Context: an optimization exercise on an open-source flow, tuned for small area. The choices shown serve that exercise and are no tape-out recipe.
In this exercise RTL edits were held to simulation tests only and were not proved equivalent to the original.
Not every run is shown, and edits may drop behaviour that the tests do not exercise.
Power is estimated from default activity; no workload was simulated.

**design.v**
```verilog
`timescale 1ns / 1ps
module sine_rom(
    input clk,
    input rst,
    input en,
    input[11:0] a,
    output[7:0] spo
    );
    reg[7:0] mem[0:4095];
    reg[11:0] a_q;
    initial $readmemh("sine_wave.hex", mem);
    always@(posedge clk)
    begin
        if (rst) a_q <= 12'd0;
        else if (en) a_q <= a;
    end
    assign spo = mem[a_q];
endmodule
module square_rom(
    input clk,
    input rst,
    input en,
    input[11:0] a,
    output[7:0] spo
    );
    reg[7:0] mem[0:4095];
    reg[11:0] a_q;
    initial $readmemh("square_wave.hex", mem);
    always@(posedge clk)
    begin
        if (rst) a_q <= 12'd0;
        else if (en) a_q <= a;
    end
    assign spo = mem[a_q];
endmodule
module triangle_rom(
    input clk,
    input rst,
    input en,
    input[11:0] a,
    output[7:0] spo
    );
    reg[7:0] mem[0:4095];
    reg[11:0] a_q;
    initial $readmemh("triangular_wave.hex", mem);
    always@(posedge clk)
    begin
        if (rst) a_q <= 12'd0;
        else if (en) a_q <= a;
    end
    assign spo = mem[a_q];
endmodule
module sawtooth_rom(
    input clk,
    input rst,
    input en,
    input[11:0] a,
    output[7:0] spo
    );
    reg[7:0] mem[0:4095];
    reg[11:0] a_q;
    initial $readmemh("sawtooth_wave.hex", mem);
    always@(posedge clk)
    begin
        if (rst) a_q <= 12'd0;
        else if (en) a_q <= a;
    end
    assign spo = mem[a_q];
endmodule
`timescale 1ns / 1ps
module mult(
    input CLK,
    input rst,
    input en,
    input signed[7:0] A,
    input signed[7:0] B,
    output reg signed[15:0] P
    );
    always@(posedge CLK)
    begin
        if (rst) P <= 16'sd0;
        else if (en) P <= A * B;
    end
endmodule
`timescale 1ns / 1ps
module full_adder(
    input clk,
    input rst,
    input en,
    input[11:0] freq_ctl,
    output[7:0] sine_wave,
    output[7:0] square_wave,
    output[7:0] triangle_wave,
    output[7:0] sawtooth_wave
    );
    reg[11:0] addr;
    always@(posedge clk)
    begin
        if (rst)
            addr <= 12'd0;
        else if (en)
            addr <= addr + freq_ctl;
    end
    sine_rom sine(
        .a(addr),
        .clk(clk),
        .rst(rst),
        .en(en),
        .spo(sine_wave)
    );
    square_rom square(
        .a(addr),
        .clk(clk),
        .rst(rst),
        .en(en),
        .spo(square_wave)
    );
    triangle_rom triangle(
        .a(addr),
        .clk(clk),
        .rst(rst),
        .en(en),
        .spo(triangle_wave)
    );
    sawtooth_rom sawtooth(
        .a(addr),
        .clk(clk),
        .rst(rst),
        .en(en),
        .spo(sawtooth_wave)
    );
endmodule
`timescale 1ns / 1ps
module wave_out(
    input clk,
    input rst,
    input en,
    input[1:0] wave_selector,
    input[11:0] freq_ctl,
    output reg[7:0] output_wave
    );
    wire[7:0] sin_input;
    wire[7:0] squ_input;
    wire[7:0] tri_input;
    wire[7:0] saw_input;
    full_adder full_adder_embed(
        .clk(clk),
        .rst(rst),
        .en(en),
        .freq_ctl(freq_ctl),
        .sine_wave(sin_input),
        .square_wave(squ_input),
        .triangle_wave(tri_input),
        .sawtooth_wave(saw_input)
        );
    always@(posedge clk)
    begin
        if (rst)
            output_wave <= 8'd0;
        else if (en)
        begin
            case(wave_selector)
                2'd0: output_wave <= sin_input;
                2'd1: output_wave <= squ_input;
                2'd2: output_wave <= tri_input;
                2'd3: output_wave <= saw_input;
            endcase
        end
    end
endmodule
`timescale 1ns / 1ps
module am_gen(
    input clk,
    input rst,
    input en,
    output signed[7:0] sin_s,
    output signed[7:0] sin_c
    );
    parameter freq_s = 7'd64;
    parameter freq_c = 11'd1920;
    parameter cnt_width = 8'd15;
    reg [cnt_width-1:0] cnt_s;
    reg [cnt_width-1:0] cnt_c;
    wire [11:0] addr_s;
    wire [11:0] addr_c;
    wire signed[7:0] raw_s;
    wire signed[7:0] raw_c;
    always @(posedge clk) 
    begin
        if (rst)
        begin
            cnt_s <= 0;
            cnt_c <= 0;
        end
        else if (en)
        begin
            cnt_s <= cnt_s + freq_s;
            cnt_c <= cnt_c + freq_c; 
        end
    end
    assign addr_s = cnt_s[cnt_width-1:cnt_width-12]; 
    assign addr_c = cnt_c[cnt_width-1:cnt_width-12]; 
    assign sin_s = raw_s + 8'd128;
    assign sin_c = raw_c + 8'd128;
    sine_rom sine_am_s(
        .a(addr_s),
        .clk(clk),
        .rst(rst),
        .en(en),
        .spo(raw_s)
    );
    sine_rom sine_am_c(
        .a(addr_c),
        .clk(clk),
        .rst(rst),
        .en(en),
        .spo(raw_c)
    );
endmodule
`timescale 1ns / 1ps
module am_out(
    input clk,
    input rst,
    input en,
    output reg[7:0] am_wave
    );
    wire[7:0] sc;
    wire[7:0] ss;
    wire[15:0] raw;
    reg[7:0] raw_tmp;
    am_gen am_gen_out(
        .clk(clk),
        .rst(rst),
        .en(en),
        .sin_s(ss),
        .sin_c(sc)
        );
    mult mult_am(
        .CLK(clk),
        .rst(rst),
        .en(en),
        .A(ss),
        .B(sc),
        .P(raw)
        );
    always@(*)
    begin
        raw_tmp = raw[15:8];
    end
    always@(posedge clk)
    begin
        if (rst)
            am_wave <= 8'd0;
        else if (en)
            am_wave <= raw_tmp + 8'd128;
    end
endmodule
`timescale 1ns / 1ps
module dac_mux(
    input mode,
    input[7:0] am,
    input[7:0] dds,
    output reg[7:0] dac
    );
    always@(*)
    begin
        if(mode == 1)
        begin
            dac = dds;
        end
        else
        begin
            dac = am;
        end
    end
endmodule
`timescale 1ns / 1ps
module theory_freq(
    input clk,
    input rst,
    input[11:0] freq_ctl,
    output reg[3:0] thou_count,
    output reg[3:0] hund_count,
    output reg[3:0] ten_count,
    output reg[3:0] one_count
    );
    reg[26:0] theo_freq;
    always@(posedge clk)
    begin
        if (rst)
        begin
            theo_freq <= 27'd0;
            one_count <= 4'd0;
            ten_count <= 4'd0;
            hund_count <= 4'd0;
            thou_count <= 4'd0;
        end
        else
        begin
            theo_freq <= freq_ctl * 10000 / 4096;
            one_count <= theo_freq % 10;
            ten_count <= theo_freq / 10 % 10;
            hund_count <= theo_freq / 100 % 10;
            thou_count <= theo_freq / 1000;
        end
    end
endmodule
`timescale 1ns / 1ps
module freq_ctl_data(
    input clk,
    input rst,
    input[11:0] freq_ctl,
    output reg[15:0] freq_ctl_data
    );
    reg[3:0] thou;
    reg[3:0] hund;
    reg[3:0] ten;
    reg[3:0] one;
    always@(posedge clk)
    begin
        if (rst)
        begin
            thou <= 4'd0;
            hund <= 4'd0;
            ten <= 4'd0;
            one <= 4'd0;
            freq_ctl_data <= 16'd0;
        end
        else
        begin
            one <= freq_ctl % 10;
            ten <= freq_ctl / 10 % 10;
            hund <= freq_ctl / 100 % 10;
            thou <= freq_ctl / 1000;
            freq_ctl_data[15:12] <= thou;
            freq_ctl_data[11:8] <= hund;
            freq_ctl_data[7:4] <= ten;
            freq_ctl_data[3:0] <= one;
        end
    end
endmodule
`timescale 1ns / 1ps
module dds_core(
    input clk,
    input rst,
    input mode,               
    input[1:0] wave_select,   
    input[11:0] freq_ctl,
    output[7:0] dac,
    output[15:0] theo_freq_bcd,
    output[15:0] freq_ctl_bcd
    );
    wire[7:0] dds_mux;
    wire[7:0] am_mux;
    wave_out wave_out_dds(
        .clk(clk),
        .rst(rst),
        .en(mode),
        .wave_selector(wave_select),
        .freq_ctl(freq_ctl),
        .output_wave(dds_mux)
        );
    am_out am_out_dynamic(
        .clk(clk),
        .rst(rst),
        .en(~mode),
        .am_wave(am_mux)
        );
    dac_mux dac_mux_dynamic(
        .mode(mode),
        .am(am_mux),
        .dds(dds_mux),
        .dac(dac)
        );
    theory_freq theory_freq_embed(
        .clk(clk),
        .rst(rst),
        .freq_ctl(freq_ctl),
        .thou_count(theo_freq_bcd[15:12]),
        .hund_count(theo_freq_bcd[11:8]),
        .ten_count(theo_freq_bcd[7:4]),
        .one_count(theo_freq_bcd[3:0])
        );
    freq_ctl_data freq_ctl_data_dds(
        .clk(clk),
        .rst(rst),
        .freq_ctl(freq_ctl),
        .freq_ctl_data(freq_ctl_bcd)
        );
endmodule
```
**sawtooth_wave.hex**
```
00
00
00
00
00
00
00
00
00
00
00
00
00
00
00
00
01
01
01
01
01
01
01
01
01
01
01
01
01
01
01
01
02
02
02
02
02
02
02
02
02
02
02
02
02
02
02
02
03
03
03
03
03
03
03
03
03
03
03
03
03
03
03
03
04
04
04
04
04
04
04
04
04
04
04
04
04
04
04
04
05
05
05
05
05
05
05
05
05
05
05
05
05
05
05
05
06
06
06
06
06
06
06
06
06
06
06
06
06
06
06
06
07
07
07
07
07
07
07
07
07
07
07
07
07
07
07
07
08
08
08
08
08
08
08
08
08
08
08
08
08
08
08
08
09
09
09
09
09
09
09
09
09
09
09
09
09
09
09
09
0a
0a
0a
0a
0a
0a
0a
0a
0a
0a
0a
0a
0a
0a
0a
0a
0b
0b
0b
0b
0b
0b
0b
0b
0b
0b
0b
0b
0b
0b
0b
0b
0c
0c
0c
0c
0c
0c
0c
0c
0c
0c
0c
0c
0c
0c
0c
0c
0d
0d
0d
0d
0d
0d
0d
0d
0d
0d
0d
0d
0d
0d
0d
0d
0e
0e
0e
0e
0e
0e
0e
0e
0e
0e
0e
0e
0e
0e
0e
0e
0f
0f
0f
0f
0f
0f
0f
0f
0f
0f
0f
0f
0f
0f
0f
0f
10
10
10
10
10
10
10
10
10
10
10
10
10
10
10
10
11
11
11
11
11
11
11
11
11
11
11
11
11
11
11
11
12
12
12
12
12
12
12
12
12
12
12
12
12
12
12
12
13
13
13
13
13
13
13
13
13
13
13
13
13
13
13
13
14
14
14
14
14
14
14
14
14
14
14
14
14
14
14
14
15
15
15
15
15
15
15
15
15
15
15
15
15
15
15
15
16
16
16
16
16
16
16
16
16
16
16
16
16
16
16
16
17
17
17
17
17
17
17
17
17
17
17
17
17
17
17
17
18
18
18
18
18
18
18
18
18
18
18
18
18
18
18
18
19
19
19
19
19
19
19
19
19
19
19
19
19
19
19
19
1a
1a
1a
1a
1a
1a
1a
1a
1a
1a
1a
1a
1a
1a
1a
1a
1b
1b
1b
1b
1b
1b
1b
1b
1b
1b
1b
1b
1b
1b
1b
1b
1c
1c
1c
1c
1c
1c
1c
1c
1c
1c
1c
1c
1c
1c
1c
1c
1d
1d
1d
1d
1d
1d
1d
1d
1d
1d
1d
1d
1d
1d
1d
1d
1e
1e
1e
1e
1e
1e
1e
1e
1e
1e
1e
1e
1e
1e
1e
1e
1f
1f
1f
1f
1f
1f
1f
1f
1f
1f
1f
1f
1f
1f
1f
1f
20
20
20
20
20
20
20
20
20
20
20
20
20
20
20
20
21
21
21
21
21
21
21
21
21
21
21
21
21
21
21
21
22
22
22
22
22
22
22
22
22
22
22
22
22
22
22
22
23
23
23
23
23
23
23
23
23
23
23
23
23
23
23
23
24
24
24
24
24
24
24
24
24
24
24
24
24
24
24
24
25
25
25
25
25
25
25
25
25
25
25
25
25
25
25
25
26
26
26
26
26
26
26
26
26
26
26
26
26
26
26
26
27
27
27
27
27
27
27
27
27
27
27
27
27
27
27
27
28
28
28
28
28
28
28
28
28
28
28
28
28
28
28
28
29
29
29
29
29
29
29
29
29
29
29
29
29
29
29
29
2a
2a
2a
2a
2a
2a
2a
2a
2a
2a
2a
2a
2a
2a
2a
2a
2b
2b
2b
2b
2b
2b
2b
2b
2b
2b
2b
2b
2b
2b
2b
2b
2c
2c
2c
2c
2c
2c
2c
2c
2c
2c
2c
2c
2c
2c
2c
2c
2d
2d
2d
2d
2d
2d
2d
2d
2d
2d
2d
2d
2d
2d
2d
2d
2e
2e
2e
2e
2e
2e
2e
2e
2e
2e
2e
2e
2e
2e
2e
2e
2f
2f
2f
2f
2f
2f
2f
2f
2f
2f
2f
2f
2f
2f
2f
2f
30
30
30
30
30
30
30
30
30
30
30
30
30
30
30
30
31
31
31
31
31
31
31
31
31
31
31
31
31
31
31
31
32
32
32
32
32
32
32
32
32
32
32
32
32
32
32
32
33
33
33
33
33
33
33
33
33
33
33
33
33
33
33
33
34
34
34
34
34
34
34
34
34
34
34
34
34
34
34
34
35
35
35
35
35
35
35
35
35
35
35
35
35
35
35
35
36
36
36
36
36
36
36
36
36
36
36
36
36
36
36
36
37
37
37
37
37
37
37
37
37
37
37
37
37
37
37
37
38
38
38
38
38
38
38
38
38
38
38
38
38
38
38
38
39
39
39
39
39
39
39
39
39
39
39
39
39
39
39
39
3a
3a
3a
3a
3a
3a
3a
3a
3a
3a
3a
3a
3a
3a
3a
3a
3b
3b
3b
3b
3b
3b
3b
3b
3b
3b
3b
3b
3b
3b
3b
3b
3c
3c
3c
3c
3c
3c
3c
3c
3c
3c
3c
3c
3c
3c
3c
3c
3d
3d
3d
3d
3d
3d
3d
3d
3d
3d
3d
3d
3d
3d
3d
3d
3e
3e
3e
3e
3e
3e
3e
3e
3e
3e
3e
3e
3e
3e
3e
3e
3f
3f
3f
3f
3f
3f
3f
3f
3f
3f
3f
3f
3f
3f
3f
3f
40
40
40
40
40
40
40
40
40
40
40
40
40
40
40
40
41
41
41
41
41
41
41
41
41
41
41
41
41
41
41
41
42
42
42
42
42
42
42
42
42
42
42
42
42
42
42
42
43
43
43
43
43
43
43
43
43
43
43
43
43
43
43
43
44
44
44
44
44
44
44
44
44
44
44
44
44
44
44
44
45
45
45
45
45
45
45
45
45
45
45
45
45
45
45
45
46
46
46
46
46
46
46
46
46
46
46
46
46
46
46
46
47
47
47
47
47
47
47
47
47
47
47
47
47
47
47
47
48
48
48
48
48
48
48
48
48
48
48
48
48
48
48
48
49
49
49
49
49
49
49
49
49
49
49
49
49
49
49
49
4a
4a
4a
4a
4a
4a
4a
4a
4a
4a
4a
4a
4a
4a
4a
4a
4b
4b
4b
4b
4b
4b
4b
4b
4b
4b
4b
4b
4b
4b
4b
4b
4c
4c
4c
4c
4c
4c
4c
4c
4c
4c
4c
4c
4c
4c
4c
4c
4d
4d
4d
4d
4d
4d
4d
4d
4d
4d
4d
4d
4d
4d
4d
4d
4e
4e
4e
4e
4e
4e
4e
4e
4e
4e
4e
4e
4e
4e
4e
4e
4f
4f
4f
4f
4f
4f
4f
4f
4f
4f
4f
4f
4f
4f
4f
4f
50
50
50
50
50
50
50
50
50
50
50
50
50
50
50
50
51
51
51
51
51
51
51
51
51
51
51
51
51
51
51
51
52
52
52
52
52
52
52
52
52
52
52
52
52
52
52
52
53
53
53
53
53
53
53
53
53
53
53
53
53
53
53
53
54
54
54
54
54
54
54
54
54
54
54
54
54
54
54
54
55
55
55
55
55
55
55
55
55
55
55
55
55
55
55
55
56
56
56
56
56
56
56
56
56
56
56
56
56
56
56
56
57
57
57
57
57
57
57
57
57
57
57
57
57
57
57
57
58
58
58
58
58
58
58
58
58
58
58
58
58
58
58
58
59
59
59
59
59
59
59
59
59
59
59
59
59
59
59
59
5a
5a
5a
5a
5a
5a
5a
5a
5a
5a
5a
5a
5a
5a
5a
5a
5b
5b
5b
5b
5b
5b
5b
5b
5b
5b
5b
5b
5b
5b
5b
5b
5c
5c
5c
5c
5c
5c
5c
5c
5c
5c
5c
5c
5c
5c
5c
5c
5d
5d
5d
5d
5d
5d
5d
5d
5d
5d
5d
5d
5d
5d
5d
5d
5e
5e
5e
5e
5e
5e
5e
5e
5e
5e
5e
5e
5e
5e
5e
5e
5f
5f
5f
5f
5f
5f
5f
5f
5f
5f
5f
5f
5f
5f
5f
5f
60
60
60
60
60
60
60
60
60
60
60
60
60
60
60
60
61
61
61
61
61
61
61
61
61
61
61
61
61
61
61
61
62
62
62
62
62
62
62
62
62
62
62
62
62
62
62
62
63
63
63
63
63
63
63
63
63
63
63
63
63
63
63
63
64
64
64
64
64
64
64
64
64
64
64
64
64
64
64
64
65
65
65
65
65
65
65
65
65
65
65
65
65
65
65
65
66
66
66
66
66
66
66
66
66
66
66
66
66
66
66
66
67
67
67
67
67
67
67
67
67
67
67
67
67
67
67
67
68
68
68
68
68
68
68
68
68
68
68
68
68
68
68
68
69
69
69
69
69
69
69
69
69
69
69
69
69
69
69
69
6a
6a
6a
6a
6a
6a
6a
6a
6a
6a
6a
6a
6a
6a
6a
6a
6b
6b
6b
6b
6b
6b
6b
6b
6b
6b
6b
6b
6b
6b
6b
6b
6c
6c
6c
6c
6c
6c
6c
6c
6c
6c
6c
6c
6c
6c
6c
6c
6d
6d
6d
6d
6d
6d
6d
6d
6d
6d
6d
6d
6d
6d
6d
6d
6e
6e
6e
6e
6e
6e
6e
6e
6e
6e
6e
6e
6e
6e
6e
6e
6f
6f
6f
6f
6f
6f
6f
6f
6f
6f
6f
6f
6f
6f
6f
6f
70
70
70
70
70
70
70
70
70
70
70
70
70
70
70
70
71
71
71
71
71
71
71
71
71
71
71
71
71
71
71
71
72
72
72
72
72
72
72
72
72
72
72
72
72
72
72
72
73
73
73
73
73
73
73
73
73
73
73
73
73
73
73
73
74
74
74
74
74
74
74
74
74
74
74
74
74
74
74
74
75
75
75
75
75
75
75
75
75
75
75
75
75
75
75
75
76
76
76
76
76
76
76
76
76
76
76
76
76
76
76
76
77
77
77
77
77
77
77
77
77
77
77
77
77
77
77
77
78
78
78
78
78
78
78
78
78
78
78
78
78
78
78
78
79
79
79
79
79
79
79
79
79
79
79
79
79
79
79
79
7a
7a
7a
7a
7a
7a
7a
7a
7a
7a
7a
7a
7a
7a
7a
7a
7b
7b
7b
7b
7b
7b
7b
7b
7b
7b
7b
7b
7b
7b
7b
7b
7c
7c
7c
7c
7c
7c
7c
7c
7c
7c
7c
7c
7c
7c
7c
7c
7d
7d
7d
7d
7d
7d
7d
7d
7d
7d
7d
7d
7d
7d
7d
7d
7e
7e
7e
7e
7e
7e
7e
7e
7e
7e
7e
7e
7e
7e
7e
7e
7f
7f
7f
7f
7f
7f
7f
7f
7f
7f
7f
7f
7f
7f
7f
7f
80
80
80
80
80
80
80
80
80
80
80
80
80
80
80
80
81
81
81
81
81
81
81
81
81
81
81
81
81
81
81
81
82
82
82
82
82
82
82
82
82
82
82
82
82
82
82
82
83
83
83
83
83
83
83
83
83
83
83
83
83
83
83
83
84
84
84
84
84
84
84
84
84
84
84
84
84
84
84
84
85
85
85
85
85
85
85
85
85
85
85
85
85
85
85
85
86
86
86
86
86
86
86
86
86
86
86
86
86
86
86
86
87
87
87
87
87
87
87
87
87
87
87
87
87
87
87
87
88
88
88
88
88
88
88
88
88
88
88
88
88
88
88
88
89
89
89
89
89
89
89
89
89
89
89
89
89
89
89
89
8a
8a
8a
8a
8a
8a
8a
8a
8a
8a
8a
8a
8a
8a
8a
8a
8b
8b
8b
8b
8b
8b
8b
8b
8b
8b
8b
8b
8b
8b
8b
8b
8c
8c
8c
8c
8c
8c
8c
8c
8c
8c
8c
8c
8c
8c
8c
8c
8d
8d
8d
8d
8d
8d
8d
8d
8d
8d
8d
8d
8d
8d
8d
8d
8e
8e
8e
8e
8e
8e
8e
8e
8e
8e
8e
8e
8e
8e
8e
8e
8f
8f
8f
8f
8f
8f
8f
8f
8f
8f
8f
8f
8f
8f
8f
8f
90
90
90
90
90
90
90
90
90
90
90
90
90
90
90
90
91
91
91
91
91
91
91
91
91
91
91
91
91
91
91
91
92
92
92
92
92
92
92
92
92
92
92
92
92
92
92
92
93
93
93
93
93
93
93
93
93
93
93
93
93
93
93
93
94
94
94
94
94
94
94
94
94
94
94
94
94
94
94
94
95
95
95
95
95
95
95
95
95
95
95
95
95
95
95
95
96
96
96
96
96
96
96
96
96
96
96
96
96
96
96
96
97
97
97
97
97
97
97
97
97
97
97
97
97
97
97
97
98
98
98
98
98
98
98
98
98
98
98
98
98
98
98
98
99
99
99
99
99
99
99
99
99
99
99
99
99
99
99
99
9a
9a
9a
9a
9a
9a
9a
9a
9a
9a
9a
9a
9a
9a
9a
9a
9b
9b
9b
9b
9b
9b
9b
9b
9b
9b
9b
9b
9b
9b
9b
9b
9c
9c
9c
9c
9c
9c
9c
9c
9c
9c
9c
9c
9c
9c
9c
9c
9d
9d
9d
9d
9d
9d
9d
9d
9d
9d
9d
9d
9d
9d
9d
9d
9e
9e
9e
9e
9e
9e
9e
9e
9e
9e
9e
9e
9e
9e
9e
9e
9f
9f
9f
9f
9f
9f
9f
9f
9f
9f
9f
9f
9f
9f
9f
9f
a0
a0
a0
a0
a0
a0
a0
a0
a0
a0
a0
a0
a0
a0
a0
a0
a1
a1
a1
a1
a1
a1
a1
a1
a1
a1
a1
a1
a1
a1
a1
a1
a2
a2
a2
a2
a2
a2
a2
a2
a2
a2
a2
a2
a2
a2
a2
a2
a3
a3
a3
a3
a3
a3
a3
a3
a3
a3
a3
a3
a3
a3
a3
a3
a4
a4
a4
a4
a4
a4
a4
a4
a4
a4
a4
a4
a4
a4
a4
a4
a5
a5
a5
a5
a5
a5
a5
a5
a5
a5
a5
a5
a5
a5
a5
a5
a6
a6
a6
a6
a6
a6
a6
a6
a6
a6
a6
a6
a6
a6
a6
a6
a7
a7
a7
a7
a7
a7
a7
a7
a7
a7
a7
a7
a7
a7
a7
a7
a8
a8
a8
a8
a8
a8
a8
a8
a8
a8
a8
a8
a8
a8
a8
a8
a9
a9
a9
a9
a9
a9
a9
a9
a9
a9
a9
a9
a9
a9
a9
a9
aa
aa
aa
aa
aa
aa
aa
aa
aa
aa
aa
aa
aa
aa
aa
aa
ab
ab
ab
ab
ab
ab
ab
ab
ab
ab
ab
ab
ab
ab
ab
ab
ac
ac
ac
ac
ac
ac
ac
ac
ac
ac
ac
ac
ac
ac
ac
ac
ad
ad
ad
ad
ad
ad
ad
ad
ad
ad
ad
ad
ad
ad
ad
ad
ae
ae
ae
ae
ae
ae
ae
ae
ae
ae
ae
ae
ae
ae
ae
ae
af
af
af
af
af
af
af
af
af
af
af
af
af
af
af
af
b0
b0
b0
b0
b0
b0
b0
b0
b0
b0
b0
b0
b0
b0
b0
b0
b1
b1
b1
b1
b1
b1
b1
b1
b1
b1
b1
b1
b1
b1
b1
b1
b2
b2
b2
b2
b2
b2
b2
b2
b2
b2
b2
b2
b2
b2
b2
b2
b3
b3
b3
b3
b3
b3
b3
b3
b3
b3
b3
b3
b3
b3
b3
b3
b4
b4
b4
b4
b4
b4
b4
b4
b4
b4
b4
b4
b4
b4
b4
b4
b5
b5
b5
b5
b5
b5
b5
b5
b5
b5
b5
b5
b5
b5
b5
b5
b6
b6
b6
b6
b6
b6
b6
b6
b6
b6
b6
b6
b6
b6
b6
b6
b7
b7
b7
b7
b7
b7
b7
b7
b7
b7
b7
b7
b7
b7
b7
b7
b8
b8
b8
b8
b8
b8
b8
b8
b8
b8
b8
b8
b8
b8
b8
b8
b9
b9
b9
b9
b9
b9
b9
b9
b9
b9
b9
b9
b9
b9
b9
b9
ba
ba
ba
ba
ba
ba
ba
ba
ba
ba
ba
ba
ba
ba
ba
ba
bb
bb
bb
bb
bb
bb
bb
bb
bb
bb
bb
bb
bb
bb
bb
bb
bc
bc
bc
bc
bc
bc
bc
bc
bc
bc
bc
bc
bc
bc
bc
bc
bd
bd
bd
bd
bd
bd
bd
bd
bd
bd
bd
bd
bd
bd
bd
bd
be
be
be
be
be
be
be
be
be
be
be
be
be
be
be
be
bf
bf
bf
bf
bf
bf
bf
bf
bf
bf
bf
bf
bf
bf
bf
bf
c0
c0
c0
c0
c0
c0
c0
c0
c0
c0
c0
c0
c0
c0
c0
c0
c1
c1
c1
c1
c1
c1
c1
c1
c1
c1
c1
c1
c1
c1
c1
c1
c2
c2
c2
c2
c2
c2
c2
c2
c2
c2
c2
c2
c2
c2
c2
c2
c3
c3
c3
c3
c3
c3
c3
c3
c3
c3
c3
c3
c3
c3
c3
c3
c4
c4
c4
c4
c4
c4
c4
c4
c4
c4
c4
c4
c4
c4
c4
c4
c5
c5
c5
c5
c5
c5
c5
c5
c5
c5
c5
c5
c5
c5
c5
c5
c6
c6
c6
c6
c6
c6
c6
c6
c6
c6
c6
c6
c6
c6
c6
c6
c7
c7
c7
c7
c7
c7
c7
c7
c7
c7
c7
c7
c7
c7
c7
c7
c8
c8
c8
c8
c8
c8
c8
c8
c8
c8
c8
c8
c8
c8
c8
c8
c9
c9
c9
c9
c9
c9
c9
c9
c9
c9
c9
c9
c9
c9
c9
c9
ca
ca
ca
ca
ca
ca
ca
ca
ca
ca
ca
ca
ca
ca
ca
ca
cb
cb
cb
cb
cb
cb
cb
cb
cb
cb
cb
cb
cb
cb
cb
cb
cc
cc
cc
cc
cc
cc
cc
cc
cc
cc
cc
cc
cc
cc
cc
cc
cd
cd
cd
cd
cd
cd
cd
cd
cd
cd
cd
cd
cd
cd
cd
cd
ce
ce
ce
ce
ce
ce
ce
ce
ce
ce
ce
ce
ce
ce
ce
ce
cf
cf
cf
cf
cf
cf
cf
cf
cf
cf
cf
cf
cf
cf
cf
cf
d0
d0
d0
d0
d0
d0
d0
d0
d0
d0
d0
d0
d0
d0
d0
d0
d1
d1
d1
d1
d1
d1
d1
d1
d1
d1
d1
d1
d1
d1
d1
d1
d2
d2
d2
d2
d2
d2
d2
d2
d2
d2
d2
d2
d2
d2
d2
d2
d3
d3
d3
d3
d3
d3
d3
d3
d3
d3
d3
d3
d3
d3
d3
d3
d4
d4
d4
d4
d4
d4
d4
d4
d4
d4
d4
d4
d4
d4
d4
d4
d5
d5
d5
d5
d5
d5
d5
d5
d5
d5
d5
d5
d5
d5
d5
d5
d6
d6
d6
d6
d6
d6
d6
d6
d6
d6
d6
d6
d6
d6
d6
d6
d7
d7
d7
d7
d7
d7
d7
d7
d7
d7
d7
d7
d7
d7
d7
d7
d8
d8
d8
d8
d8
d8
d8
d8
d8
d8
d8
d8
d8
d8
d8
d8
d9
d9
d9
d9
d9
d9
d9
d9
d9
d9
d9
d9
d9
d9
d9
d9
da
da
da
da
da
da
da
da
da
da
da
da
da
da
da
da
db
db
db
db
db
db
db
db
db
db
db
db
db
db
db
db
dc
dc
dc
dc
dc
dc
dc
dc
dc
dc
dc
dc
dc
dc
dc
dc
dd
dd
dd
dd
dd
dd
dd
dd
dd
dd
dd
dd
dd
dd
dd
dd
de
de
de
de
de
de
de
de
de
de
de
de
de
de
de
de
df
df
df
df
df
df
df
df
df
df
df
df
df
df
df
df
e0
e0
e0
e0
e0
e0
e0
e0
e0
e0
e0
e0
e0
e0
e0
e0
e1
e1
e1
e1
e1
e1
e1
e1
e1
e1
e1
e1
e1
e1
e1
e1
e2
e2
e2
e2
e2
e2
e2
e2
e2
e2
e2
e2
e2
e2
e2
e2
e3
e3
e3
e3
e3
e3
e3
e3
e3
e3
e3
e3
e3
e3
e3
e3
e4
e4
e4
e4
e4
e4
e4
e4
e4
e4
e4
e4
e4
e4
e4
e4
e5
e5
e5
e5
e5
e5
e5
e5
e5
e5
e5
e5
e5
e5
e5
e5
e6
e6
e6
e6
e6
e6
e6
e6
e6
e6
e6
e6
e6
e6
e6
e6
e7
e7
e7
e7
e7
e7
e7
e7
e7
e7
e7
e7
e7
e7
e7
e7
e8
e8
e8
e8
e8
e8
e8
e8
e8
e8
e8
e8
e8
e8
e8
e8
e9
e9
e9
e9
e9
e9
e9
e9
e9
e9
e9
e9
e9
e9
e9
e9
ea
ea
ea
ea
ea
ea
ea
ea
ea
ea
ea
ea
ea
ea
ea
ea
eb
eb
eb
eb
eb
eb
eb
eb
eb
eb
eb
eb
eb
eb
eb
eb
ec
ec
ec
ec
ec
ec
ec
ec
ec
ec
ec
ec
ec
ec
ec
ec
ed
ed
ed
ed
ed
ed
ed
ed
ed
ed
ed
ed
ed
ed
ed
ed
ee
ee
ee
ee
ee
ee
ee
ee
ee
ee
ee
ee
ee
ee
ee
ee
ef
ef
ef
ef
ef
ef
ef
ef
ef
ef
ef
ef
ef
ef
ef
ef
f0
f0
f0
f0
f0
f0
f0
f0
f0
f0
f0
f0
f0
f0
f0
f0
f1
f1
f1
f1
f1
f1
f1
f1
f1
f1
f1
f1
f1
f1
f1
f1
f2
f2
f2
f2
f2
f2
f2
f2
f2
f2
f2
f2
f2
f2
f2
f2
f3
f3
f3
f3
f3
f3
f3
f3
f3
f3
f3
f3
f3
f3
f3
f3
f4
f4
f4
f4
f4
f4
f4
f4
f4
f4
f4
f4
f4
f4
f4
f4
f5
f5
f5
f5
f5
f5
f5
f5
f5
f5
f5
f5
f5
f5
f5
f5
f6
f6
f6
f6
f6
f6
f6
f6
f6
f6
f6
f6
f6
f6
f6
f6
f7
f7
f7
f7
f7
f7
f7
f7
f7
f7
f7
f7
f7
f7
f7
f7
f8
f8
f8
f8
f8
f8
f8
f8
f8
f8
f8
f8
f8
f8
f8
f8
f9
f9
f9
f9
f9
f9
f9
f9
f9
f9
f9
f9
f9
f9
f9
f9
fa
fa
fa
fa
fa
fa
fa
fa
fa
fa
fa
fa
fa
fa
fa
fa
fb
fb
fb
fb
fb
fb
fb
fb
fb
fb
fb
fb
fb
fb
fb
fb
fc
fc
fc
fc
fc
fc
fc
fc
fc
fc
fc
fc
fc
fc
fc
fc
fd
fd
fd
fd
fd
fd
fd
fd
fd
fd
fd
fd
fd
fd
fd
fd
fe
fe
fe
fe
fe
fe
fe
fe
fe
fe
fe
fe
fe
fe
fe
fe
ff
ff
ff
ff
ff
ff
ff
ff
ff
ff
ff
ff
ff
ff
ff
ff
```
**sine_wave.hex**
```
80
80
80
80
80
80
81
81
81
81
81
82
82
82
82
82
83
83
83
83
83
84
84
84
84
84
85
85
85
85
85
86
86
86
86
86
87
87
87
87
87
88
88
88
88
88
88
89
89
89
89
89
8a
8a
8a
8a
8a
8b
8b
8b
8b
8b
8c
8c
8c
8c
8c
8d
8d
8d
8d
8d
8e
8e
8e
8e
8e
8f
8f
8f
8f
8f
8f
90
90
90
90
90
91
91
91
91
91
92
92
92
92
92
93
93
93
93
93
94
94
94
94
94
95
95
95
95
95
95
96
96
96
96
96
97
97
97
97
97
98
98
98
98
98
99
99
99
99
99
9a
9a
9a
9a
9a
9a
9b
9b
9b
9b
9b
9c
9c
9c
9c
9c
9d
9d
9d
9d
9d
9e
9e
9e
9e
9e
9e
9f
9f
9f
9f
9f
a0
a0
a0
a0
a0
a1
a1
a1
a1
a1
a2
a2
a2
a2
a2
a2
a3
a3
a3
a3
a3
a4
a4
a4
a4
a4
a5
a5
a5
a5
a5
a5
a6
a6
a6
a6
a6
a7
a7
a7
a7
a7
a7
a8
a8
a8
a8
a8
a9
a9
a9
a9
a9
aa
aa
aa
aa
aa
aa
ab
ab
ab
ab
ab
ac
ac
ac
ac
ac
ac
ad
ad
ad
ad
ad
ae
ae
ae
ae
ae
ae
af
af
af
af
af
b0
b0
b0
b0
b0
b0
b1
b1
b1
b1
b1
b2
b2
b2
b2
b2
b2
b3
b3
b3
b3
b3
b4
b4
b4
b4
b4
b4
b5
b5
b5
b5
b5
b5
b6
b6
b6
b6
b6
b7
b7
b7
b7
b7
b7
b8
b8
b8
b8
b8
b8
b9
b9
b9
b9
b9
ba
ba
ba
ba
ba
ba
bb
bb
bb
bb
bb
bb
bc
bc
bc
bc
bc
bc
bd
bd
bd
bd
bd
bd
be
be
be
be
be
bf
bf
bf
bf
bf
bf
c0
c0
c0
c0
c0
c0
c1
c1
c1
c1
c1
c1
c2
c2
c2
c2
c2
c2
c3
c3
c3
c3
c3
c3
c4
c4
c4
c4
c4
c4
c5
c5
c5
c5
c5
c5
c6
c6
c6
c6
c6
c6
c6
c7
c7
c7
c7
c7
c7
c8
c8
c8
c8
c8
c8
c9
c9
c9
c9
c9
c9
ca
ca
ca
ca
ca
ca
cb
cb
cb
cb
cb
cb
cb
cc
cc
cc
cc
cc
cc
cd
cd
cd
cd
cd
cd
cd
ce
ce
ce
ce
ce
ce
cf
cf
cf
cf
cf
cf
cf
d0
d0
d0
d0
d0
d0
d1
d1
d1
d1
d1
d1
d1
d2
d2
d2
d2
d2
d2
d2
d3
d3
d3
d3
d3
d3
d4
d4
d4
d4
d4
d4
d4
d5
d5
d5
d5
d5
d5
d5
d6
d6
d6
d6
d6
d6
d6
d7
d7
d7
d7
d7
d7
d7
d8
d8
d8
d8
d8
d8
d8
d9
d9
d9
d9
d9
d9
d9
da
da
da
da
da
da
da
da
db
db
db
db
db
db
db
dc
dc
dc
dc
dc
dc
dc
dd
dd
dd
dd
dd
dd
dd
dd
de
de
de
de
de
de
de
de
df
df
df
df
df
df
df
e0
e0
e0
e0
e0
e0
e0
e0
e1
e1
e1
e1
e1
e1
e1
e1
e2
e2
e2
e2
e2
e2
e2
e2
e3
e3
e3
e3
e3
e3
e3
e3
e4
e4
e4
e4
e4
e4
e4
e4
e4
e5
e5
e5
e5
e5
e5
e5
e5
e6
e6
e6
e6
e6
e6
e6
e6
e6
e7
e7
e7
e7
e7
e7
e7
e7
e8
e8
e8
e8
e8
e8
e8
e8
e8
e9
e9
e9
e9
e9
e9
e9
e9
e9
ea
ea
ea
ea
ea
ea
ea
ea
ea
ea
eb
eb
eb
eb
eb
eb
eb
eb
eb
ec
ec
ec
ec
ec
ec
ec
ec
ec
ec
ed
ed
ed
ed
ed
ed
ed
ed
ed
ed
ee
ee
ee
ee
ee
ee
ee
ee
ee
ee
ef
ef
ef
ef
ef
ef
ef
ef
ef
ef
ef
f0
f0
f0
f0
f0
f0
f0
f0
f0
f0
f0
f1
f1
f1
f1
f1
f1
f1
f1
f1
f1
f1
f2
f2
f2
f2
f2
f2
f2
f2
f2
f2
f2
f3
f3
f3
f3
f3
f3
f3
f3
f3
f3
f3
f3
f4
f4
f4
f4
f4
f4
f4
f4
f4
f4
f4
f4
f4
f5
f5
f5
f5
f5
f5
f5
f5
f5
f5
f5
f5
f5
f6
f6
f6
f6
f6
f6
f6
f6
f6
f6
f6
f6
f6
f6
f7
f7
f7
f7
f7
f7
f7
f7
f7
f7
f7
f7
f7
f7
f7
f8
f8
f8
f8
f8
f8
f8
f8
f8
f8
f8
f8
f8
f8
f8
f9
f9
f9
f9
f9
f9
f9
f9
f9
f9
f9
f9
f9
f9
f9
f9
f9
fa
fa
fa
fa
fa
fa
fa
fa
fa
fa
fa
fa
fa
fa
fa
fa
fa
fa
fa
fb
fb
fb
fb
fb
fb
fb
fb
fb
fb
fb
fb
fb
fb
fb
fb
fb
fb
fb
fb
fc
fc
fc
fc
fc
fc
fc
fc
fc
fc
fc
fc
fc
fc
fc
fc
fc
fc
fc
fc
fc
fc
fc
fc
fd
fd
fd
fd
fd
fd
fd
fd
fd
fd
fd
fd
fd
fd
fd
fd
fd
fd
fd
fd
fd
fd
fd
fd
fd
fd
fd
fd
fd
fe
fe
fe
fe
fe
fe
fe
fe
fe
fe
fe
fe
fe
fe
fe
fe
fe
fe
fe
fe
fe
fe
fe
fe
fe
fe
fe
fe
fe
fe
fe
fe
fe
fe
fe
fe
fe
fe
fe
fe
fe
fe
fe
ff
ff
ff
ff
ff
ff
ff
ff
ff
ff
ff
ff
ff
ff
ff
ff
ff
ff
ff
ff
ff
ff
ff
ff
ff
ff
ff
ff
ff
ff
ff
ff
ff
ff
ff
ff
ff
ff
ff
ff
ff
ff
ff
ff
ff
ff
ff
ff
ff
ff
ff
ff
ff
ff
ff
ff
ff
ff
ff
ff
ff
ff
ff
ff
ff
ff
ff
ff
ff
ff
ff
ff
ff
ff
ff
ff
ff
ff
ff
ff
ff
ff
ff
ff
ff
ff
ff
ff
ff
ff
ff
ff
ff
ff
ff
ff
ff
ff
ff
ff
ff
ff
ff
ff
ff
ff
ff
ff
ff
ff
ff
ff
ff
ff
ff
fe
fe
fe
fe
fe
fe
fe
fe
fe
fe
fe
fe
fe
fe
fe
fe
fe
fe
fe
fe
fe
fe
fe
fe
fe
fe
fe
fe
fe
fe
fe
fe
fe
fe
fe
fe
fe
fe
fe
fe
fe
fe
fe
fd
fd
fd
fd
fd
fd
fd
fd
fd
fd
fd
fd
fd
fd
fd
fd
fd
fd
fd
fd
fd
fd
fd
fd
fd
fd
fd
fd
fd
fc
fc
fc
fc
fc
fc
fc
fc
fc
fc
fc
fc
fc
fc
fc
fc
fc
fc
fc
fc
fc
fc
fc
fc
fb
fb
fb
fb
fb
fb
fb
fb
fb
fb
fb
fb
fb
fb
fb
fb
fb
fb
fb
fb
fa
fa
fa
fa
fa
fa
fa
fa
fa
fa
fa
fa
fa
fa
fa
fa
fa
fa
fa
f9
f9
f9
f9
f9
f9
f9
f9
f9
f9
f9
f9
f9
f9
f9
f9
f9
f8
f8
f8
f8
f8
f8
f8
f8
f8
f8
f8
f8
f8
f8
f8
f7
f7
f7
f7
f7
f7
f7
f7
f7
f7
f7
f7
f7
f7
f7
f6
f6
f6
f6
f6
f6
f6
f6
f6
f6
f6
f6
f6
f6
f5
f5
f5
f5
f5
f5
f5
f5
f5
f5
f5
f5
f5
f4
f4
f4
f4
f4
f4
f4
f4
f4
f4
f4
f4
f4
f3
f3
f3
f3
f3
f3
f3
f3
f3
f3
f3
f3
f2
f2
f2
f2
f2
f2
f2
f2
f2
f2
f2
f1
f1
f1
f1
f1
f1
f1
f1
f1
f1
f1
f0
f0
f0
f0
f0
f0
f0
f0
f0
f0
f0
ef
ef
ef
ef
ef
ef
ef
ef
ef
ef
ef
ee
ee
ee
ee
ee
ee
ee
ee
ee
ee
ed
ed
ed
ed
ed
ed
ed
ed
ed
ed
ec
ec
ec
ec
ec
ec
ec
ec
ec
ec
eb
eb
eb
eb
eb
eb
eb
eb
eb
ea
ea
ea
ea
ea
ea
ea
ea
ea
ea
e9
e9
e9
e9
e9
e9
e9
e9
e9
e8
e8
e8
e8
e8
e8
e8
e8
e8
e7
e7
e7
e7
e7
e7
e7
e7
e6
e6
e6
e6
e6
e6
e6
e6
e6
e5
e5
e5
e5
e5
e5
e5
e5
e4
e4
e4
e4
e4
e4
e4
e4
e4
e3
e3
e3
e3
e3
e3
e3
e3
e2
e2
e2
e2
e2
e2
e2
e2
e1
e1
e1
e1
e1
e1
e1
e1
e0
e0
e0
e0
e0
e0
e0
e0
df
df
df
df
df
df
df
de
de
de
de
de
de
de
de
dd
dd
dd
dd
dd
dd
dd
dd
dc
dc
dc
dc
dc
dc
dc
db
db
db
db
db
db
db
da
da
da
da
da
da
da
da
d9
d9
d9
d9
d9
d9
d9
d8
d8
d8
d8
d8
d8
d8
d7
d7
d7
d7
d7
d7
d7
d6
d6
d6
d6
d6
d6
d6
d5
d5
d5
d5
d5
d5
d5
d4
d4
d4
d4
d4
d4
d4
d3
d3
d3
d3
d3
d3
d2
d2
d2
d2
d2
d2
d2
d1
d1
d1
d1
d1
d1
d1
d0
d0
d0
d0
d0
d0
cf
cf
cf
cf
cf
cf
cf
ce
ce
ce
ce
ce
ce
cd
cd
cd
cd
cd
cd
cd
cc
cc
cc
cc
cc
cc
cb
cb
cb
cb
cb
cb
cb
ca
ca
ca
ca
ca
ca
c9
c9
c9
c9
c9
c9
c8
c8
c8
c8
c8
c8
c7
c7
c7
c7
c7
c7
c6
c6
c6
c6
c6
c6
c6
c5
c5
c5
c5
c5
c5
c4
c4
c4
c4
c4
c4
c3
c3
c3
c3
c3
c3
c2
c2
c2
c2
c2
c2
c1
c1
c1
c1
c1
c1
c0
c0
c0
c0
c0
c0
bf
bf
bf
bf
bf
bf
be
be
be
be
be
bd
bd
bd
bd
bd
bd
bc
bc
bc
bc
bc
bc
bb
bb
bb
bb
bb
bb
ba
ba
ba
ba
ba
ba
b9
b9
b9
b9
b9
b8
b8
b8
b8
b8
b8
b7
b7
b7
b7
b7
b7
b6
b6
b6
b6
b6
b5
b5
b5
b5
b5
b5
b4
b4
b4
b4
b4
b4
b3
b3
b3
b3
b3
b2
b2
b2
b2
b2
b2
b1
b1
b1
b1
b1
b0
b0
b0
b0
b0
b0
af
af
af
af
af
ae
ae
ae
ae
ae
ae
ad
ad
ad
ad
ad
ac
ac
ac
ac
ac
ac
ab
ab
ab
ab
ab
aa
aa
aa
aa
aa
aa
a9
a9
a9
a9
a9
a8
a8
a8
a8
a8
a7
a7
a7
a7
a7
a7
a6
a6
a6
a6
a6
a5
a5
a5
a5
a5
a5
a4
a4
a4
a4
a4
a3
a3
a3
a3
a3
a2
a2
a2
a2
a2
a2
a1
a1
a1
a1
a1
a0
a0
a0
a0
a0
9f
9f
9f
9f
9f
9e
9e
9e
9e
9e
9e
9d
9d
9d
9d
9d
9c
9c
9c
9c
9c
9b
9b
9b
9b
9b
9a
9a
9a
9a
9a
9a
99
99
99
99
99
98
98
98
98
98
97
97
97
97
97
96
96
96
96
96
95
95
95
95
95
95
94
94
94
94
94
93
93
93
93
93
92
92
92
92
92
91
91
91
91
91
90
90
90
90
90
8f
8f
8f
8f
8f
8f
8e
8e
8e
8e
8e
8d
8d
8d
8d
8d
8c
8c
8c
8c
8c
8b
8b
8b
8b
8b
8a
8a
8a
8a
8a
89
89
89
89
89
88
88
88
88
88
88
87
87
87
87
87
86
86
86
86
86
85
85
85
85
85
84
84
84
84
84
83
83
83
83
83
82
82
82
82
82
81
81
81
81
81
80
80
80
80
80
80
7f
7f
7f
7f
7f
7e
7e
7e
7e
7e
7d
7d
7d
7d
7d
7c
7c
7c
7c
7c
7b
7b
7b
7b
7b
7a
7a
7a
7a
7a
79
79
79
79
79
78
78
78
78
78
77
77
77
77
77
77
76
76
76
76
76
75
75
75
75
75
74
74
74
74
74
73
73
73
73
73
72
72
72
72
72
71
71
71
71
71
70
70
70
70
70
70
6f
6f
6f
6f
6f
6e
6e
6e
6e
6e
6d
6d
6d
6d
6d
6c
6c
6c
6c
6c
6b
6b
6b
6b
6b
6a
6a
6a
6a
6a
6a
69
69
69
69
69
68
68
68
68
68
67
67
67
67
67
66
66
66
66
66
65
65
65
65
65
65
64
64
64
64
64
63
63
63
63
63
62
62
62
62
62
61
61
61
61
61
61
60
60
60
60
60
5f
5f
5f
5f
5f
5e
5e
5e
5e
5e
5d
5d
5d
5d
5d
5d
5c
5c
5c
5c
5c
5b
5b
5b
5b
5b
5a
5a
5a
5a
5a
5a
59
59
59
59
59
58
58
58
58
58
58
57
57
57
57
57
56
56
56
56
56
55
55
55
55
55
55
54
54
54
54
54
53
53
53
53
53
53
52
52
52
52
52
51
51
51
51
51
51
50
50
50
50
50
4f
4f
4f
4f
4f
4f
4e
4e
4e
4e
4e
4d
4d
4d
4d
4d
4d
4c
4c
4c
4c
4c
4b
4b
4b
4b
4b
4b
4a
4a
4a
4a
4a
4a
49
49
49
49
49
48
48
48
48
48
48
47
47
47
47
47
47
46
46
46
46
46
45
45
45
45
45
45
44
44
44
44
44
44
43
43
43
43
43
43
42
42
42
42
42
42
41
41
41
41
41
40
40
40
40
40
40
3f
3f
3f
3f
3f
3f
3e
3e
3e
3e
3e
3e
3d
3d
3d
3d
3d
3d
3c
3c
3c
3c
3c
3c
3b
3b
3b
3b
3b
3b
3a
3a
3a
3a
3a
3a
39
39
39
39
39
39
39
38
38
38
38
38
38
37
37
37
37
37
37
36
36
36
36
36
36
35
35
35
35
35
35
34
34
34
34
34
34
34
33
33
33
33
33
33
32
32
32
32
32
32
32
31
31
31
31
31
31
30
30
30
30
30
30
30
2f
2f
2f
2f
2f
2f
2e
2e
2e
2e
2e
2e
2e
2d
2d
2d
2d
2d
2d
2d
2c
2c
2c
2c
2c
2c
2b
2b
2b
2b
2b
2b
2b
2a
2a
2a
2a
2a
2a
2a
29
29
29
29
29
29
29
28
28
28
28
28
28
28
27
27
27
27
27
27
27
26
26
26
26
26
26
26
25
25
25
25
25
25
25
25
24
24
24
24
24
24
24
23
23
23
23
23
23
23
22
22
22
22
22
22
22
22
21
21
21
21
21
21
21
21
20
20
20
20
20
20
20
1f
1f
1f
1f
1f
1f
1f
1f
1e
1e
1e
1e
1e
1e
1e
1e
1d
1d
1d
1d
1d
1d
1d
1d
1c
1c
1c
1c
1c
1c
1c
1c
1b
1b
1b
1b
1b
1b
1b
1b
1b
1a
1a
1a
1a
1a
1a
1a
1a
19
19
19
19
19
19
19
19
19
18
18
18
18
18
18
18
18
17
17
17
17
17
17
17
17
17
16
16
16
16
16
16
16
16
16
15
15
15
15
15
15
15
15
15
15
14
14
14
14
14
14
14
14
14
13
13
13
13
13
13
13
13
13
13
12
12
12
12
12
12
12
12
12
12
11
11
11
11
11
11
11
11
11
11
10
10
10
10
10
10
10
10
10
10
10
0f
0f
0f
0f
0f
0f
0f
0f
0f
0f
0f
0e
0e
0e
0e
0e
0e
0e
0e
0e
0e
0e
0d
0d
0d
0d
0d
0d
0d
0d
0d
0d
0d
0c
0c
0c
0c
0c
0c
0c
0c
0c
0c
0c
0c
0b
0b
0b
0b
0b
0b
0b
0b
0b
0b
0b
0b
0b
0a
0a
0a
0a
0a
0a
0a
0a
0a
0a
0a
0a
0a
09
09
09
09
09
09
09
09
09
09
09
09
09
09
08
08
08
08
08
08
08
08
08
08
08
08
08
08
08
07
07
07
07
07
07
07
07
07
07
07
07
07
07
07
06
06
06
06
06
06
06
06
06
06
06
06
06
06
06
06
06
05
05
05
05
05
05
05
05
05
05
05
05
05
05
05
05
05
05
05
04
04
04
04
04
04
04
04
04
04
04
04
04
04
04
04
04
04
04
04
03
03
03
03
03
03
03
03
03
03
03
03
03
03
03
03
03
03
03
03
03
03
03
03
02
02
02
02
02
02
02
02
02
02
02
02
02
02
02
02
02
02
02
02
02
02
02
02
02
02
02
02
02
01
01
01
01
01
01
01
01
01
01
01
01
01
01
01
01
01
01
01
01
01
01
01
01
01
01
01
01
01
01
01
01
01
01
01
01
01
01
01
01
01
01
01
00
00
00
00
00
00
00
00
00
00
00
00
00
00
00
00
00
00
00
00
00
00
00
00
00
00
00
00
00
00
00
00
00
00
00
00
00
00
00
00
00
00
00
00
00
00
00
00
00
00
00
00
00
00
00
00
00
00
00
00
00
00
00
00
00
00
00
00
00
00
00
00
00
00
00
00
00
00
00
00
00
00
00
00
00
00
00
00
00
00
00
00
00
00
00
00
00
00
00
00
00
00
00
00
00
00
00
00
00
00
00
00
00
00
00
01
01
01
01
01
01
01
01
01
01
01
01
01
01
01
01
01
01
01
01
01
01
01
01
01
01
01
01
01
01
01
01
01
01
01
01
01
01
01
01
01
01
01
02
02
02
02
02
02
02
02
02
02
02
02
02
02
02
02
02
02
02
02
02
02
02
02
02
02
02
02
02
03
03
03
03
03
03
03
03
03
03
03
03
03
03
03
03
03
03
03
03
03
03
03
03
04
04
04
04
04
04
04
04
04
04
04
04
04
04
04
04
04
04
04
04
05
05
05
05
05
05
05
05
05
05
05
05
05
05
05
05
05
05
05
06
06
06
06
06
06
06
06
06
06
06
06
06
06
06
06
06
07
07
07
07
07
07
07
07
07
07
07
07
07
07
07
08
08
08
08
08
08
08
08
08
08
08
08
08
08
08
09
09
09
09
09
09
09
09
09
09
09
09
09
09
0a
0a
0a
0a
0a
0a
0a
0a
0a
0a
0a
0a
0a
0b
0b
0b
0b
0b
0b
0b
0b
0b
0b
0b
0b
0b
0c
0c
0c
0c
0c
0c
0c
0c
0c
0c
0c
0c
0d
0d
0d
0d
0d
0d
0d
0d
0d
0d
0d
0e
0e
0e
0e
0e
0e
0e
0e
0e
0e
0e
0f
0f
0f
0f
0f
0f
0f
0f
0f
0f
0f
10
10
10
10
10
10
10
10
10
10
10
11
11
11
11
11
11
11
11
11
11
12
12
12
12
12
12
12
12
12
12
13
13
13
13
13
13
13
13
13
13
14
14
14
14
14
14
14
14
14
15
15
15
15
15
15
15
15
15
15
16
16
16
16
16
16
16
16
16
17
17
17
17
17
17
17
17
17
18
18
18
18
18
18
18
18
19
19
19
19
19
19
19
19
19
1a
1a
1a
1a
1a
1a
1a
1a
1b
1b
1b
1b
1b
1b
1b
1b
1b
1c
1c
1c
1c
1c
1c
1c
1c
1d
1d
1d
1d
1d
1d
1d
1d
1e
1e
1e
1e
1e
1e
1e
1e
1f
1f
1f
1f
1f
1f
1f
1f
20
20
20
20
20
20
20
21
21
21
21
21
21
21
21
22
22
22
22
22
22
22
22
23
23
23
23
23
23
23
24
24
24
24
24
24
24
25
25
25
25
25
25
25
25
26
26
26
26
26
26
26
27
27
27
27
27
27
27
28
28
28
28
28
28
28
29
29
29
29
29
29
29
2a
2a
2a
2a
2a
2a
2a
2b
2b
2b
2b
2b
2b
2b
2c
2c
2c
2c
2c
2c
2d
2d
2d
2d
2d
2d
2d
2e
2e
2e
2e
2e
2e
2e
2f
2f
2f
2f
2f
2f
30
30
30
30
30
30
30
31
31
31
31
31
31
32
32
32
32
32
32
32
33
33
33
33
33
33
34
34
34
34
34
34
34
35
35
35
35
35
35
36
36
36
36
36
36
37
37
37
37
37
37
38
38
38
38
38
38
39
39
39
39
39
39
39
3a
3a
3a
3a
3a
3a
3b
3b
3b
3b
3b
3b
3c
3c
3c
3c
3c
3c
3d
3d
3d
3d
3d
3d
3e
3e
3e
3e
3e
3e
3f
3f
3f
3f
3f
3f
40
40
40
40
40
40
41
41
41
41
41
42
42
42
42
42
42
43
43
43
43
43
43
44
44
44
44
44
44
45
45
45
45
45
45
46
46
46
46
46
47
47
47
47
47
47
48
48
48
48
48
48
49
49
49
49
49
4a
4a
4a
4a
4a
4a
4b
4b
4b
4b
4b
4b
4c
4c
4c
4c
4c
4d
4d
4d
4d
4d
4d
4e
4e
4e
4e
4e
4f
4f
4f
4f
4f
4f
50
50
50
50
50
51
51
51
51
51
51
52
52
52
52
52
53
53
53
53
53
53
54
54
54
54
54
55
55
55
55
55
55
56
56
56
56
56
57
57
57
57
57
58
58
58
58
58
58
59
59
59
59
59
5a
5a
5a
5a
5a
5a
5b
5b
5b
5b
5b
5c
5c
5c
5c
5c
5d
5d
5d
5d
5d
5d
5e
5e
5e
5e
5e
5f
5f
5f
5f
5f
60
60
60
60
60
61
61
61
61
61
61
62
62
62
62
62
63
63
63
63
63
64
64
64
64
64
65
65
65
65
65
65
66
66
66
66
66
67
67
67
67
67
68
68
68
68
68
69
69
69
69
69
6a
6a
6a
6a
6a
6a
6b
6b
6b
6b
6b
6c
6c
6c
6c
6c
6d
6d
6d
6d
6d
6e
6e
6e
6e
6e
6f
6f
6f
6f
6f
70
70
70
70
70
70
71
71
71
71
71
72
72
72
72
72
73
73
73
73
73
74
74
74
74
74
75
75
75
75
75
76
76
76
76
76
77
77
77
77
77
77
78
78
78
78
78
79
79
79
79
79
7a
7a
7a
7a
7a
7b
7b
7b
7b
7b
7c
7c
7c
7c
7c
7d
7d
7d
7d
7d
7e
7e
7e
7e
7e
7f
7f
7f
7f
7f
```
**square_wave.hex**
```
ff
ff
ff
ff
ff
ff
ff
ff
ff
ff
ff
ff
ff
ff
ff
ff
ff
ff
ff
ff
ff
ff
ff
ff
ff
ff
ff
ff
ff
ff
ff
ff
ff
ff
ff
ff
ff
ff
ff
ff
ff
ff
ff
ff
ff
ff
ff
ff
ff
ff
ff
ff
ff
ff
ff
ff
ff
ff
ff
ff
ff
ff
ff
ff
ff
ff
ff
ff
ff
ff
ff
ff
ff
ff
ff
ff
ff
ff
ff
ff
ff
ff
ff
ff
ff
ff
ff
ff
ff
ff
ff
ff
ff
ff
ff
ff
ff
ff
ff
ff
ff
ff
ff
ff
ff
ff
ff
ff
ff
ff
ff
ff
ff
ff
ff
ff
ff
ff
ff
ff
ff
ff
ff
ff
ff
ff
ff
ff
ff
ff
ff
ff
ff
ff
ff
ff
ff
ff
ff
ff
ff
ff
ff
ff
ff
ff
ff
ff
ff
ff
ff
ff
ff
ff
ff
ff
ff
ff
ff
ff
ff
ff
ff
ff
ff
ff
ff
ff
ff
ff
ff
ff
ff
ff
ff
ff
ff
ff
ff
ff
ff
ff
ff
ff
ff
ff
ff
ff
ff
ff
ff
ff
ff
ff
ff
ff
ff
ff
ff
ff
ff
ff
ff
ff
ff
ff
ff
ff
ff
ff
ff
ff
ff
ff
ff
ff
ff
ff
ff
ff
ff
ff
ff
ff
ff
ff
ff
ff
ff
ff
ff
ff
ff
ff
ff
ff
ff
ff
ff
ff
ff
ff
ff
ff
ff
ff
ff
ff
ff
ff
ff
ff
ff
ff
ff
ff
ff
ff
ff
ff
ff
ff
ff
ff
ff
ff
ff
ff
ff
ff
ff
ff
ff
ff
ff
ff
ff
ff
ff
ff
ff
ff
ff
ff
ff
ff
ff
ff
ff
ff
ff
ff
ff
ff
ff
ff
ff
ff
ff
ff
ff
ff
ff
ff
ff
ff
ff
ff
ff
ff
ff
ff
ff
ff
ff
ff
ff
ff
ff
ff
ff
ff
ff
ff
ff
ff
ff
ff
ff
ff
ff
ff
ff
ff
ff
ff
ff
ff
ff
ff
ff
ff
ff
ff
ff
ff
ff
ff
ff
ff
ff
ff
ff
ff
ff
ff
ff
ff
ff
ff
ff
ff
ff
ff
ff
ff
ff
ff
ff
ff
ff
ff
ff
ff
ff
ff
ff
ff
ff
ff
ff
ff
ff
ff
ff
ff
ff
ff
ff
ff
ff
ff
ff
ff
ff
ff
ff
ff
ff
ff
ff
ff
ff
ff
ff
ff
ff
ff
ff
ff
ff
ff
ff
ff
ff
ff
ff
ff
ff
ff
ff
ff
ff
ff
ff
ff
ff
ff
ff
ff
ff
ff
ff
ff
ff
ff
ff
ff
ff
ff
ff
ff
ff
ff
ff
ff
ff
ff
ff
ff
ff
ff
ff
ff
ff
ff
ff
ff
ff
ff
ff
ff
ff
ff
ff
ff
ff
ff
ff
ff
ff
ff
ff
ff
ff
ff
ff
ff
ff
ff
ff
ff
ff
ff
ff
ff
ff
ff
ff
ff
ff
ff
ff
ff
ff
ff
ff
ff
ff
ff
ff
ff
ff
ff
ff
ff
ff
ff
ff
ff
ff
ff
ff
ff
ff
ff
ff
ff
ff
ff
ff
ff
ff
ff
ff
ff
ff
ff
ff
ff
ff
ff
ff
ff
ff
ff
ff
ff
ff
ff
ff
ff
ff
ff
ff
ff
ff
ff
ff
ff
ff
ff
ff
ff
ff
ff
ff
ff
ff
ff
ff
ff
ff
ff
ff
ff
ff
ff
ff
ff
ff
ff
ff
ff
ff
ff
ff
ff
ff
ff
ff
ff
ff
ff
ff
ff
ff
ff
ff
ff
ff
ff
ff
ff
ff
ff
ff
ff
ff
ff
ff
ff
ff
ff
ff
ff
ff
ff
ff
ff
ff
ff
ff
ff
ff
ff
ff
ff
ff
ff
ff
ff
ff
ff
ff
ff
ff
ff
ff
ff
ff
ff
ff
ff
ff
ff
ff
ff
ff
ff
ff
ff
ff
ff
ff
ff
ff
ff
ff
ff
ff
ff
ff
ff
ff
ff
ff
ff
ff
ff
ff
ff
ff
ff
ff
ff
ff
ff
ff
ff
ff
ff
ff
ff
ff
ff
ff
ff
ff
ff
ff
ff
ff
ff
ff
ff
ff
ff
ff
ff
ff
ff
ff
ff
ff
ff
ff
ff
ff
ff
ff
ff
ff
ff
ff
ff
ff
ff
ff
ff
ff
ff
ff
ff
ff
ff
ff
ff
ff
ff
ff
ff
ff
ff
ff
ff
ff
ff
ff
ff
ff
ff
ff
ff
ff
ff
ff
ff
ff
ff
ff
ff
ff
ff
ff
ff
ff
ff
ff
ff
ff
ff
ff
ff
ff
ff
ff
ff
ff
ff
ff
ff
ff
ff
ff
ff
ff
ff
ff
ff
ff
ff
ff
ff
ff
ff
ff
ff
ff
ff
ff
ff
ff
ff
ff
ff
ff
ff
ff
ff
ff
ff
ff
ff
ff
ff
ff
ff
ff
ff
ff
ff
ff
ff
ff
ff
ff
ff
ff
ff
ff
ff
ff
ff
ff
ff
ff
ff
ff
ff
ff
ff
ff
ff
ff
ff
ff
ff
ff
ff
ff
ff
ff
ff
ff
ff
ff
ff
ff
ff
ff
ff
ff
ff
ff
ff
ff
ff
ff
ff
ff
ff
ff
ff
ff
ff
ff
ff
ff
ff
ff
ff
ff
ff
ff
ff
ff
ff
ff
ff
ff
ff
ff
ff
ff
ff
ff
ff
ff
ff
ff
ff
ff
ff
ff
ff
ff
ff
ff
ff
ff
ff
ff
ff
ff
ff
ff
ff
ff
ff
ff
ff
ff
ff
ff
ff
ff
ff
ff
ff
ff
ff
ff
ff
ff
ff
ff
ff
ff
ff
ff
ff
ff
ff
ff
ff
ff
ff
ff
ff
ff
ff
ff
ff
ff
ff
ff
ff
ff
ff
ff
ff
ff
ff
ff
ff
ff
ff
ff
ff
ff
ff
ff
ff
ff
ff
ff
ff
ff
ff
ff
ff
ff
ff
ff
ff
ff
ff
ff
ff
ff
ff
ff
ff
ff
ff
ff
ff
ff
ff
ff
ff
ff
ff
ff
ff
ff
ff
ff
ff
ff
ff
ff
ff
ff
ff
ff
ff
ff
ff
ff
ff
ff
ff
ff
ff
ff
ff
ff
ff
ff
ff
ff
ff
ff
ff
ff
ff
ff
ff
ff
ff
ff
ff
ff
ff
ff
ff
ff
ff
ff
ff
ff
ff
ff
ff
ff
ff
ff
ff
ff
ff
ff
ff
ff
ff
ff
ff
ff
ff
ff
ff
ff
ff
ff
ff
ff
ff
ff
ff
ff
ff
ff
ff
ff
ff
ff
ff
ff
ff
ff
ff
ff
ff
ff
ff
ff
ff
ff
ff
ff
ff
ff
ff
ff
ff
ff
ff
ff
ff
ff
ff
ff
ff
ff
ff
ff
ff
ff
ff
ff
ff
ff
ff
ff
ff
ff
ff
ff
ff
ff
ff
ff
ff
ff
ff
ff
ff
ff
ff
ff
ff
ff
ff
ff
ff
ff
ff
ff
ff
ff
ff
ff
ff
ff
ff
ff
ff
ff
ff
ff
ff
ff
ff
ff
ff
ff
ff
ff
ff
ff
ff
ff
ff
ff
ff
ff
ff
ff
ff
ff
ff
ff
ff
ff
ff
ff
ff
ff
ff
ff
ff
ff
ff
ff
ff
ff
ff
ff
ff
ff
ff
ff
ff
ff
ff
ff
ff
ff
ff
ff
ff
ff
ff
ff
ff
ff
ff
ff
ff
ff
ff
ff
ff
ff
ff
ff
ff
ff
ff
ff
ff
ff
ff
ff
ff
ff
ff
ff
ff
ff
ff
ff
ff
ff
ff
ff
ff
ff
ff
ff
ff
ff
ff
ff
ff
ff
ff
ff
ff
ff
ff
ff
ff
ff
ff
ff
ff
ff
ff
ff
ff
ff
ff
ff
ff
ff
ff
ff
ff
ff
ff
ff
ff
ff
ff
ff
ff
ff
ff
ff
ff
ff
ff
ff
ff
ff
ff
ff
ff
ff
ff
ff
ff
ff
ff
ff
ff
ff
ff
ff
ff
ff
ff
ff
ff
ff
ff
ff
ff
ff
ff
ff
ff
ff
ff
ff
ff
ff
ff
ff
ff
ff
ff
ff
ff
ff
ff
ff
ff
ff
ff
ff
ff
ff
ff
ff
ff
ff
ff
ff
ff
ff
ff
ff
ff
ff
ff
ff
ff
ff
ff
ff
ff
ff
ff
ff
ff
ff
ff
ff
ff
ff
ff
ff
ff
ff
ff
ff
ff
ff
ff
ff
ff
ff
ff
ff
ff
ff
ff
ff
ff
ff
ff
ff
ff
ff
ff
ff
ff
ff
ff
ff
ff
ff
ff
ff
ff
ff
ff
ff
ff
ff
ff
ff
ff
ff
ff
ff
ff
ff
ff
ff
ff
ff
ff
ff
ff
ff
ff
ff
ff
ff
ff
ff
ff
ff
ff
ff
ff
ff
ff
ff
ff
ff
ff
ff
ff
ff
ff
ff
ff
ff
ff
ff
ff
ff
ff
ff
ff
ff
ff
ff
ff
ff
ff
ff
ff
ff
ff
ff
ff
ff
ff
ff
ff
ff
ff
ff
ff
ff
ff
ff
ff
ff
ff
ff
ff
ff
ff
ff
ff
ff
ff
ff
ff
ff
ff
ff
ff
ff
ff
ff
ff
ff
ff
ff
ff
ff
ff
ff
ff
ff
ff
ff
ff
ff
ff
ff
ff
ff
ff
ff
ff
ff
ff
ff
ff
ff
ff
ff
ff
ff
ff
ff
ff
ff
ff
ff
ff
ff
ff
ff
ff
ff
ff
ff
ff
ff
ff
ff
ff
ff
ff
ff
ff
ff
ff
ff
ff
ff
ff
ff
ff
ff
ff
ff
ff
ff
ff
ff
ff
ff
ff
ff
ff
ff
ff
ff
ff
ff
ff
ff
ff
ff
ff
ff
ff
ff
ff
ff
ff
ff
ff
ff
ff
ff
ff
ff
ff
ff
ff
ff
ff
ff
ff
ff
ff
ff
ff
ff
ff
ff
ff
ff
ff
ff
ff
ff
ff
ff
ff
ff
ff
ff
ff
ff
ff
ff
ff
ff
ff
ff
ff
ff
ff
ff
ff
ff
ff
ff
ff
ff
ff
ff
ff
ff
ff
ff
ff
ff
ff
ff
ff
ff
ff
ff
ff
ff
ff
ff
ff
ff
ff
ff
ff
ff
ff
ff
ff
ff
ff
ff
ff
ff
ff
ff
ff
ff
ff
ff
ff
ff
ff
ff
ff
ff
ff
ff
ff
ff
ff
ff
ff
ff
ff
ff
ff
ff
ff
ff
ff
ff
ff
ff
ff
ff
ff
ff
ff
ff
ff
ff
ff
ff
ff
ff
ff
ff
ff
ff
ff
ff
ff
ff
ff
ff
ff
ff
ff
ff
ff
ff
ff
ff
ff
ff
ff
ff
ff
ff
ff
ff
ff
ff
ff
ff
ff
ff
ff
ff
ff
ff
ff
ff
ff
ff
ff
ff
ff
ff
ff
ff
ff
ff
ff
ff
ff
ff
ff
ff
ff
ff
ff
ff
ff
ff
ff
ff
ff
ff
ff
ff
ff
ff
ff
ff
ff
ff
ff
ff
ff
ff
ff
ff
ff
ff
ff
ff
ff
ff
ff
ff
ff
ff
ff
ff
ff
ff
ff
ff
ff
ff
ff
ff
ff
ff
ff
ff
ff
ff
ff
ff
ff
ff
ff
ff
ff
ff
ff
ff
ff
ff
ff
ff
ff
ff
ff
ff
ff
ff
ff
ff
ff
ff
ff
ff
ff
ff
ff
ff
ff
ff
ff
ff
ff
ff
ff
ff
ff
ff
ff
ff
ff
ff
ff
ff
ff
ff
ff
ff
ff
ff
ff
ff
ff
ff
ff
ff
ff
ff
ff
ff
ff
ff
ff
ff
ff
ff
ff
ff
ff
ff
ff
ff
ff
ff
ff
ff
ff
ff
ff
ff
ff
ff
ff
ff
ff
ff
ff
ff
ff
ff
ff
ff
ff
ff
ff
ff
ff
ff
ff
ff
ff
ff
ff
ff
ff
ff
ff
ff
ff
ff
ff
ff
ff
ff
ff
ff
ff
ff
ff
ff
ff
ff
ff
ff
ff
ff
ff
ff
ff
ff
ff
ff
ff
ff
ff
ff
ff
ff
ff
ff
ff
ff
ff
ff
ff
ff
ff
ff
ff
ff
ff
ff
ff
ff
ff
ff
ff
ff
ff
ff
ff
ff
ff
ff
ff
ff
ff
ff
ff
ff
ff
ff
ff
ff
ff
ff
ff
ff
ff
ff
ff
ff
ff
ff
ff
ff
ff
ff
ff
ff
ff
ff
ff
ff
ff
ff
ff
ff
ff
ff
ff
ff
ff
ff
ff
ff
ff
ff
ff
ff
ff
ff
ff
ff
ff
ff
ff
ff
ff
ff
ff
ff
ff
ff
ff
ff
ff
ff
ff
ff
ff
ff
ff
ff
ff
ff
ff
ff
ff
ff
ff
ff
ff
ff
ff
00
00
00
00
00
00
00
00
00
00
00
00
00
00
00
00
00
00
00
00
00
00
00
00
00
00
00
00
00
00
00
00
00
00
00
00
00
00
00
00
00
00
00
00
00
00
00
00
00
00
00
00
00
00
00
00
00
00
00
00
00
00
00
00
00
00
00
00
00
00
00
00
00
00
00
00
00
00
00
00
00
00
00
00
00
00
00
00
00
00
00
00
00
00
00
00
00
00
00
00
00
00
00
00
00
00
00
00
00
00
00
00
00
00
00
00
00
00
00
00
00
00
00
00
00
00
00
00
00
00
00
00
00
00
00
00
00
00
00
00
00
00
00
00
00
00
00
00
00
00
00
00
00
00
00
00
00
00
00
00
00
00
00
00
00
00
00
00
00
00
00
00
00
00
00
00
00
00
00
00
00
00
00
00
00
00
00
00
00
00
00
00
00
00
00
00
00
00
00
00
00
00
00
00
00
00
00
00
00
00
00
00
00
00
00
00
00
00
00
00
00
00
00
00
00
00
00
00
00
00
00
00
00
00
00
00
00
00
00
00
00
00
00
00
00
00
00
00
00
00
00
00
00
00
00
00
00
00
00
00
00
00
00
00
00
00
00
00
00
00
00
00
00
00
00
00
00
00
00
00
00
00
00
00
00
00
00
00
00
00
00
00
00
00
00
00
00
00
00
00
00
00
00
00
00
00
00
00
00
00
00
00
00
00
00
00
00
00
00
00
00
00
00
00
00
00
00
00
00
00
00
00
00
00
00
00
00
00
00
00
00
00
00
00
00
00
00
00
00
00
00
00
00
00
00
00
00
00
00
00
00
00
00
00
00
00
00
00
00
00
00
00
00
00
00
00
00
00
00
00
00
00
00
00
00
00
00
00
00
00
00
00
00
00
00
00
00
00
00
00
00
00
00
00
00
00
00
00
00
00
00
00
00
00
00
00
00
00
00
00
00
00
00
00
00
00
00
00
00
00
00
00
00
00
00
00
00
00
00
00
00
00
00
00
00
00
00
00
00
00
00
00
00
00
00
00
00
00
00
00
00
00
00
00
00
00
00
00
00
00
00
00
00
00
00
00
00
00
00
00
00
00
00
00
00
00
00
00
00
00
00
00
00
00
00
00
00
00
00
00
00
00
00
00
00
00
00
00
00
00
00
00
00
00
00
00
00
00
00
00
00
00
00
00
00
00
00
00
00
00
00
00
00
00
00
00
00
00
00
00
00
00
00
00
00
00
00
00
00
00
00
00
00
00
00
00
00
00
00
00
00
00
00
00
00
00
00
00
00
00
00
00
00
00
00
00
00
00
00
00
00
00
00
00
00
00
00
00
00
00
00
00
00
00
00
00
00
00
00
00
00
00
00
00
00
00
00
00
00
00
00
00
00
00
00
00
00
00
00
00
00
00
00
00
00
00
00
00
00
00
00
00
00
00
00
00
00
00
00
00
00
00
00
00
00
00
00
00
00
00
00
00
00
00
00
00
00
00
00
00
00
00
00
00
00
00
00
00
00
00
00
00
00
00
00
00
00
00
00
00
00
00
00
00
00
00
00
00
00
00
00
00
00
00
00
00
00
00
00
00
00
00
00
00
00
00
00
00
00
00
00
00
00
00
00
00
00
00
00
00
00
00
00
00
00
00
00
00
00
00
00
00
00
00
00
00
00
00
00
00
00
00
00
00
00
00
00
00
00
00
00
00
00
00
00
00
00
00
00
00
00
00
00
00
00
00
00
00
00
00
00
00
00
00
00
00
00
00
00
00
00
00
00
00
00
00
00
00
00
00
00
00
00
00
00
00
00
00
00
00
00
00
00
00
00
00
00
00
00
00
00
00
00
00
00
00
00
00
00
00
00
00
00
00
00
00
00
00
00
00
00
00
00
00
00
00
00
00
00
00
00
00
00
00
00
00
00
00
00
00
00
00
00
00
00
00
00
00
00
00
00
00
00
00
00
00
00
00
00
00
00
00
00
00
00
00
00
00
00
00
00
00
00
00
00
00
00
00
00
00
00
00
00
00
00
00
00
00
00
00
00
00
00
00
00
00
00
00
00
00
00
00
00
00
00
00
00
00
00
00
00
00
00
00
00
00
00
00
00
00
00
00
00
00
00
00
00
00
00
00
00
00
00
00
00
00
00
00
00
00
00
00
00
00
00
00
00
00
00
00
00
00
00
00
00
00
00
00
00
00
00
00
00
00
00
00
00
00
00
00
00
00
00
00
00
00
00
00
00
00
00
00
00
00
00
00
00
00
00
00
00
00
00
00
00
00
00
00
00
00
00
00
00
00
00
00
00
00
00
00
00
00
00
00
00
00
00
00
00
00
00
00
00
00
00
00
00
00
00
00
00
00
00
00
00
00
00
00
00
00
00
00
00
00
00
00
00
00
00
00
00
00
00
00
00
00
00
00
00
00
00
00
00
00
00
00
00
00
00
00
00
00
00
00
00
00
00
00
00
00
00
00
00
00
00
00
00
00
00
00
00
00
00
00
00
00
00
00
00
00
00
00
00
00
00
00
00
00
00
00
00
00
00
00
00
00
00
00
00
00
00
00
00
00
00
00
00
00
00
00
00
00
00
00
00
00
00
00
00
00
00
00
00
00
00
00
00
00
00
00
00
00
00
00
00
00
00
00
00
00
00
00
00
00
00
00
00
00
00
00
00
00
00
00
00
00
00
00
00
00
00
00
00
00
00
00
00
00
00
00
00
00
00
00
00
00
00
00
00
00
00
00
00
00
00
00
00
00
00
00
00
00
00
00
00
00
00
00
00
00
00
00
00
00
00
00
00
00
00
00
00
00
00
00
00
00
00
00
00
00
00
00
00
00
00
00
00
00
00
00
00
00
00
00
00
00
00
00
00
00
00
00
00
00
00
00
00
00
00
00
00
00
00
00
00
00
00
00
00
00
00
00
00
00
00
00
00
00
00
00
00
00
00
00
00
00
00
00
00
00
00
00
00
00
00
00
00
00
00
00
00
00
00
00
00
00
00
00
00
00
00
00
00
00
00
00
00
00
00
00
00
00
00
00
00
00
00
00
00
00
00
00
00
00
00
00
00
00
00
00
00
00
00
00
00
00
00
00
00
00
00
00
00
00
00
00
00
00
00
00
00
00
00
00
00
00
00
00
00
00
00
00
00
00
00
00
00
00
00
00
00
00
00
00
00
00
00
00
00
00
00
00
00
00
00
00
00
00
00
00
00
00
00
00
00
00
00
00
00
00
00
00
00
00
00
00
00
00
00
00
00
00
00
00
00
00
00
00
00
00
00
00
00
00
00
00
00
00
00
00
00
00
00
00
00
00
00
00
00
00
00
00
00
00
00
00
00
00
00
00
00
00
00
00
00
00
00
00
00
00
00
00
00
00
00
00
00
00
00
00
00
00
00
00
00
00
00
00
00
00
00
00
00
00
00
00
00
00
00
00
00
00
00
00
00
00
00
00
00
00
00
00
00
00
00
00
00
00
00
00
00
00
00
00
00
00
00
00
00
00
00
00
00
00
00
00
00
00
00
00
00
00
00
00
00
00
00
00
00
00
00
00
00
00
00
00
00
00
00
00
00
00
00
00
00
00
00
00
00
00
00
00
00
00
00
00
00
00
00
00
00
00
00
00
00
00
00
00
00
00
00
00
00
00
00
00
00
00
00
00
00
00
00
00
00
00
00
00
00
00
00
00
00
00
00
00
00
00
00
00
00
00
00
00
00
00
00
00
00
00
00
00
00
00
00
00
00
00
00
00
00
00
00
00
00
00
00
00
00
00
00
00
00
00
00
00
00
00
00
00
00
00
00
00
00
00
00
00
00
00
00
00
00
00
00
00
00
00
00
00
00
00
00
00
00
00
00
00
00
00
00
00
00
00
00
00
00
00
00
00
00
00
00
00
00
00
00
00
00
00
00
00
00
00
00
00
00
00
00
00
00
00
00
00
00
00
00
00
00
00
00
00
00
00
00
00
00
00
00
00
00
00
00
00
00
00
00
00
00
00
00
00
00
00
00
00
00
00
00
00
00
00
00
00
00
00
00
00
00
00
00
00
00
00
00
00
00
00
00
00
00
00
00
00
00
00
00
00
00
00
00
00
00
00
00
00
00
00
00
00
00
00
00
00
00
00
00
00
00
00
00
00
00
00
00
00
00
00
00
00
00
00
00
00
00
00
00
00
00
00
00
00
00
00
00
00
00
00
00
00
00
00
00
00
00
00
00
00
00
00
00
00
00
00
00
00
00
00
00
00
00
00
00
00
00
00
00
00
00
00
00
00
00
00
00
00
00
00
00
00
00
00
00
00
00
00
00
00
00
00
00
00
00
00
00
00
00
00
00
00
00
00
00
00
00
00
00
00
00
00
00
00
00
00
00
00
00
00
00
00
00
00
00
00
00
00
00
00
00
00
00
00
00
00
00
00
00
00
00
00
00
00
00
00
00
00
00
00
00
00
00
00
00
00
00
00
00
00
00
00
00
00
00
00
00
00
00
00
00
00
00
00
00
00
00
00
00
00
00
00
00
00
00
00
00
00
00
00
00
00
00
00
00
00
00
00
00
00
00
00
00
00
00
00
00
00
00
00
00
00
00
00
00
00
00
00
00
00
00
00
00
00
00
00
00
00
00
00
```
**triangular_wave.hex**
```
00
00
00
00
00
00
00
00
01
01
01
01
01
01
01
01
02
02
02
02
02
02
02
02
03
03
03
03
03
03
03
03
04
04
04
04
04
04
04
04
05
05
05
05
05
05
05
05
06
06
06
06
06
06
06
06
07
07
07
07
07
07
07
07
08
08
08
08
08
08
08
08
09
09
09
09
09
09
09
09
0a
0a
0a
0a
0a
0a
0a
0a
0b
0b
0b
0b
0b
0b
0b
0b
0c
0c
0c
0c
0c
0c
0c
0c
0d
0d
0d
0d
0d
0d
0d
0d
0e
0e
0e
0e
0e
0e
0e
0e
0f
0f
0f
0f
0f
0f
0f
0f
10
10
10
10
10
10
10
10
11
11
11
11
11
11
11
11
12
12
12
12
12
12
12
12
13
13
13
13
13
13
13
13
14
14
14
14
14
14
14
14
15
15
15
15
15
15
15
15
16
16
16
16
16
16
16
16
17
17
17
17
17
17
17
17
18
18
18
18
18
18
18
18
19
19
19
19
19
19
19
19
1a
1a
1a
1a
1a
1a
1a
1a
1b
1b
1b
1b
1b
1b
1b
1b
1c
1c
1c
1c
1c
1c
1c
1c
1d
1d
1d
1d
1d
1d
1d
1d
1e
1e
1e
1e
1e
1e
1e
1e
1f
1f
1f
1f
1f
1f
1f
1f
20
20
20
20
20
20
20
20
21
21
21
21
21
21
21
21
22
22
22
22
22
22
22
22
23
23
23
23
23
23
23
23
24
24
24
24
24
24
24
24
25
25
25
25
25
25
25
25
26
26
26
26
26
26
26
26
27
27
27
27
27
27
27
27
28
28
28
28
28
28
28
28
29
29
29
29
29
29
29
29
2a
2a
2a
2a
2a
2a
2a
2a
2b
2b
2b
2b
2b
2b
2b
2b
2c
2c
2c
2c
2c
2c
2c
2c
2d
2d
2d
2d
2d
2d
2d
2d
2e
2e
2e
2e
2e
2e
2e
2e
2f
2f
2f
2f
2f
2f
2f
2f
30
30
30
30
30
30
30
30
31
31
31
31
31
31
31
31
32
32
32
32
32
32
32
32
33
33
33
33
33
33
33
33
34
34
34
34
34
34
34
34
35
35
35
35
35
35
35
35
36
36
36
36
36
36
36
36
37
37
37
37
37
37
37
37
38
38
38
38
38
38
38
38
39
39
39
39
39
39
39
39
3a
3a
3a
3a
3a
3a
3a
3a
3b
3b
3b
3b
3b
3b
3b
3b
3c
3c
3c
3c
3c
3c
3c
3c
3d
3d
3d
3d
3d
3d
3d
3d
3e
3e
3e
3e
3e
3e
3e
3e
3f
3f
3f
3f
3f
3f
3f
3f
40
40
40
40
40
40
40
40
41
41
41
41
41
41
41
41
42
42
42
42
42
42
42
42
43
43
43
43
43
43
43
43
44
44
44
44
44
44
44
44
45
45
45
45
45
45
45
45
46
46
46
46
46
46
46
46
47
47
47
47
47
47
47
47
48
48
48
48
48
48
48
48
49
49
49
49
49
49
49
49
4a
4a
4a
4a
4a
4a
4a
4a
4b
4b
4b
4b
4b
4b
4b
4b
4c
4c
4c
4c
4c
4c
4c
4c
4d
4d
4d
4d
4d
4d
4d
4d
4e
4e
4e
4e
4e
4e
4e
4e
4f
4f
4f
4f
4f
4f
4f
4f
50
50
50
50
50
50
50
50
51
51
51
51
51
51
51
51
52
52
52
52
52
52
52
52
53
53
53
53
53
53
53
53
54
54
54
54
54
54
54
54
55
55
55
55
55
55
55
55
56
56
56
56
56
56
56
56
57
57
57
57
57
57
57
57
58
58
58
58
58
58
58
58
59
59
59
59
59
59
59
59
5a
5a
5a
5a
5a
5a
5a
5a
5b
5b
5b
5b
5b
5b
5b
5b
5c
5c
5c
5c
5c
5c
5c
5c
5d
5d
5d
5d
5d
5d
5d
5d
5e
5e
5e
5e
5e
5e
5e
5e
5f
5f
5f
5f
5f
5f
5f
5f
60
60
60
60
60
60
60
60
61
61
61
61
61
61
61
61
62
62
62
62
62
62
62
62
63
63
63
63
63
63
63
63
64
64
64
64
64
64
64
64
65
65
65
65
65
65
65
65
66
66
66
66
66
66
66
66
67
67
67
67
67
67
67
67
68
68
68
68
68
68
68
68
69
69
69
69
69
69
69
69
6a
6a
6a
6a
6a
6a
6a
6a
6b
6b
6b
6b
6b
6b
6b
6b
6c
6c
6c
6c
6c
6c
6c
6c
6d
6d
6d
6d
6d
6d
6d
6d
6e
6e
6e
6e
6e
6e
6e
6e
6f
6f
6f
6f
6f
6f
6f
6f
70
70
70
70
70
70
70
70
71
71
71
71
71
71
71
71
72
72
72
72
72
72
72
72
73
73
73
73
73
73
73
73
74
74
74
74
74
74
74
74
75
75
75
75
75
75
75
75
76
76
76
76
76
76
76
76
77
77
77
77
77
77
77
77
78
78
78
78
78
78
78
78
79
79
79
79
79
79
79
79
7a
7a
7a
7a
7a
7a
7a
7a
7b
7b
7b
7b
7b
7b
7b
7b
7c
7c
7c
7c
7c
7c
7c
7c
7d
7d
7d
7d
7d
7d
7d
7d
7e
7e
7e
7e
7e
7e
7e
7e
7f
7f
7f
7f
7f
7f
7f
7f
80
80
80
80
80
80
80
80
81
81
81
81
81
81
81
81
82
82
82
82
82
82
82
82
83
83
83
83
83
83
83
83
84
84
84
84
84
84
84
84
85
85
85
85
85
85
85
85
86
86
86
86
86
86
86
86
87
87
87
87
87
87
87
87
88
88
88
88
88
88
88
88
89
89
89
89
89
89
89
89
8a
8a
8a
8a
8a
8a
8a
8a
8b
8b
8b
8b
8b
8b
8b
8b
8c
8c
8c
8c
8c
8c
8c
8c
8d
8d
8d
8d
8d
8d
8d
8d
8e
8e
8e
8e
8e
8e
8e
8e
8f
8f
8f
8f
8f
8f
8f
8f
90
90
90
90
90
90
90
90
91
91
91
91
91
91
91
91
92
92
92
92
92
92
92
92
93
93
93
93
93
93
93
93
94
94
94
94
94
94
94
94
95
95
95
95
95
95
95
95
96
96
96
96
96
96
96
96
97
97
97
97
97
97
97
97
98
98
98
98
98
98
98
98
99
99
99
99
99
99
99
99
9a
9a
9a
9a
9a
9a
9a
9a
9b
9b
9b
9b
9b
9b
9b
9b
9c
9c
9c
9c
9c
9c
9c
9c
9d
9d
9d
9d
9d
9d
9d
9d
9e
9e
9e
9e
9e
9e
9e
9e
9f
9f
9f
9f
9f
9f
9f
9f
a0
a0
a0
a0
a0
a0
a0
a0
a1
a1
a1
a1
a1
a1
a1
a1
a2
a2
a2
a2
a2
a2
a2
a2
a3
a3
a3
a3
a3
a3
a3
a3
a4
a4
a4
a4
a4
a4
a4
a4
a5
a5
a5
a5
a5
a5
a5
a5
a6
a6
a6
a6
a6
a6
a6
a6
a7
a7
a7
a7
a7
a7
a7
a7
a8
a8
a8
a8
a8
a8
a8
a8
a9
a9
a9
a9
a9
a9
a9
a9
aa
aa
aa
aa
aa
aa
aa
aa
ab
ab
ab
ab
ab
ab
ab
ab
ac
ac
ac
ac
ac
ac
ac
ac
ad
ad
ad
ad
ad
ad
ad
ad
ae
ae
ae
ae
ae
ae
ae
ae
af
af
af
af
af
af
af
af
b0
b0
b0
b0
b0
b0
b0
b0
b1
b1
b1
b1
b1
b1
b1
b1
b2
b2
b2
b2
b2
b2
b2
b2
b3
b3
b3
b3
b3
b3
b3
b3
b4
b4
b4
b4
b4
b4
b4
b4
b5
b5
b5
b5
b5
b5
b5
b5
b6
b6
b6
b6
b6
b6
b6
b6
b7
b7
b7
b7
b7
b7
b7
b7
b8
b8
b8
b8
b8
b8
b8
b8
b9
b9
b9
b9
b9
b9
b9
b9
ba
ba
ba
ba
ba
ba
ba
ba
bb
bb
bb
bb
bb
bb
bb
bb
bc
bc
bc
bc
bc
bc
bc
bc
bd
bd
bd
bd
bd
bd
bd
bd
be
be
be
be
be
be
be
be
bf
bf
bf
bf
bf
bf
bf
bf
c0
c0
c0
c0
c0
c0
c0
c0
c1
c1
c1
c1
c1
c1
c1
c1
c2
c2
c2
c2
c2
c2
c2
c2
c3
c3
c3
c3
c3
c3
c3
c3
c4
c4
c4
c4
c4
c4
c4
c4
c5
c5
c5
c5
c5
c5
c5
c5
c6
c6
c6
c6
c6
c6
c6
c6
c7
c7
c7
c7
c7
c7
c7
c7
c8
c8
c8
c8
c8
c8
c8
c8
c9
c9
c9
c9
c9
c9
c9
c9
ca
ca
ca
ca
ca
ca
ca
ca
cb
cb
cb
cb
cb
cb
cb
cb
cc
cc
cc
cc
cc
cc
cc
cc
cd
cd
cd
cd
cd
cd
cd
cd
ce
ce
ce
ce
ce
ce
ce
ce
cf
cf
cf
cf
cf
cf
cf
cf
d0
d0
d0
d0
d0
d0
d0
d0
d1
d1
d1
d1
d1
d1
d1
d1
d2
d2
d2
d2
d2
d2
d2
d2
d3
d3
d3
d3
d3
d3
d3
d3
d4
d4
d4
d4
d4
d4
d4
d4
d5
d5
d5
d5
d5
d5
d5
d5
d6
d6
d6
d6
d6
d6
d6
d6
d7
d7
d7
d7
d7
d7
d7
d7
d8
d8
d8
d8
d8
d8
d8
d8
d9
d9
d9
d9
d9
d9
d9
d9
da
da
da
da
da
da
da
da
db
db
db
db
db
db
db
db
dc
dc
dc
dc
dc
dc
dc
dc
dd
dd
dd
dd
dd
dd
dd
dd
de
de
de
de
de
de
de
de
df
df
df
df
df
df
df
df
e0
e0
e0
e0
e0
e0
e0
e0
e1
e1
e1
e1
e1
e1
e1
e1
e2
e2
e2
e2
e2
e2
e2
e2
e3
e3
e3
e3
e3
e3
e3
e3
e4
e4
e4
e4
e4
e4
e4
e4
e5
e5
e5
e5
e5
e5
e5
e5
e6
e6
e6
e6
e6
e6
e6
e6
e7
e7
e7
e7
e7
e7
e7
e7
e8
e8
e8
e8
e8
e8
e8
e8
e9
e9
e9
e9
e9
e9
e9
e9
ea
ea
ea
ea
ea
ea
ea
ea
eb
eb
eb
eb
eb
eb
eb
eb
ec
ec
ec
ec
ec
ec
ec
ec
ed
ed
ed
ed
ed
ed
ed
ed
ee
ee
ee
ee
ee
ee
ee
ee
ef
ef
ef
ef
ef
ef
ef
ef
f0
f0
f0
f0
f0
f0
f0
f0
f1
f1
f1
f1
f1
f1
f1
f1
f2
f2
f2
f2
f2
f2
f2
f2
f3
f3
f3
f3
f3
f3
f3
f3
f4
f4
f4
f4
f4
f4
f4
f4
f5
f5
f5
f5
f5
f5
f5
f5
f6
f6
f6
f6
f6
f6
f6
f6
f7
f7
f7
f7
f7
f7
f7
f7
f8
f8
f8
f8
f8
f8
f8
f8
f9
f9
f9
f9
f9
f9
f9
f9
fa
fa
fa
fa
fa
fa
fa
fa
fb
fb
fb
fb
fb
fb
fb
fb
fc
fc
fc
fc
fc
fc
fc
fc
fd
fd
fd
fd
fd
fd
fd
fd
fe
fe
fe
fe
fe
fe
fe
fe
ff
ff
ff
ff
ff
ff
ff
ff
ff
ff
ff
ff
ff
ff
ff
ff
fe
fe
fe
fe
fe
fe
fe
fe
fd
fd
fd
fd
fd
fd
fd
fd
fc
fc
fc
fc
fc
fc
fc
fc
fb
fb
fb
fb
fb
fb
fb
fb
fa
fa
fa
fa
fa
fa
fa
fa
f9
f9
f9
f9
f9
f9
f9
f9
f8
f8
f8
f8
f8
f8
f8
f8
f7
f7
f7
f7
f7
f7
f7
f7
f6
f6
f6
f6
f6
f6
f6
f6
f5
f5
f5
f5
f5
f5
f5
f5
f4
f4
f4
f4
f4
f4
f4
f4
f3
f3
f3
f3
f3
f3
f3
f3
f2
f2
f2
f2
f2
f2
f2
f2
f1
f1
f1
f1
f1
f1
f1
f1
f0
f0
f0
f0
f0
f0
f0
f0
ef
ef
ef
ef
ef
ef
ef
ef
ee
ee
ee
ee
ee
ee
ee
ee
ed
ed
ed
ed
ed
ed
ed
ed
ec
ec
ec
ec
ec
ec
ec
ec
eb
eb
eb
eb
eb
eb
eb
eb
ea
ea
ea
ea
ea
ea
ea
ea
e9
e9
e9
e9
e9
e9
e9
e9
e8
e8
e8
e8
e8
e8
e8
e8
e7
e7
e7
e7
e7
e7
e7
e7
e6
e6
e6
e6
e6
e6
e6
e6
e5
e5
e5
e5
e5
e5
e5
e5
e4
e4
e4
e4
e4
e4
e4
e4
e3
e3
e3
e3
e3
e3
e3
e3
e2
e2
e2
e2
e2
e2
e2
e2
e1
e1
e1
e1
e1
e1
e1
e1
e0
e0
e0
e0
e0
e0
e0
e0
df
df
df
df
df
df
df
df
de
de
de
de
de
de
de
de
dd
dd
dd
dd
dd
dd
dd
dd
dc
dc
dc
dc
dc
dc
dc
dc
db
db
db
db
db
db
db
db
da
da
da
da
da
da
da
da
d9
d9
d9
d9
d9
d9
d9
d9
d8
d8
d8
d8
d8
d8
d8
d8
d7
d7
d7
d7
d7
d7
d7
d7
d6
d6
d6
d6
d6
d6
d6
d6
d5
d5
d5
d5
d5
d5
d5
d5
d4
d4
d4
d4
d4
d4
d4
d4
d3
d3
d3
d3
d3
d3
d3
d3
d2
d2
d2
d2
d2
d2
d2
d2
d1
d1
d1
d1
d1
d1
d1
d1
d0
d0
d0
d0
d0
d0
d0
d0
cf
cf
cf
cf
cf
cf
cf
cf
ce
ce
ce
ce
ce
ce
ce
ce
cd
cd
cd
cd
cd
cd
cd
cd
cc
cc
cc
cc
cc
cc
cc
cc
cb
cb
cb
cb
cb
cb
cb
cb
ca
ca
ca
ca
ca
ca
ca
ca
c9
c9
c9
c9
c9
c9
c9
c9
c8
c8
c8
c8
c8
c8
c8
c8
c7
c7
c7
c7
c7
c7
c7
c7
c6
c6
c6
c6
c6
c6
c6
c6
c5
c5
c5
c5
c5
c5
c5
c5
c4
c4
c4
c4
c4
c4
c4
c4
c3
c3
c3
c3
c3
c3
c3
c3
c2
c2
c2
c2
c2
c2
c2
c2
c1
c1
c1
c1
c1
c1
c1
c1
c0
c0
c0
c0
c0
c0
c0
c0
bf
bf
bf
bf
bf
bf
bf
bf
be
be
be
be
be
be
be
be
bd
bd
bd
bd
bd
bd
bd
bd
bc
bc
bc
bc
bc
bc
bc
bc
bb
bb
bb
bb
bb
bb
bb
bb
ba
ba
ba
ba
ba
ba
ba
ba
b9
b9
b9
b9
b9
b9
b9
b9
b8
b8
b8
b8
b8
b8
b8
b8
b7
b7
b7
b7
b7
b7
b7
b7
b6
b6
b6
b6
b6
b6
b6
b6
b5
b5
b5
b5
b5
b5
b5
b5
b4
b4
b4
b4
b4
b4
b4
b4
b3
b3
b3
b3
b3
b3
b3
b3
b2
b2
b2
b2
b2
b2
b2
b2
b1
b1
b1
b1
b1
b1
b1
b1
b0
b0
b0
b0
b0
b0
b0
b0
af
af
af
af
af
af
af
af
ae
ae
ae
ae
ae
ae
ae
ae
ad
ad
ad
ad
ad
ad
ad
ad
ac
ac
ac
ac
ac
ac
ac
ac
ab
ab
ab
ab
ab
ab
ab
ab
aa
aa
aa
aa
aa
aa
aa
aa
a9
a9
a9
a9
a9
a9
a9
a9
a8
a8
a8
a8
a8
a8
a8
a8
a7
a7
a7
a7
a7
a7
a7
a7
a6
a6
a6
a6
a6
a6
a6
a6
a5
a5
a5
a5
a5
a5
a5
a5
a4
a4
a4
a4
a4
a4
a4
a4
a3
a3
a3
a3
a3
a3
a3
a3
a2
a2
a2
a2
a2
a2
a2
a2
a1
a1
a1
a1
a1
a1
a1
a1
a0
a0
a0
a0
a0
a0
a0
a0
9f
9f
9f
9f
9f
9f
9f
9f
9e
9e
9e
9e
9e
9e
9e
9e
9d
9d
9d
9d
9d
9d
9d
9d
9c
9c
9c
9c
9c
9c
9c
9c
9b
9b
9b
9b
9b
9b
9b
9b
9a
9a
9a
9a
9a
9a
9a
9a
99
99
99
99
99
99
99
99
98
98
98
98
98
98
98
98
97
97
97
97
97
97
97
97
96
96
96
96
96
96
96
96
95
95
95
95
95
95
95
95
94
94
94
94
94
94
94
94
93
93
93
93
93
93
93
93
92
92
92
92
92
92
92
92
91
91
91
91
91
91
91
91
90
90
90
90
90
90
90
90
8f
8f
8f
8f
8f
8f
8f
8f
8e
8e
8e
8e
8e
8e
8e
8e
8d
8d
8d
8d
8d
8d
8d
8d
8c
8c
8c
8c
8c
8c
8c
8c
8b
8b
8b
8b
8b
8b
8b
8b
8a
8a
8a
8a
8a
8a
8a
8a
89
89
89
89
89
89
89
89
88
88
88
88
88
88
88
88
87
87
87
87
87
87
87
87
86
86
86
86
86
86
86
86
85
85
85
85
85
85
85
85
84
84
84
84
84
84
84
84
83
83
83
83
83
83
83
83
82
82
82
82
82
82
82
82
81
81
81
81
81
81
81
81
80
80
80
80
80
80
80
80
7f
7f
7f
7f
7f
7f
7f
7f
7e
7e
7e
7e
7e
7e
7e
7e
7d
7d
7d
7d
7d
7d
7d
7d
7c
7c
7c
7c
7c
7c
7c
7c
7b
7b
7b
7b
7b
7b
7b
7b
7a
7a
7a
7a
7a
7a
7a
7a
79
79
79
79
79
79
79
79
78
78
78
78
78
78
78
78
77
77
77
77
77
77
77
77
76
76
76
76
76
76
76
76
75
75
75
75
75
75
75
75
74
74
74
74
74
74
74
74
73
73
73
73
73
73
73
73
72
72
72
72
72
72
72
72
71
71
71
71
71
71
71
71
70
70
70
70
70
70
70
70
6f
6f
6f
6f
6f
6f
6f
6f
6e
6e
6e
6e
6e
6e
6e
6e
6d
6d
6d
6d
6d
6d
6d
6d
6c
6c
6c
6c
6c
6c
6c
6c
6b
6b
6b
6b
6b
6b
6b
6b
6a
6a
6a
6a
6a
6a
6a
6a
69
69
69
69
69
69
69
69
68
68
68
68
68
68
68
68
67
67
67
67
67
67
67
67
66
66
66
66
66
66
66
66
65
65
65
65
65
65
65
65
64
64
64
64
64
64
64
64
63
63
63
63
63
63
63
63
62
62
62
62
62
62
62
62
61
61
61
61
61
61
61
61
60
60
60
60
60
60
60
60
5f
5f
5f
5f
5f
5f
5f
5f
5e
5e
5e
5e
5e
5e
5e
5e
5d
5d
5d
5d
5d
5d
5d
5d
5c
5c
5c
5c
5c
5c
5c
5c
5b
5b
5b
5b
5b
5b
5b
5b
5a
5a
5a
5a
5a
5a
5a
5a
59
59
59
59
59
59
59
59
58
58
58
58
58
58
58
58
57
57
57
57
57
57
57
57
56
56
56
56
56
56
56
56
55
55
55
55
55
55
55
55
54
54
54
54
54
54
54
54
53
53
53
53
53
53
53
53
52
52
52
52
52
52
52
52
51
51
51
51
51
51
51
51
50
50
50
50
50
50
50
50
4f
4f
4f
4f
4f
4f
4f
4f
4e
4e
4e
4e
4e
4e
4e
4e
4d
4d
4d
4d
4d
4d
4d
4d
4c
4c
4c
4c
4c
4c
4c
4c
4b
4b
4b
4b
4b
4b
4b
4b
4a
4a
4a
4a
4a
4a
4a
4a
49
49
49
49
49
49
49
49
48
48
48
48
48
48
48
48
47
47
47
47
47
47
47
47
46
46
46
46
46
46
46
46
45
45
45
45
45
45
45
45
44
44
44
44
44
44
44
44
43
43
43
43
43
43
43
43
42
42
42
42
42
42
42
42
41
41
41
41
41
41
41
41
40
40
40
40
40
40
40
40
3f
3f
3f
3f
3f
3f
3f
3f
3e
3e
3e
3e
3e
3e
3e
3e
3d
3d
3d
3d
3d
3d
3d
3d
3c
3c
3c
3c
3c
3c
3c
3c
3b
3b
3b
3b
3b
3b
3b
3b
3a
3a
3a
3a
3a
3a
3a
3a
39
39
39
39
39
39
39
39
38
38
38
38
38
38
38
38
37
37
37
37
37
37
37
37
36
36
36
36
36
36
36
36
35
35
35
35
35
35
35
35
34
34
34
34
34
34
34
34
33
33
33
33
33
33
33
33
32
32
32
32
32
32
32
32
31
31
31
31
31
31
31
31
30
30
30
30
30
30
30
30
2f
2f
2f
2f
2f
2f
2f
2f
2e
2e
2e
2e
2e
2e
2e
2e
2d
2d
2d
2d
2d
2d
2d
2d
2c
2c
2c
2c
2c
2c
2c
2c
2b
2b
2b
2b
2b
2b
2b
2b
2a
2a
2a
2a
2a
2a
2a
2a
29
29
29
29
29
29
29
29
28
28
28
28
28
28
28
28
27
27
27
27
27
27
27
27
26
26
26
26
26
26
26
26
25
25
25
25
25
25
25
25
24
24
24
24
24
24
24
24
23
23
23
23
23
23
23
23
22
22
22
22
22
22
22
22
21
21
21
21
21
21
21
21
20
20
20
20
20
20
20
20
1f
1f
1f
1f
1f
1f
1f
1f
1e
1e
1e
1e
1e
1e
1e
1e
1d
1d
1d
1d
1d
1d
1d
1d
1c
1c
1c
1c
1c
1c
1c
1c
1b
1b
1b
1b
1b
1b
1b
1b
1a
1a
1a
1a
1a
1a
1a
1a
19
19
19
19
19
19
19
19
18
18
18
18
18
18
18
18
17
17
17
17
17
17
17
17
16
16
16
16
16
16
16
16
15
15
15
15
15
15
15
15
14
14
14
14
14
14
14
14
13
13
13
13
13
13
13
13
12
12
12
12
12
12
12
12
11
11
11
11
11
11
11
11
10
10
10
10
10
10
10
10
0f
0f
0f
0f
0f
0f
0f
0f
0e
0e
0e
0e
0e
0e
0e
0e
0d
0d
0d
0d
0d
0d
0d
0d
0c
0c
0c
0c
0c
0c
0c
0c
0b
0b
0b
0b
0b
0b
0b
0b
0a
0a
0a
0a
0a
0a
0a
0a
09
09
09
09
09
09
09
09
08
08
08
08
08
08
08
08
07
07
07
07
07
07
07
07
06
06
06
06
06
06
06
06
05
05
05
05
05
05
05
05
04
04
04
04
04
04
04
04
03
03
03
03
03
03
03
03
02
02
02
02
02
02
02
02
01
01
01
01
01
01
01
01
00
00
00
00
00
00
00
00
```
**run.sh**
```bash
#!/bin/bash
# synth_recipe.tcl (not shown) runs the flow's synth.tcl, then flattens the netlist and writes it again
# the make line also repeats each setting of config.mk as NAME=value (left out here)
make -C /OpenROAD-flow-scripts/flow DESIGN_CONFIG=/design/flow/config.mk WORK_HOME=/design/flow/orfs CLKGATE_MAP_FILE= SYNTH_SCRIPT=/design/flow/synth_recipe.tcl finish
```
**config.mk**
```make
export PLATFORM = sky130hd
export DESIGN_NAME = dds_core
export DESIGN_NICKNAME = dds_core
export VERILOG_FILES = /design/flow/design.v
export SDC_FILE = /design/flow/constraint.sdc
export NUM_CORES = 4
export LEC_CHECK = 0
export CAP_MARGIN = 20
export CORE_MARGIN = 2
export CORE_UTILIZATION = 40
export SLEW_MARGIN = 20
export SYNTH_MEMORY_MAX_BITS = 65536
```
**constraint.sdc**
```tcl
create_clock -name core_clock -period 15.0 [get_ports {clk}]
set_input_delay 3.0000 -clock core_clock [delete_from_list [all_inputs] [get_ports {clk}]]
set_output_delay 3.0000 -clock core_clock [all_outputs]
set_load 0.01 [all_outputs]
```
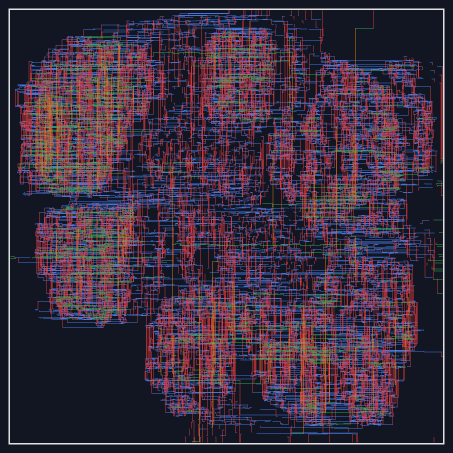
(run_1/layers.png)
Scale: 1.5 px per um.
layer	colour	wire length
M1	blue	48.6 mm
M2	red	49.7 mm
M4	orange	3180 um
M3	green	8190 um

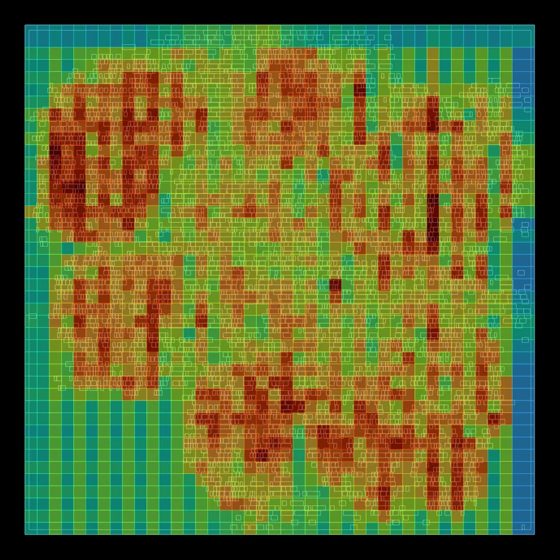
(run_1/congestion_map.png)
Total GRT Usage: 0.256
DR WL/cell: 19.4 um
global routing met2 resource utilization: 0.413
final core occ: 0.424
met3 Use GR: 0.0310

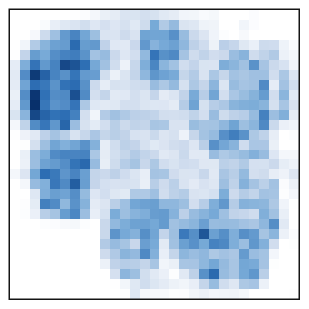
(run_1/route_heat.png)
Scale: 1 px per um. 29 x 29 tiles, from white (low) to dark blue (high), scaled to the fullest tile. Values are wire area over tile area, all layers added.
fullest tile	0.78
tiles over half the peak	18%
emptiest ninth of the die	bottom left

==> impl_metrics.env, run 1 <==
export IMPL_outcome="no timing/DRC/antenna violations"
export IMPL_powerDensity_nw_per_um2=236
export IMPL_postCtsSetupBuffers=0
export IMPL_path_common_cell="nand2_1"
export IMPL_synth_top_cells_by_area="dfxtp_1 (11%), a21oi_1 (7.3%), ha_1 (7.0%)"
export IMPL_whs_endpoint="freq_ctl_data_dds.freq_ctl_data[9]"
export IMPL_hold_violations=0
export IMPL_worstSetupPathType="in -> reg"
export IMPL_clock_fmax_mhz=71.7
export IMPL_regToRegEndpoint="theory_freq_embed.one_count[2]"
export IMPL_grt_max_degree=91
export IMPL_r2r_slack_ns=3.66
export IMPL_floorplan_initialDensity=0.403
export IMPL_syn_area_per_cell_sq_um=6.75
export IMPL_cts_resized=0
export IMPL_synth_edff_count=0
export IMPL_drtAntennaViolNets=0
export IMPL_routed_via_density=6.35
export IMPL_syn_nets=5072
export IMPL_yosysUniqueCellTypes=120
export IMPL_globalRouteOverflowTotal=0
export IMPL_setup_viol=0
export IMPL_cts_sinks=183
export IMPL_hold_buffers=0
export IMPL_cp_end_kind="flop"
export IMPL_maxCapViolations=0
export IMPL_synthFlopType="dfxtp_1"
export IMPL_ys_warnings_count=12
export IMPL_fin_skew_ns=0.0247
export IMPL_cts_tree="done"
export IMPL_core_sq_um=80400
export IMPL_hpwl_um=78200
export IMPL_regMostFlops="freq_ctl_data_dds.freq_ctl_data"
export IMPL_first_pass_iters=6
export IMPL_yosys_area_top_type_share=0.113
export IMPL_finalHoldWorstSlack_ns=0.425
export IMPL_ys_ff_latch=183
export IMPL_worstPathRequired_ns=15.43
export IMPL_holdPathStages=1
export IMPL_synthCells=4799
export IMPL_drt_total_wl_um=110000
export IMPL_yosysSeqAreaShare=0.113
export IMPL_num_vias=36015
export IMPL_clk_latency_ns=0.50
export IMPL_cp_slowest_cell="nor2_1"
export IMPL_setup_worst_path_start="freq_ctl[1]"
export IMPL_yosys_area_top_type="dfxtp_1"
export IMPL_drv_slew=0
export IMPL_rows=104
export IMPL_max_slew_worst_pin_slew_ns=1.07
export IMPL_grt_antenna_before_repair=1
export IMPL_drive_gt1_frac=0.0627
export IMPL_io_pins=57
-- run 1: per-layer routing --
metal  wire length (um)  vias to the layer above  GRT usage
met5                  0                        -          0
met4               3180                        0     0.0839
met3               8190                      239     0.0310
met2              49700                     1666      0.413
met1              48600                    16874      0.355
li1                   -                    17236          -
-- run 1: stage by stage --
| stage | util | instance area (sq um) | worst slack, ns | power, mW |
|---|---|---|---|---|
| global route | 0.424 | 34100 | 0.188 | 8.90 |
| CTS | 0.424 | 34100 | 1.24 | 7.97 |
| floorplan | - | 32400 | 3.43 | 6.12 |
| finish | 0.424 | 34100 | 1.05 | 8.04 |
| detailed placement | 0.416 | 33500 | 0.733 | 7.44 |
| global placement | 0.416 | 33500 | 0.840 | 7.41 |
-- run 1: power by group --
group	internal (mW)	switching, mW
Clock	0.243	0.253
Sequential	0.573	0.0533
Combinational	2.64	4.27
-- run 1: cells in the mapped netlist, types with 58 or more instances --
cell and n:
or2_2 59, clkbuf_1 270, buf_1 58, inv_1 200
nand2_1 500, fa_1 76, xnor2_1 154, o21ai_0 412
a21oi_1 472, dfxtp_1 183, a31oi_1 103, nor2_1 509
mux2i_1 89, a211oi_1 74, nand3_1 123, nor3_1 121
and2_1 59, ha_1 180, o22ai_1 63, o211ai_1 85
-- run 1: cell families after synthesis --
group	Yosys count	synth area share
compound gates	1768	0.357
fa+ha+maj	272	0.121
mux	124	0.0427
buf+inv	586	0.0699
flops	183	0.113
xor+xnor	203	0.0564
other cells	1	0.000116
simple gates	1662	0.240
-- run 1: critical path, delay by kind of cell --
kind	cells	cell delay [ns]
compound gates	16	4.52
simple gates	12	3.89
buf+inv	5	1.57
mux	2	0.84
fa+ha+maj	2	0.52
-- run 1: how the worst max path moves through the flow --
stage                                     to  slack (ns)
global placement    freq_ctl_data_dds.one[3]        0.84
CTS                 freq_ctl_data_dds.one[3]        1.24
global route        freq_ctl_data_dds.one[1]        0.19
floorplan           freq_ctl_data_dds.one[3]        3.43
detailed placement  freq_ctl_data_dds.one[3]        0.73
finish              freq_ctl_data_dds.one[3]        1.05
-- run 1: final cells by class --
type	instances	area, sq um	share of cell area
well taps	1060	1330	0.0389
multi-input cells	4030	26500	0.777
clock inverters	14	199	0.00583
repair buffers	134	1140	0.0335
clock buffers	18	429	0.0126
inverters	228	856	0.0251
diodes	1	2.50	0.0000734
flip-flops and latches	183	3660	0.107
==> run_1/m2.png <==
Scale: 2 px per um. Cells faint in the background.
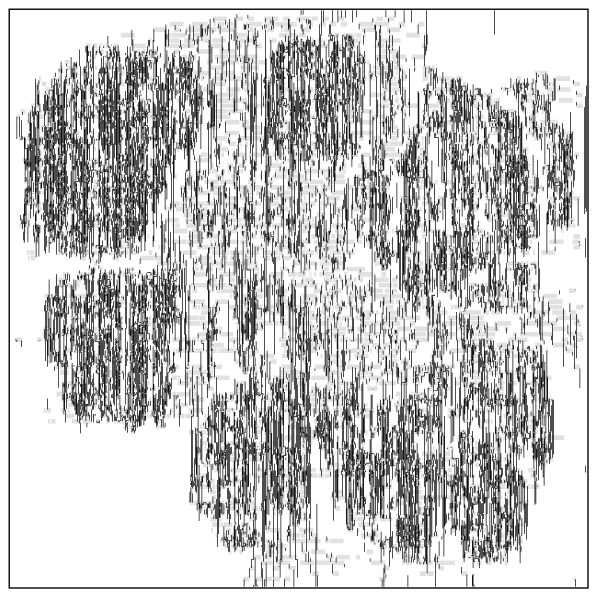

## Run 2: files that changed since run 1, shown whole
removed: sawtooth_wave.hex
removed: sine_wave.hex
removed: square_wave.hex
removed: triangular_wave.hex
removed: run.sh
==> design.v <==
`timescale 1ns / 1ps
module dds_core(
    input clk,
    input rst,
    input mode,               
    input[1:0] wave_select,   
    input[11:0] freq_ctl,
    output[7:0] dac,
    output[15:0] theo_freq_bcd,
    output[15:0] freq_ctl_bcd
    );
    localparam [7167:0] QSIN = 7168'hfffffffffffffffffffffffffffffffffffffffffffffffffffffffffffffffffffffffffffffffffffffffffffffffffffffbf7efdfbf7efdfbf7efdfbf7efdfbf7efdfbf7efdfbf7efdfbf7efdfbf7efdfbf7efdfbf7efbf7efdfbf7efdfbf7efdfbf7efdfbf7efdfbf7efdfbf7efdfbf3e7cf9f3e7cf9f3e7cf9f3e7cf9f3e7cf9f3e7cf9efdfbf7efdfbf7efdfbf7efdfbf7efdfbf7ebd7af5ebd7af5ebd7af5ebd7af5ebd7af3e7cf9f3e7cf9f3e7cf9f3e7cf9f3e3c78f1e3c78f1e3c78f1e3c78efdfbf7efdfbf7efdfbf7efdfbf6eddbb76eddbb76eddbb76edd7af5ebd7af5ebd7af5ebd7a74e9d3a74e9d3a74e9d3a73e7cf9f3e7cf9f3e7cf9f2e5cb972e5cb972e5cb8f1e3c78f1e3c78f1e3c3870e1c3870e1c3870dfbf7efdfbf7efdfbf7eeddbb76eddbb76eddb76eddbb76eddbb76ecd9b366cd9b366cd9af5ebd7af5ebd7af56ad5ab56ad5ab56ad3a74e9d3a74e9d3a3468d1a3468d1a33e7cf9f3e7cf9f366cd9b366cd9b365cb972e5cb972e4c993264c993264c78f1e3c78f1e3c58b162c58b162c3870e1c3870e1c183060c183060bf7efdfbf7efdebd7af5ebd7af5dbb76eddbb76edcb972e5cb972ddbb76eddbb76ad5ab56ad5ab566cd9b366cd9b162c58b162c57af5ebd7af5eb56ad5ab56ad56ad5ab56ad5a952a54a952a53a74e9d3a74a952a54a952a3468d1a3468d0a142850a13e7cf9f3e7cf9d3a74e9d3a6cd9b366cd9b3264c993264b972e5cb972e54a952a54a93264c9932644891224488f1e3c78f1e3468d1a3468d162c58b162c48912244890e1c3870e1c2850a14285060c183060c0810204080fdfbf7efdfbe7cf9f3e7af5ebd7af5e3c78f1e3c76eddbb76edd3a74e9d3a72e5cb972e1c3870e1c376eddbb76ed9b366cd9ab56ad5ab568d1a3468d19b366cd9b264c993264c58b162c583060c18305ebd7af5eb972e5cb972d5ab56ad58b162c58b15ab56ad5aa54a952a54a54a952a542850a14274e9d3a74e993264c992a54a952a54891224488d1a3468d122448912242850a142810204080f9f3e7cf9e3c78f1e3c74e9d3a74e1c3870e1b366cd9b3468d1a3468c993264c983060c182e5cb972e58b162c58a952a54a952850a14284c993264c912244891122448912040810203c78f1e3c78e1c3870e1a3468d1a3060c183058b162c58a142850a1224489122040810204070e1c3870c183060c142850a142040810203060c1830408102040408102040000000000;
    localparam [4095:0] AMTAB = 4096'h80818283838482817e7b78767576777b7f84898d90908e8a847d756f6a696a6e757e8891989c9c9991877c70665f5d5f65707d8b98a1a7a7a3988b7b6c5f5652555d6b7b8d9ca9b0b1ab9f8f7c69594f4a4d5766798da0afb7b8b1a4927d68564a44475162778da2b2bbbdb6a9947e68554741434e5f758ca2b3bdbfb9ab978069554741434d5e748aa0b2bdbfb9ab98816b574942444e5e73899daeb9bbb6a997836e5b4e4748516072869aa9b3b5b1a696847160544f4f5763738495a2aaada9a0938474675d58585e6875828f9aa0a3a0998f84786e666363676e77818a91959795908a827b75716f6f72767b808488898a898784817e7d7c7c7c7d7e7f807f7e7e7d7c7c7d7e8183868889898784807b7672706f71757b828990949695908981776e686363666e78838f989fa29f998f8274685e59585d677483939fa9aca9a194847363574f4f5560708395a5b0b4b2a89986725f5148474e5b6e8297a9b5bab8ad9d88725e4d444249576b8197aab8bebcb19f8a735d4c42404755698096aab8bebcb2a18b755f4e43414755687e94a8b5bcbab1a18c77625147454a56687c91a3b0b7b6ae9f8c7966574d4b4f59697b8e9eaab0afa89c8c7b6a5d5553565f6c7b8b98a2a7a6a1978a7d70655f5d5f66707c8791989c9c9790887e756e6a696b6f757d848a8e908f8d89847f7b78767677797c7e818283838281808080;
    reg [11:0] acc;      
    reg [11:0] aq;       
    reg [7:0]  dds_q;    
    wire [10:0] h = aq[10:0];
    wire [10:0] j = ({1'b0, h[9:0] ^ {10{h[10]}}}) + {10'd0, h[10]};
    wire [6:0]  q = QSIN[j[9:0]*7 +: 7] | {7{j[10]}};
    wire        hz = (h == 11'd0);
    wire [7:0]  sine = (aq[11] & hz) ? 8'd128 : {~aq[11], q ^ {7{aq[11]}}};
    reg [7:0] wave;
    always @(*) begin
        case (wave_select)
            2'd0: wave = sine;
            2'd1: wave = {8{~aq[11]}};
            2'd2: wave = aq[10:3] ^ {8{aq[11]}};
            default: wave = aq[11:4];
        endcase
    end
    always @(posedge clk) begin
        if (rst) begin
            acc <= 12'd0;
            aq <= 12'd0;
            dds_q <= 8'd0;
        end else if (mode) begin
            acc <= acc + freq_ctl;
            aq <= acc;
            dds_q <= wave;
        end
    end
    reg [9:0] am_st;
    always @(posedge clk) begin
        if (rst)
            am_st <= {1'b1, 9'd509};
        else if (!mode) begin
            am_st[8:0] <= am_st[8:0] + 9'd1;
            am_st[9] <= am_st[9] & ~(&am_st[8:0]);
        end
    end
    wire [7:0] am = am_st[9] ? {am_st[1], 7'd0} : AMTAB[am_st[8:0]*8 +: 8];
    assign dac = mode ? dds_q : am;
    reg [11:0] fc1, fc2;
    reg rst_q;
    always @(posedge clk) begin
        fc1 <= freq_ctl;
        rst_q <= rst;
        fc2 <= (rst | rst_q) ? 12'd0 : fc1;
    end
    function [15:0] bin2bcd(input [11:0] v);
        integer i;
        reg [27:0] sh;
        begin
            sh = {16'd0, v};
            for (i = 0; i < 12; i = i + 1) begin
                if (sh[15:12] > 4) sh[15:12] = sh[15:12] + 4'd3;
                if (sh[19:16] > 4) sh[19:16] = sh[19:16] + 4'd3;
                if (sh[23:20] > 4) sh[23:20] = sh[23:20] + 4'd3;
                if (sh[27:24] > 4) sh[27:24] = sh[27:24] + 4'd3;
                sh = sh << 1;
            end
            bin2bcd = sh[27:12];
        end
    endfunction
    assign freq_ctl_bcd = bin2bcd(fc2);
    wire [14:0] p1 = {3'b0, fc2} + {1'b0, fc2, 2'b0};
    wire [10:0] r1 = p1[10:0];
    wire [13:0] p2 = {3'b0, r1} + {1'b0, r1, 2'b0};
    wire [9:0]  r2 = p2[9:0];
    wire [12:0] p3 = {3'b0, r2} + {1'b0, r2, 2'b0};
    wire [8:0]  r3 = p3[8:0];
    wire [11:0] p4 = {3'b0, r3} + {1'b0, r3, 2'b0};
    assign theo_freq_bcd = {p1[14:11], p2[13:10], p3[12:9], p4[11:8]};
endmodule
==> flow/run.sh <==
#!/bin/bash
# Standard synthesis, then the combinational logic between the standard
# synthesis's registers is re-mapped by ABC with an area-oriented script
# (registers, their names and cell types are kept as they are), then the
# standard ORFS layout from floorplan to finish.
set -euo pipefail
R=$PWD/orfs/results/sky130hd/dds_core/base
bash standard.sh synth > synth.log 2>&1
cp $R/1_2_yosys.v $R/1_2_yosys_std.v
LIB=$FLOW_HOME/platforms/sky130hd/lib/sky130_fd_sc_hd__tt_025C_1v80.lib
DU="$(sed -n "/DONT_USE_CELLS +=/,/^#/p" $FLOW_HOME/platforms/sky130hd/config.mk | grep -o "sky130_fd_sc_hd__[a-z0-9_]*" | sed "s/^/-dont_use /" | tr "\n" " ") -dont_use sky130_fd_sc_hd__fa* -dont_use sky130_fd_sc_hd__ha*"
cat > resyn.ys <<EOF
read_liberty -ignore_miss_func $LIB
read_verilog $R/1_2_yosys_std.v
hierarchy -top $FLOW_TOP
setattr -mod -set keep_hierarchy 1 sky130_fd_sc_hd__*df*
flatten
hierarchy -top $FLOW_TOP
blackbox sky130_fd_sc_hd__*df*
delete t:\$scopeinfo
opt_clean -purge
opt_clean
abc -liberty $LIB $DU -script $PWD/flow/resyn.abc
opt_clean -purge
read_liberty -lib -ignore_miss_func $LIB
hilomap -singleton -hicell sky130_fd_sc_hd__conb_1 HI -locell sky130_fd_sc_hd__conb_1 LO
insbuf -buf sky130_fd_sc_hd__buf_4 A X
splitnets
opt_clean -purge
check -assert
tee -o resyn_stat.log stat -liberty $LIB
write_verilog -noattr -nohex -nodec -noexpr $R/1_2_yosys.v
EOF
yosys -s resyn.ys > resyn.log 2>&1
rm -f $R/1_synth.odb $R/1_synth.sdc
bash standard.sh > layout.log 2>&1
==> flow/resyn.abc <==
strash
&get -n
&deepsyn -T 120
&put
strash
dch -f
map -a
==> standard.sh <==
#!/bin/bash
# synth_recipe.tcl (not shown) runs the flow's synth.tcl, then flattens the netlist and writes it again
# the make line also repeats each setting of config.mk as NAME=value (left out here)
make -C /OpenROAD-flow-scripts/flow DESIGN_CONFIG=/design/flow/config.mk WORK_HOME=/design/flow/orfs CLKGATE_MAP_FILE= SYNTH_SCRIPT=/design/flow/synth_recipe.tcl "${@:-finish}"
==> config.mk <==
export PLATFORM = sky130hd
export DESIGN_NAME = dds_core
export DESIGN_NICKNAME = dds_core
export VERILOG_FILES = /design/flow/design.v
export SDC_FILE = /design/flow/constraint.sdc
export NUM_CORES = 4
export LEC_CHECK = 0
export ABC_AREA = 1
export CAP_MARGIN = 20
export CORE_MARGIN = 2
export CORE_UTILIZATION = 40
export SLEW_MARGIN = 20
export SYNTH_MEMORY_MAX_BITS = 65536
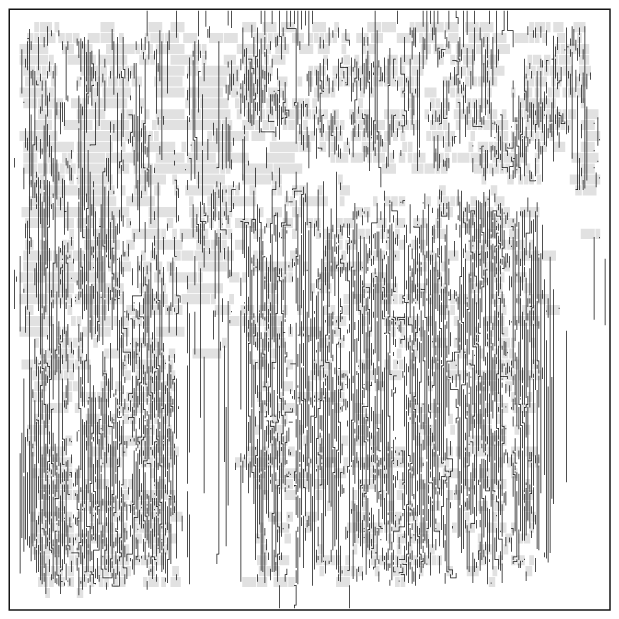
(run_2/m2.png)
Scale: 4 px per um. Cells faint in the background.
main direction	vertical
share of all routed wire	43%
nets with wire on the layer	1359

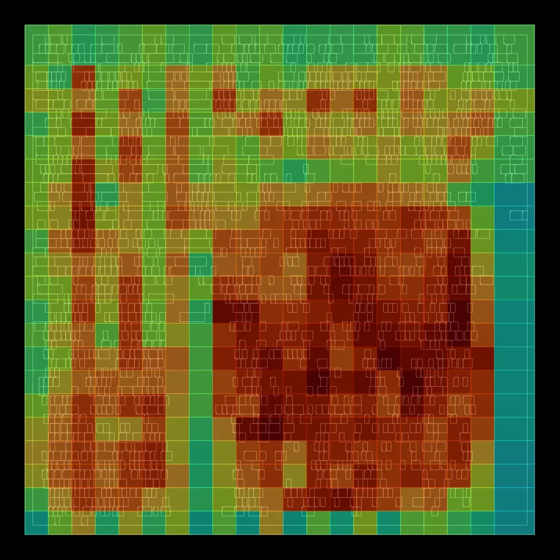
(run_2/congestion_map.png)
met1 GRT Util: 0.460
global routing met2 resource utilization: 0.562
Total GRT Usage: 0.361

==> run 2 against run 1 <==
Worst setup slack improved by 4.3 ns. Area after synthesis decreased by 74%. Flip-flop and latch count decreased by 116. Power decreased by 85%. Global-route usage increased by 10 points. Final cell count decreased by 66%. Hold slack got worse by 0.021 ns. Fmax increased by 45%. Critical path type is now reg -> out. Register-to-register slack improved by 5.3 ns. Count of clock-buffer cells in the layout decreased by 9.
==> impl_metrics.env, run 2 <==
export IMPL_outcome="no timing/DRC/antenna violations"
export IMPL_grt_max_degree=40
export IMPL_fin_skew_ns=0.00419
export IMPL_clock_fmax_mhz=104
export IMPL_routedWlPerCell_um=21.2
export IMPL_reg2reg_depth=25
export IMPL_worstPathRequired_ns=12.00
export IMPL_ff_latch_area_sq_um=1340
export IMPL_htree_num_levels=3
export IMPL_cts_sinks=67
export IMPL_drv_slew=0
export IMPL_stdcell_count=1939
export IMPL_rows=53
export IMPL_p_leak_nw=3.66
export IMPL_synthCells=1572
export IMPL_core_sq_um=21000
export IMPL_dp_cells=1923
export IMPL_postCtsSetupBuffers=0
export IMPL_routed_via_density=6.12
export IMPL_grt_antenna_before_repair=0
export IMPL_rsz0062_at_grt="false"
export IMPL_drive_gt1_frac=0.0349
export IMPL_place_ws_ns=5.76
export IMPL_setup_slack_ns=5.35
export IMPL_mostFrequentLayoutCells="nor2_1 (382), clkinv_1 (272), nand2_1 (206)"
export IMPL_maxCapViolations=0
export IMPL_powerDensity_nw_per_um2=121
export IMPL_syn_area_per_cell_sq_um=5.41
export IMPL_hold_buffers=0
export IMPL_hpwl_um=31600
export IMPL_syn_nets=1589
export IMPL_path_common_cell="clkinv_1"
export IMPL_cts_tree="done"
export IMPL_wl_met3_um=4880
export IMPL_worstSetupPathType="reg -> out"
export IMPL_fin_crit_ns=9.65
export IMPL_drtAntennaViolNets=0
export IMPL_drt_total_wl_um=41200
export IMPL_multi_input_area_sq_um=6130
export IMPL_wl_met2_um=17700
export IMPL_clk_latency_ns=0.32
export IMPL_wl_met1_um=16000
export IMPL_highest_layer="met4"
export IMPL_dieHeight_um=150
export IMPL_die_w_um=150
export IMPL_fin_crit_sh=0.643
export IMPL_first_pass_iters=7
export IMPL_setup_tns_ns=0
export IMPL_worstHoldPathType="reg -> reg"
export IMPL_floorplan_initialDensity=0.406
export IMPL_num_vias=11868
export IMPL_io_pins=57
export IMPL_cts_path_max_buffers=2
export IMPL_globalRouteOverflowTotal=0
export IMPL_hold_violations=0
export IMPL_cts_resized=0
export IMPL_cp_end_kind="primary output"
export IMPL_setup_viol=0
export IMPL_synth_area_sq_um=8500
export IMPL_holdPathStages=2
export IMPL_path_clk_slew_ns=0.05
export IMPL_final_core_util=0.469
export IMPL_max_slew_worst_pin_slew_ns=1.03
export IMPL_ir_worst_vdd_mv=0.0886
export IMPL_cp_slowest_cell="clkdlybuf4s50_1"
export IMPL_portBuffers=55
export IMPL_ys_warnings_count=1
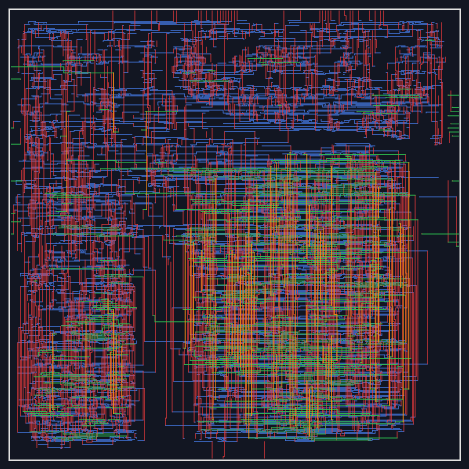
(run_2/layers.png)
Scale: 3 px per um.
layer	colour	wire length
M1	blue	16000 um
M2	red	17700 um
M3	green	4880 um
M4	orange	2630 um

[run 2: worst max-delay path, delay by kind of cell (launching register included)]
kind,cells,cell delay (ns)
AOI/OAI and AO/OA,11,2.01
and+or+nand+nor,18,2.08
DFF,1,0.40
buffers and inverters,13,1.84
[run 2: worst paths after layout]
check | start | end | slack, ns
min reg2reg | fc1[9] | fc2[9] | 0.40
max reg2reg | aq[1] | dds_q[1] | 8.93
max | fc2[10] | freq_ctl_bcd[2] | 5.35
min | fc1[9] | fc2[9] | 0.40
[run 2: area by class of cell]
| type | instances | area share |
|---|---|---|
| clock inverter | 6 | 0.00446 |
| clock buffer | 9 | 0.0229 |
| timing repair buffer | 78 | 0.0736 |
| inverter | 272 | 0.104 |
| multi-input combinational | 1231 | 0.623 |
| tap | 275 | 0.0350 |
| antenna | 1 | 0.000255 |
| sequential | 67 | 0.136 |
[run 2: metrics by stage]
stage          hold WS, ns  instance area, sq um  power (mW)
3_5_place_dp         0.394                  9560       0.993
3_3_place_gp         0.392                  9560       0.993
2_1_floorplan        0.388                  8500       0.689
4_1_cts              0.403                  9830        1.18
6_report             0.404                  9830        1.19
5_1_grt              0.419                  9830        1.28
[run 2: power breakdown]
| group | internal [mW] | switching [mW] | leakage, nW | total [mW] |
|---|---|---|---|---|
| Clock | 0.110 | 0.0747 | 0.120 | 0.185 |
| Sequential | 0.191 | 0.0149 | 0.553 | 0.206 |
| Combinational | 0.322 | 0.482 | 2.99 | 0.803 |
[run 2: routing by layer]
layer,track usage,vias up
li1,-,5537
met1,0.460,5276
met2,0.562,837
met3,0.0976,218
met4,0.179,0
met5,0,-
==> run_2/route_heat.png <==
Scale: 2 px per um. 30 x 30 tiles, from white (low) to dark blue (high), scaled to the fullest tile. Values are wire area over tile area, all layers added.
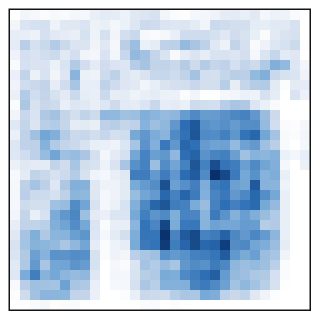

## Run 3: files that changed since run 2, shown whole
==> design.v <==
`timescale 1ns / 1ps
module dds_core(
    input clk,
    input rst,
    input mode,               
    input[1:0] wave_select,   
    input[11:0] freq_ctl,
    output[7:0] dac,
    output[15:0] theo_freq_bcd,
    output[15:0] freq_ctl_bcd
    );
    localparam [7167:0] QSIN = 7168'hfffffffffffffffffffffffffffffffffffffffffffffffffffffffffffffffffffffffffffffffffffffffffffffffffffffbf7efdfbf7efdfbf7efdfbf7efdfbf7efdfbf7efdfbf7efdfbf7efdfbf7efdfbf7efdfbf7efbf7efdfbf7efdfbf7efdfbf7efdfbf7efdfbf7efdfbf7efdfbf3e7cf9f3e7cf9f3e7cf9f3e7cf9f3e7cf9f3e7cf9efdfbf7efdfbf7efdfbf7efdfbf7efdfbf7ebd7af5ebd7af5ebd7af5ebd7af5ebd7af3e7cf9f3e7cf9f3e7cf9f3e7cf9f3e3c78f1e3c78f1e3c78f1e3c78efdfbf7efdfbf7efdfbf7efdfbf6eddbb76eddbb76eddbb76edd7af5ebd7af5ebd7af5ebd7a74e9d3a74e9d3a74e9d3a73e7cf9f3e7cf9f3e7cf9f2e5cb972e5cb972e5cb8f1e3c78f1e3c78f1e3c3870e1c3870e1c3870dfbf7efdfbf7efdfbf7eeddbb76eddbb76eddb76eddbb76eddbb76ecd9b366cd9b366cd9af5ebd7af5ebd7af56ad5ab56ad5ab56ad3a74e9d3a74e9d3a3468d1a3468d1a33e7cf9f3e7cf9f366cd9b366cd9b365cb972e5cb972e4c993264c993264c78f1e3c78f1e3c58b162c58b162c3870e1c3870e1c183060c183060bf7efdfbf7efdebd7af5ebd7af5dbb76eddbb76edcb972e5cb972ddbb76eddbb76ad5ab56ad5ab566cd9b366cd9b162c58b162c57af5ebd7af5eb56ad5ab56ad56ad5ab56ad5a952a54a952a53a74e9d3a74a952a54a952a3468d1a3468d0a142850a13e7cf9f3e7cf9d3a74e9d3a6cd9b366cd9b3264c993264b972e5cb972e54a952a54a93264c9932644891224488f1e3c78f1e3468d1a3468d162c58b162c48912244890e1c3870e1c2850a14285060c183060c0810204080fdfbf7efdfbe7cf9f3e7af5ebd7af5e3c78f1e3c76eddbb76edd3a74e9d3a72e5cb972e1c3870e1c376eddbb76ed9b366cd9ab56ad5ab568d1a3468d19b366cd9b264c993264c58b162c583060c18305ebd7af5eb972e5cb972d5ab56ad58b162c58b15ab56ad5aa54a952a54a54a952a542850a14274e9d3a74e993264c992a54a952a54891224488d1a3468d122448912242850a142810204080f9f3e7cf9e3c78f1e3c74e9d3a74e1c3870e1b366cd9b3468d1a3468c993264c983060c182e5cb972e58b162c58a952a54a952850a14284c993264c912244891122448912040810203c78f1e3c78e1c3870e1a3468d1a3060c183058b162c58a142850a1224489122040810204070e1c3870c183060c142850a142040810203060c1830408102040408102040000000000;
    localparam [2047:0] AMQ = 2048'h8096aab8bebcb2a18b755f4e43414755687e94a8b5bcbab1a18c77625147454a56687c91a3b0b7b6ae9f8c7966574d4b4f59697b8e9eaab0afa89c8c7b6a5d5553565f6c7b8b98a2a7a6a1978a7d70655f5d5f66707c8791989c9c9790887e756e6a696b6f757d848a8e908f8d89847f7b78767677797c7e818283838281808080;
    localparam [1023:0] AMC = 1024'h15103fcc004000c0014100000144400304455540c015555030055540000155550000055503f0105403fc315500f300010000c00040430f0014000c00455003f13000000000000c03c30300f3c3000330fc030ffc003cff30030cff000033ff000000000000000000000000000000000000000000000000000000000000000000;
    reg [11:0] acc;      
    reg [11:0] aq;       
    reg [7:0]  dds_q;    
    wire [10:0] h = aq[10:0];
    wire [10:0] j = ({1'b0, h[9:0] ^ {10{h[10]}}}) + {10'd0, h[10]};
    wire [6:0]  q = QSIN[j[9:0]*7 +: 7] | {7{j[10]}};
    wire        hz = (h == 11'd0);
    wire [7:0]  sine = (aq[11] & hz) ? 8'd128 : {~aq[11], q ^ {7{aq[11]}}};
    reg [7:0] wave;
    always @(*) begin
        case (wave_select)
            2'd0: wave = sine;
            2'd1: wave = {8{~aq[11]}};
            2'd2: wave = aq[10:3] ^ {8{aq[11]}};
            default: wave = aq[11:4];
        endcase
    end
    always @(posedge clk) begin
        if (rst)
            acc <= 12'd0;
        else
            acc <= acc + (freq_ctl & {12{mode}});
    end
    always @(posedge clk) begin
        if (rst) begin
            aq <= 12'd0;
            dds_q <= 8'd0;
        end else if (mode) begin
            aq <= acc;
            dds_q <= wave;
        end
    end
    reg [9:0] am_st;
    wire am_en = ~mode;
    always @(posedge clk) begin
        if (rst)
            am_st <= {1'b1, 9'd509};
        else begin
            am_st[8:0] <= am_st[8:0] + {8'd0, am_en};
            am_st[9] <= am_st[9] & ~(am_en & (&am_st[8:0]));
        end
    end
    wire [8:0] ak = am_st[8:0];
    wire       am_m = ak[7] & (ak[6:0] != 7'd0);
    wire [7:0] am_rp = am_m ? (8'd0 - ak[7:0]) : ak[7:0];
    wire [7:0] am_b = AMQ[am_rp*8 +: 8];
    wire [1:0] am_c = AMC[ak*2 +: 2];
    wire [7:0] am_v = (am_b ^ {8{ak[8] ^ am_m}}) + {{6{am_c[1]}}, am_c};
    wire [7:0] am = am_st[9] ? {am_st[1], 7'd0} : am_v;
    assign dac = mode ? dds_q : am;
    reg [11:0] fc1, fc2;
    reg rst_q;
    always @(posedge clk) begin
        fc1 <= freq_ctl;
        rst_q <= rst;
        fc2 <= (rst | rst_q) ? 12'd0 : fc1;
    end
    function [15:0] bin2bcd(input [11:0] v);
        integer i;
        reg [27:0] sh;
        begin
            sh = {16'd0, v};
            for (i = 0; i < 12; i = i + 1) begin
                if (sh[15:12] > 4) sh[15:12] = sh[15:12] + 4'd3;
                if (sh[19:16] > 4) sh[19:16] = sh[19:16] + 4'd3;
                if (sh[23:20] > 4) sh[23:20] = sh[23:20] + 4'd3;
                if (sh[27:24] > 4) sh[27:24] = sh[27:24] + 4'd3;
                sh = sh << 1;
            end
            bin2bcd = sh[27:12];
        end
    endfunction
    assign freq_ctl_bcd = bin2bcd(fc2);
    wire [14:0] p1 = {3'b0, fc2} + {1'b0, fc2, 2'b0};
    wire [10:0] r1 = p1[10:0];
    wire [13:0] p2 = {3'b0, r1} + {1'b0, r1, 2'b0};
    wire [9:0]  r2 = p2[9:0];
    wire [12:0] p3 = {3'b0, r2} + {1'b0, r2, 2'b0};
    wire [8:0]  r3 = p3[8:0];
    wire [11:0] p4 = {3'b0, r3} + {1'b0, r3, 2'b0};
    assign theo_freq_bcd = {p1[14:11], p2[13:10], p3[12:9], p4[11:8]};
endmodule
==> flow/run.sh <==
#!/bin/bash
# Standard synthesis, then the combinational logic between the standard
# synthesis's registers is re-mapped by ABC with an area-oriented script
# (registers, their names and cell types are kept as they are), then the
# standard ORFS layout from floorplan to finish.
set -euo pipefail
R=$PWD/orfs/results/sky130hd/dds_core/base
bash standard.sh synth > synth.log 2>&1
cp $R/1_2_yosys.v $R/1_2_yosys_std.v
LIB=$FLOW_HOME/platforms/sky130hd/lib/sky130_fd_sc_hd__tt_025C_1v80.lib
DU="$(sed -n "/DONT_USE_CELLS +=/,/^#/p" $FLOW_HOME/platforms/sky130hd/config.mk | grep -o "sky130_fd_sc_hd__[a-z0-9_]*" | sed "s/^/-dont_use /" | tr "\n" " ") -dont_use sky130_fd_sc_hd__fa* -dont_use sky130_fd_sc_hd__ha*"
cat > resyn.ys <<EOF
read_liberty -ignore_miss_func $LIB
read_verilog $R/1_2_yosys_std.v
hierarchy -top $FLOW_TOP
setattr -mod -set keep_hierarchy 1 sky130_fd_sc_hd__*df*
flatten
hierarchy -top $FLOW_TOP
blackbox sky130_fd_sc_hd__*df*
delete t:\$scopeinfo
opt_clean -purge
opt_clean
abc -liberty $LIB $DU -script $PWD/flow/resyn.abc
opt_clean -purge
read_liberty -lib -ignore_miss_func $LIB
hilomap -singleton -hicell sky130_fd_sc_hd__conb_1 HI -locell sky130_fd_sc_hd__conb_1 LO
insbuf -buf sky130_fd_sc_hd__buf_4 A X
splitnets
opt_clean -purge
check -assert
tee -o resyn_stat.log stat -liberty $LIB
write_verilog -noattr -nohex -nodec -noexpr $R/1_2_yosys.v
EOF
yosys -s resyn.ys > resyn.log 2>&1
rm -f $R/1_synth.odb $R/1_synth.sdc
export BUFFER_PORTS_ARGS="-buffer_cell sky130_fd_sc_hd__buf_1"
bash standard.sh > layout.log 2>&1
==> flow/resyn.abc <==
strash
&get -n
&deepsyn -T 300
&put
strash
&get -n
&dch
&nf -a -p -F 8 -A 6 -R 1000
&put
==> config.mk <==
export PLATFORM = sky130hd
export DESIGN_NAME = dds_core
export DESIGN_NICKNAME = dds_core
export VERILOG_FILES = /design/flow/design.v
export SDC_FILE = /design/flow/constraint.sdc
export NUM_CORES = 4
export LEC_CHECK = 0
export ABC_AREA = 1
export CAP_MARGIN = 20
export CORE_MARGIN = 2
export CORE_UTILIZATION = 45
export CTS_BUF_LIST = sky130_fd_sc_hd__clkbuf_4 sky130_fd_sc_hd__clkbuf_8
export CTS_CLUSTER_DIAMETER = 100
export CTS_CLUSTER_SIZE = 30
export SLEW_MARGIN = 20
export SYNTH_MEMORY_MAX_BITS = 65536
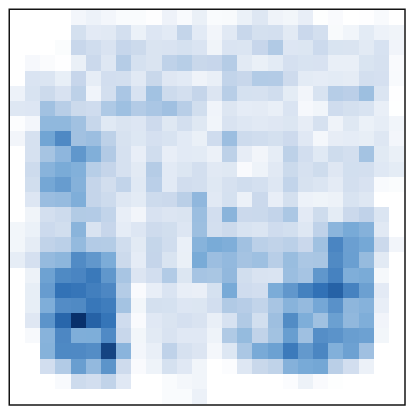
(run_3/route_heat.png)
Scale: 3 px per um. 26 x 26 tiles, from white (low) to dark blue (high), scaled to the fullest tile. Values are wire area over tile area, all layers added.
emptiest ninth of the die	top right
fullest tile	0.96
tiles over half the peak	9.5%
mean over tiles	0.21

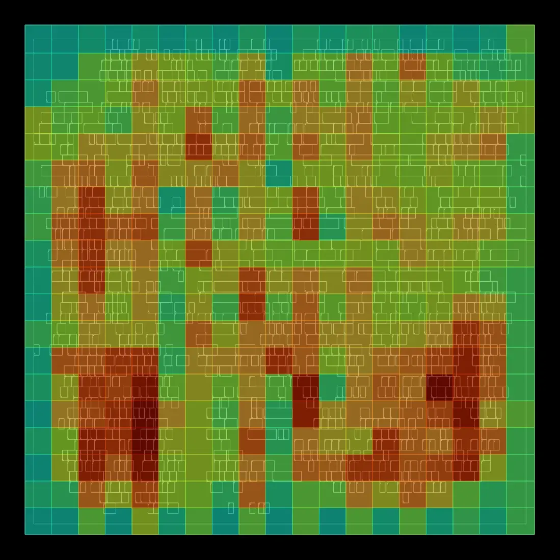
(run_3/congestion_map.png)
DR WL/cell: 15.7 um
met3 Use GR: 0.0359
final core occ: 0.512
Total GRT Usage: 0.249

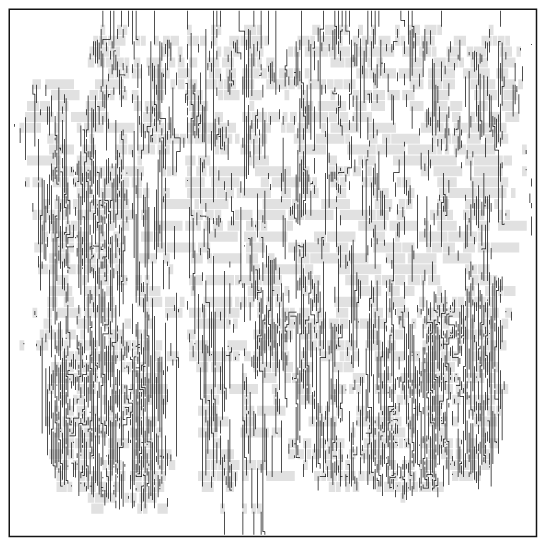
(run_3/m2.png)
Scale: 4 px per um. Cells faint in the background.
wire length on this layer	10100 um
share of all routed wire	46%
main direction	vertical
nets with wire on the layer	963

==> run 3 against run 2 <==
Largest cell class unchanged. Via count shrank 28%. Final cell count shrank 27%. Still clean. Largest power group unchanged. Worst setup slack lost 0.94 ns.
==> impl_metrics.env, run 3 <==
export IMPL_clock_fmax_mhz=94.4
export IMPL_htree_num_levels=3
export IMPL_cp_end_kind="primary output"
export IMPL_path_delay_family="compound AO/OA/AOI/OAI gates"
export IMPL_setup_tns_ns=0
export IMPL_ys_warnings_count=1
export IMPL_fill_cells=1675
export IMPL_drv_slew=0
export IMPL_portBuffers=55
export IMPL_cts_resized=0
export IMPL_drt_initial_drc_count=781
export IMPL_grt_max_degree=38
export IMPL_drt_total_wl_um=22100
export IMPL_mostFrequentLayoutCells="nand2_1 (154), o21ai_0 (135), nor2_1 (122)"
export IMPL_routed_via_density=6.06
export IMPL_grt_antenna_before_repair=0
export IMPL_grt_pass1_vias=7464
export IMPL_place_ws_ns=4.82
export IMPL_synth_area_sq_um=7310
export IMPL_setup_slack_ns=4.40
export IMPL_worstSetupPathType="reg -> out"
export IMPL_fin_crit_sh=0.706
export IMPL_cp_start_kind="flop"
export IMPL_core_sq_um=15900
export IMPL_dieHeight_um=131
export IMPL_fin_crit_ns=10.60
export IMPL_clk_latency_ns=0.35
export IMPL_final_common_cell="nand2_1"
export IMPL_syn_area_per_cell_sq_um=6.62
export IMPL_place_area_sq_um=7920
export IMPL_total_power_mw=1.03
export IMPL_synthCells=1104
export IMPL_hpwl_um=16500
export IMPL_cpPeakStageDelay_ns=0.49
export IMPL_hold_buffers=0
export IMPL_drive_gt1_frac=0.0311
export IMPL_powerDensity_nw_per_um2=127
export IMPL_postLayoutCellArea_sq_um=8130
export IMPL_worstPathRequired_ns=12.00
export IMPL_cts_path_max_buffers=2
export IMPL_dp_cells=1391
export IMPL_busiest_layer="met2"
export IMPL_arrival_ns=7.60
export IMPL_relSlewSlack=0.365
export IMPL_die_w_um=131
export IMPL_worstHoldPathType="reg -> reg"
export IMPL_gp_congestion=0.977
export IMPL_drt_drc_violations_left=0
export IMPL_drtAntennaViolNets=0
export IMPL_setup_viol=0
export IMPL_first_pass_iters=5
export IMPL_io_pins=57
export IMPL_hold_violations=0
export IMPL_grt_use_met2=0.404
export IMPL_area_delta_synth_final_pct=11.3
export IMPL_maxCapViolations=0
export IMPL_p_leak_nw=2.90
export IMPL_path_common_cell="nor2_1"
export IMPL_floorplan_initialDensity=0.460
export IMPL_clockRootBuffer="clkbuf_8"
export IMPL_num_vias=8530
export IMPL_grt_pass1_wl_um=36800
export IMPL_path_clk_slew_ns=0.07
export IMPL_cts_made_buffers=9
export IMPL_die_area_sq_um=17300
export IMPL_n_antenna_cell=0
export IMPL_finalHoldWorstSlack_ns=0.430
export IMPL_ir_worst_vdd_mv=0.0869
export IMPL_fin_skew_ns=0.0113
export IMPL_cp_slowest_cell="dfxtp_1"
export IMPL_cts_sinks=67
export IMPL_stdcell_count=1407
export IMPL_critical_path_max_fanout=9
export IMPL_rows=46
export IMPL_cts_tree="done"
export IMPL_outcome="no timing/DRC/antenna violations"
export IMPL_rsz0062_at_grt="false"
export IMPL_syn_nets=1121
export IMPL_max_slew_worst_pin_slew_ns=0.950
export IMPL_use_met1=0.340
export IMPL_nNetsFinal=1203
export IMPL_globalRouteOverflowTotal=0
export IMPL_path_buf_inv=3
export IMPL_postCtsSetupBuffers=0
run 3: path summary, 6_finish.rpt:
kind	from	to	slack, ns	depth (start not counted)
hold reg to reg	fc1[9]	fc2[9]	0.43	1
setup / recovery	fc2[10]	freq_ctl_bcd[2]	4.40	33
setup reg to reg	aq[0]	dds_q[2]	10.12	14
hold / removal	fc1[9]	fc2[9]	0.43	1
run 3: metal layers:
layer | share of wire | up-vias
li1 | - | 4257
met1 | 0.45 | 3835
met2 | 0.46 | 376
met3 | 0.069 | 62
met4 | 0.026 | 0
met5 | 0 | -
run 3: where the power goes:
group	switching, mW	internal [mW]	total (mW)
sequential	0.0208	0.191	0.212
clock	0.0735	0.0826	0.156
combinational	0.409	0.257	0.666
run 3: cell type report:
| cell class | instances | area, sq um | share of cell area |
|---|---|---|---|
| Timing Repair Buffer | 73 | 342 | 0.0420 |
| Clock inverter | 6 | 72.6 | 0.00892 |
| Tap cell | 216 | 270 | 0.0332 |
| Inverter | 24 | 90.1 | 0.0111 |
| Multi-Input combinational cell | 1011 | 5880 | 0.723 |
| Clock buffer | 10 | 138 | 0.0169 |
| Sequential cell | 67 | 1340 | 0.165 |
run 3: worst register-to-register path, stage by stage (launching register included):
cell and delay, ns:
dfxtp_1 0.41, or3_1 0.52, or3_1 0.47, nor3b_1 0.37
mux2_1 0.58, nor2_1 0.47, nor3_1 0.15, o22ai_1 0.17
o21ai_0 0.19, o21ai_0 0.70, nand2b_1 0.27, o21ai_0 0.11
a31o_1 0.19, o211ai_1 0.10, nand2_1 0.08
==> run_3/gates.png <==
Scale: 3 px per um.
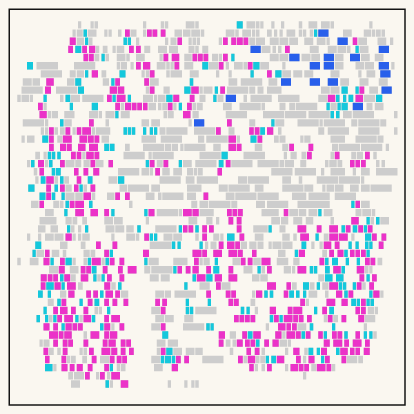

==> inputs of run 4 (changes only) <==
--- a/design.v
+++ b/design.v
@@ -19,13 +19,15 @@
     wire [10:0] j = ({1'b0, h[9:0] ^ {10{h[10]}}}) + {10'd0, h[10]};
     wire [6:0]  q = QSIN[j[9:0]*7 +: 7] | {7{j[10]}};
     wire        hz = (h == 11'd0);
-    wire [7:0]  sine = (aq[11] & hz) ? 8'd128 : {~aq[11], q ^ {7{aq[11]}}};
+    wire       inv = aq[11] & ~(hz & ~wave_select[1]);
+    wire [6:0] lo = wave_select[1] ? aq[9:3] : q;
+    wire [7:0] st = {wave_select[1] & aq[10], lo} ^ {8{inv}};
     reg [7:0] wave;
     always @(*) begin
         case (wave_select)
-            2'd0: wave = sine;
+            2'd0: wave = {~st[7], st[6:0]};
             2'd1: wave = {8{~aq[11]}};
-            2'd2: wave = aq[10:3] ^ {8{aq[11]}};
+            2'd2: wave = st;
             default: wave = aq[11:4];
         endcase
     end
==> flow/run.sh (replaced) <==
#!/bin/bash
# Standard synthesis, then the combinational logic between the standard
# synthesis's registers is re-mapped by ABC with an area-oriented script
# (registers, their names and cell types are kept as they are); ABC runs
# with a few random seeds in parallel and the smallest netlist is kept.
# Then the standard ORFS layout from floorplan to finish.
set -euo pipefail
R=$PWD/orfs/results/sky130hd/dds_core/base
bash standard.sh synth > synth.log 2>&1
cp $R/1_2_yosys.v $R/1_2_yosys_std.v
LIB=$FLOW_HOME/platforms/sky130hd/lib/sky130_fd_sc_hd__tt_025C_1v80.lib
DU="$(sed -n "/DONT_USE_CELLS +=/,/^#/p" $FLOW_HOME/platforms/sky130hd/config.mk | grep -o "sky130_fd_sc_hd__[a-z0-9_]*" | sed "s/^/-dont_use /" | tr "\n" " ") -dont_use sky130_fd_sc_hd__fa* -dont_use sky130_fd_sc_hd__ha*"
for S in 0 1 2 3; do
  sed "s/@SEED@/$S/" flow/resyn.abc > resyn_$S.abc
  cat > resyn_$S.ys <<EOF
read_liberty -ignore_miss_func $LIB
read_verilog $R/1_2_yosys_std.v
hierarchy -top $FLOW_TOP
setattr -mod -set keep_hierarchy 1 sky130_fd_sc_hd__*df*
flatten
hierarchy -top $FLOW_TOP
blackbox sky130_fd_sc_hd__*df*
delete t:\$scopeinfo
opt_clean -purge
abc -liberty $LIB $DU -script $PWD/resyn_$S.abc
opt_clean -purge
read_liberty -lib -ignore_miss_func $LIB
hilomap -singleton -hicell sky130_fd_sc_hd__conb_1 HI -locell sky130_fd_sc_hd__conb_1 LO
insbuf -buf sky130_fd_sc_hd__buf_4 A X
splitnets
opt_clean -purge
check -assert
tee -o resyn_stat_$S.log stat -liberty $LIB
write_verilog -noattr -nohex -nodec -noexpr $PWD/resyn_out_$S.v
EOF
  (yosys -s resyn_$S.ys > resyn_$S.log 2>&1 || true) &
done
wait
best=""; bestA=""
for S in 0 1 2 3; do
  A=$(grep -i "chip area for module" resyn_stat_$S.log 2>/dev/null | awk '{print $NF}')
  [ -n "$A" ] || continue
  echo "seed $S area $A" >> resyn_pick.log
  if [ -z "$best" ] || awk "BEGIN{exit !($A < $bestA)}"; then best=$S; bestA=$A; fi
done
echo "picked seed $best area $bestA" >> resyn_pick.log
cp resyn_out_$best.v $R/1_2_yosys.v
rm -f $R/1_synth.odb $R/1_synth.sdc
export BUFFER_PORTS_ARGS="-buffer_cell sky130_fd_sc_hd__buf_1"
bash standard.sh > layout.log 2>&1
==> flow/resyn.abc (replaced) <==
strash
&get -n
&deepsyn -T 300 -S @SEED@
&put
strash
&get -n
&dch
&nf -a -p -F 8 -A 6 -R 1000
&put
--- a/config.mk
+++ b/config.mk
@@ -9,8 +9,9 @@
 export CAP_MARGIN = 20
 export CORE_MARGIN = 2
 export CORE_UTILIZATION = 45
-export CTS_BUF_LIST = sky130_fd_sc_hd__clkbuf_4 sky130_fd_sc_hd__clkbuf_8
+export CTS_BUF_LIST = sky130_fd_sc_hd__clkbuf_4
 export CTS_CLUSTER_DIAMETER = 100
 export CTS_CLUSTER_SIZE = 30
+export GPL_TIMING_DRIVEN = 0
 export SLEW_MARGIN = 20
 export SYNTH_MEMORY_MAX_BITS = 65536
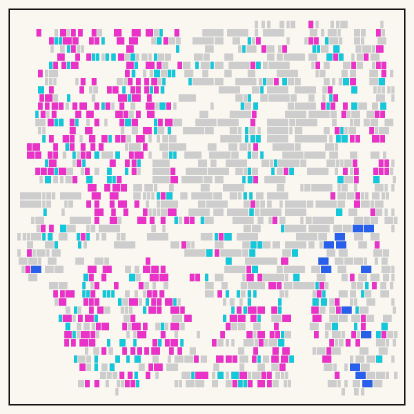
(run_4/gates.png)
Scale: 3 px per um.
family	colour	cells	most used
fa/ha/maj cells	blue	14	maj3_1
nand cells	cyan	189	nand2_1
aoi and oai cells	magenta	343	a21oi_1

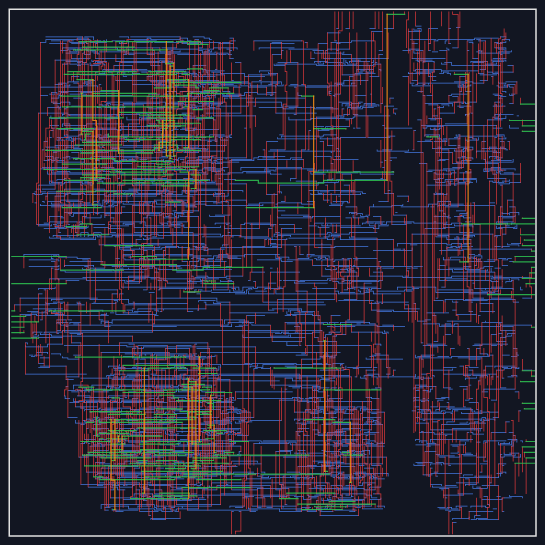
(run_4/layers.png)
Scale: 4 px per um.
layer	colour	wire length
M2	red	10100 um
M1	blue	10300 um
M4	orange	532 um
M3	green	1930 um

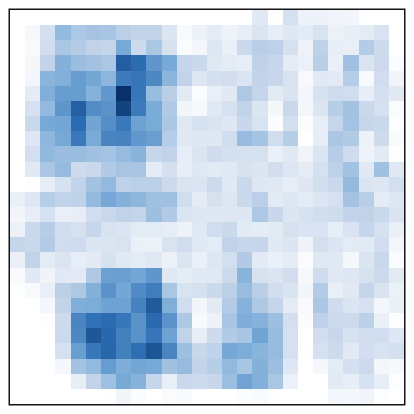
(run_4/route_heat.png)
Scale: 3 px per um. 26 x 26 tiles, from white (low) to dark blue (high), scaled to the fullest tile. Values are wire area over tile area, all layers added.
nearly empty tiles	12%
mean over tiles	0.22
fullest tile	0.95

==> run 4 against run 3 <==
Utilization down 0.45 points. Highest routed layer unchanged. Power down 5.3%. Sequential power is essentially flat. First-iteration DRC count rose by 24%. Design area shrank 0.88%. Final cell count is 0.85% lower. Combinational power fell by 5.4%. Critical path depth decreased by 7. Largest cell class unchanged.
==> impl_metrics.env, run 4 <==
export IMPL_outcome="no timing/DRC/antenna violations"
export IMPL_reg2reg_from="aq[0]"
export IMPL_drv_slew=0
export IMPL_met3_usage=0.0386
export IMPL_portBuffers=55
export IMPL_routedWlPerCell_um=16.4
export IMPL_worstSetupPathType="reg -> out"
export IMPL_core_sq_um=15900
export IMPL_maxCapViolations=0
export IMPL_dieHeight_um=131
export IMPL_cp_start_kind="flop"
export IMPL_syn_nets=1121
export IMPL_io_pins=57
export IMPL_worstHoldPathType="reg -> reg"
export IMPL_synthCells=1104
export IMPL_critical_path_max_fanout=21
export IMPL_cpPeakStageDelay_ns=0.87
export IMPL_fin_crit_sh=0.707
export IMPL_fin_skew_ns=0.0188
export IMPL_path_clk_slew_ns=0.13
export IMPL_grt_pass1_wl_um=37500
export IMPL_die_w_um=131
export IMPL_regToRegEndpoint="dds_q[3]"
export IMPL_drt_drc_violations_left=0
export IMPL_max_slew_worst_pin_slew_ns=1.04
export IMPL_rows=46
export IMPL_powerDensity_nw_per_um2=121
export IMPL_clk_latency_ns=0.42
export IMPL_ys_warnings_count=1
export IMPL_cts_path_max_buffers=2
export IMPL_relSlewSlack=0.306
export IMPL_area_delta_synth_final_pct=10.5
export IMPL_syn_area_per_cell_sq_um=6.61
export IMPL_p_leak_nw=2.91
export IMPL_cts_resized=0
export IMPL_nNetsFinal=1191
export IMPL_drt_total_wl_um=22900
export IMPL_clockRootBuffer="clkbuf_4"
export IMPL_mostFrequentLayoutCells="nor2_1 (143), nand2_1 (124), a21oi_1 (122)"
export IMPL_crit_end="dac[5]"
export IMPL_reg2reg_depth=15
export IMPL_worstPathRequired_ns=12.00
export IMPL_globalRouteOverflowTotal=0
export IMPL_ir_worst_vdd_mv=0.100
export IMPL_clock_fmax_mhz=94.3
export IMPL_grt_usage=0.256
export IMPL_postCtsSetupBuffers=0
export IMPL_drt_initial_drc_count=970
export IMPL_r2r_slack_ns=10.03
export IMPL_num_vias=8556
export IMPL_synth_area_sq_um=7300
export IMPL_setup_worst_path_start="am_st[0]"
export IMPL_hpwl_um=17000
export IMPL_hold_buffers=0
export IMPL_fin_crit_ns=10.60
export IMPL_htree_num_levels=3
export IMPL_drtAntennaViolNets=0
export IMPL_place_area_sq_um=7890
export IMPL_grt_max_degree=45
export IMPL_postLayoutCellArea_sq_um=8060
export IMPL_cp_slowest_cell="dfxtp_1"
export IMPL_final_common_cell="nor2_1"
export IMPL_hold_violations=0
-- run 4: worst max-delay path: cells and delay by family (launching register included) --
family,cells,cell delay [ns]
buffers and inverters,2,0.24
AND/OR/NAND/NOR,15,3.90
adder cells (fa/ha/maj),1,0.41
XOR/XNOR,2,0.43
flip-flops,1,0.87
AO/OA/AOI/OAI,6,1.32
-- run 4: where the power goes --
| part | total [mW] | switching (mW) | internal (mW) |
|---|---|---|---|
| registers | 0.211 | 0.0209 | 0.190 |
| logic | 0.630 | 0.394 | 0.236 |
| clock network | 0.138 | 0.0695 | 0.0690 |
-- run 4: per-stage QoR --
step / hold WS, ns / std cells / util / setup slack, ns
after detailed placement: 0.412 / 1379 / 0.497 / 5.16
after global routing: 0.458 / 1395 / 0.508 / 3.72
after floorplan: 0.407 / 1104 / - / 6.25
after global placement: 0.408 / 1375 / 0.489 / 4.68
final: 0.435 / 1395 / 0.508 / 4.40
after CTS: 0.439 / 1395 / 0.507 / 4.63
-- run 4: layout make-up --
type / instances / area [sq um] / share of cell area
inverters: 30 / 113 / 0.0140
flip-flops and latches: 67 / 1340 / 0.166
multi-input cells: 1005 / 5890 / 0.731
repair buffers: 59 / 263 / 0.0326
plain buffers: 2 / 15.0 / 0.00186
well taps: 216 / 270 / 0.0335
clock buffers: 9 / 67.6 / 0.00838
clock inverters: 7 / 100 / 0.0124
-- run 4: worst min-delay path by stage --
| stage | from | to | slack (ns) | cells past startpoint |
|---|---|---|---|---|
| finish | fc1[4] | fc2[4] | 0.43 | 1 |
| floorplan | fc1[0] | fc2[0] | 0.41 | 1 |
| detailed placement | fc1[5] | fc2[5] | 0.41 | 1 |
| CTS | fc1[5] | fc2[5] | 0.44 | 1 |
| global placement | fc1[9] | fc2[9] | 0.41 | 1 |
| global route | fc1[9] | fc2[9] | 0.46 | 1 |
-- run 4: layer usage --
layer | part of all wire | wire (um) | up-vias
met2 | 0.44 | 10100 | 422
met3 | 0.084 | 1930 | 60
met5 | 0 | 0 | -
met4 | 0.023 | 532 | 0
li1 | - | - | 4191
met1 | 0.45 | 10300 | 3883
==> run_4/m2.png <==
Scale: 4 px per um. Cells faint in the background.
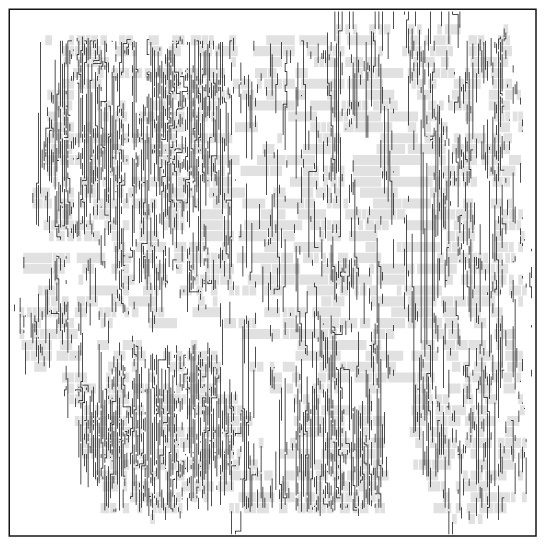

==> run 5: a larger rewrite; changed files in full <==
==> design.v <==
`timescale 1ns / 1ps
module dds_core(
    input clk,
    input rst,
    input mode,               
    input[1:0] wave_select,   
    input[11:0] freq_ctl,
    output[7:0] dac,
    output[15:0] theo_freq_bcd,
    output[15:0] freq_ctl_bcd
    );
    localparam [7167:0] QSIN = 7168'hfffffffffffffffffffffffffffffffffffffffffffffffffffffffffffffffffffffffffffffffffffffffffffffffffffffbf7efdfbf7efdfbf7efdfbf7efdfbf7efdfbf7efdfbf7efdfbf7efdfbf7efdfbf7efdfbf7efbf7efdfbf7efdfbf7efdfbf7efdfbf7efdfbf7efdfbf7efdfbf3e7cf9f3e7cf9f3e7cf9f3e7cf9f3e7cf9f3e7cf9efdfbf7efdfbf7efdfbf7efdfbf7efdfbf7ebd7af5ebd7af5ebd7af5ebd7af5ebd7af3e7cf9f3e7cf9f3e7cf9f3e7cf9f3e3c78f1e3c78f1e3c78f1e3c78efdfbf7efdfbf7efdfbf7efdfbf6eddbb76eddbb76eddbb76edd7af5ebd7af5ebd7af5ebd7a74e9d3a74e9d3a74e9d3a73e7cf9f3e7cf9f3e7cf9f2e5cb972e5cb972e5cb8f1e3c78f1e3c78f1e3c3870e1c3870e1c3870dfbf7efdfbf7efdfbf7eeddbb76eddbb76eddb76eddbb76eddbb76ecd9b366cd9b366cd9af5ebd7af5ebd7af56ad5ab56ad5ab56ad3a74e9d3a74e9d3a3468d1a3468d1a33e7cf9f3e7cf9f366cd9b366cd9b365cb972e5cb972e4c993264c993264c78f1e3c78f1e3c58b162c58b162c3870e1c3870e1c183060c183060bf7efdfbf7efdebd7af5ebd7af5dbb76eddbb76edcb972e5cb972ddbb76eddbb76ad5ab56ad5ab566cd9b366cd9b162c58b162c57af5ebd7af5eb56ad5ab56ad56ad5ab56ad5a952a54a952a53a74e9d3a74a952a54a952a3468d1a3468d0a142850a13e7cf9f3e7cf9d3a74e9d3a6cd9b366cd9b3264c993264b972e5cb972e54a952a54a93264c9932644891224488f1e3c78f1e3468d1a3468d162c58b162c48912244890e1c3870e1c2850a14285060c183060c0810204080fdfbf7efdfbe7cf9f3e7af5ebd7af5e3c78f1e3c76eddbb76edd3a74e9d3a72e5cb972e1c3870e1c376eddbb76ed9b366cd9ab56ad5ab568d1a3468d19b366cd9b264c993264c58b162c583060c18305ebd7af5eb972e5cb972d5ab56ad58b162c58b15ab56ad5aa54a952a54a54a952a542850a14274e9d3a74e993264c992a54a952a54891224488d1a3468d122448912242850a142810204080f9f3e7cf9e3c78f1e3c74e9d3a74e1c3870e1b366cd9b3468d1a3468c993264c983060c182e5cb972e58b162c58a952a54a952850a14284c993264c912244891122448912040810203c78f1e3c78e1c3870e1a3468d1a3060c183058b162c58a142850a1224489122040810204070e1c3870c183060c142850a142040810203060c1830408102040408102040000000000;
    localparam [2047:0] AMQ = 2048'h8096aab8bebcb2a18b755f4e43414755687e94a8b5bcbab1a18c77625147454a56687c91a3b0b7b6ae9f8c7966574d4b4f59697b8e9eaab0afa89c8c7b6a5d5553565f6c7b8b98a2a7a6a1978a7d70655f5d5f66707c8791989c9c9790887e756e6a696b6f757d848a8e908f8d89847f7b78767677797c7e818283838281808080;
    localparam [2047:0] AMC = 2048'h55550000055540301555500c0555444300044500000105000c000400cff0115000000000000000000000000000000000000000000000000000000000000000010000055503f0105403fc315500f300010000c00040430f0014000c00455003f1000000000000000000000000000000000000000000000000000000000000000003ff300003fcc30033fcf000ffc300fc3300030f3c03030f00c000000000003000000000000000000000000000000000000000000000000000000000000000000000000000000000000000000000000000000000000000000000000000000000;
    reg [11:0] acc;      
    reg [11:0] aq;       
    reg [7:0]  dds_q;    
    wire [10:0] h = aq[10:0];
    wire [10:0] j = ({1'b0, h[9:0] ^ {10{h[10]}}}) + {10'd0, h[10]};
    wire [6:0]  q = QSIN[j[9:0]*7 +: 7] | {7{j[10]}};
    wire        hz = (h == 11'd0);
    wire       inv = aq[11] & ~(hz & ~wave_select[1]);
    wire [6:0] lo = wave_select[1] ? aq[9:3] : q;
    wire [7:0] st = {wave_select[1] & aq[10], lo} ^ {8{inv}};
    reg [7:0] wave;
    always @(*) begin
        case (wave_select)
            2'd0: wave = {~st[7], st[6:0]};
            2'd1: wave = {8{~aq[11]}};
            2'd2: wave = st;
            default: wave = aq[11:4];
        endcase
    end
    always @(posedge clk) begin
        if (rst)
            acc <= 12'd0;
        else
            acc <= acc + (freq_ctl & {12{mode}});
    end
    always @(posedge clk) begin
        if (rst) begin
            aq <= 12'd0;
            dds_q <= 8'd0;
        end else if (mode) begin
            aq <= acc;
            dds_q <= wave;
        end
    end
    reg [7:0] am_r;
    reg am_d, am_h, am_f;
    wire am_en = ~mode;
    always @(posedge clk) begin
        if (rst) begin
            am_r <= 8'd3;
            am_d <= 1'b1;
            am_h <= 1'b1;
            am_f <= 1'b1;
        end else if (am_en) begin
            if (!am_d) begin
                if (am_r[7]) begin
                    am_r <= 8'd127;
                    am_d <= 1'b1;
                end else
                    am_r <= am_r + 8'd1;
            end else begin
                if (am_r == 8'd1) begin
                    am_r <= 8'd0;
                    am_d <= 1'b0;
                    am_h <= ~am_h;
                    am_f <= 1'b0;
                end else
                    am_r <= am_r - 8'd1;
            end
        end
    end
    wire [7:0] am_b = AMQ[am_r*8 +: 8];
    wire [1:0] am_c = AMC[{am_h, am_d, am_r}*2 +: 2];
    wire [7:0] am_v = (am_b ^ {8{am_h ^ am_d}}) + {{6{am_c[1]}}, am_c};
    wire [7:0] am = am_f ? {~(am_r[1] & am_r[0]), 7'd0} : am_v;
    assign dac = mode ? dds_q : am;
    reg [11:0] fc1, fc2;
    reg rst_q;
    always @(posedge clk) begin
        fc1 <= freq_ctl;
        rst_q <= rst;
        fc2 <= (rst | rst_q) ? 12'd0 : fc1;
    end
    function [15:0] bin2bcd(input [11:0] v);
        integer i;
        reg [27:0] sh;
        begin
            sh = {16'd0, v};
            for (i = 0; i < 12; i = i + 1) begin
                if (sh[15:12] > 4) sh[15:12] = sh[15:12] + 4'd3;
                if (sh[19:16] > 4) sh[19:16] = sh[19:16] + 4'd3;
                if (sh[23:20] > 4) sh[23:20] = sh[23:20] + 4'd3;
                if (sh[27:24] > 4) sh[27:24] = sh[27:24] + 4'd3;
                sh = sh << 1;
            end
            bin2bcd = sh[27:12];
        end
    endfunction
    assign freq_ctl_bcd = bin2bcd(fc2);
    wire [14:0] p1 = {3'b0, fc2} + {1'b0, fc2, 2'b0};
    wire [10:0] r1 = p1[10:0];
    wire [13:0] p2 = {3'b0, r1} + {1'b0, r1, 2'b0};
    wire [9:0]  r2 = p2[9:0];
    wire [12:0] p3 = {3'b0, r2} + {1'b0, r2, 2'b0};
    wire [8:0]  r3 = p3[8:0];
    wire [11:0] p4 = {3'b0, r3} + {1'b0, r3, 2'b0};
    assign theo_freq_bcd = {p1[14:11], p2[13:10], p3[12:9], p4[11:8]};
endmodule
==> flow/run.sh <==
#!/bin/bash
# Standard synthesis, then the combinational logic between the standard
# synthesis's registers is re-mapped by ABC with an area-oriented script
# (registers, their names and cell types are kept as they are); ABC runs
# with eight random seeds, four at a time, and the smallest netlist is kept.
# Then the standard ORFS layout from floorplan to finish.
set -euo pipefail
R=$PWD/orfs/results/sky130hd/dds_core/base
bash standard.sh synth > synth.log 2>&1
cp $R/1_2_yosys.v $R/1_2_yosys_std.v
LIB=$FLOW_HOME/platforms/sky130hd/lib/sky130_fd_sc_hd__tt_025C_1v80.lib
DU="$(sed -n "/DONT_USE_CELLS +=/,/^#/p" $FLOW_HOME/platforms/sky130hd/config.mk | grep -o "sky130_fd_sc_hd__[a-z0-9_]*" | sed "s/^/-dont_use /" | tr "\n" " ") -dont_use sky130_fd_sc_hd__fa* -dont_use sky130_fd_sc_hd__ha*"
run_seed() {
  S=$1
  sed "s/@SEED@/$S/" flow/resyn.abc > resyn_$S.abc
  cat > resyn_$S.ys <<EOF
read_liberty -ignore_miss_func $LIB
read_verilog $R/1_2_yosys_std.v
hierarchy -top $FLOW_TOP
setattr -mod -set keep_hierarchy 1 sky130_fd_sc_hd__*df*
flatten
hierarchy -top $FLOW_TOP
blackbox sky130_fd_sc_hd__*df*
delete t:\$scopeinfo
opt_clean -purge
abc -liberty $LIB $DU -script $PWD/resyn_$S.abc
opt_clean -purge
read_liberty -lib -ignore_miss_func $LIB
hilomap -singleton -hicell sky130_fd_sc_hd__conb_1 HI -locell sky130_fd_sc_hd__conb_1 LO
insbuf -buf sky130_fd_sc_hd__buf_4 A X
splitnets
opt_clean -purge
check -assert
tee -o resyn_stat_$S.log stat -liberty $LIB
write_verilog -noattr -nohex -nodec -noexpr $PWD/resyn_out_$S.v
EOF
  yosys -s resyn_$S.ys > resyn_$S.log 2>&1 || true
}
for S in 0 1 2 3; do run_seed $S & done
wait
for S in 4 5 6 7; do run_seed $S & done
wait
best=""; bestA=""
for S in 0 1 2 3 4 5 6 7; do
  A=$(grep -i "chip area for module" resyn_stat_$S.log 2>/dev/null | awk '{print $NF}')
  [ -n "$A" ] || continue
  echo "seed $S area $A" >> resyn_pick.log
  if [ -z "$best" ] || awk "BEGIN{exit !($A < $bestA)}"; then best=$S; bestA=$A; fi
done
echo "picked seed $best area $bestA" >> resyn_pick.log
cp resyn_out_$best.v $R/1_2_yosys.v
rm -f $R/1_synth.odb $R/1_synth.sdc
export BUFFER_PORTS_ARGS="-buffer_cell sky130_fd_sc_hd__buf_1"
export CTS_ARGS="-sink_clustering_enable -repair_clock_nets -dont_use_dummy_load -sink_clustering_size 30 -sink_clustering_max_diameter 100 -buf_list sky130_fd_sc_hd__clkbuf_8"
bash standard.sh > layout.log 2>&1
==> flow/resyn.abc <==
strash
&get -n
&deepsyn -T 20 -S @SEED@
&put
strash
dch -f
amap -A 20 -F 4
==> config.mk <==
export PLATFORM = sky130hd
export DESIGN_NAME = dds_core
export DESIGN_NICKNAME = dds_core
export VERILOG_FILES = /design/flow/design.v
export SDC_FILE = /design/flow/constraint.sdc
export NUM_CORES = 4
export LEC_CHECK = 0
export ABC_AREA = 1
export CAP_MARGIN = 20
export CORE_MARGIN = 2
export CORE_UTILIZATION = 45
export CTS_BUF_LIST = sky130_fd_sc_hd__clkbuf_8
export CTS_CLUSTER_DIAMETER = 100
export CTS_CLUSTER_SIZE = 30
export GPL_TIMING_DRIVEN = 0
export SLEW_MARGIN = 20
export SYNTH_MEMORY_MAX_BITS = 65536
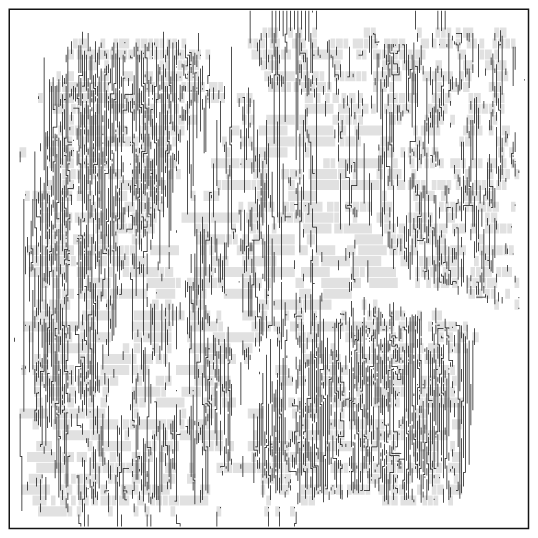
(run_5/m2.png)
Scale: 4 px per um. Cells faint in the background.
share of all routed wire	43%
main direction	vertical
wire length on this layer	11000 um

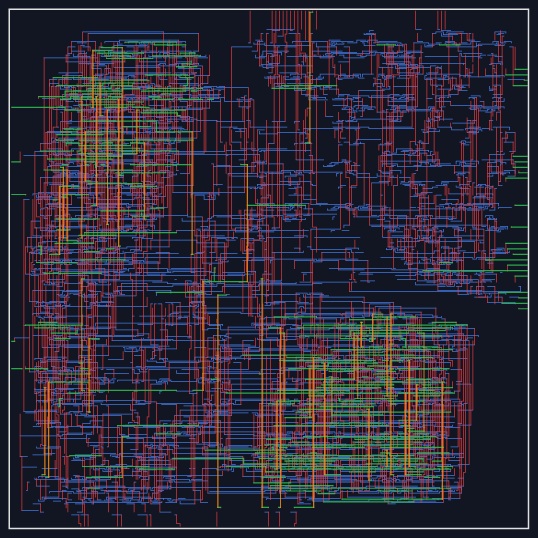
(run_5/layers.png)
Scale: 4 px per um.
layer	colour	wire length
M1	blue	11000 um
M2	red	11000 um
M3	green	2520 um
M4	orange	1010 um

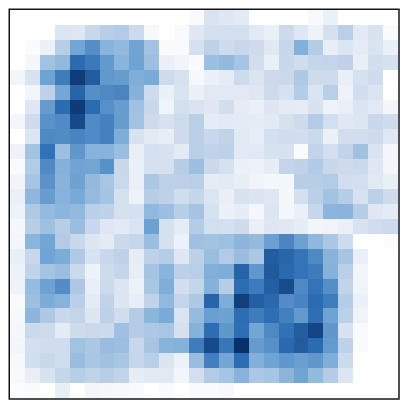
(run_5/route_heat.png)
Scale: 3 px per um. 26 x 26 tiles, from white (low) to dark blue (high), scaled to the fullest tile. Values are wire area over tile area, all layers added.
mean over tiles	0.26
densest ninth of the die	bottom middle
fullest tile	0.94

==> run 5 against run 4 <==
Critical endpoint is now freq_ctl_bcd[2]. Utilization fell by 0.37 points. Still clean. Sequential share of layout area is 1.0 points higher. Count of clock-buffer cells in the layout did not move. Synthesized cell count is 10% higher. Final cell count grew 6.9%. Combinational power fell by 21%. Global-route usage up 4.7 points. Largest cell class unchanged. Worst setup slack improved by 0.72 ns.
==> impl_metrics.env, run 5 <==
export IMPL_die_w_um=129
export IMPL_rows=45
export IMPL_rsz0062_at_grt="false"
export IMPL_cp_end_kind="primary output"
export IMPL_num_vias=9243
export IMPL_drive_gt1_frac=0.0141
export IMPL_cts_resized=0
export IMPL_critical_path_max_fanout=8
export IMPL_core_sq_um=15300
export IMPL_max_slew_worst_pin_slew_ns=1.14
export IMPL_first_pass_iters=7
export IMPL_postLayoutCellArea_sq_um=7720
export IMPL_drtAntennaViolNets=0
export IMPL_n_antenna_cell=0
export IMPL_r2r_slack_ns=8.92
export IMPL_ir_worst_vdd_mv=0.0811
export IMPL_syn_nets=1231
export IMPL_place_area_sq_um=7580
export IMPL_nNetsFinal=1299
export IMPL_portBuffers=55
export IMPL_relSlewSlack=0.235
export IMPL_grt_max_degree=29
export IMPL_die_area_sq_um=16800
export IMPL_path_clk_slew_ns=0.08
export IMPL_floorplan_initialDensity=0.462
export IMPL_drt_initial_drc_count=1289
export IMPL_ys_warnings_count=1
export IMPL_hold_violations=0
export IMPL_routedWlPerCell_um=17.2
export IMPL_grt_pass1_wl_um=40800
export IMPL_fin_skew_ns=0.0225
export IMPL_cts_made_buffers=9
export IMPL_drt_total_wl_um=25600
export IMPL_mostFrequentLayoutCells="nor2_1 (294), o21ai_0 (167), clkinv_1 (161)"
export IMPL_cts_path_max_buffers=2
export IMPL_place_ws_ns=5.55
export IMPL_cp_start_kind="flop"
export IMPL_syn_area_per_cell_sq_um=5.83
export IMPL_synthCells=1214
export IMPL_htree_num_levels=3
export IMPL_clk_latency_ns=0.35
export IMPL_setup_slack_ns=5.12
export IMPL_gp_congestion=1.01
export IMPL_path_delay_family="simple AND/OR/NAND/NOR gates"
export IMPL_setup_tns_ns=0
export IMPL_worstPathRequired_ns=12.00
export IMPL_final_common_cell="nor2_1"
export IMPL_grt_usage=0.303
export IMPL_dieHeight_um=129
export IMPL_cts_sinks=68
export IMPL_grt_pass1_vias=8201
export IMPL_grt_antenna_before_repair=0
export IMPL_clock_fmax_mhz=101
export IMPL_drt_drc_violations_left=0
export IMPL_fill_cells=1696
export IMPL_cts_tree="done"
export IMPL_fin_crit_ns=9.88
export IMPL_maxCapViolations=0
export IMPL_hpwl_um=19700
export IMPL_synth_area_sq_um=7080
export IMPL_postCtsSetupBuffers=0
export IMPL_worstSetupPathType="reg -> out"
export IMPL_io_pins=57
export IMPL_hold_buffers=0
export IMPL_p_leak_nw=2.70
export IMPL_path_buf_inv=11
export IMPL_cpPeakStageDelay_ns=0.50
export IMPL_path_common_cell="clkinv_1"
export IMPL_area_delta_synth_final_pct=9.00
export IMPL_arrival_ns=6.88
export IMPL_drv_slew=0
export IMPL_fin_crit_sh=0.659
export IMPL_clockRootBuffer="clkbuf_8"
export IMPL_powerDensity_nw_per_um2=106
export IMPL_setup_viol=0
export IMPL_globalRouteOverflowTotal=0
export IMPL_outcome="no timing/DRC/antenna violations"
export IMPL_routed_via_density=6.20
export IMPL_cp_slowest_cell="dfxtp_1"
export IMPL_worstHoldPathType="reg -> reg"
run 5: worst register-to-register path, stage by stage (launching register included):
cell	delay, ns
dfxtp_1	0.32
nor2_1	0.21
clkinv_1	0.14
nor2_1	0.21
clkinv_1	0.15
nor2_1	0.39
clkinv_1	0.16
nor2_1	0.42
o21ai_0	0.18
o31ai_2	0.21
clkinv_1	0.58
nor2_1	0.52
clkinv_1	0.25
nor2_1	0.15
a21oi_1	0.05
or4_1	0.47
a311oi_1	0.45
o32a_1	0.20
o21ai_0	0.15
nand3_1	0.12
o21ai_0	0.08
or3b_1	0.42
o211a_1	0.13
run 5: area by class of cell:
class	instances	area, sq um	share of cell area
sequential	68	1360	0.176
tap	211	264	0.0342
timing repair buffer	57	226	0.0293
multi-input combinational	983	5120	0.664
buffer	2	15.0	0.00195
inverter	161	604	0.0783
clock buffer	9	124	0.0161
run 5: metal layers:
| layer | track usage | vias to the layer above | routed length [um] |
|---|---|---|---|
| met5 | 0 | - | 0 |
| met4 | 0.122 | 0 | 1010 |
| met3 | 0.0681 | 101 | 2520 |
| met2 | 0.472 | 543 | 11000 |
| met1 | 0.408 | 4045 | 11000 |
| li1 | - | 4554 | - |
run 5: final timing paths:
| kind | from | cells past startpoint | endpoint |
|---|---|---|---|
| setup / recovery | fc2[11] | 42 | freq_ctl_bcd[2] |
| hold / removal | fc1[1] | 1 | fc2[1] |
| setup reg to reg | aq[1] | 22 | dds_q[0] |
| hold reg to reg | fc1[1] | 1 | fc2[1] |
run 5: report_power, final:
part	switching (mW)	total [mW]	internal, mW
registers	0.0151	0.208	0.193
logic	0.335	0.497	0.162
clock network	0.0592	0.113	0.0534
total	0.409	0.817	0.408
run 5: stage by stage:
stage	power (mW)	cells	hold slack [ns]	util
final	0.817	1491	0.419	0.504
after global routing	0.888	1491	0.439	0.504
after CTS	0.811	1491	0.425	0.503
after detailed placement	0.697	1482	0.421	0.495
after global placement	0.696	1480	0.418	0.493
after floorplan	0.565	1214	0.414	-
==> run_5/gates.png <==
Scale: 3 px per um.
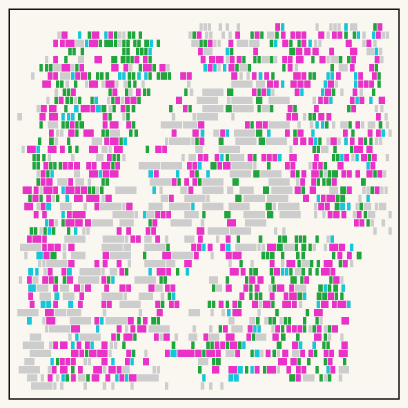

==> inputs of run 6 (changes only) <==
==> flow/run.sh (replaced) <==
#!/bin/bash
# Standard synthesis, then the combinational logic between the standard
# synthesis's registers is re-mapped by ABC with an area-oriented script
# (registers, their names and cell types are kept as they are); ABC runs
# with eight random seeds, four at a time, and the smallest netlist is kept;
# a second round re-maps that netlist with four more seeds.
# Then the standard ORFS layout from floorplan to finish.
set -euo pipefail
R=$PWD/orfs/results/sky130hd/dds_core/base
bash standard.sh synth > synth.log 2>&1
cp $R/1_2_yosys.v $R/1_2_yosys_std.v
LIB=$FLOW_HOME/platforms/sky130hd/lib/sky130_fd_sc_hd__tt_025C_1v80.lib
DU="$(sed -n "/DONT_USE_CELLS +=/,/^#/p" $FLOW_HOME/platforms/sky130hd/config.mk | grep -o "sky130_fd_sc_hd__[a-z0-9_]*" | sed "s/^/-dont_use /" | tr "\n" " ") -dont_use sky130_fd_sc_hd__fa* -dont_use sky130_fd_sc_hd__ha*"
run_seed() {
  S=$1; IN=$2
  sed "s/@SEED@/$S/" flow/resyn.abc > resyn_$S.abc
  cat > resyn_$S.ys <<EOF
read_liberty -ignore_miss_func $LIB
read_verilog $IN
hierarchy -top $FLOW_TOP
setattr -mod -set keep_hierarchy 1 sky130_fd_sc_hd__*df*
flatten
hierarchy -top $FLOW_TOP
blackbox sky130_fd_sc_hd__*df*
delete t:\$scopeinfo
opt_clean -purge
abc -liberty $LIB $DU -script $PWD/resyn_$S.abc
opt_clean -purge
read_liberty -lib -ignore_miss_func $LIB
hilomap -singleton -hicell sky130_fd_sc_hd__conb_1 HI -locell sky130_fd_sc_hd__conb_1 LO
insbuf -buf sky130_fd_sc_hd__buf_4 A X
splitnets
opt_clean -purge
check -assert
tee -o resyn_stat_$S.log stat -liberty $LIB
write_verilog -noattr -nohex -nodec -noexpr $PWD/resyn_out_$S.v
EOF
  yosys -s resyn_$S.ys > resyn_$S.log 2>&1 || true
}
pick() {
  best=""; bestA=""
  for S in "$@"; do
    A=$(grep -i "chip area for module" resyn_stat_$S.log 2>/dev/null | awk '{print $NF}')
    [ -n "$A" ] || continue
    echo "seed $S area $A" >> resyn_pick.log
    if [ -z "$best" ] || awk "BEGIN{exit !($A < $bestA)}"; then best=$S; bestA=$A; fi
  done
  echo "picked seed $best area $bestA" >> resyn_pick.log
}
# round 1: from the standard synthesis netlist
for S in 0 1 2 3; do run_seed $S $R/1_2_yosys_std.v & done
wait
for S in 4 5 6 7; do run_seed $S $R/1_2_yosys_std.v & done
wait
pick 0 1 2 3 4 5 6 7
cp resyn_out_$best.v resyn_round1.v
# round 2: from the best round-1 netlist; keep it if nothing is smaller
for S in 10 11 12 13; do run_seed $S $PWD/resyn_round1.v & done
wait
pick $best 10 11 12 13
cp resyn_out_$best.v $R/1_2_yosys.v
rm -f $R/1_synth.odb $R/1_synth.sdc
export BUFFER_PORTS_ARGS="-buffer_cell sky130_fd_sc_hd__buf_1"
export CTS_ARGS="-sink_clustering_enable -repair_clock_nets -dont_use_dummy_load -sink_clustering_size 50 -sink_clustering_max_diameter 300 -buf_list sky130_fd_sc_hd__clkbuf_8"
bash standard.sh > layout.log 2>&1
--- a/config.mk
+++ b/config.mk
@@ -10,8 +10,8 @@
 export CORE_MARGIN = 2
 export CORE_UTILIZATION = 45
 export CTS_BUF_LIST = sky130_fd_sc_hd__clkbuf_8
-export CTS_CLUSTER_DIAMETER = 100
-export CTS_CLUSTER_SIZE = 30
+export CTS_CLUSTER_DIAMETER = 300
+export CTS_CLUSTER_SIZE = 50
 export GPL_TIMING_DRIVEN = 0
 export SLEW_MARGIN = 20
 export SYNTH_MEMORY_MAX_BITS = 65536
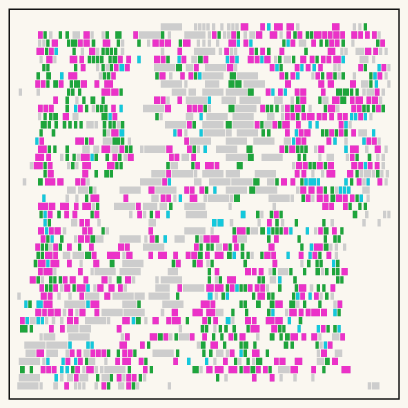
(run_6/gates.png)
Scale: 3 px per um.
family	colour	cells	most used	where
nor cells	green	368	nor2_1	spread over the die
nand cells	cyan	112	nand2_1	spread over the die
aoi and oai cells	magenta	446	o21ai_0	spread over the die

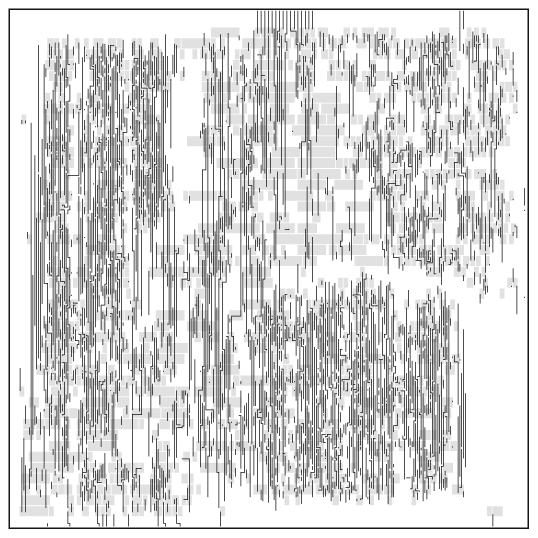
(run_6/m2.png)
Scale: 4 px per um. Cells faint in the background.
wire length on this layer	11900 um
share of all routed wire	45%

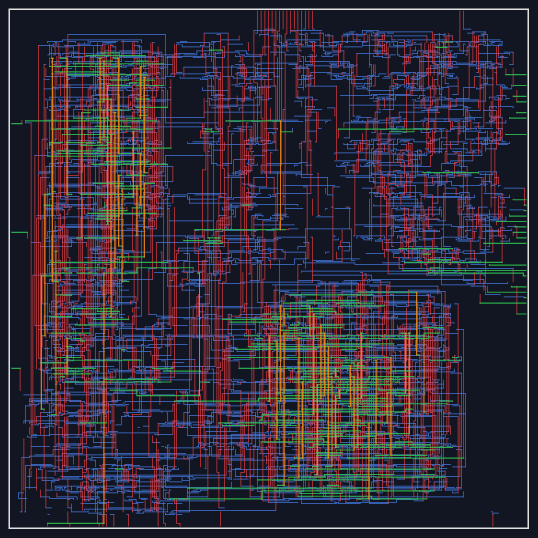
(run_6/layers.png)
Scale: 4 px per um.
layer	colour	wire length
M1	blue	11000 um
M3	green	2510 um
M2	red	11900 um
M4	orange	1220 um

==> run 6 against run 5 <==
Hold slack worse by 0.016 ns. Clock skew increased by 0.0050 ns. Combinational power is 1% higher. Fmax fell by 4.3%. Area after synthesis about the same. Via count is 0.53% higher. Wire length grew 4.0%. Count of clock-buffer cells in the layout stayed put.
==> impl_metrics.env, run 6 <==
export IMPL_io_pins=57
export IMPL_fin_skew_ns=0.0275
export IMPL_grt_usage=0.311
export IMPL_dieHeight_um=129
export IMPL_internal_power_mw=0.408
export IMPL_routedWlPerCell_um=17.7
export IMPL_path_common_cell="nor2_1"
export IMPL_grt_antenna_before_repair=0
export IMPL_p_switching_mw=0.414
export IMPL_worstPathRequired_ns=12.00
export IMPL_drtAntennaViolNets=0
export IMPL_reg2reg_depth=23
export IMPL_area_delta_synth_final_pct=8.70
export IMPL_cp_end_kind="primary output"
export IMPL_drv_slew=0
export IMPL_pwr_share_comb=0.610
export IMPL_drive_gt1_frac=0.0116
export IMPL_num_vias=9292
export IMPL_outcome="no timing/DRC/antenna violations"
export IMPL_relSlewSlack=0.293
export IMPL_stdcell_count=1509
export IMPL_drt_drc_violations_left=0
export IMPL_p_seq_frac=0.251
export IMPL_whs_endpoint="fc2[1]"
export IMPL_hpwl_um=20800
export IMPL_p_leak_nw=2.77
export IMPL_place_ws_ns=5.15
export IMPL_setup_tns_ns=0
export IMPL_ys_warnings_count=1
export IMPL_core_sq_um=15300
export IMPL_globalRouteOverflowTotal=0
export IMPL_htree_num_levels=3
export IMPL_cts_path_max_buffers=2
export IMPL_cts_sinks=68
export IMPL_fin_crit_sh=0.688
export IMPL_setup_worst_path_start="fc2[11]"
export IMPL_grt_pass1_vias=8005
export IMPL_clock_fmax_mhz=96.9
export IMPL_cts_resized=0
export IMPL_die_area_sq_um=16700
export IMPL_holdPathStages=1
export IMPL_clk_latency_ns=0.35
export IMPL_cpPeakStageDelay_ns=0.50
export IMPL_reg2reg_from="aq[0]"
export IMPL_drt_initial_drc_count=1036
export IMPL_arrival_ns=7.32
export IMPL_path_buf_inv=7
export IMPL_cts_made_buffers=9
export IMPL_portBuffers=55
export IMPL_path_clk_slew_ns=0.09
export IMPL_setup_slack_ns=4.68
export IMPL_syn_nets=1250
export IMPL_grt_max_degree=35
export IMPL_worst_hold_startpoint="fc1[1]"
export IMPL_final_common_cell="nor2_1"
export IMPL_hold_buffers=0
export IMPL_dp_cells=1500
export IMPL_max_slew_worst_pin_slew_ns=1.06
export IMPL_cts_tree="done"
export IMPL_cp_start_kind="flop"
export IMPL_critical_path_max_fanout=9
export IMPL_grt_pass1_wl_um=41300
export IMPL_regToRegEndpoint="dds_q[4]"
export IMPL_fill_cells=1657
export IMPL_place_area_sq_um=7570
export IMPL_synthCells=1233
export IMPL_mostFrequentLayoutCells="nor2_1 (310), clkinv_1 (170), o21ai_0 (157)"
export IMPL_rsz0062_at_grt="false"
export IMPL_rows=45
export IMPL_postCtsSetupBuffers=0
export IMPL_nNetsFinal=1317
export IMPL_finalHoldWorstSlack_ns=0.404
export IMPL_floorplan_initialDensity=0.464
export IMPL_path_delay_family="compound AO/OA/AOI/OAI gates"
export IMPL_r2r_slack_ns=8.58
export IMPL_ir_worst_vdd_mv=0.0733
export IMPL_powerDensity_nw_per_um2=107
export IMPL_syn_area_per_cell_sq_um=5.74
export IMPL_maxCapViolations=0
export IMPL_fin_crit_ns=10.32
export IMPL_first_pass_iters=7
export IMPL_routed_via_density=6.16
export IMPL_synth_area_sq_um=7070
export IMPL_postLayoutCellArea_sq_um=7690
export IMPL_worstSetupPathType="reg -> out"
export IMPL_clockRootBuffer="clkbuf_8"
export IMPL_hold_violations=0
export IMPL_die_w_um=129
export IMPL_setup_viol=0
export IMPL_power_frac_clock=0.138
export IMPL_worstHoldPathType="reg -> reg"
export IMPL_n_antenna_cell=0
export IMPL_drt_total_wl_um=26600
export IMPL_gp_congestion=1.05
export IMPL_swShare=0.504
export IMPL_cp_slowest_cell="dfxtp_1"
-- run 6: cell type report --
class,instances,area (sq um),share of cell area
clock buffer,9,124,0.0161
tap,211,264,0.0343
inverter,170,638,0.0830
buffer,2,15.0,0.00195
timing repair buffer,56,219,0.0285
sequential,68,1360,0.177
multi-input combinational,993,5070,0.659
-- run 6: worst max-delay path by stage --
stage | endpoint | slack [ns] | depth (start not counted)
after detailed placement | freq_ctl_bcd[2] | 5.15 | 37
final | freq_ctl_bcd[2] | 4.68 | 37
after global routing | freq_ctl_bcd[2] | 3.69 | 37
after CTS | freq_ctl_bcd[2] | 4.76 | 37
after global placement | freq_ctl_bcd[2] | 5.28 | 37
after floorplan | freq_ctl_bcd[2] | 6.06 | 36
-- run 6: power by group through the flow --
stage | registers, mW | clock network (mW) | logic (mW)
after floorplan | 0.205 | 0 | 0.362
after global placement | 0.210 | 0 | 0.492
final | 0.207 | 0.114 | 0.502
after detailed placement | 0.210 | 0 | 0.491
after global routing | 0.208 | 0.122 | 0.561
after CTS | 0.206 | 0.116 | 0.493
-- run 6: metal layers --
metal  global-route usage  part of all wire  vias up
met5                    0                 0        -
met2                0.504              0.45      512
li1                     -                 -     4563
met4                0.149             0.046        0
met3               0.0553             0.094      120
met1                0.400              0.41     4097
-- run 6: metrics by stage --
step / util / power (mW)
floorplan: - / 0.567
global placement: 0.494 / 0.703
detailed placement: 0.496 / 0.701
CTS: 0.504 / 0.815
global route: 0.504 / 0.891
finish: 0.504 / 0.822
==> run_6/route_heat.png <==
Scale: 3 px per um. 26 x 26 tiles, from white (low) to dark blue (high), scaled to the fullest tile. Values are wire area over tile area, all layers added.
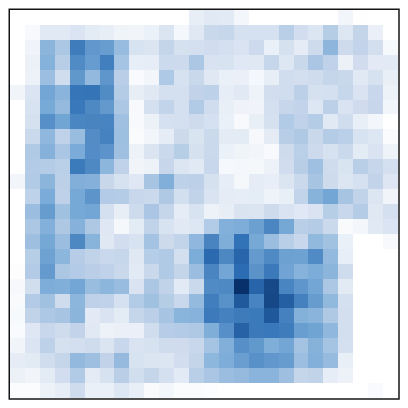

==> inputs of run 7 (changes only) <==
--- a/design.v
+++ b/design.v
@@ -47,14 +47,14 @@
         end
     end
     reg [7:0] am_r;
-    reg am_d, am_h, am_f;
+    reg am_d, am_h;
     wire am_en = ~mode;
+    wire am_f = am_d & am_r[7];
     always @(posedge clk) begin
         if (rst) begin
-            am_r <= 8'd3;
+            am_r <= 8'd131;
             am_d <= 1'b1;
             am_h <= 1'b1;
-            am_f <= 1'b1;
         end else if (am_en) begin
             if (!am_d) begin
                 if (am_r[7]) begin
@@ -63,11 +63,10 @@
                 end else
                     am_r <= am_r + 8'd1;
             end else begin
-                if (am_r == 8'd1) begin
+                if (am_r[6:0] == 7'd1) begin
                     am_r <= 8'd0;
                     am_d <= 1'b0;
                     am_h <= ~am_h;
-                    am_f <= 1'b0;
                 end else
                     am_r <= am_r - 8'd1;
             end
--- a/flow/run.sh
+++ b/flow/run.sh
@@ -28,7 +28,7 @@
 opt_clean -purge
 read_liberty -lib -ignore_miss_func $LIB
 hilomap -singleton -hicell sky130_fd_sc_hd__conb_1 HI -locell sky130_fd_sc_hd__conb_1 LO
-insbuf -buf sky130_fd_sc_hd__buf_4 A X
+insbuf -buf sky130_fd_sc_hd__buf_1 A X
 splitnets
 opt_clean -purge
 check -assert
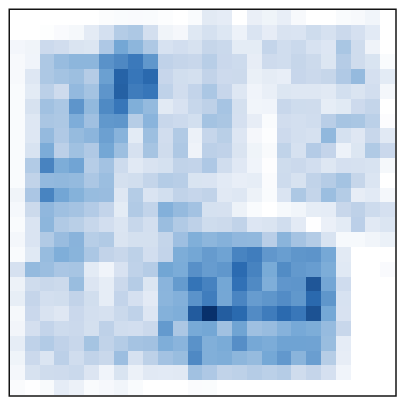
(run_7/route_heat.png)
Scale: 3 px per um. 26 x 26 tiles, from white (low) to dark blue (high), scaled to the fullest tile. Values are wire area over tile area, all layers added.
mean over tiles	0.28
nearly empty tiles	9.9%
densest ninth of the die	bottom middle
emptiest ninth of the die	top right
fullest tile	1.1

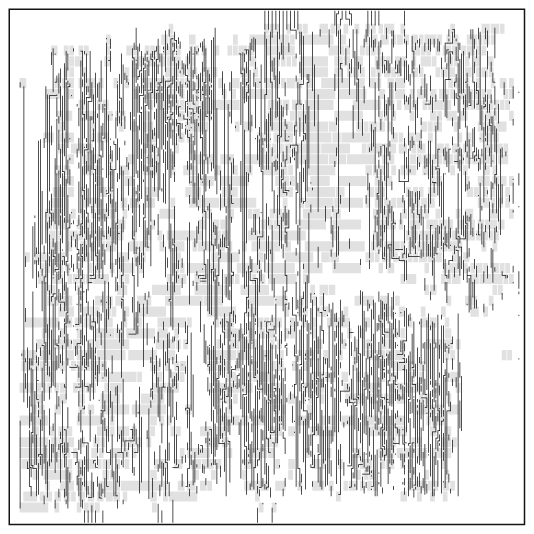
(run_7/m2.png)
Scale: 4 px per um. Cells faint in the background.
nets with wire on the layer	1095
wire length on this layer	11500 um
main direction	vertical
longest straight run	78.9 um
share of all routed wire	43%

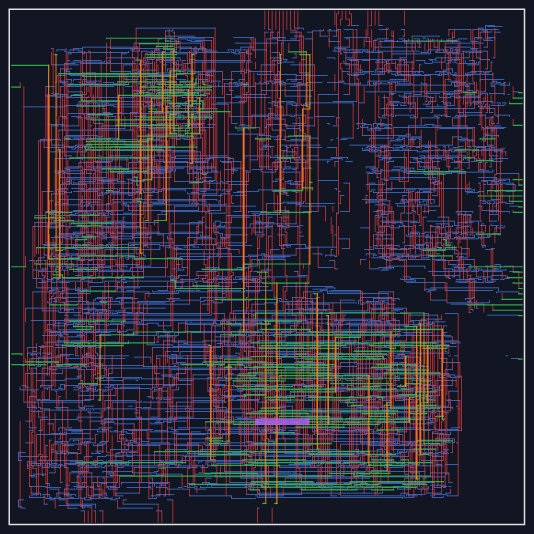
(run_7/layers.png)
Scale: 4 px per um.
layer	colour	wire length
M5	purple	12.0 um
M4	orange	984 um
M2	red	11500 um
M3	green	2640 um
M1	blue	11400 um

==> run 7 against run 6 <==
Global-route usage is 0.053 points lower. Clock power hardly changed. Fmax up 4.0%. First-iteration DRC count down 3.4%. Wire length down 0.11%. Power decreased by 1.4%. Worst setup slack improved by 0.40 ns. Still clean on timing, DRC and antenna. Utilization fell by 0.34 points.
==> impl_metrics.env, run 7 <==
export IMPL_outcome="no timing/DRC/antenna violations"
export IMPL_clk_latency_ns=0.35
export IMPL_worst_hold_startpoint="fc1[3]"
export IMPL_path_clk_slew_ns=0.09
export IMPL_syn_area_per_cell_sq_um=5.77
export IMPL_setup_tns_ns=0
export IMPL_powerDensity_nw_per_um2=107
export IMPL_reg2reg_from="aq[0]"
export IMPL_fin_skew_ns=0.0370
export IMPL_path_delay_family="compound AO/OA/AOI/OAI gates"
export IMPL_ir_worst_vdd_mv=0.0550
export IMPL_whs_endpoint="fc2[3]"
export IMPL_grt_usage=0.310
export IMPL_path_buf_inv=9
export IMPL_r2r_slack_ns=8.75
export IMPL_cp_end_kind="primary output"
export IMPL_drt_total_wl_um=26600
export IMPL_postLayoutCellArea_sq_um=7580
export IMPL_setup_viol=0
export IMPL_rsz0062_at_grt="false"
export IMPL_core_sq_um=15100
export IMPL_regToRegEndpoint="dds_q[1]"
export IMPL_rows=45
export IMPL_final_common_cell="nor2_1"
export IMPL_worstHoldPathType="reg -> reg"
export IMPL_grt_max_degree=34
export IMPL_gp_congestion=1.01
export IMPL_drt_drc_violations_left=0
export IMPL_maxCapViolations=0
export IMPL_worstSetupPathType="reg -> out"
export IMPL_grt_pass1_vias=7982
export IMPL_io_pins=57
export IMPL_drtAntennaViolNets=0
export IMPL_cts_sinks=67
export IMPL_cp_slowest_cell="dfxtp_1"
export IMPL_area_delta_synth_final_pct=8.80
export IMPL_drive_gt1_frac=0.0126
export IMPL_clockRootBuffer="clkbuf_8"
export IMPL_fin_crit_sh=0.661
export IMPL_globalRouteOverflowTotal=0
export IMPL_cp_start_kind="flop"
export IMPL_nNetsFinal=1293
export IMPL_hpwl_um=20600
export IMPL_arrival_ns=6.92
export IMPL_hold_buffers=0
export IMPL_place_area_sq_um=7450
export IMPL_reg2reg_depth=21
export IMPL_hold_violations=0
export IMPL_die_w_um=128
export IMPL_cpPeakStageDelay_ns=0.48
export IMPL_die_area_sq_um=16500
export IMPL_num_vias=9232
export IMPL_htree_num_levels=3
export IMPL_cts_path_max_buffers=2
export IMPL_routed_via_density=6.31
export IMPL_drv_slew=0
export IMPL_routedWlPerCell_um=18.2
export IMPL_mostFrequentLayoutCells="nor2_1 (301), clkinv_1 (160), a21oi_1 (133)"
export IMPL_drt_initial_drc_count=1001
export IMPL_grt_antenna_before_repair=1
export IMPL_path_common_cell="nand2_1"
export IMPL_synth_area_sq_um=6970
export IMPL_cts_made_buffers=9
export IMPL_finalHoldWorstSlack_ns=0.399
export IMPL_cts_tree="done"
export IMPL_critical_path_max_fanout=9
export IMPL_p_leak_nw=2.70
export IMPL_worstPathRequired_ns=12.00
export IMPL_portBuffers=55
export IMPL_synthCells=1208
export IMPL_grt_pass1_wl_um=41100
export IMPL_max_slew_worst_pin_slew_ns=1.01
export IMPL_cts_resized=0
export IMPL_syn_nets=1225
==> run 7: cell types whose count changed in the layout (fill, tap and decap cells not counted), sizes merged, moves of 5 or more <==
cell,delta
nor2,-10
a22oi,-7
a31oi,-10
nand3,+5
a21oi,+19
o21ai,-30
nor3,+11
clkinv,-10
o221ai,+6
==> run 7: cell type report <==
class | instances | area, sq um
inverters | 160 | 601
plain buffers | 2 | 7.51
fillers | 1672 | 7560
flip-flops and latches | 67 | 1340
repair buffers | 57 | 230
multi-input cells | 979 | 5040
clock buffers | 9 | 124
well taps | 188 | 235
==> run 7: report_power, final <==
group	internal (mW)	switching (mW)	total (mW)
Combinational	0.159	0.330	0.489
Sequential	0.191	0.0175	0.208
Clock	0.0534	0.0598	0.113
==> run 7: through the flow <==
| stage | std cells | utilization | total power, mW | setup WS, ns |
|---|---|---|---|---|
| after floorplan | 1208 | - | 0.557 | 6.40 |
| after global placement | 1451 | 0.489 | 0.687 | 5.72 |
| after detailed placement | 1453 | 0.492 | 0.688 | 5.49 |
| after CTS | 1462 | 0.500 | 0.801 | 5.11 |
| after global routing | 1462 | 0.501 | 0.872 | 4.31 |
| final | 1462 | 0.501 | 0.811 | 5.08 |
==> run 7: metal layers <==
layer  up-vias  GRT usage  part of all wire
met3        86     0.0599             0.099
met1      4120      0.419              0.43
met2       529      0.487              0.43
met4         2      0.126             0.037
met5         -          0           0.00041
li1       4495          -                 -
==> run 7: worst max-delay path by stage <==
stage | startpoint | end | slack, ns | cells after the start
after floorplan | fc2[10] | freq_ctl_bcd[6] | 6.40 | 37
after global placement | fc2[10] | freq_ctl_bcd[6] | 5.72 | 38
after detailed placement | fc2[10] | freq_ctl_bcd[6] | 5.49 | 38
after CTS | fc2[10] | freq_ctl_bcd[6] | 5.11 | 38
after global routing | fc2[10] | freq_ctl_bcd[6] | 4.31 | 38
final | fc2[10] | freq_ctl_bcd[6] | 5.08 | 38
==> inputs of run 8 (changes only) <==
--- a/flow/run.sh
+++ b/flow/run.sh
@@ -2,8 +2,8 @@
 # Standard synthesis, then the combinational logic between the standard
 # synthesis's registers is re-mapped by ABC with an area-oriented script
 # (registers, their names and cell types are kept as they are); ABC runs
-# with eight random seeds, four at a time, and the smallest netlist is kept;
-# a second round re-maps that netlist with four more seeds.
+# with sixteen random seeds, four at a time, and the smallest netlist is kept;
+# a second round re-maps that netlist with eight more seeds.
 # Then the standard ORFS layout from floorplan to finish.
 set -euo pipefail
 R=$PWD/orfs/results/sky130hd/dds_core/base
@@ -47,17 +47,23 @@
   done
   echo "picked seed $best area $bestA" >> resyn_pick.log
 }
-# round 1: from the standard synthesis netlist
+# round 1: from the standard synthesis netlist, sixteen seeds
 for S in 0 1 2 3; do run_seed $S $R/1_2_yosys_std.v & done
 wait
 for S in 4 5 6 7; do run_seed $S $R/1_2_yosys_std.v & done
 wait
-pick 0 1 2 3 4 5 6 7
+for S in 8 9 20 21; do run_seed $S $R/1_2_yosys_std.v & done
+wait
+for S in 22 23 24 25; do run_seed $S $R/1_2_yosys_std.v & done
+wait
+pick 0 1 2 3 4 5 6 7 8 9 20 21 22 23 24 25
 cp resyn_out_$best.v resyn_round1.v
-# round 2: from the best round-1 netlist; keep it if nothing is smaller
+# round 2: from the best round-1 netlist, eight seeds; keep it if nothing is smaller
 for S in 10 11 12 13; do run_seed $S $PWD/resyn_round1.v & done
 wait
-pick $best 10 11 12 13
+for S in 14 15 16 17; do run_seed $S $PWD/resyn_round1.v & done
+wait
+pick $best 10 11 12 13 14 15 16 17
 cp resyn_out_$best.v $R/1_2_yosys.v
 rm -f $R/1_synth.odb $R/1_synth.sdc
 export BUFFER_PORTS_ARGS="-buffer_cell sky130_fd_sc_hd__buf_1"
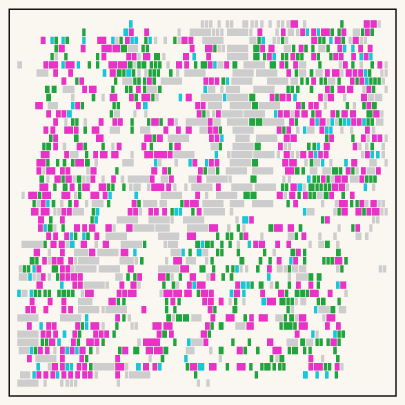
(run_8/gates.png)
Scale: 3 px per um.
family	colour	cells	most used	where
nor cells	green	370	nor2_1	spread over the die
nand cells	cyan	114	nand2_1	spread over the die
aoi and oai cells	magenta	424	a21oi_1	spread over the die

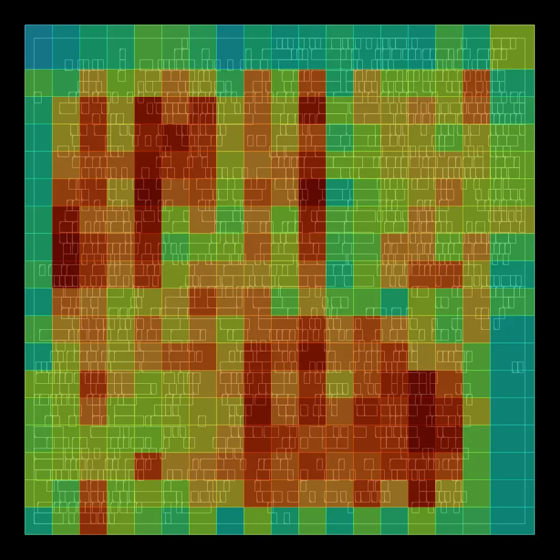
(run_8/congestion_map.png)
Total GRT Usage: 0.310
global routing met2 resource utilization: 0.487
DR WL/cell: 18.2 um
gr busiest metal: met2

==> run 8 against run 7 <==
Synthesized cell count is the same. Fmax unchanged. Sequential power about the same. Clock power about the same. Flip-flop and latch count stayed put. First-iteration DRC count did not move. Global-route usage did not move. Power unchanged. Design area unchanged. Non-clock buffer count stayed put. Critical path depth unchanged. Register-to-register slack about the same. Largest power group unchanged. Highest routed layer unchanged.
==> impl_metrics.env, run 8 <==
export IMPL_stdcell_count=1462
export IMPL_rows=45
export IMPL_io_pins=57
export IMPL_portBuffers=55
export IMPL_setup_tns_ns=0
export IMPL_gp_congestion=1.01
export IMPL_synthCells=1208
export IMPL_path_clk_slew_ns=0.09
export IMPL_syn_nets=1225
export IMPL_clockRootBuffer="clkbuf_8"
export IMPL_place_ws_ns=5.49
export IMPL_cp_slowest_cell="dfxtp_1"
export IMPL_htree_num_levels=3
export IMPL_setup_slack_ns=5.08
export IMPL_drt_initial_drc_count=1001
export IMPL_cts_made_buffers=9
export IMPL_arrival_ns=6.92
export IMPL_maxCapViolations=0
export IMPL_fin_skew_ns=0.0370
export IMPL_routed_via_density=6.31
export IMPL_drtAntennaViolNets=0
export IMPL_grt_pass1_vias=7982
export IMPL_cp_start_kind="flop"
export IMPL_cts_path_max_buffers=2
export IMPL_area_delta_synth_final_pct=8.80
export IMPL_drt_total_wl_um=26600
export IMPL_synth_area_sq_um=6970
export IMPL_outcome="no timing/DRC/antenna violations"
export IMPL_hold_violations=0
export IMPL_drt_drc_violations_left=0
export IMPL_fin_crit_sh=0.661
export IMPL_ir_worst_vdd_mv=0.0550
export IMPL_critical_path_max_fanout=9
export IMPL_dp_cells=1453
export IMPL_rsz0062_at_grt="false"
export IMPL_drv_slew=0
export IMPL_powerDensity_nw_per_um2=107
export IMPL_cts_tree="done"
export IMPL_grt_pass1_wl_um=41100
export IMPL_worstSetupPathType="reg -> out"
export IMPL_syn_area_per_cell_sq_um=5.77
export IMPL_setup_viol=0
export IMPL_grt_antenna_before_repair=1
export IMPL_hold_buffers=0
export IMPL_mostFrequentLayoutCells="nor2_1 (301), clkinv_1 (160), a21oi_1 (133)"
## run 8: layout make-up
cell class	instances	area share
multi-input combinational	979	0.665
sequential	67	0.177
inverter	160	0.0792
tap	188	0.0310
timing repair buffer	57	0.0304
clock buffer	9	0.0163
buffer	2	0.000990
## run 8: worst paths after layout
path                            startpoint               to  slack, ns  depth (start not counted)
worst max-delay path               fc2[10]  freq_ctl_bcd[6]       5.08                         38
worst min register to register      fc1[3]           fc2[3]       0.40                          1
worst min-delay path                fc1[3]           fc2[3]       0.40                          1
worst max register to register       aq[0]         dds_q[1]       8.75                         21
## run 8: layer usage
layer  routed length (um)  part of all wire  vias to the layer above  global-route usage
met4                  984             0.037                        2               0.126
met5                   11           0.00041                        -                   0
met3                 2640             0.099                       86              0.0599
met2                11500              0.43                      529               0.487
met1                11400              0.43                     4120               0.419
li1                     -                 -                     4495                   -
## run 8: power by group
group | internal [mW] | total [mW] | switching [mW]
clock network | 0.0534 | 0.113 | 0.0598
registers | 0.191 | 0.208 | 0.0175
logic | 0.159 | 0.489 | 0.330
## run 8: worst max-delay path: cells and delay by family (launching register included)
kind / cells / cell delay (ns)
AO/OA/AOI/OAI: 13 / 3.07
flip-flops: 1 / 0.48
AND/OR/NAND/NOR: 16 / 1.80
buffers and inverters: 9 / 1.28
## run 8: through the flow
stage,util,power (mW)
final,0.501,0.811
after CTS,0.500,0.801
after global routing,0.501,0.872
after floorplan,-,0.557
after detailed placement,0.492,0.688
after global placement,0.489,0.687
==> inputs of run 9 (changes only) <==
--- a/design.v
+++ b/design.v
@@ -84,16 +84,26 @@
         rst_q <= rst;
         fc2 <= (rst | rst_q) ? 12'd0 : fc1;
     end
+    function [3:0] add3(input [3:0] d);
+        case (d)
+            4'd5: add3 = 4'd8;
+            4'd6: add3 = 4'd9;
+            4'd7: add3 = 4'd10;
+            4'd8: add3 = 4'd11;
+            4'd9: add3 = 4'd12;
+            default: add3 = d;
+        endcase
+    endfunction
     function [15:0] bin2bcd(input [11:0] v);
         integer i;
         reg [27:0] sh;
         begin
             sh = {16'd0, v};
             for (i = 0; i < 12; i = i + 1) begin
-                if (sh[15:12] > 4) sh[15:12] = sh[15:12] + 4'd3;
-                if (sh[19:16] > 4) sh[19:16] = sh[19:16] + 4'd3;
-                if (sh[23:20] > 4) sh[23:20] = sh[23:20] + 4'd3;
-                if (sh[27:24] > 4) sh[27:24] = sh[27:24] + 4'd3;
+                sh[15:12] = add3(sh[15:12]);
+                sh[19:16] = add3(sh[19:16]);
+                sh[23:20] = add3(sh[23:20]);
+                sh[27:24] = add3(sh[27:24]);
                 sh = sh << 1;
             end
             bin2bcd = sh[27:12];
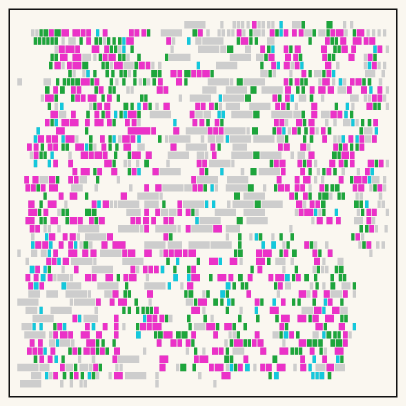
(run_9/gates.png)
Scale: 3 px per um.
family	colour	cells	most used	where
nand cells	cyan	108	nand2_1	spread over the die
aoi and oai cells	magenta	449	o21ai_0	spread over the die
nor cells	green	346	nor2_1	spread over the die

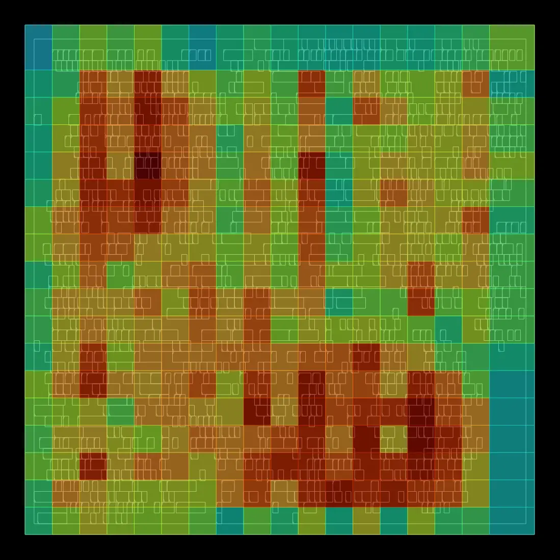
(run_9/congestion_map.png)
final core occ: 0.499
met1 GRT Util: 0.415
global routing met2 resource utilization: 0.464
DR WL/cell: 17.7 um
Total GRT Usage: 0.303

==> run 9 against run 8 <==
Critical path depth unchanged. Final cell count decreased by 0.21%. Hold slack improved by 0.028 ns. Non-clock buffer count shrank 1. Design area hardly changed. Die area grew 0.35%. Worst setup slack worse by 0.84 ns. Combinational power fell by 11%. Critical path type unchanged.
==> impl_metrics.env, run 9 <==
export IMPL_fin_skew_ns=0.0263
export IMPL_syn_area_per_cell_sq_um=5.80
export IMPL_worstPathRequired_ns=12.00
export IMPL_clockRootBuffer="clkbuf_8"
export IMPL_path_buf_inv=6
export IMPL_synth_area_sq_um=6990
export IMPL_cp_start_kind="flop"
export IMPL_cts_tree="done"
export IMPL_arrival_ns=7.76
export IMPL_p_seq_frac=0.269
export IMPL_power_frac_clock=0.151
export IMPL_outcome="no timing/DRC/antenna violations"
export IMPL_mostFrequentLayoutCells="nor2_1 (294), clkinv_1 (165), o21ai_0 (140)"
export IMPL_portBuffers=55
export IMPL_rows=45
export IMPL_synthCells=1206
export IMPL_area_delta_synth_final_pct=8.50
export IMPL_io_pins=57
export IMPL_fin_crit_sh=0.717
export IMPL_dp_cells=1450
export IMPL_htree_num_levels=3
export IMPL_maxCapViolations=0
export IMPL_syn_nets=1223
export IMPL_hold_buffers=0
export IMPL_drtAntennaViolNets=0
export IMPL_ys_warnings_count=1
export IMPL_setup_slack_ns=4.24
export IMPL_gp_congestion=1.04
export IMPL_path_delay_family="compound AO/OA/AOI/OAI gates"
export IMPL_pwr_share_comb=0.580
export IMPL_drt_total_wl_um=25800
export IMPL_worstSetupPathType="reg -> out"
export IMPL_setup_viol=0
export IMPL_swShare=0.486
export IMPL_cts_made_buffers=9
export IMPL_p_switching_mw=0.366
export IMPL_hold_violations=0
export IMPL_worstHoldPathType="reg -> reg"
export IMPL_powerDensity_nw_per_um2=99.3
export IMPL_drt_drc_violations_left=0
export IMPL_grt_pass1_wl_um=40300
export IMPL_fin_crit_ns=10.76
export IMPL_grt_pass1_vias=7905
export IMPL_cp_slowest_cell="o21ai_0"
export IMPL_rsz0062_at_grt="false"
export IMPL_path_clk_slew_ns=0.08
export IMPL_drt_initial_drc_count=1057
export IMPL_cts_path_max_buffers=2
export IMPL_max_slew_worst_pin_slew_ns=1.16
export IMPL_internal_power_mw=0.387
export IMPL_critical_path_max_fanout=7
export IMPL_cpPeakStageDelay_ns=0.53
export IMPL_grt_antenna_before_repair=0
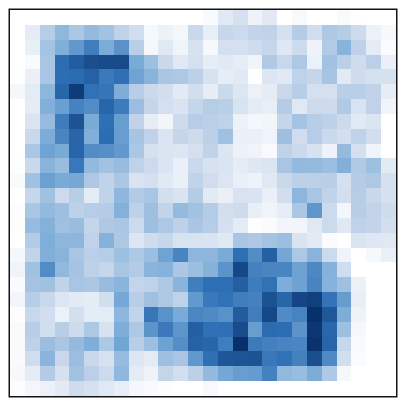
(run_9/route_heat.png)
Scale: 3 px per um. 26 x 26 tiles, from white (low) to dark blue (high), scaled to the fullest tile. Values are wire area over tile area, all layers added.
fullest tile	0.86
nearly empty tiles	11%
densest ninth of the die	bottom middle
mean over tiles	0.26
tiles over half the peak	19%

[run 9: metal layers]
layer / up-vias / global-route usage / routed length, um
met5: - / 0 / 0
met4: 0 / 0.107 / 748
met3: 69 / 0.0736 / 2450
met2: 446 / 0.464 / 11000
met1: 4021 / 0.415 / 11600
li1: 4503 / - / -
[run 9: layout make-up]
| class | instances | area [sq um] |
|---|---|---|
| Tap cell | 188 | 235 |
| Multi-Input combinational cell | 972 | 5050 |
| Sequential cell | 67 | 1340 |
| Timing Repair Buffer | 56 | 215 |
| Inverter | 165 | 619 |
| Buffer | 2 | 7.51 |
| Fill cell | 1659 | 7610 |
| Clock buffer | 9 | 124 |
[run 9: power groups by stage]
stage / clock, mW / combinational, mW / sequential (mW)
floorplan: 0 / 0.318 / 0.201
global placement: 0 / 0.427 / 0.206
detailed placement: 0 / 0.427 / 0.206
CTS: 0.116 / 0.429 / 0.202
global route: 0.123 / 0.489 / 0.204
finish: 0.114 / 0.437 / 0.203
[run 9: per-stage QoR]
stage | total power, mW | hold slack [ns] | area (sq um)
6_report | 0.753 | 0.427 | 7590
5_1_grt | 0.817 | 0.434 | 7590
4_1_cts | 0.746 | 0.422 | 7590
3_5_place_dp | 0.633 | 0.420 | 7460
3_3_place_gp | 0.633 | 0.415 | 7440
2_1_floorplan | 0.519 | 0.414 | 6990
[run 9: final timing paths]
| path | end | startpoint | cells after the start | slack, ns |
|---|---|---|---|---|
| worst max-delay path | freq_ctl_bcd[5] | fc2[9] | 38 | 4.24 |
| worst min-delay path | fc2[2] | fc1[2] | 1 | 0.43 |
| worst max register to register | dds_q[0] | aq[0] | 25 | 8.00 |
| worst min register to register | fc2[2] | fc1[2] | 1 | 0.43 |

==> notes/layouts.md <==
Pictures saved along the way, in no particular order.

Routing congestion map.
shot_01.png
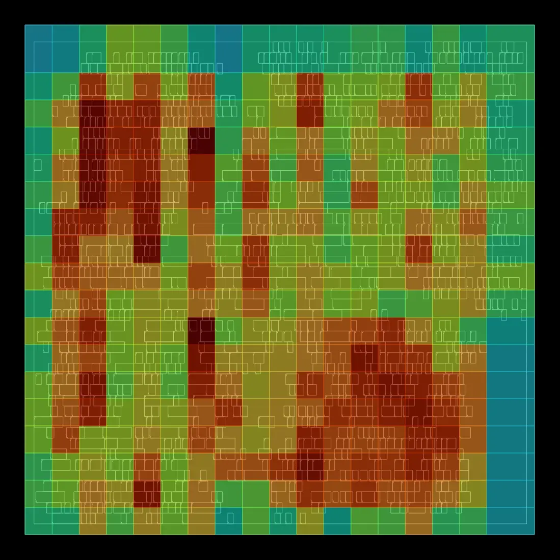
shot_02.png
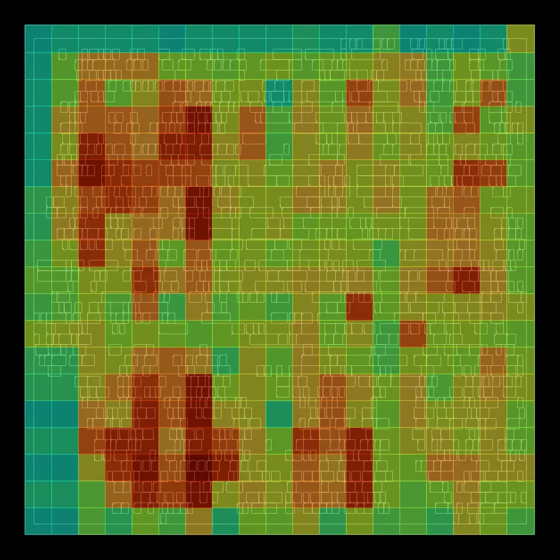
shot_02.png -> run 4
shot_01.png -> run 5
Of these, highest track usage: shot_01.png

==> port drivers added, routing unchanged <==
Ports are ideal in the flow. The routed layouts listed here were re-timed in OpenROAD.
Step 1: set_driving_cell puts a clkbuf_16 on clk and a buf_2 on each other input, an assumption about the parent block.
Step 2 moves the port delays by t, midway between the first and last clock arrival at a register: inputs arrive t later, outputs are due t later. That takes back most of the time a late clock gives input paths.
Slacks: no drivers / after step 1 / after step 2; pairs: no drivers / after step 1.
| run | t, ns | setup WS [ns] | clock arrival spread, ns | worst data-port slew with drivers (ns) | pins driven straight from the clock port |
|---|---|---|---|---|---|
| run 1 | 0.550 | 1.051 / 0.980 / 0.430 | 0.029 / 0.028 | 0.12 | 1 |
| run 2 | 0.354 | 5.348 / 5.316 / 5.671 | 0.005 / 0.005 | 0.05 | 1 |
| run 3 | 0.383 | 4.404 / 4.368 / 4.751 | 0.013 / 0.012 | 0.06 | 1 |
| run 4 | 0.438 | 4.397 / 4.368 / 4.806 | 0.019 / 0.020 | 0.06 | 1 |
| run 5 | 0.370 | 5.121 / 5.087 / 5.457 | 0.023 / 0.023 | 0.05 | 1 |
| run 6 | 0.370 | 4.677 / 4.639 / 5.009 | 0.036 / 0.036 | 0.07 | 1 |
| run 7 | 0.369 | 5.078 / 5.043 / 5.412 | 0.037 / 0.038 | 0.03 | 1 |
| run 8 | 0.369 | 5.078 / 5.043 / 5.412 | 0.037 / 0.038 | 0.03 | 1 |
| run 9 | 0.371 | 4.240 / 4.206 / 4.577 | 0.026 / 0.027 | 0.07 | 1 |
After both steps every run listed still meets setup and hold. For run 1, which loses most, drivers alone change the setup slack by -0.071 ns; drivers and shift together by -0.621 ns.
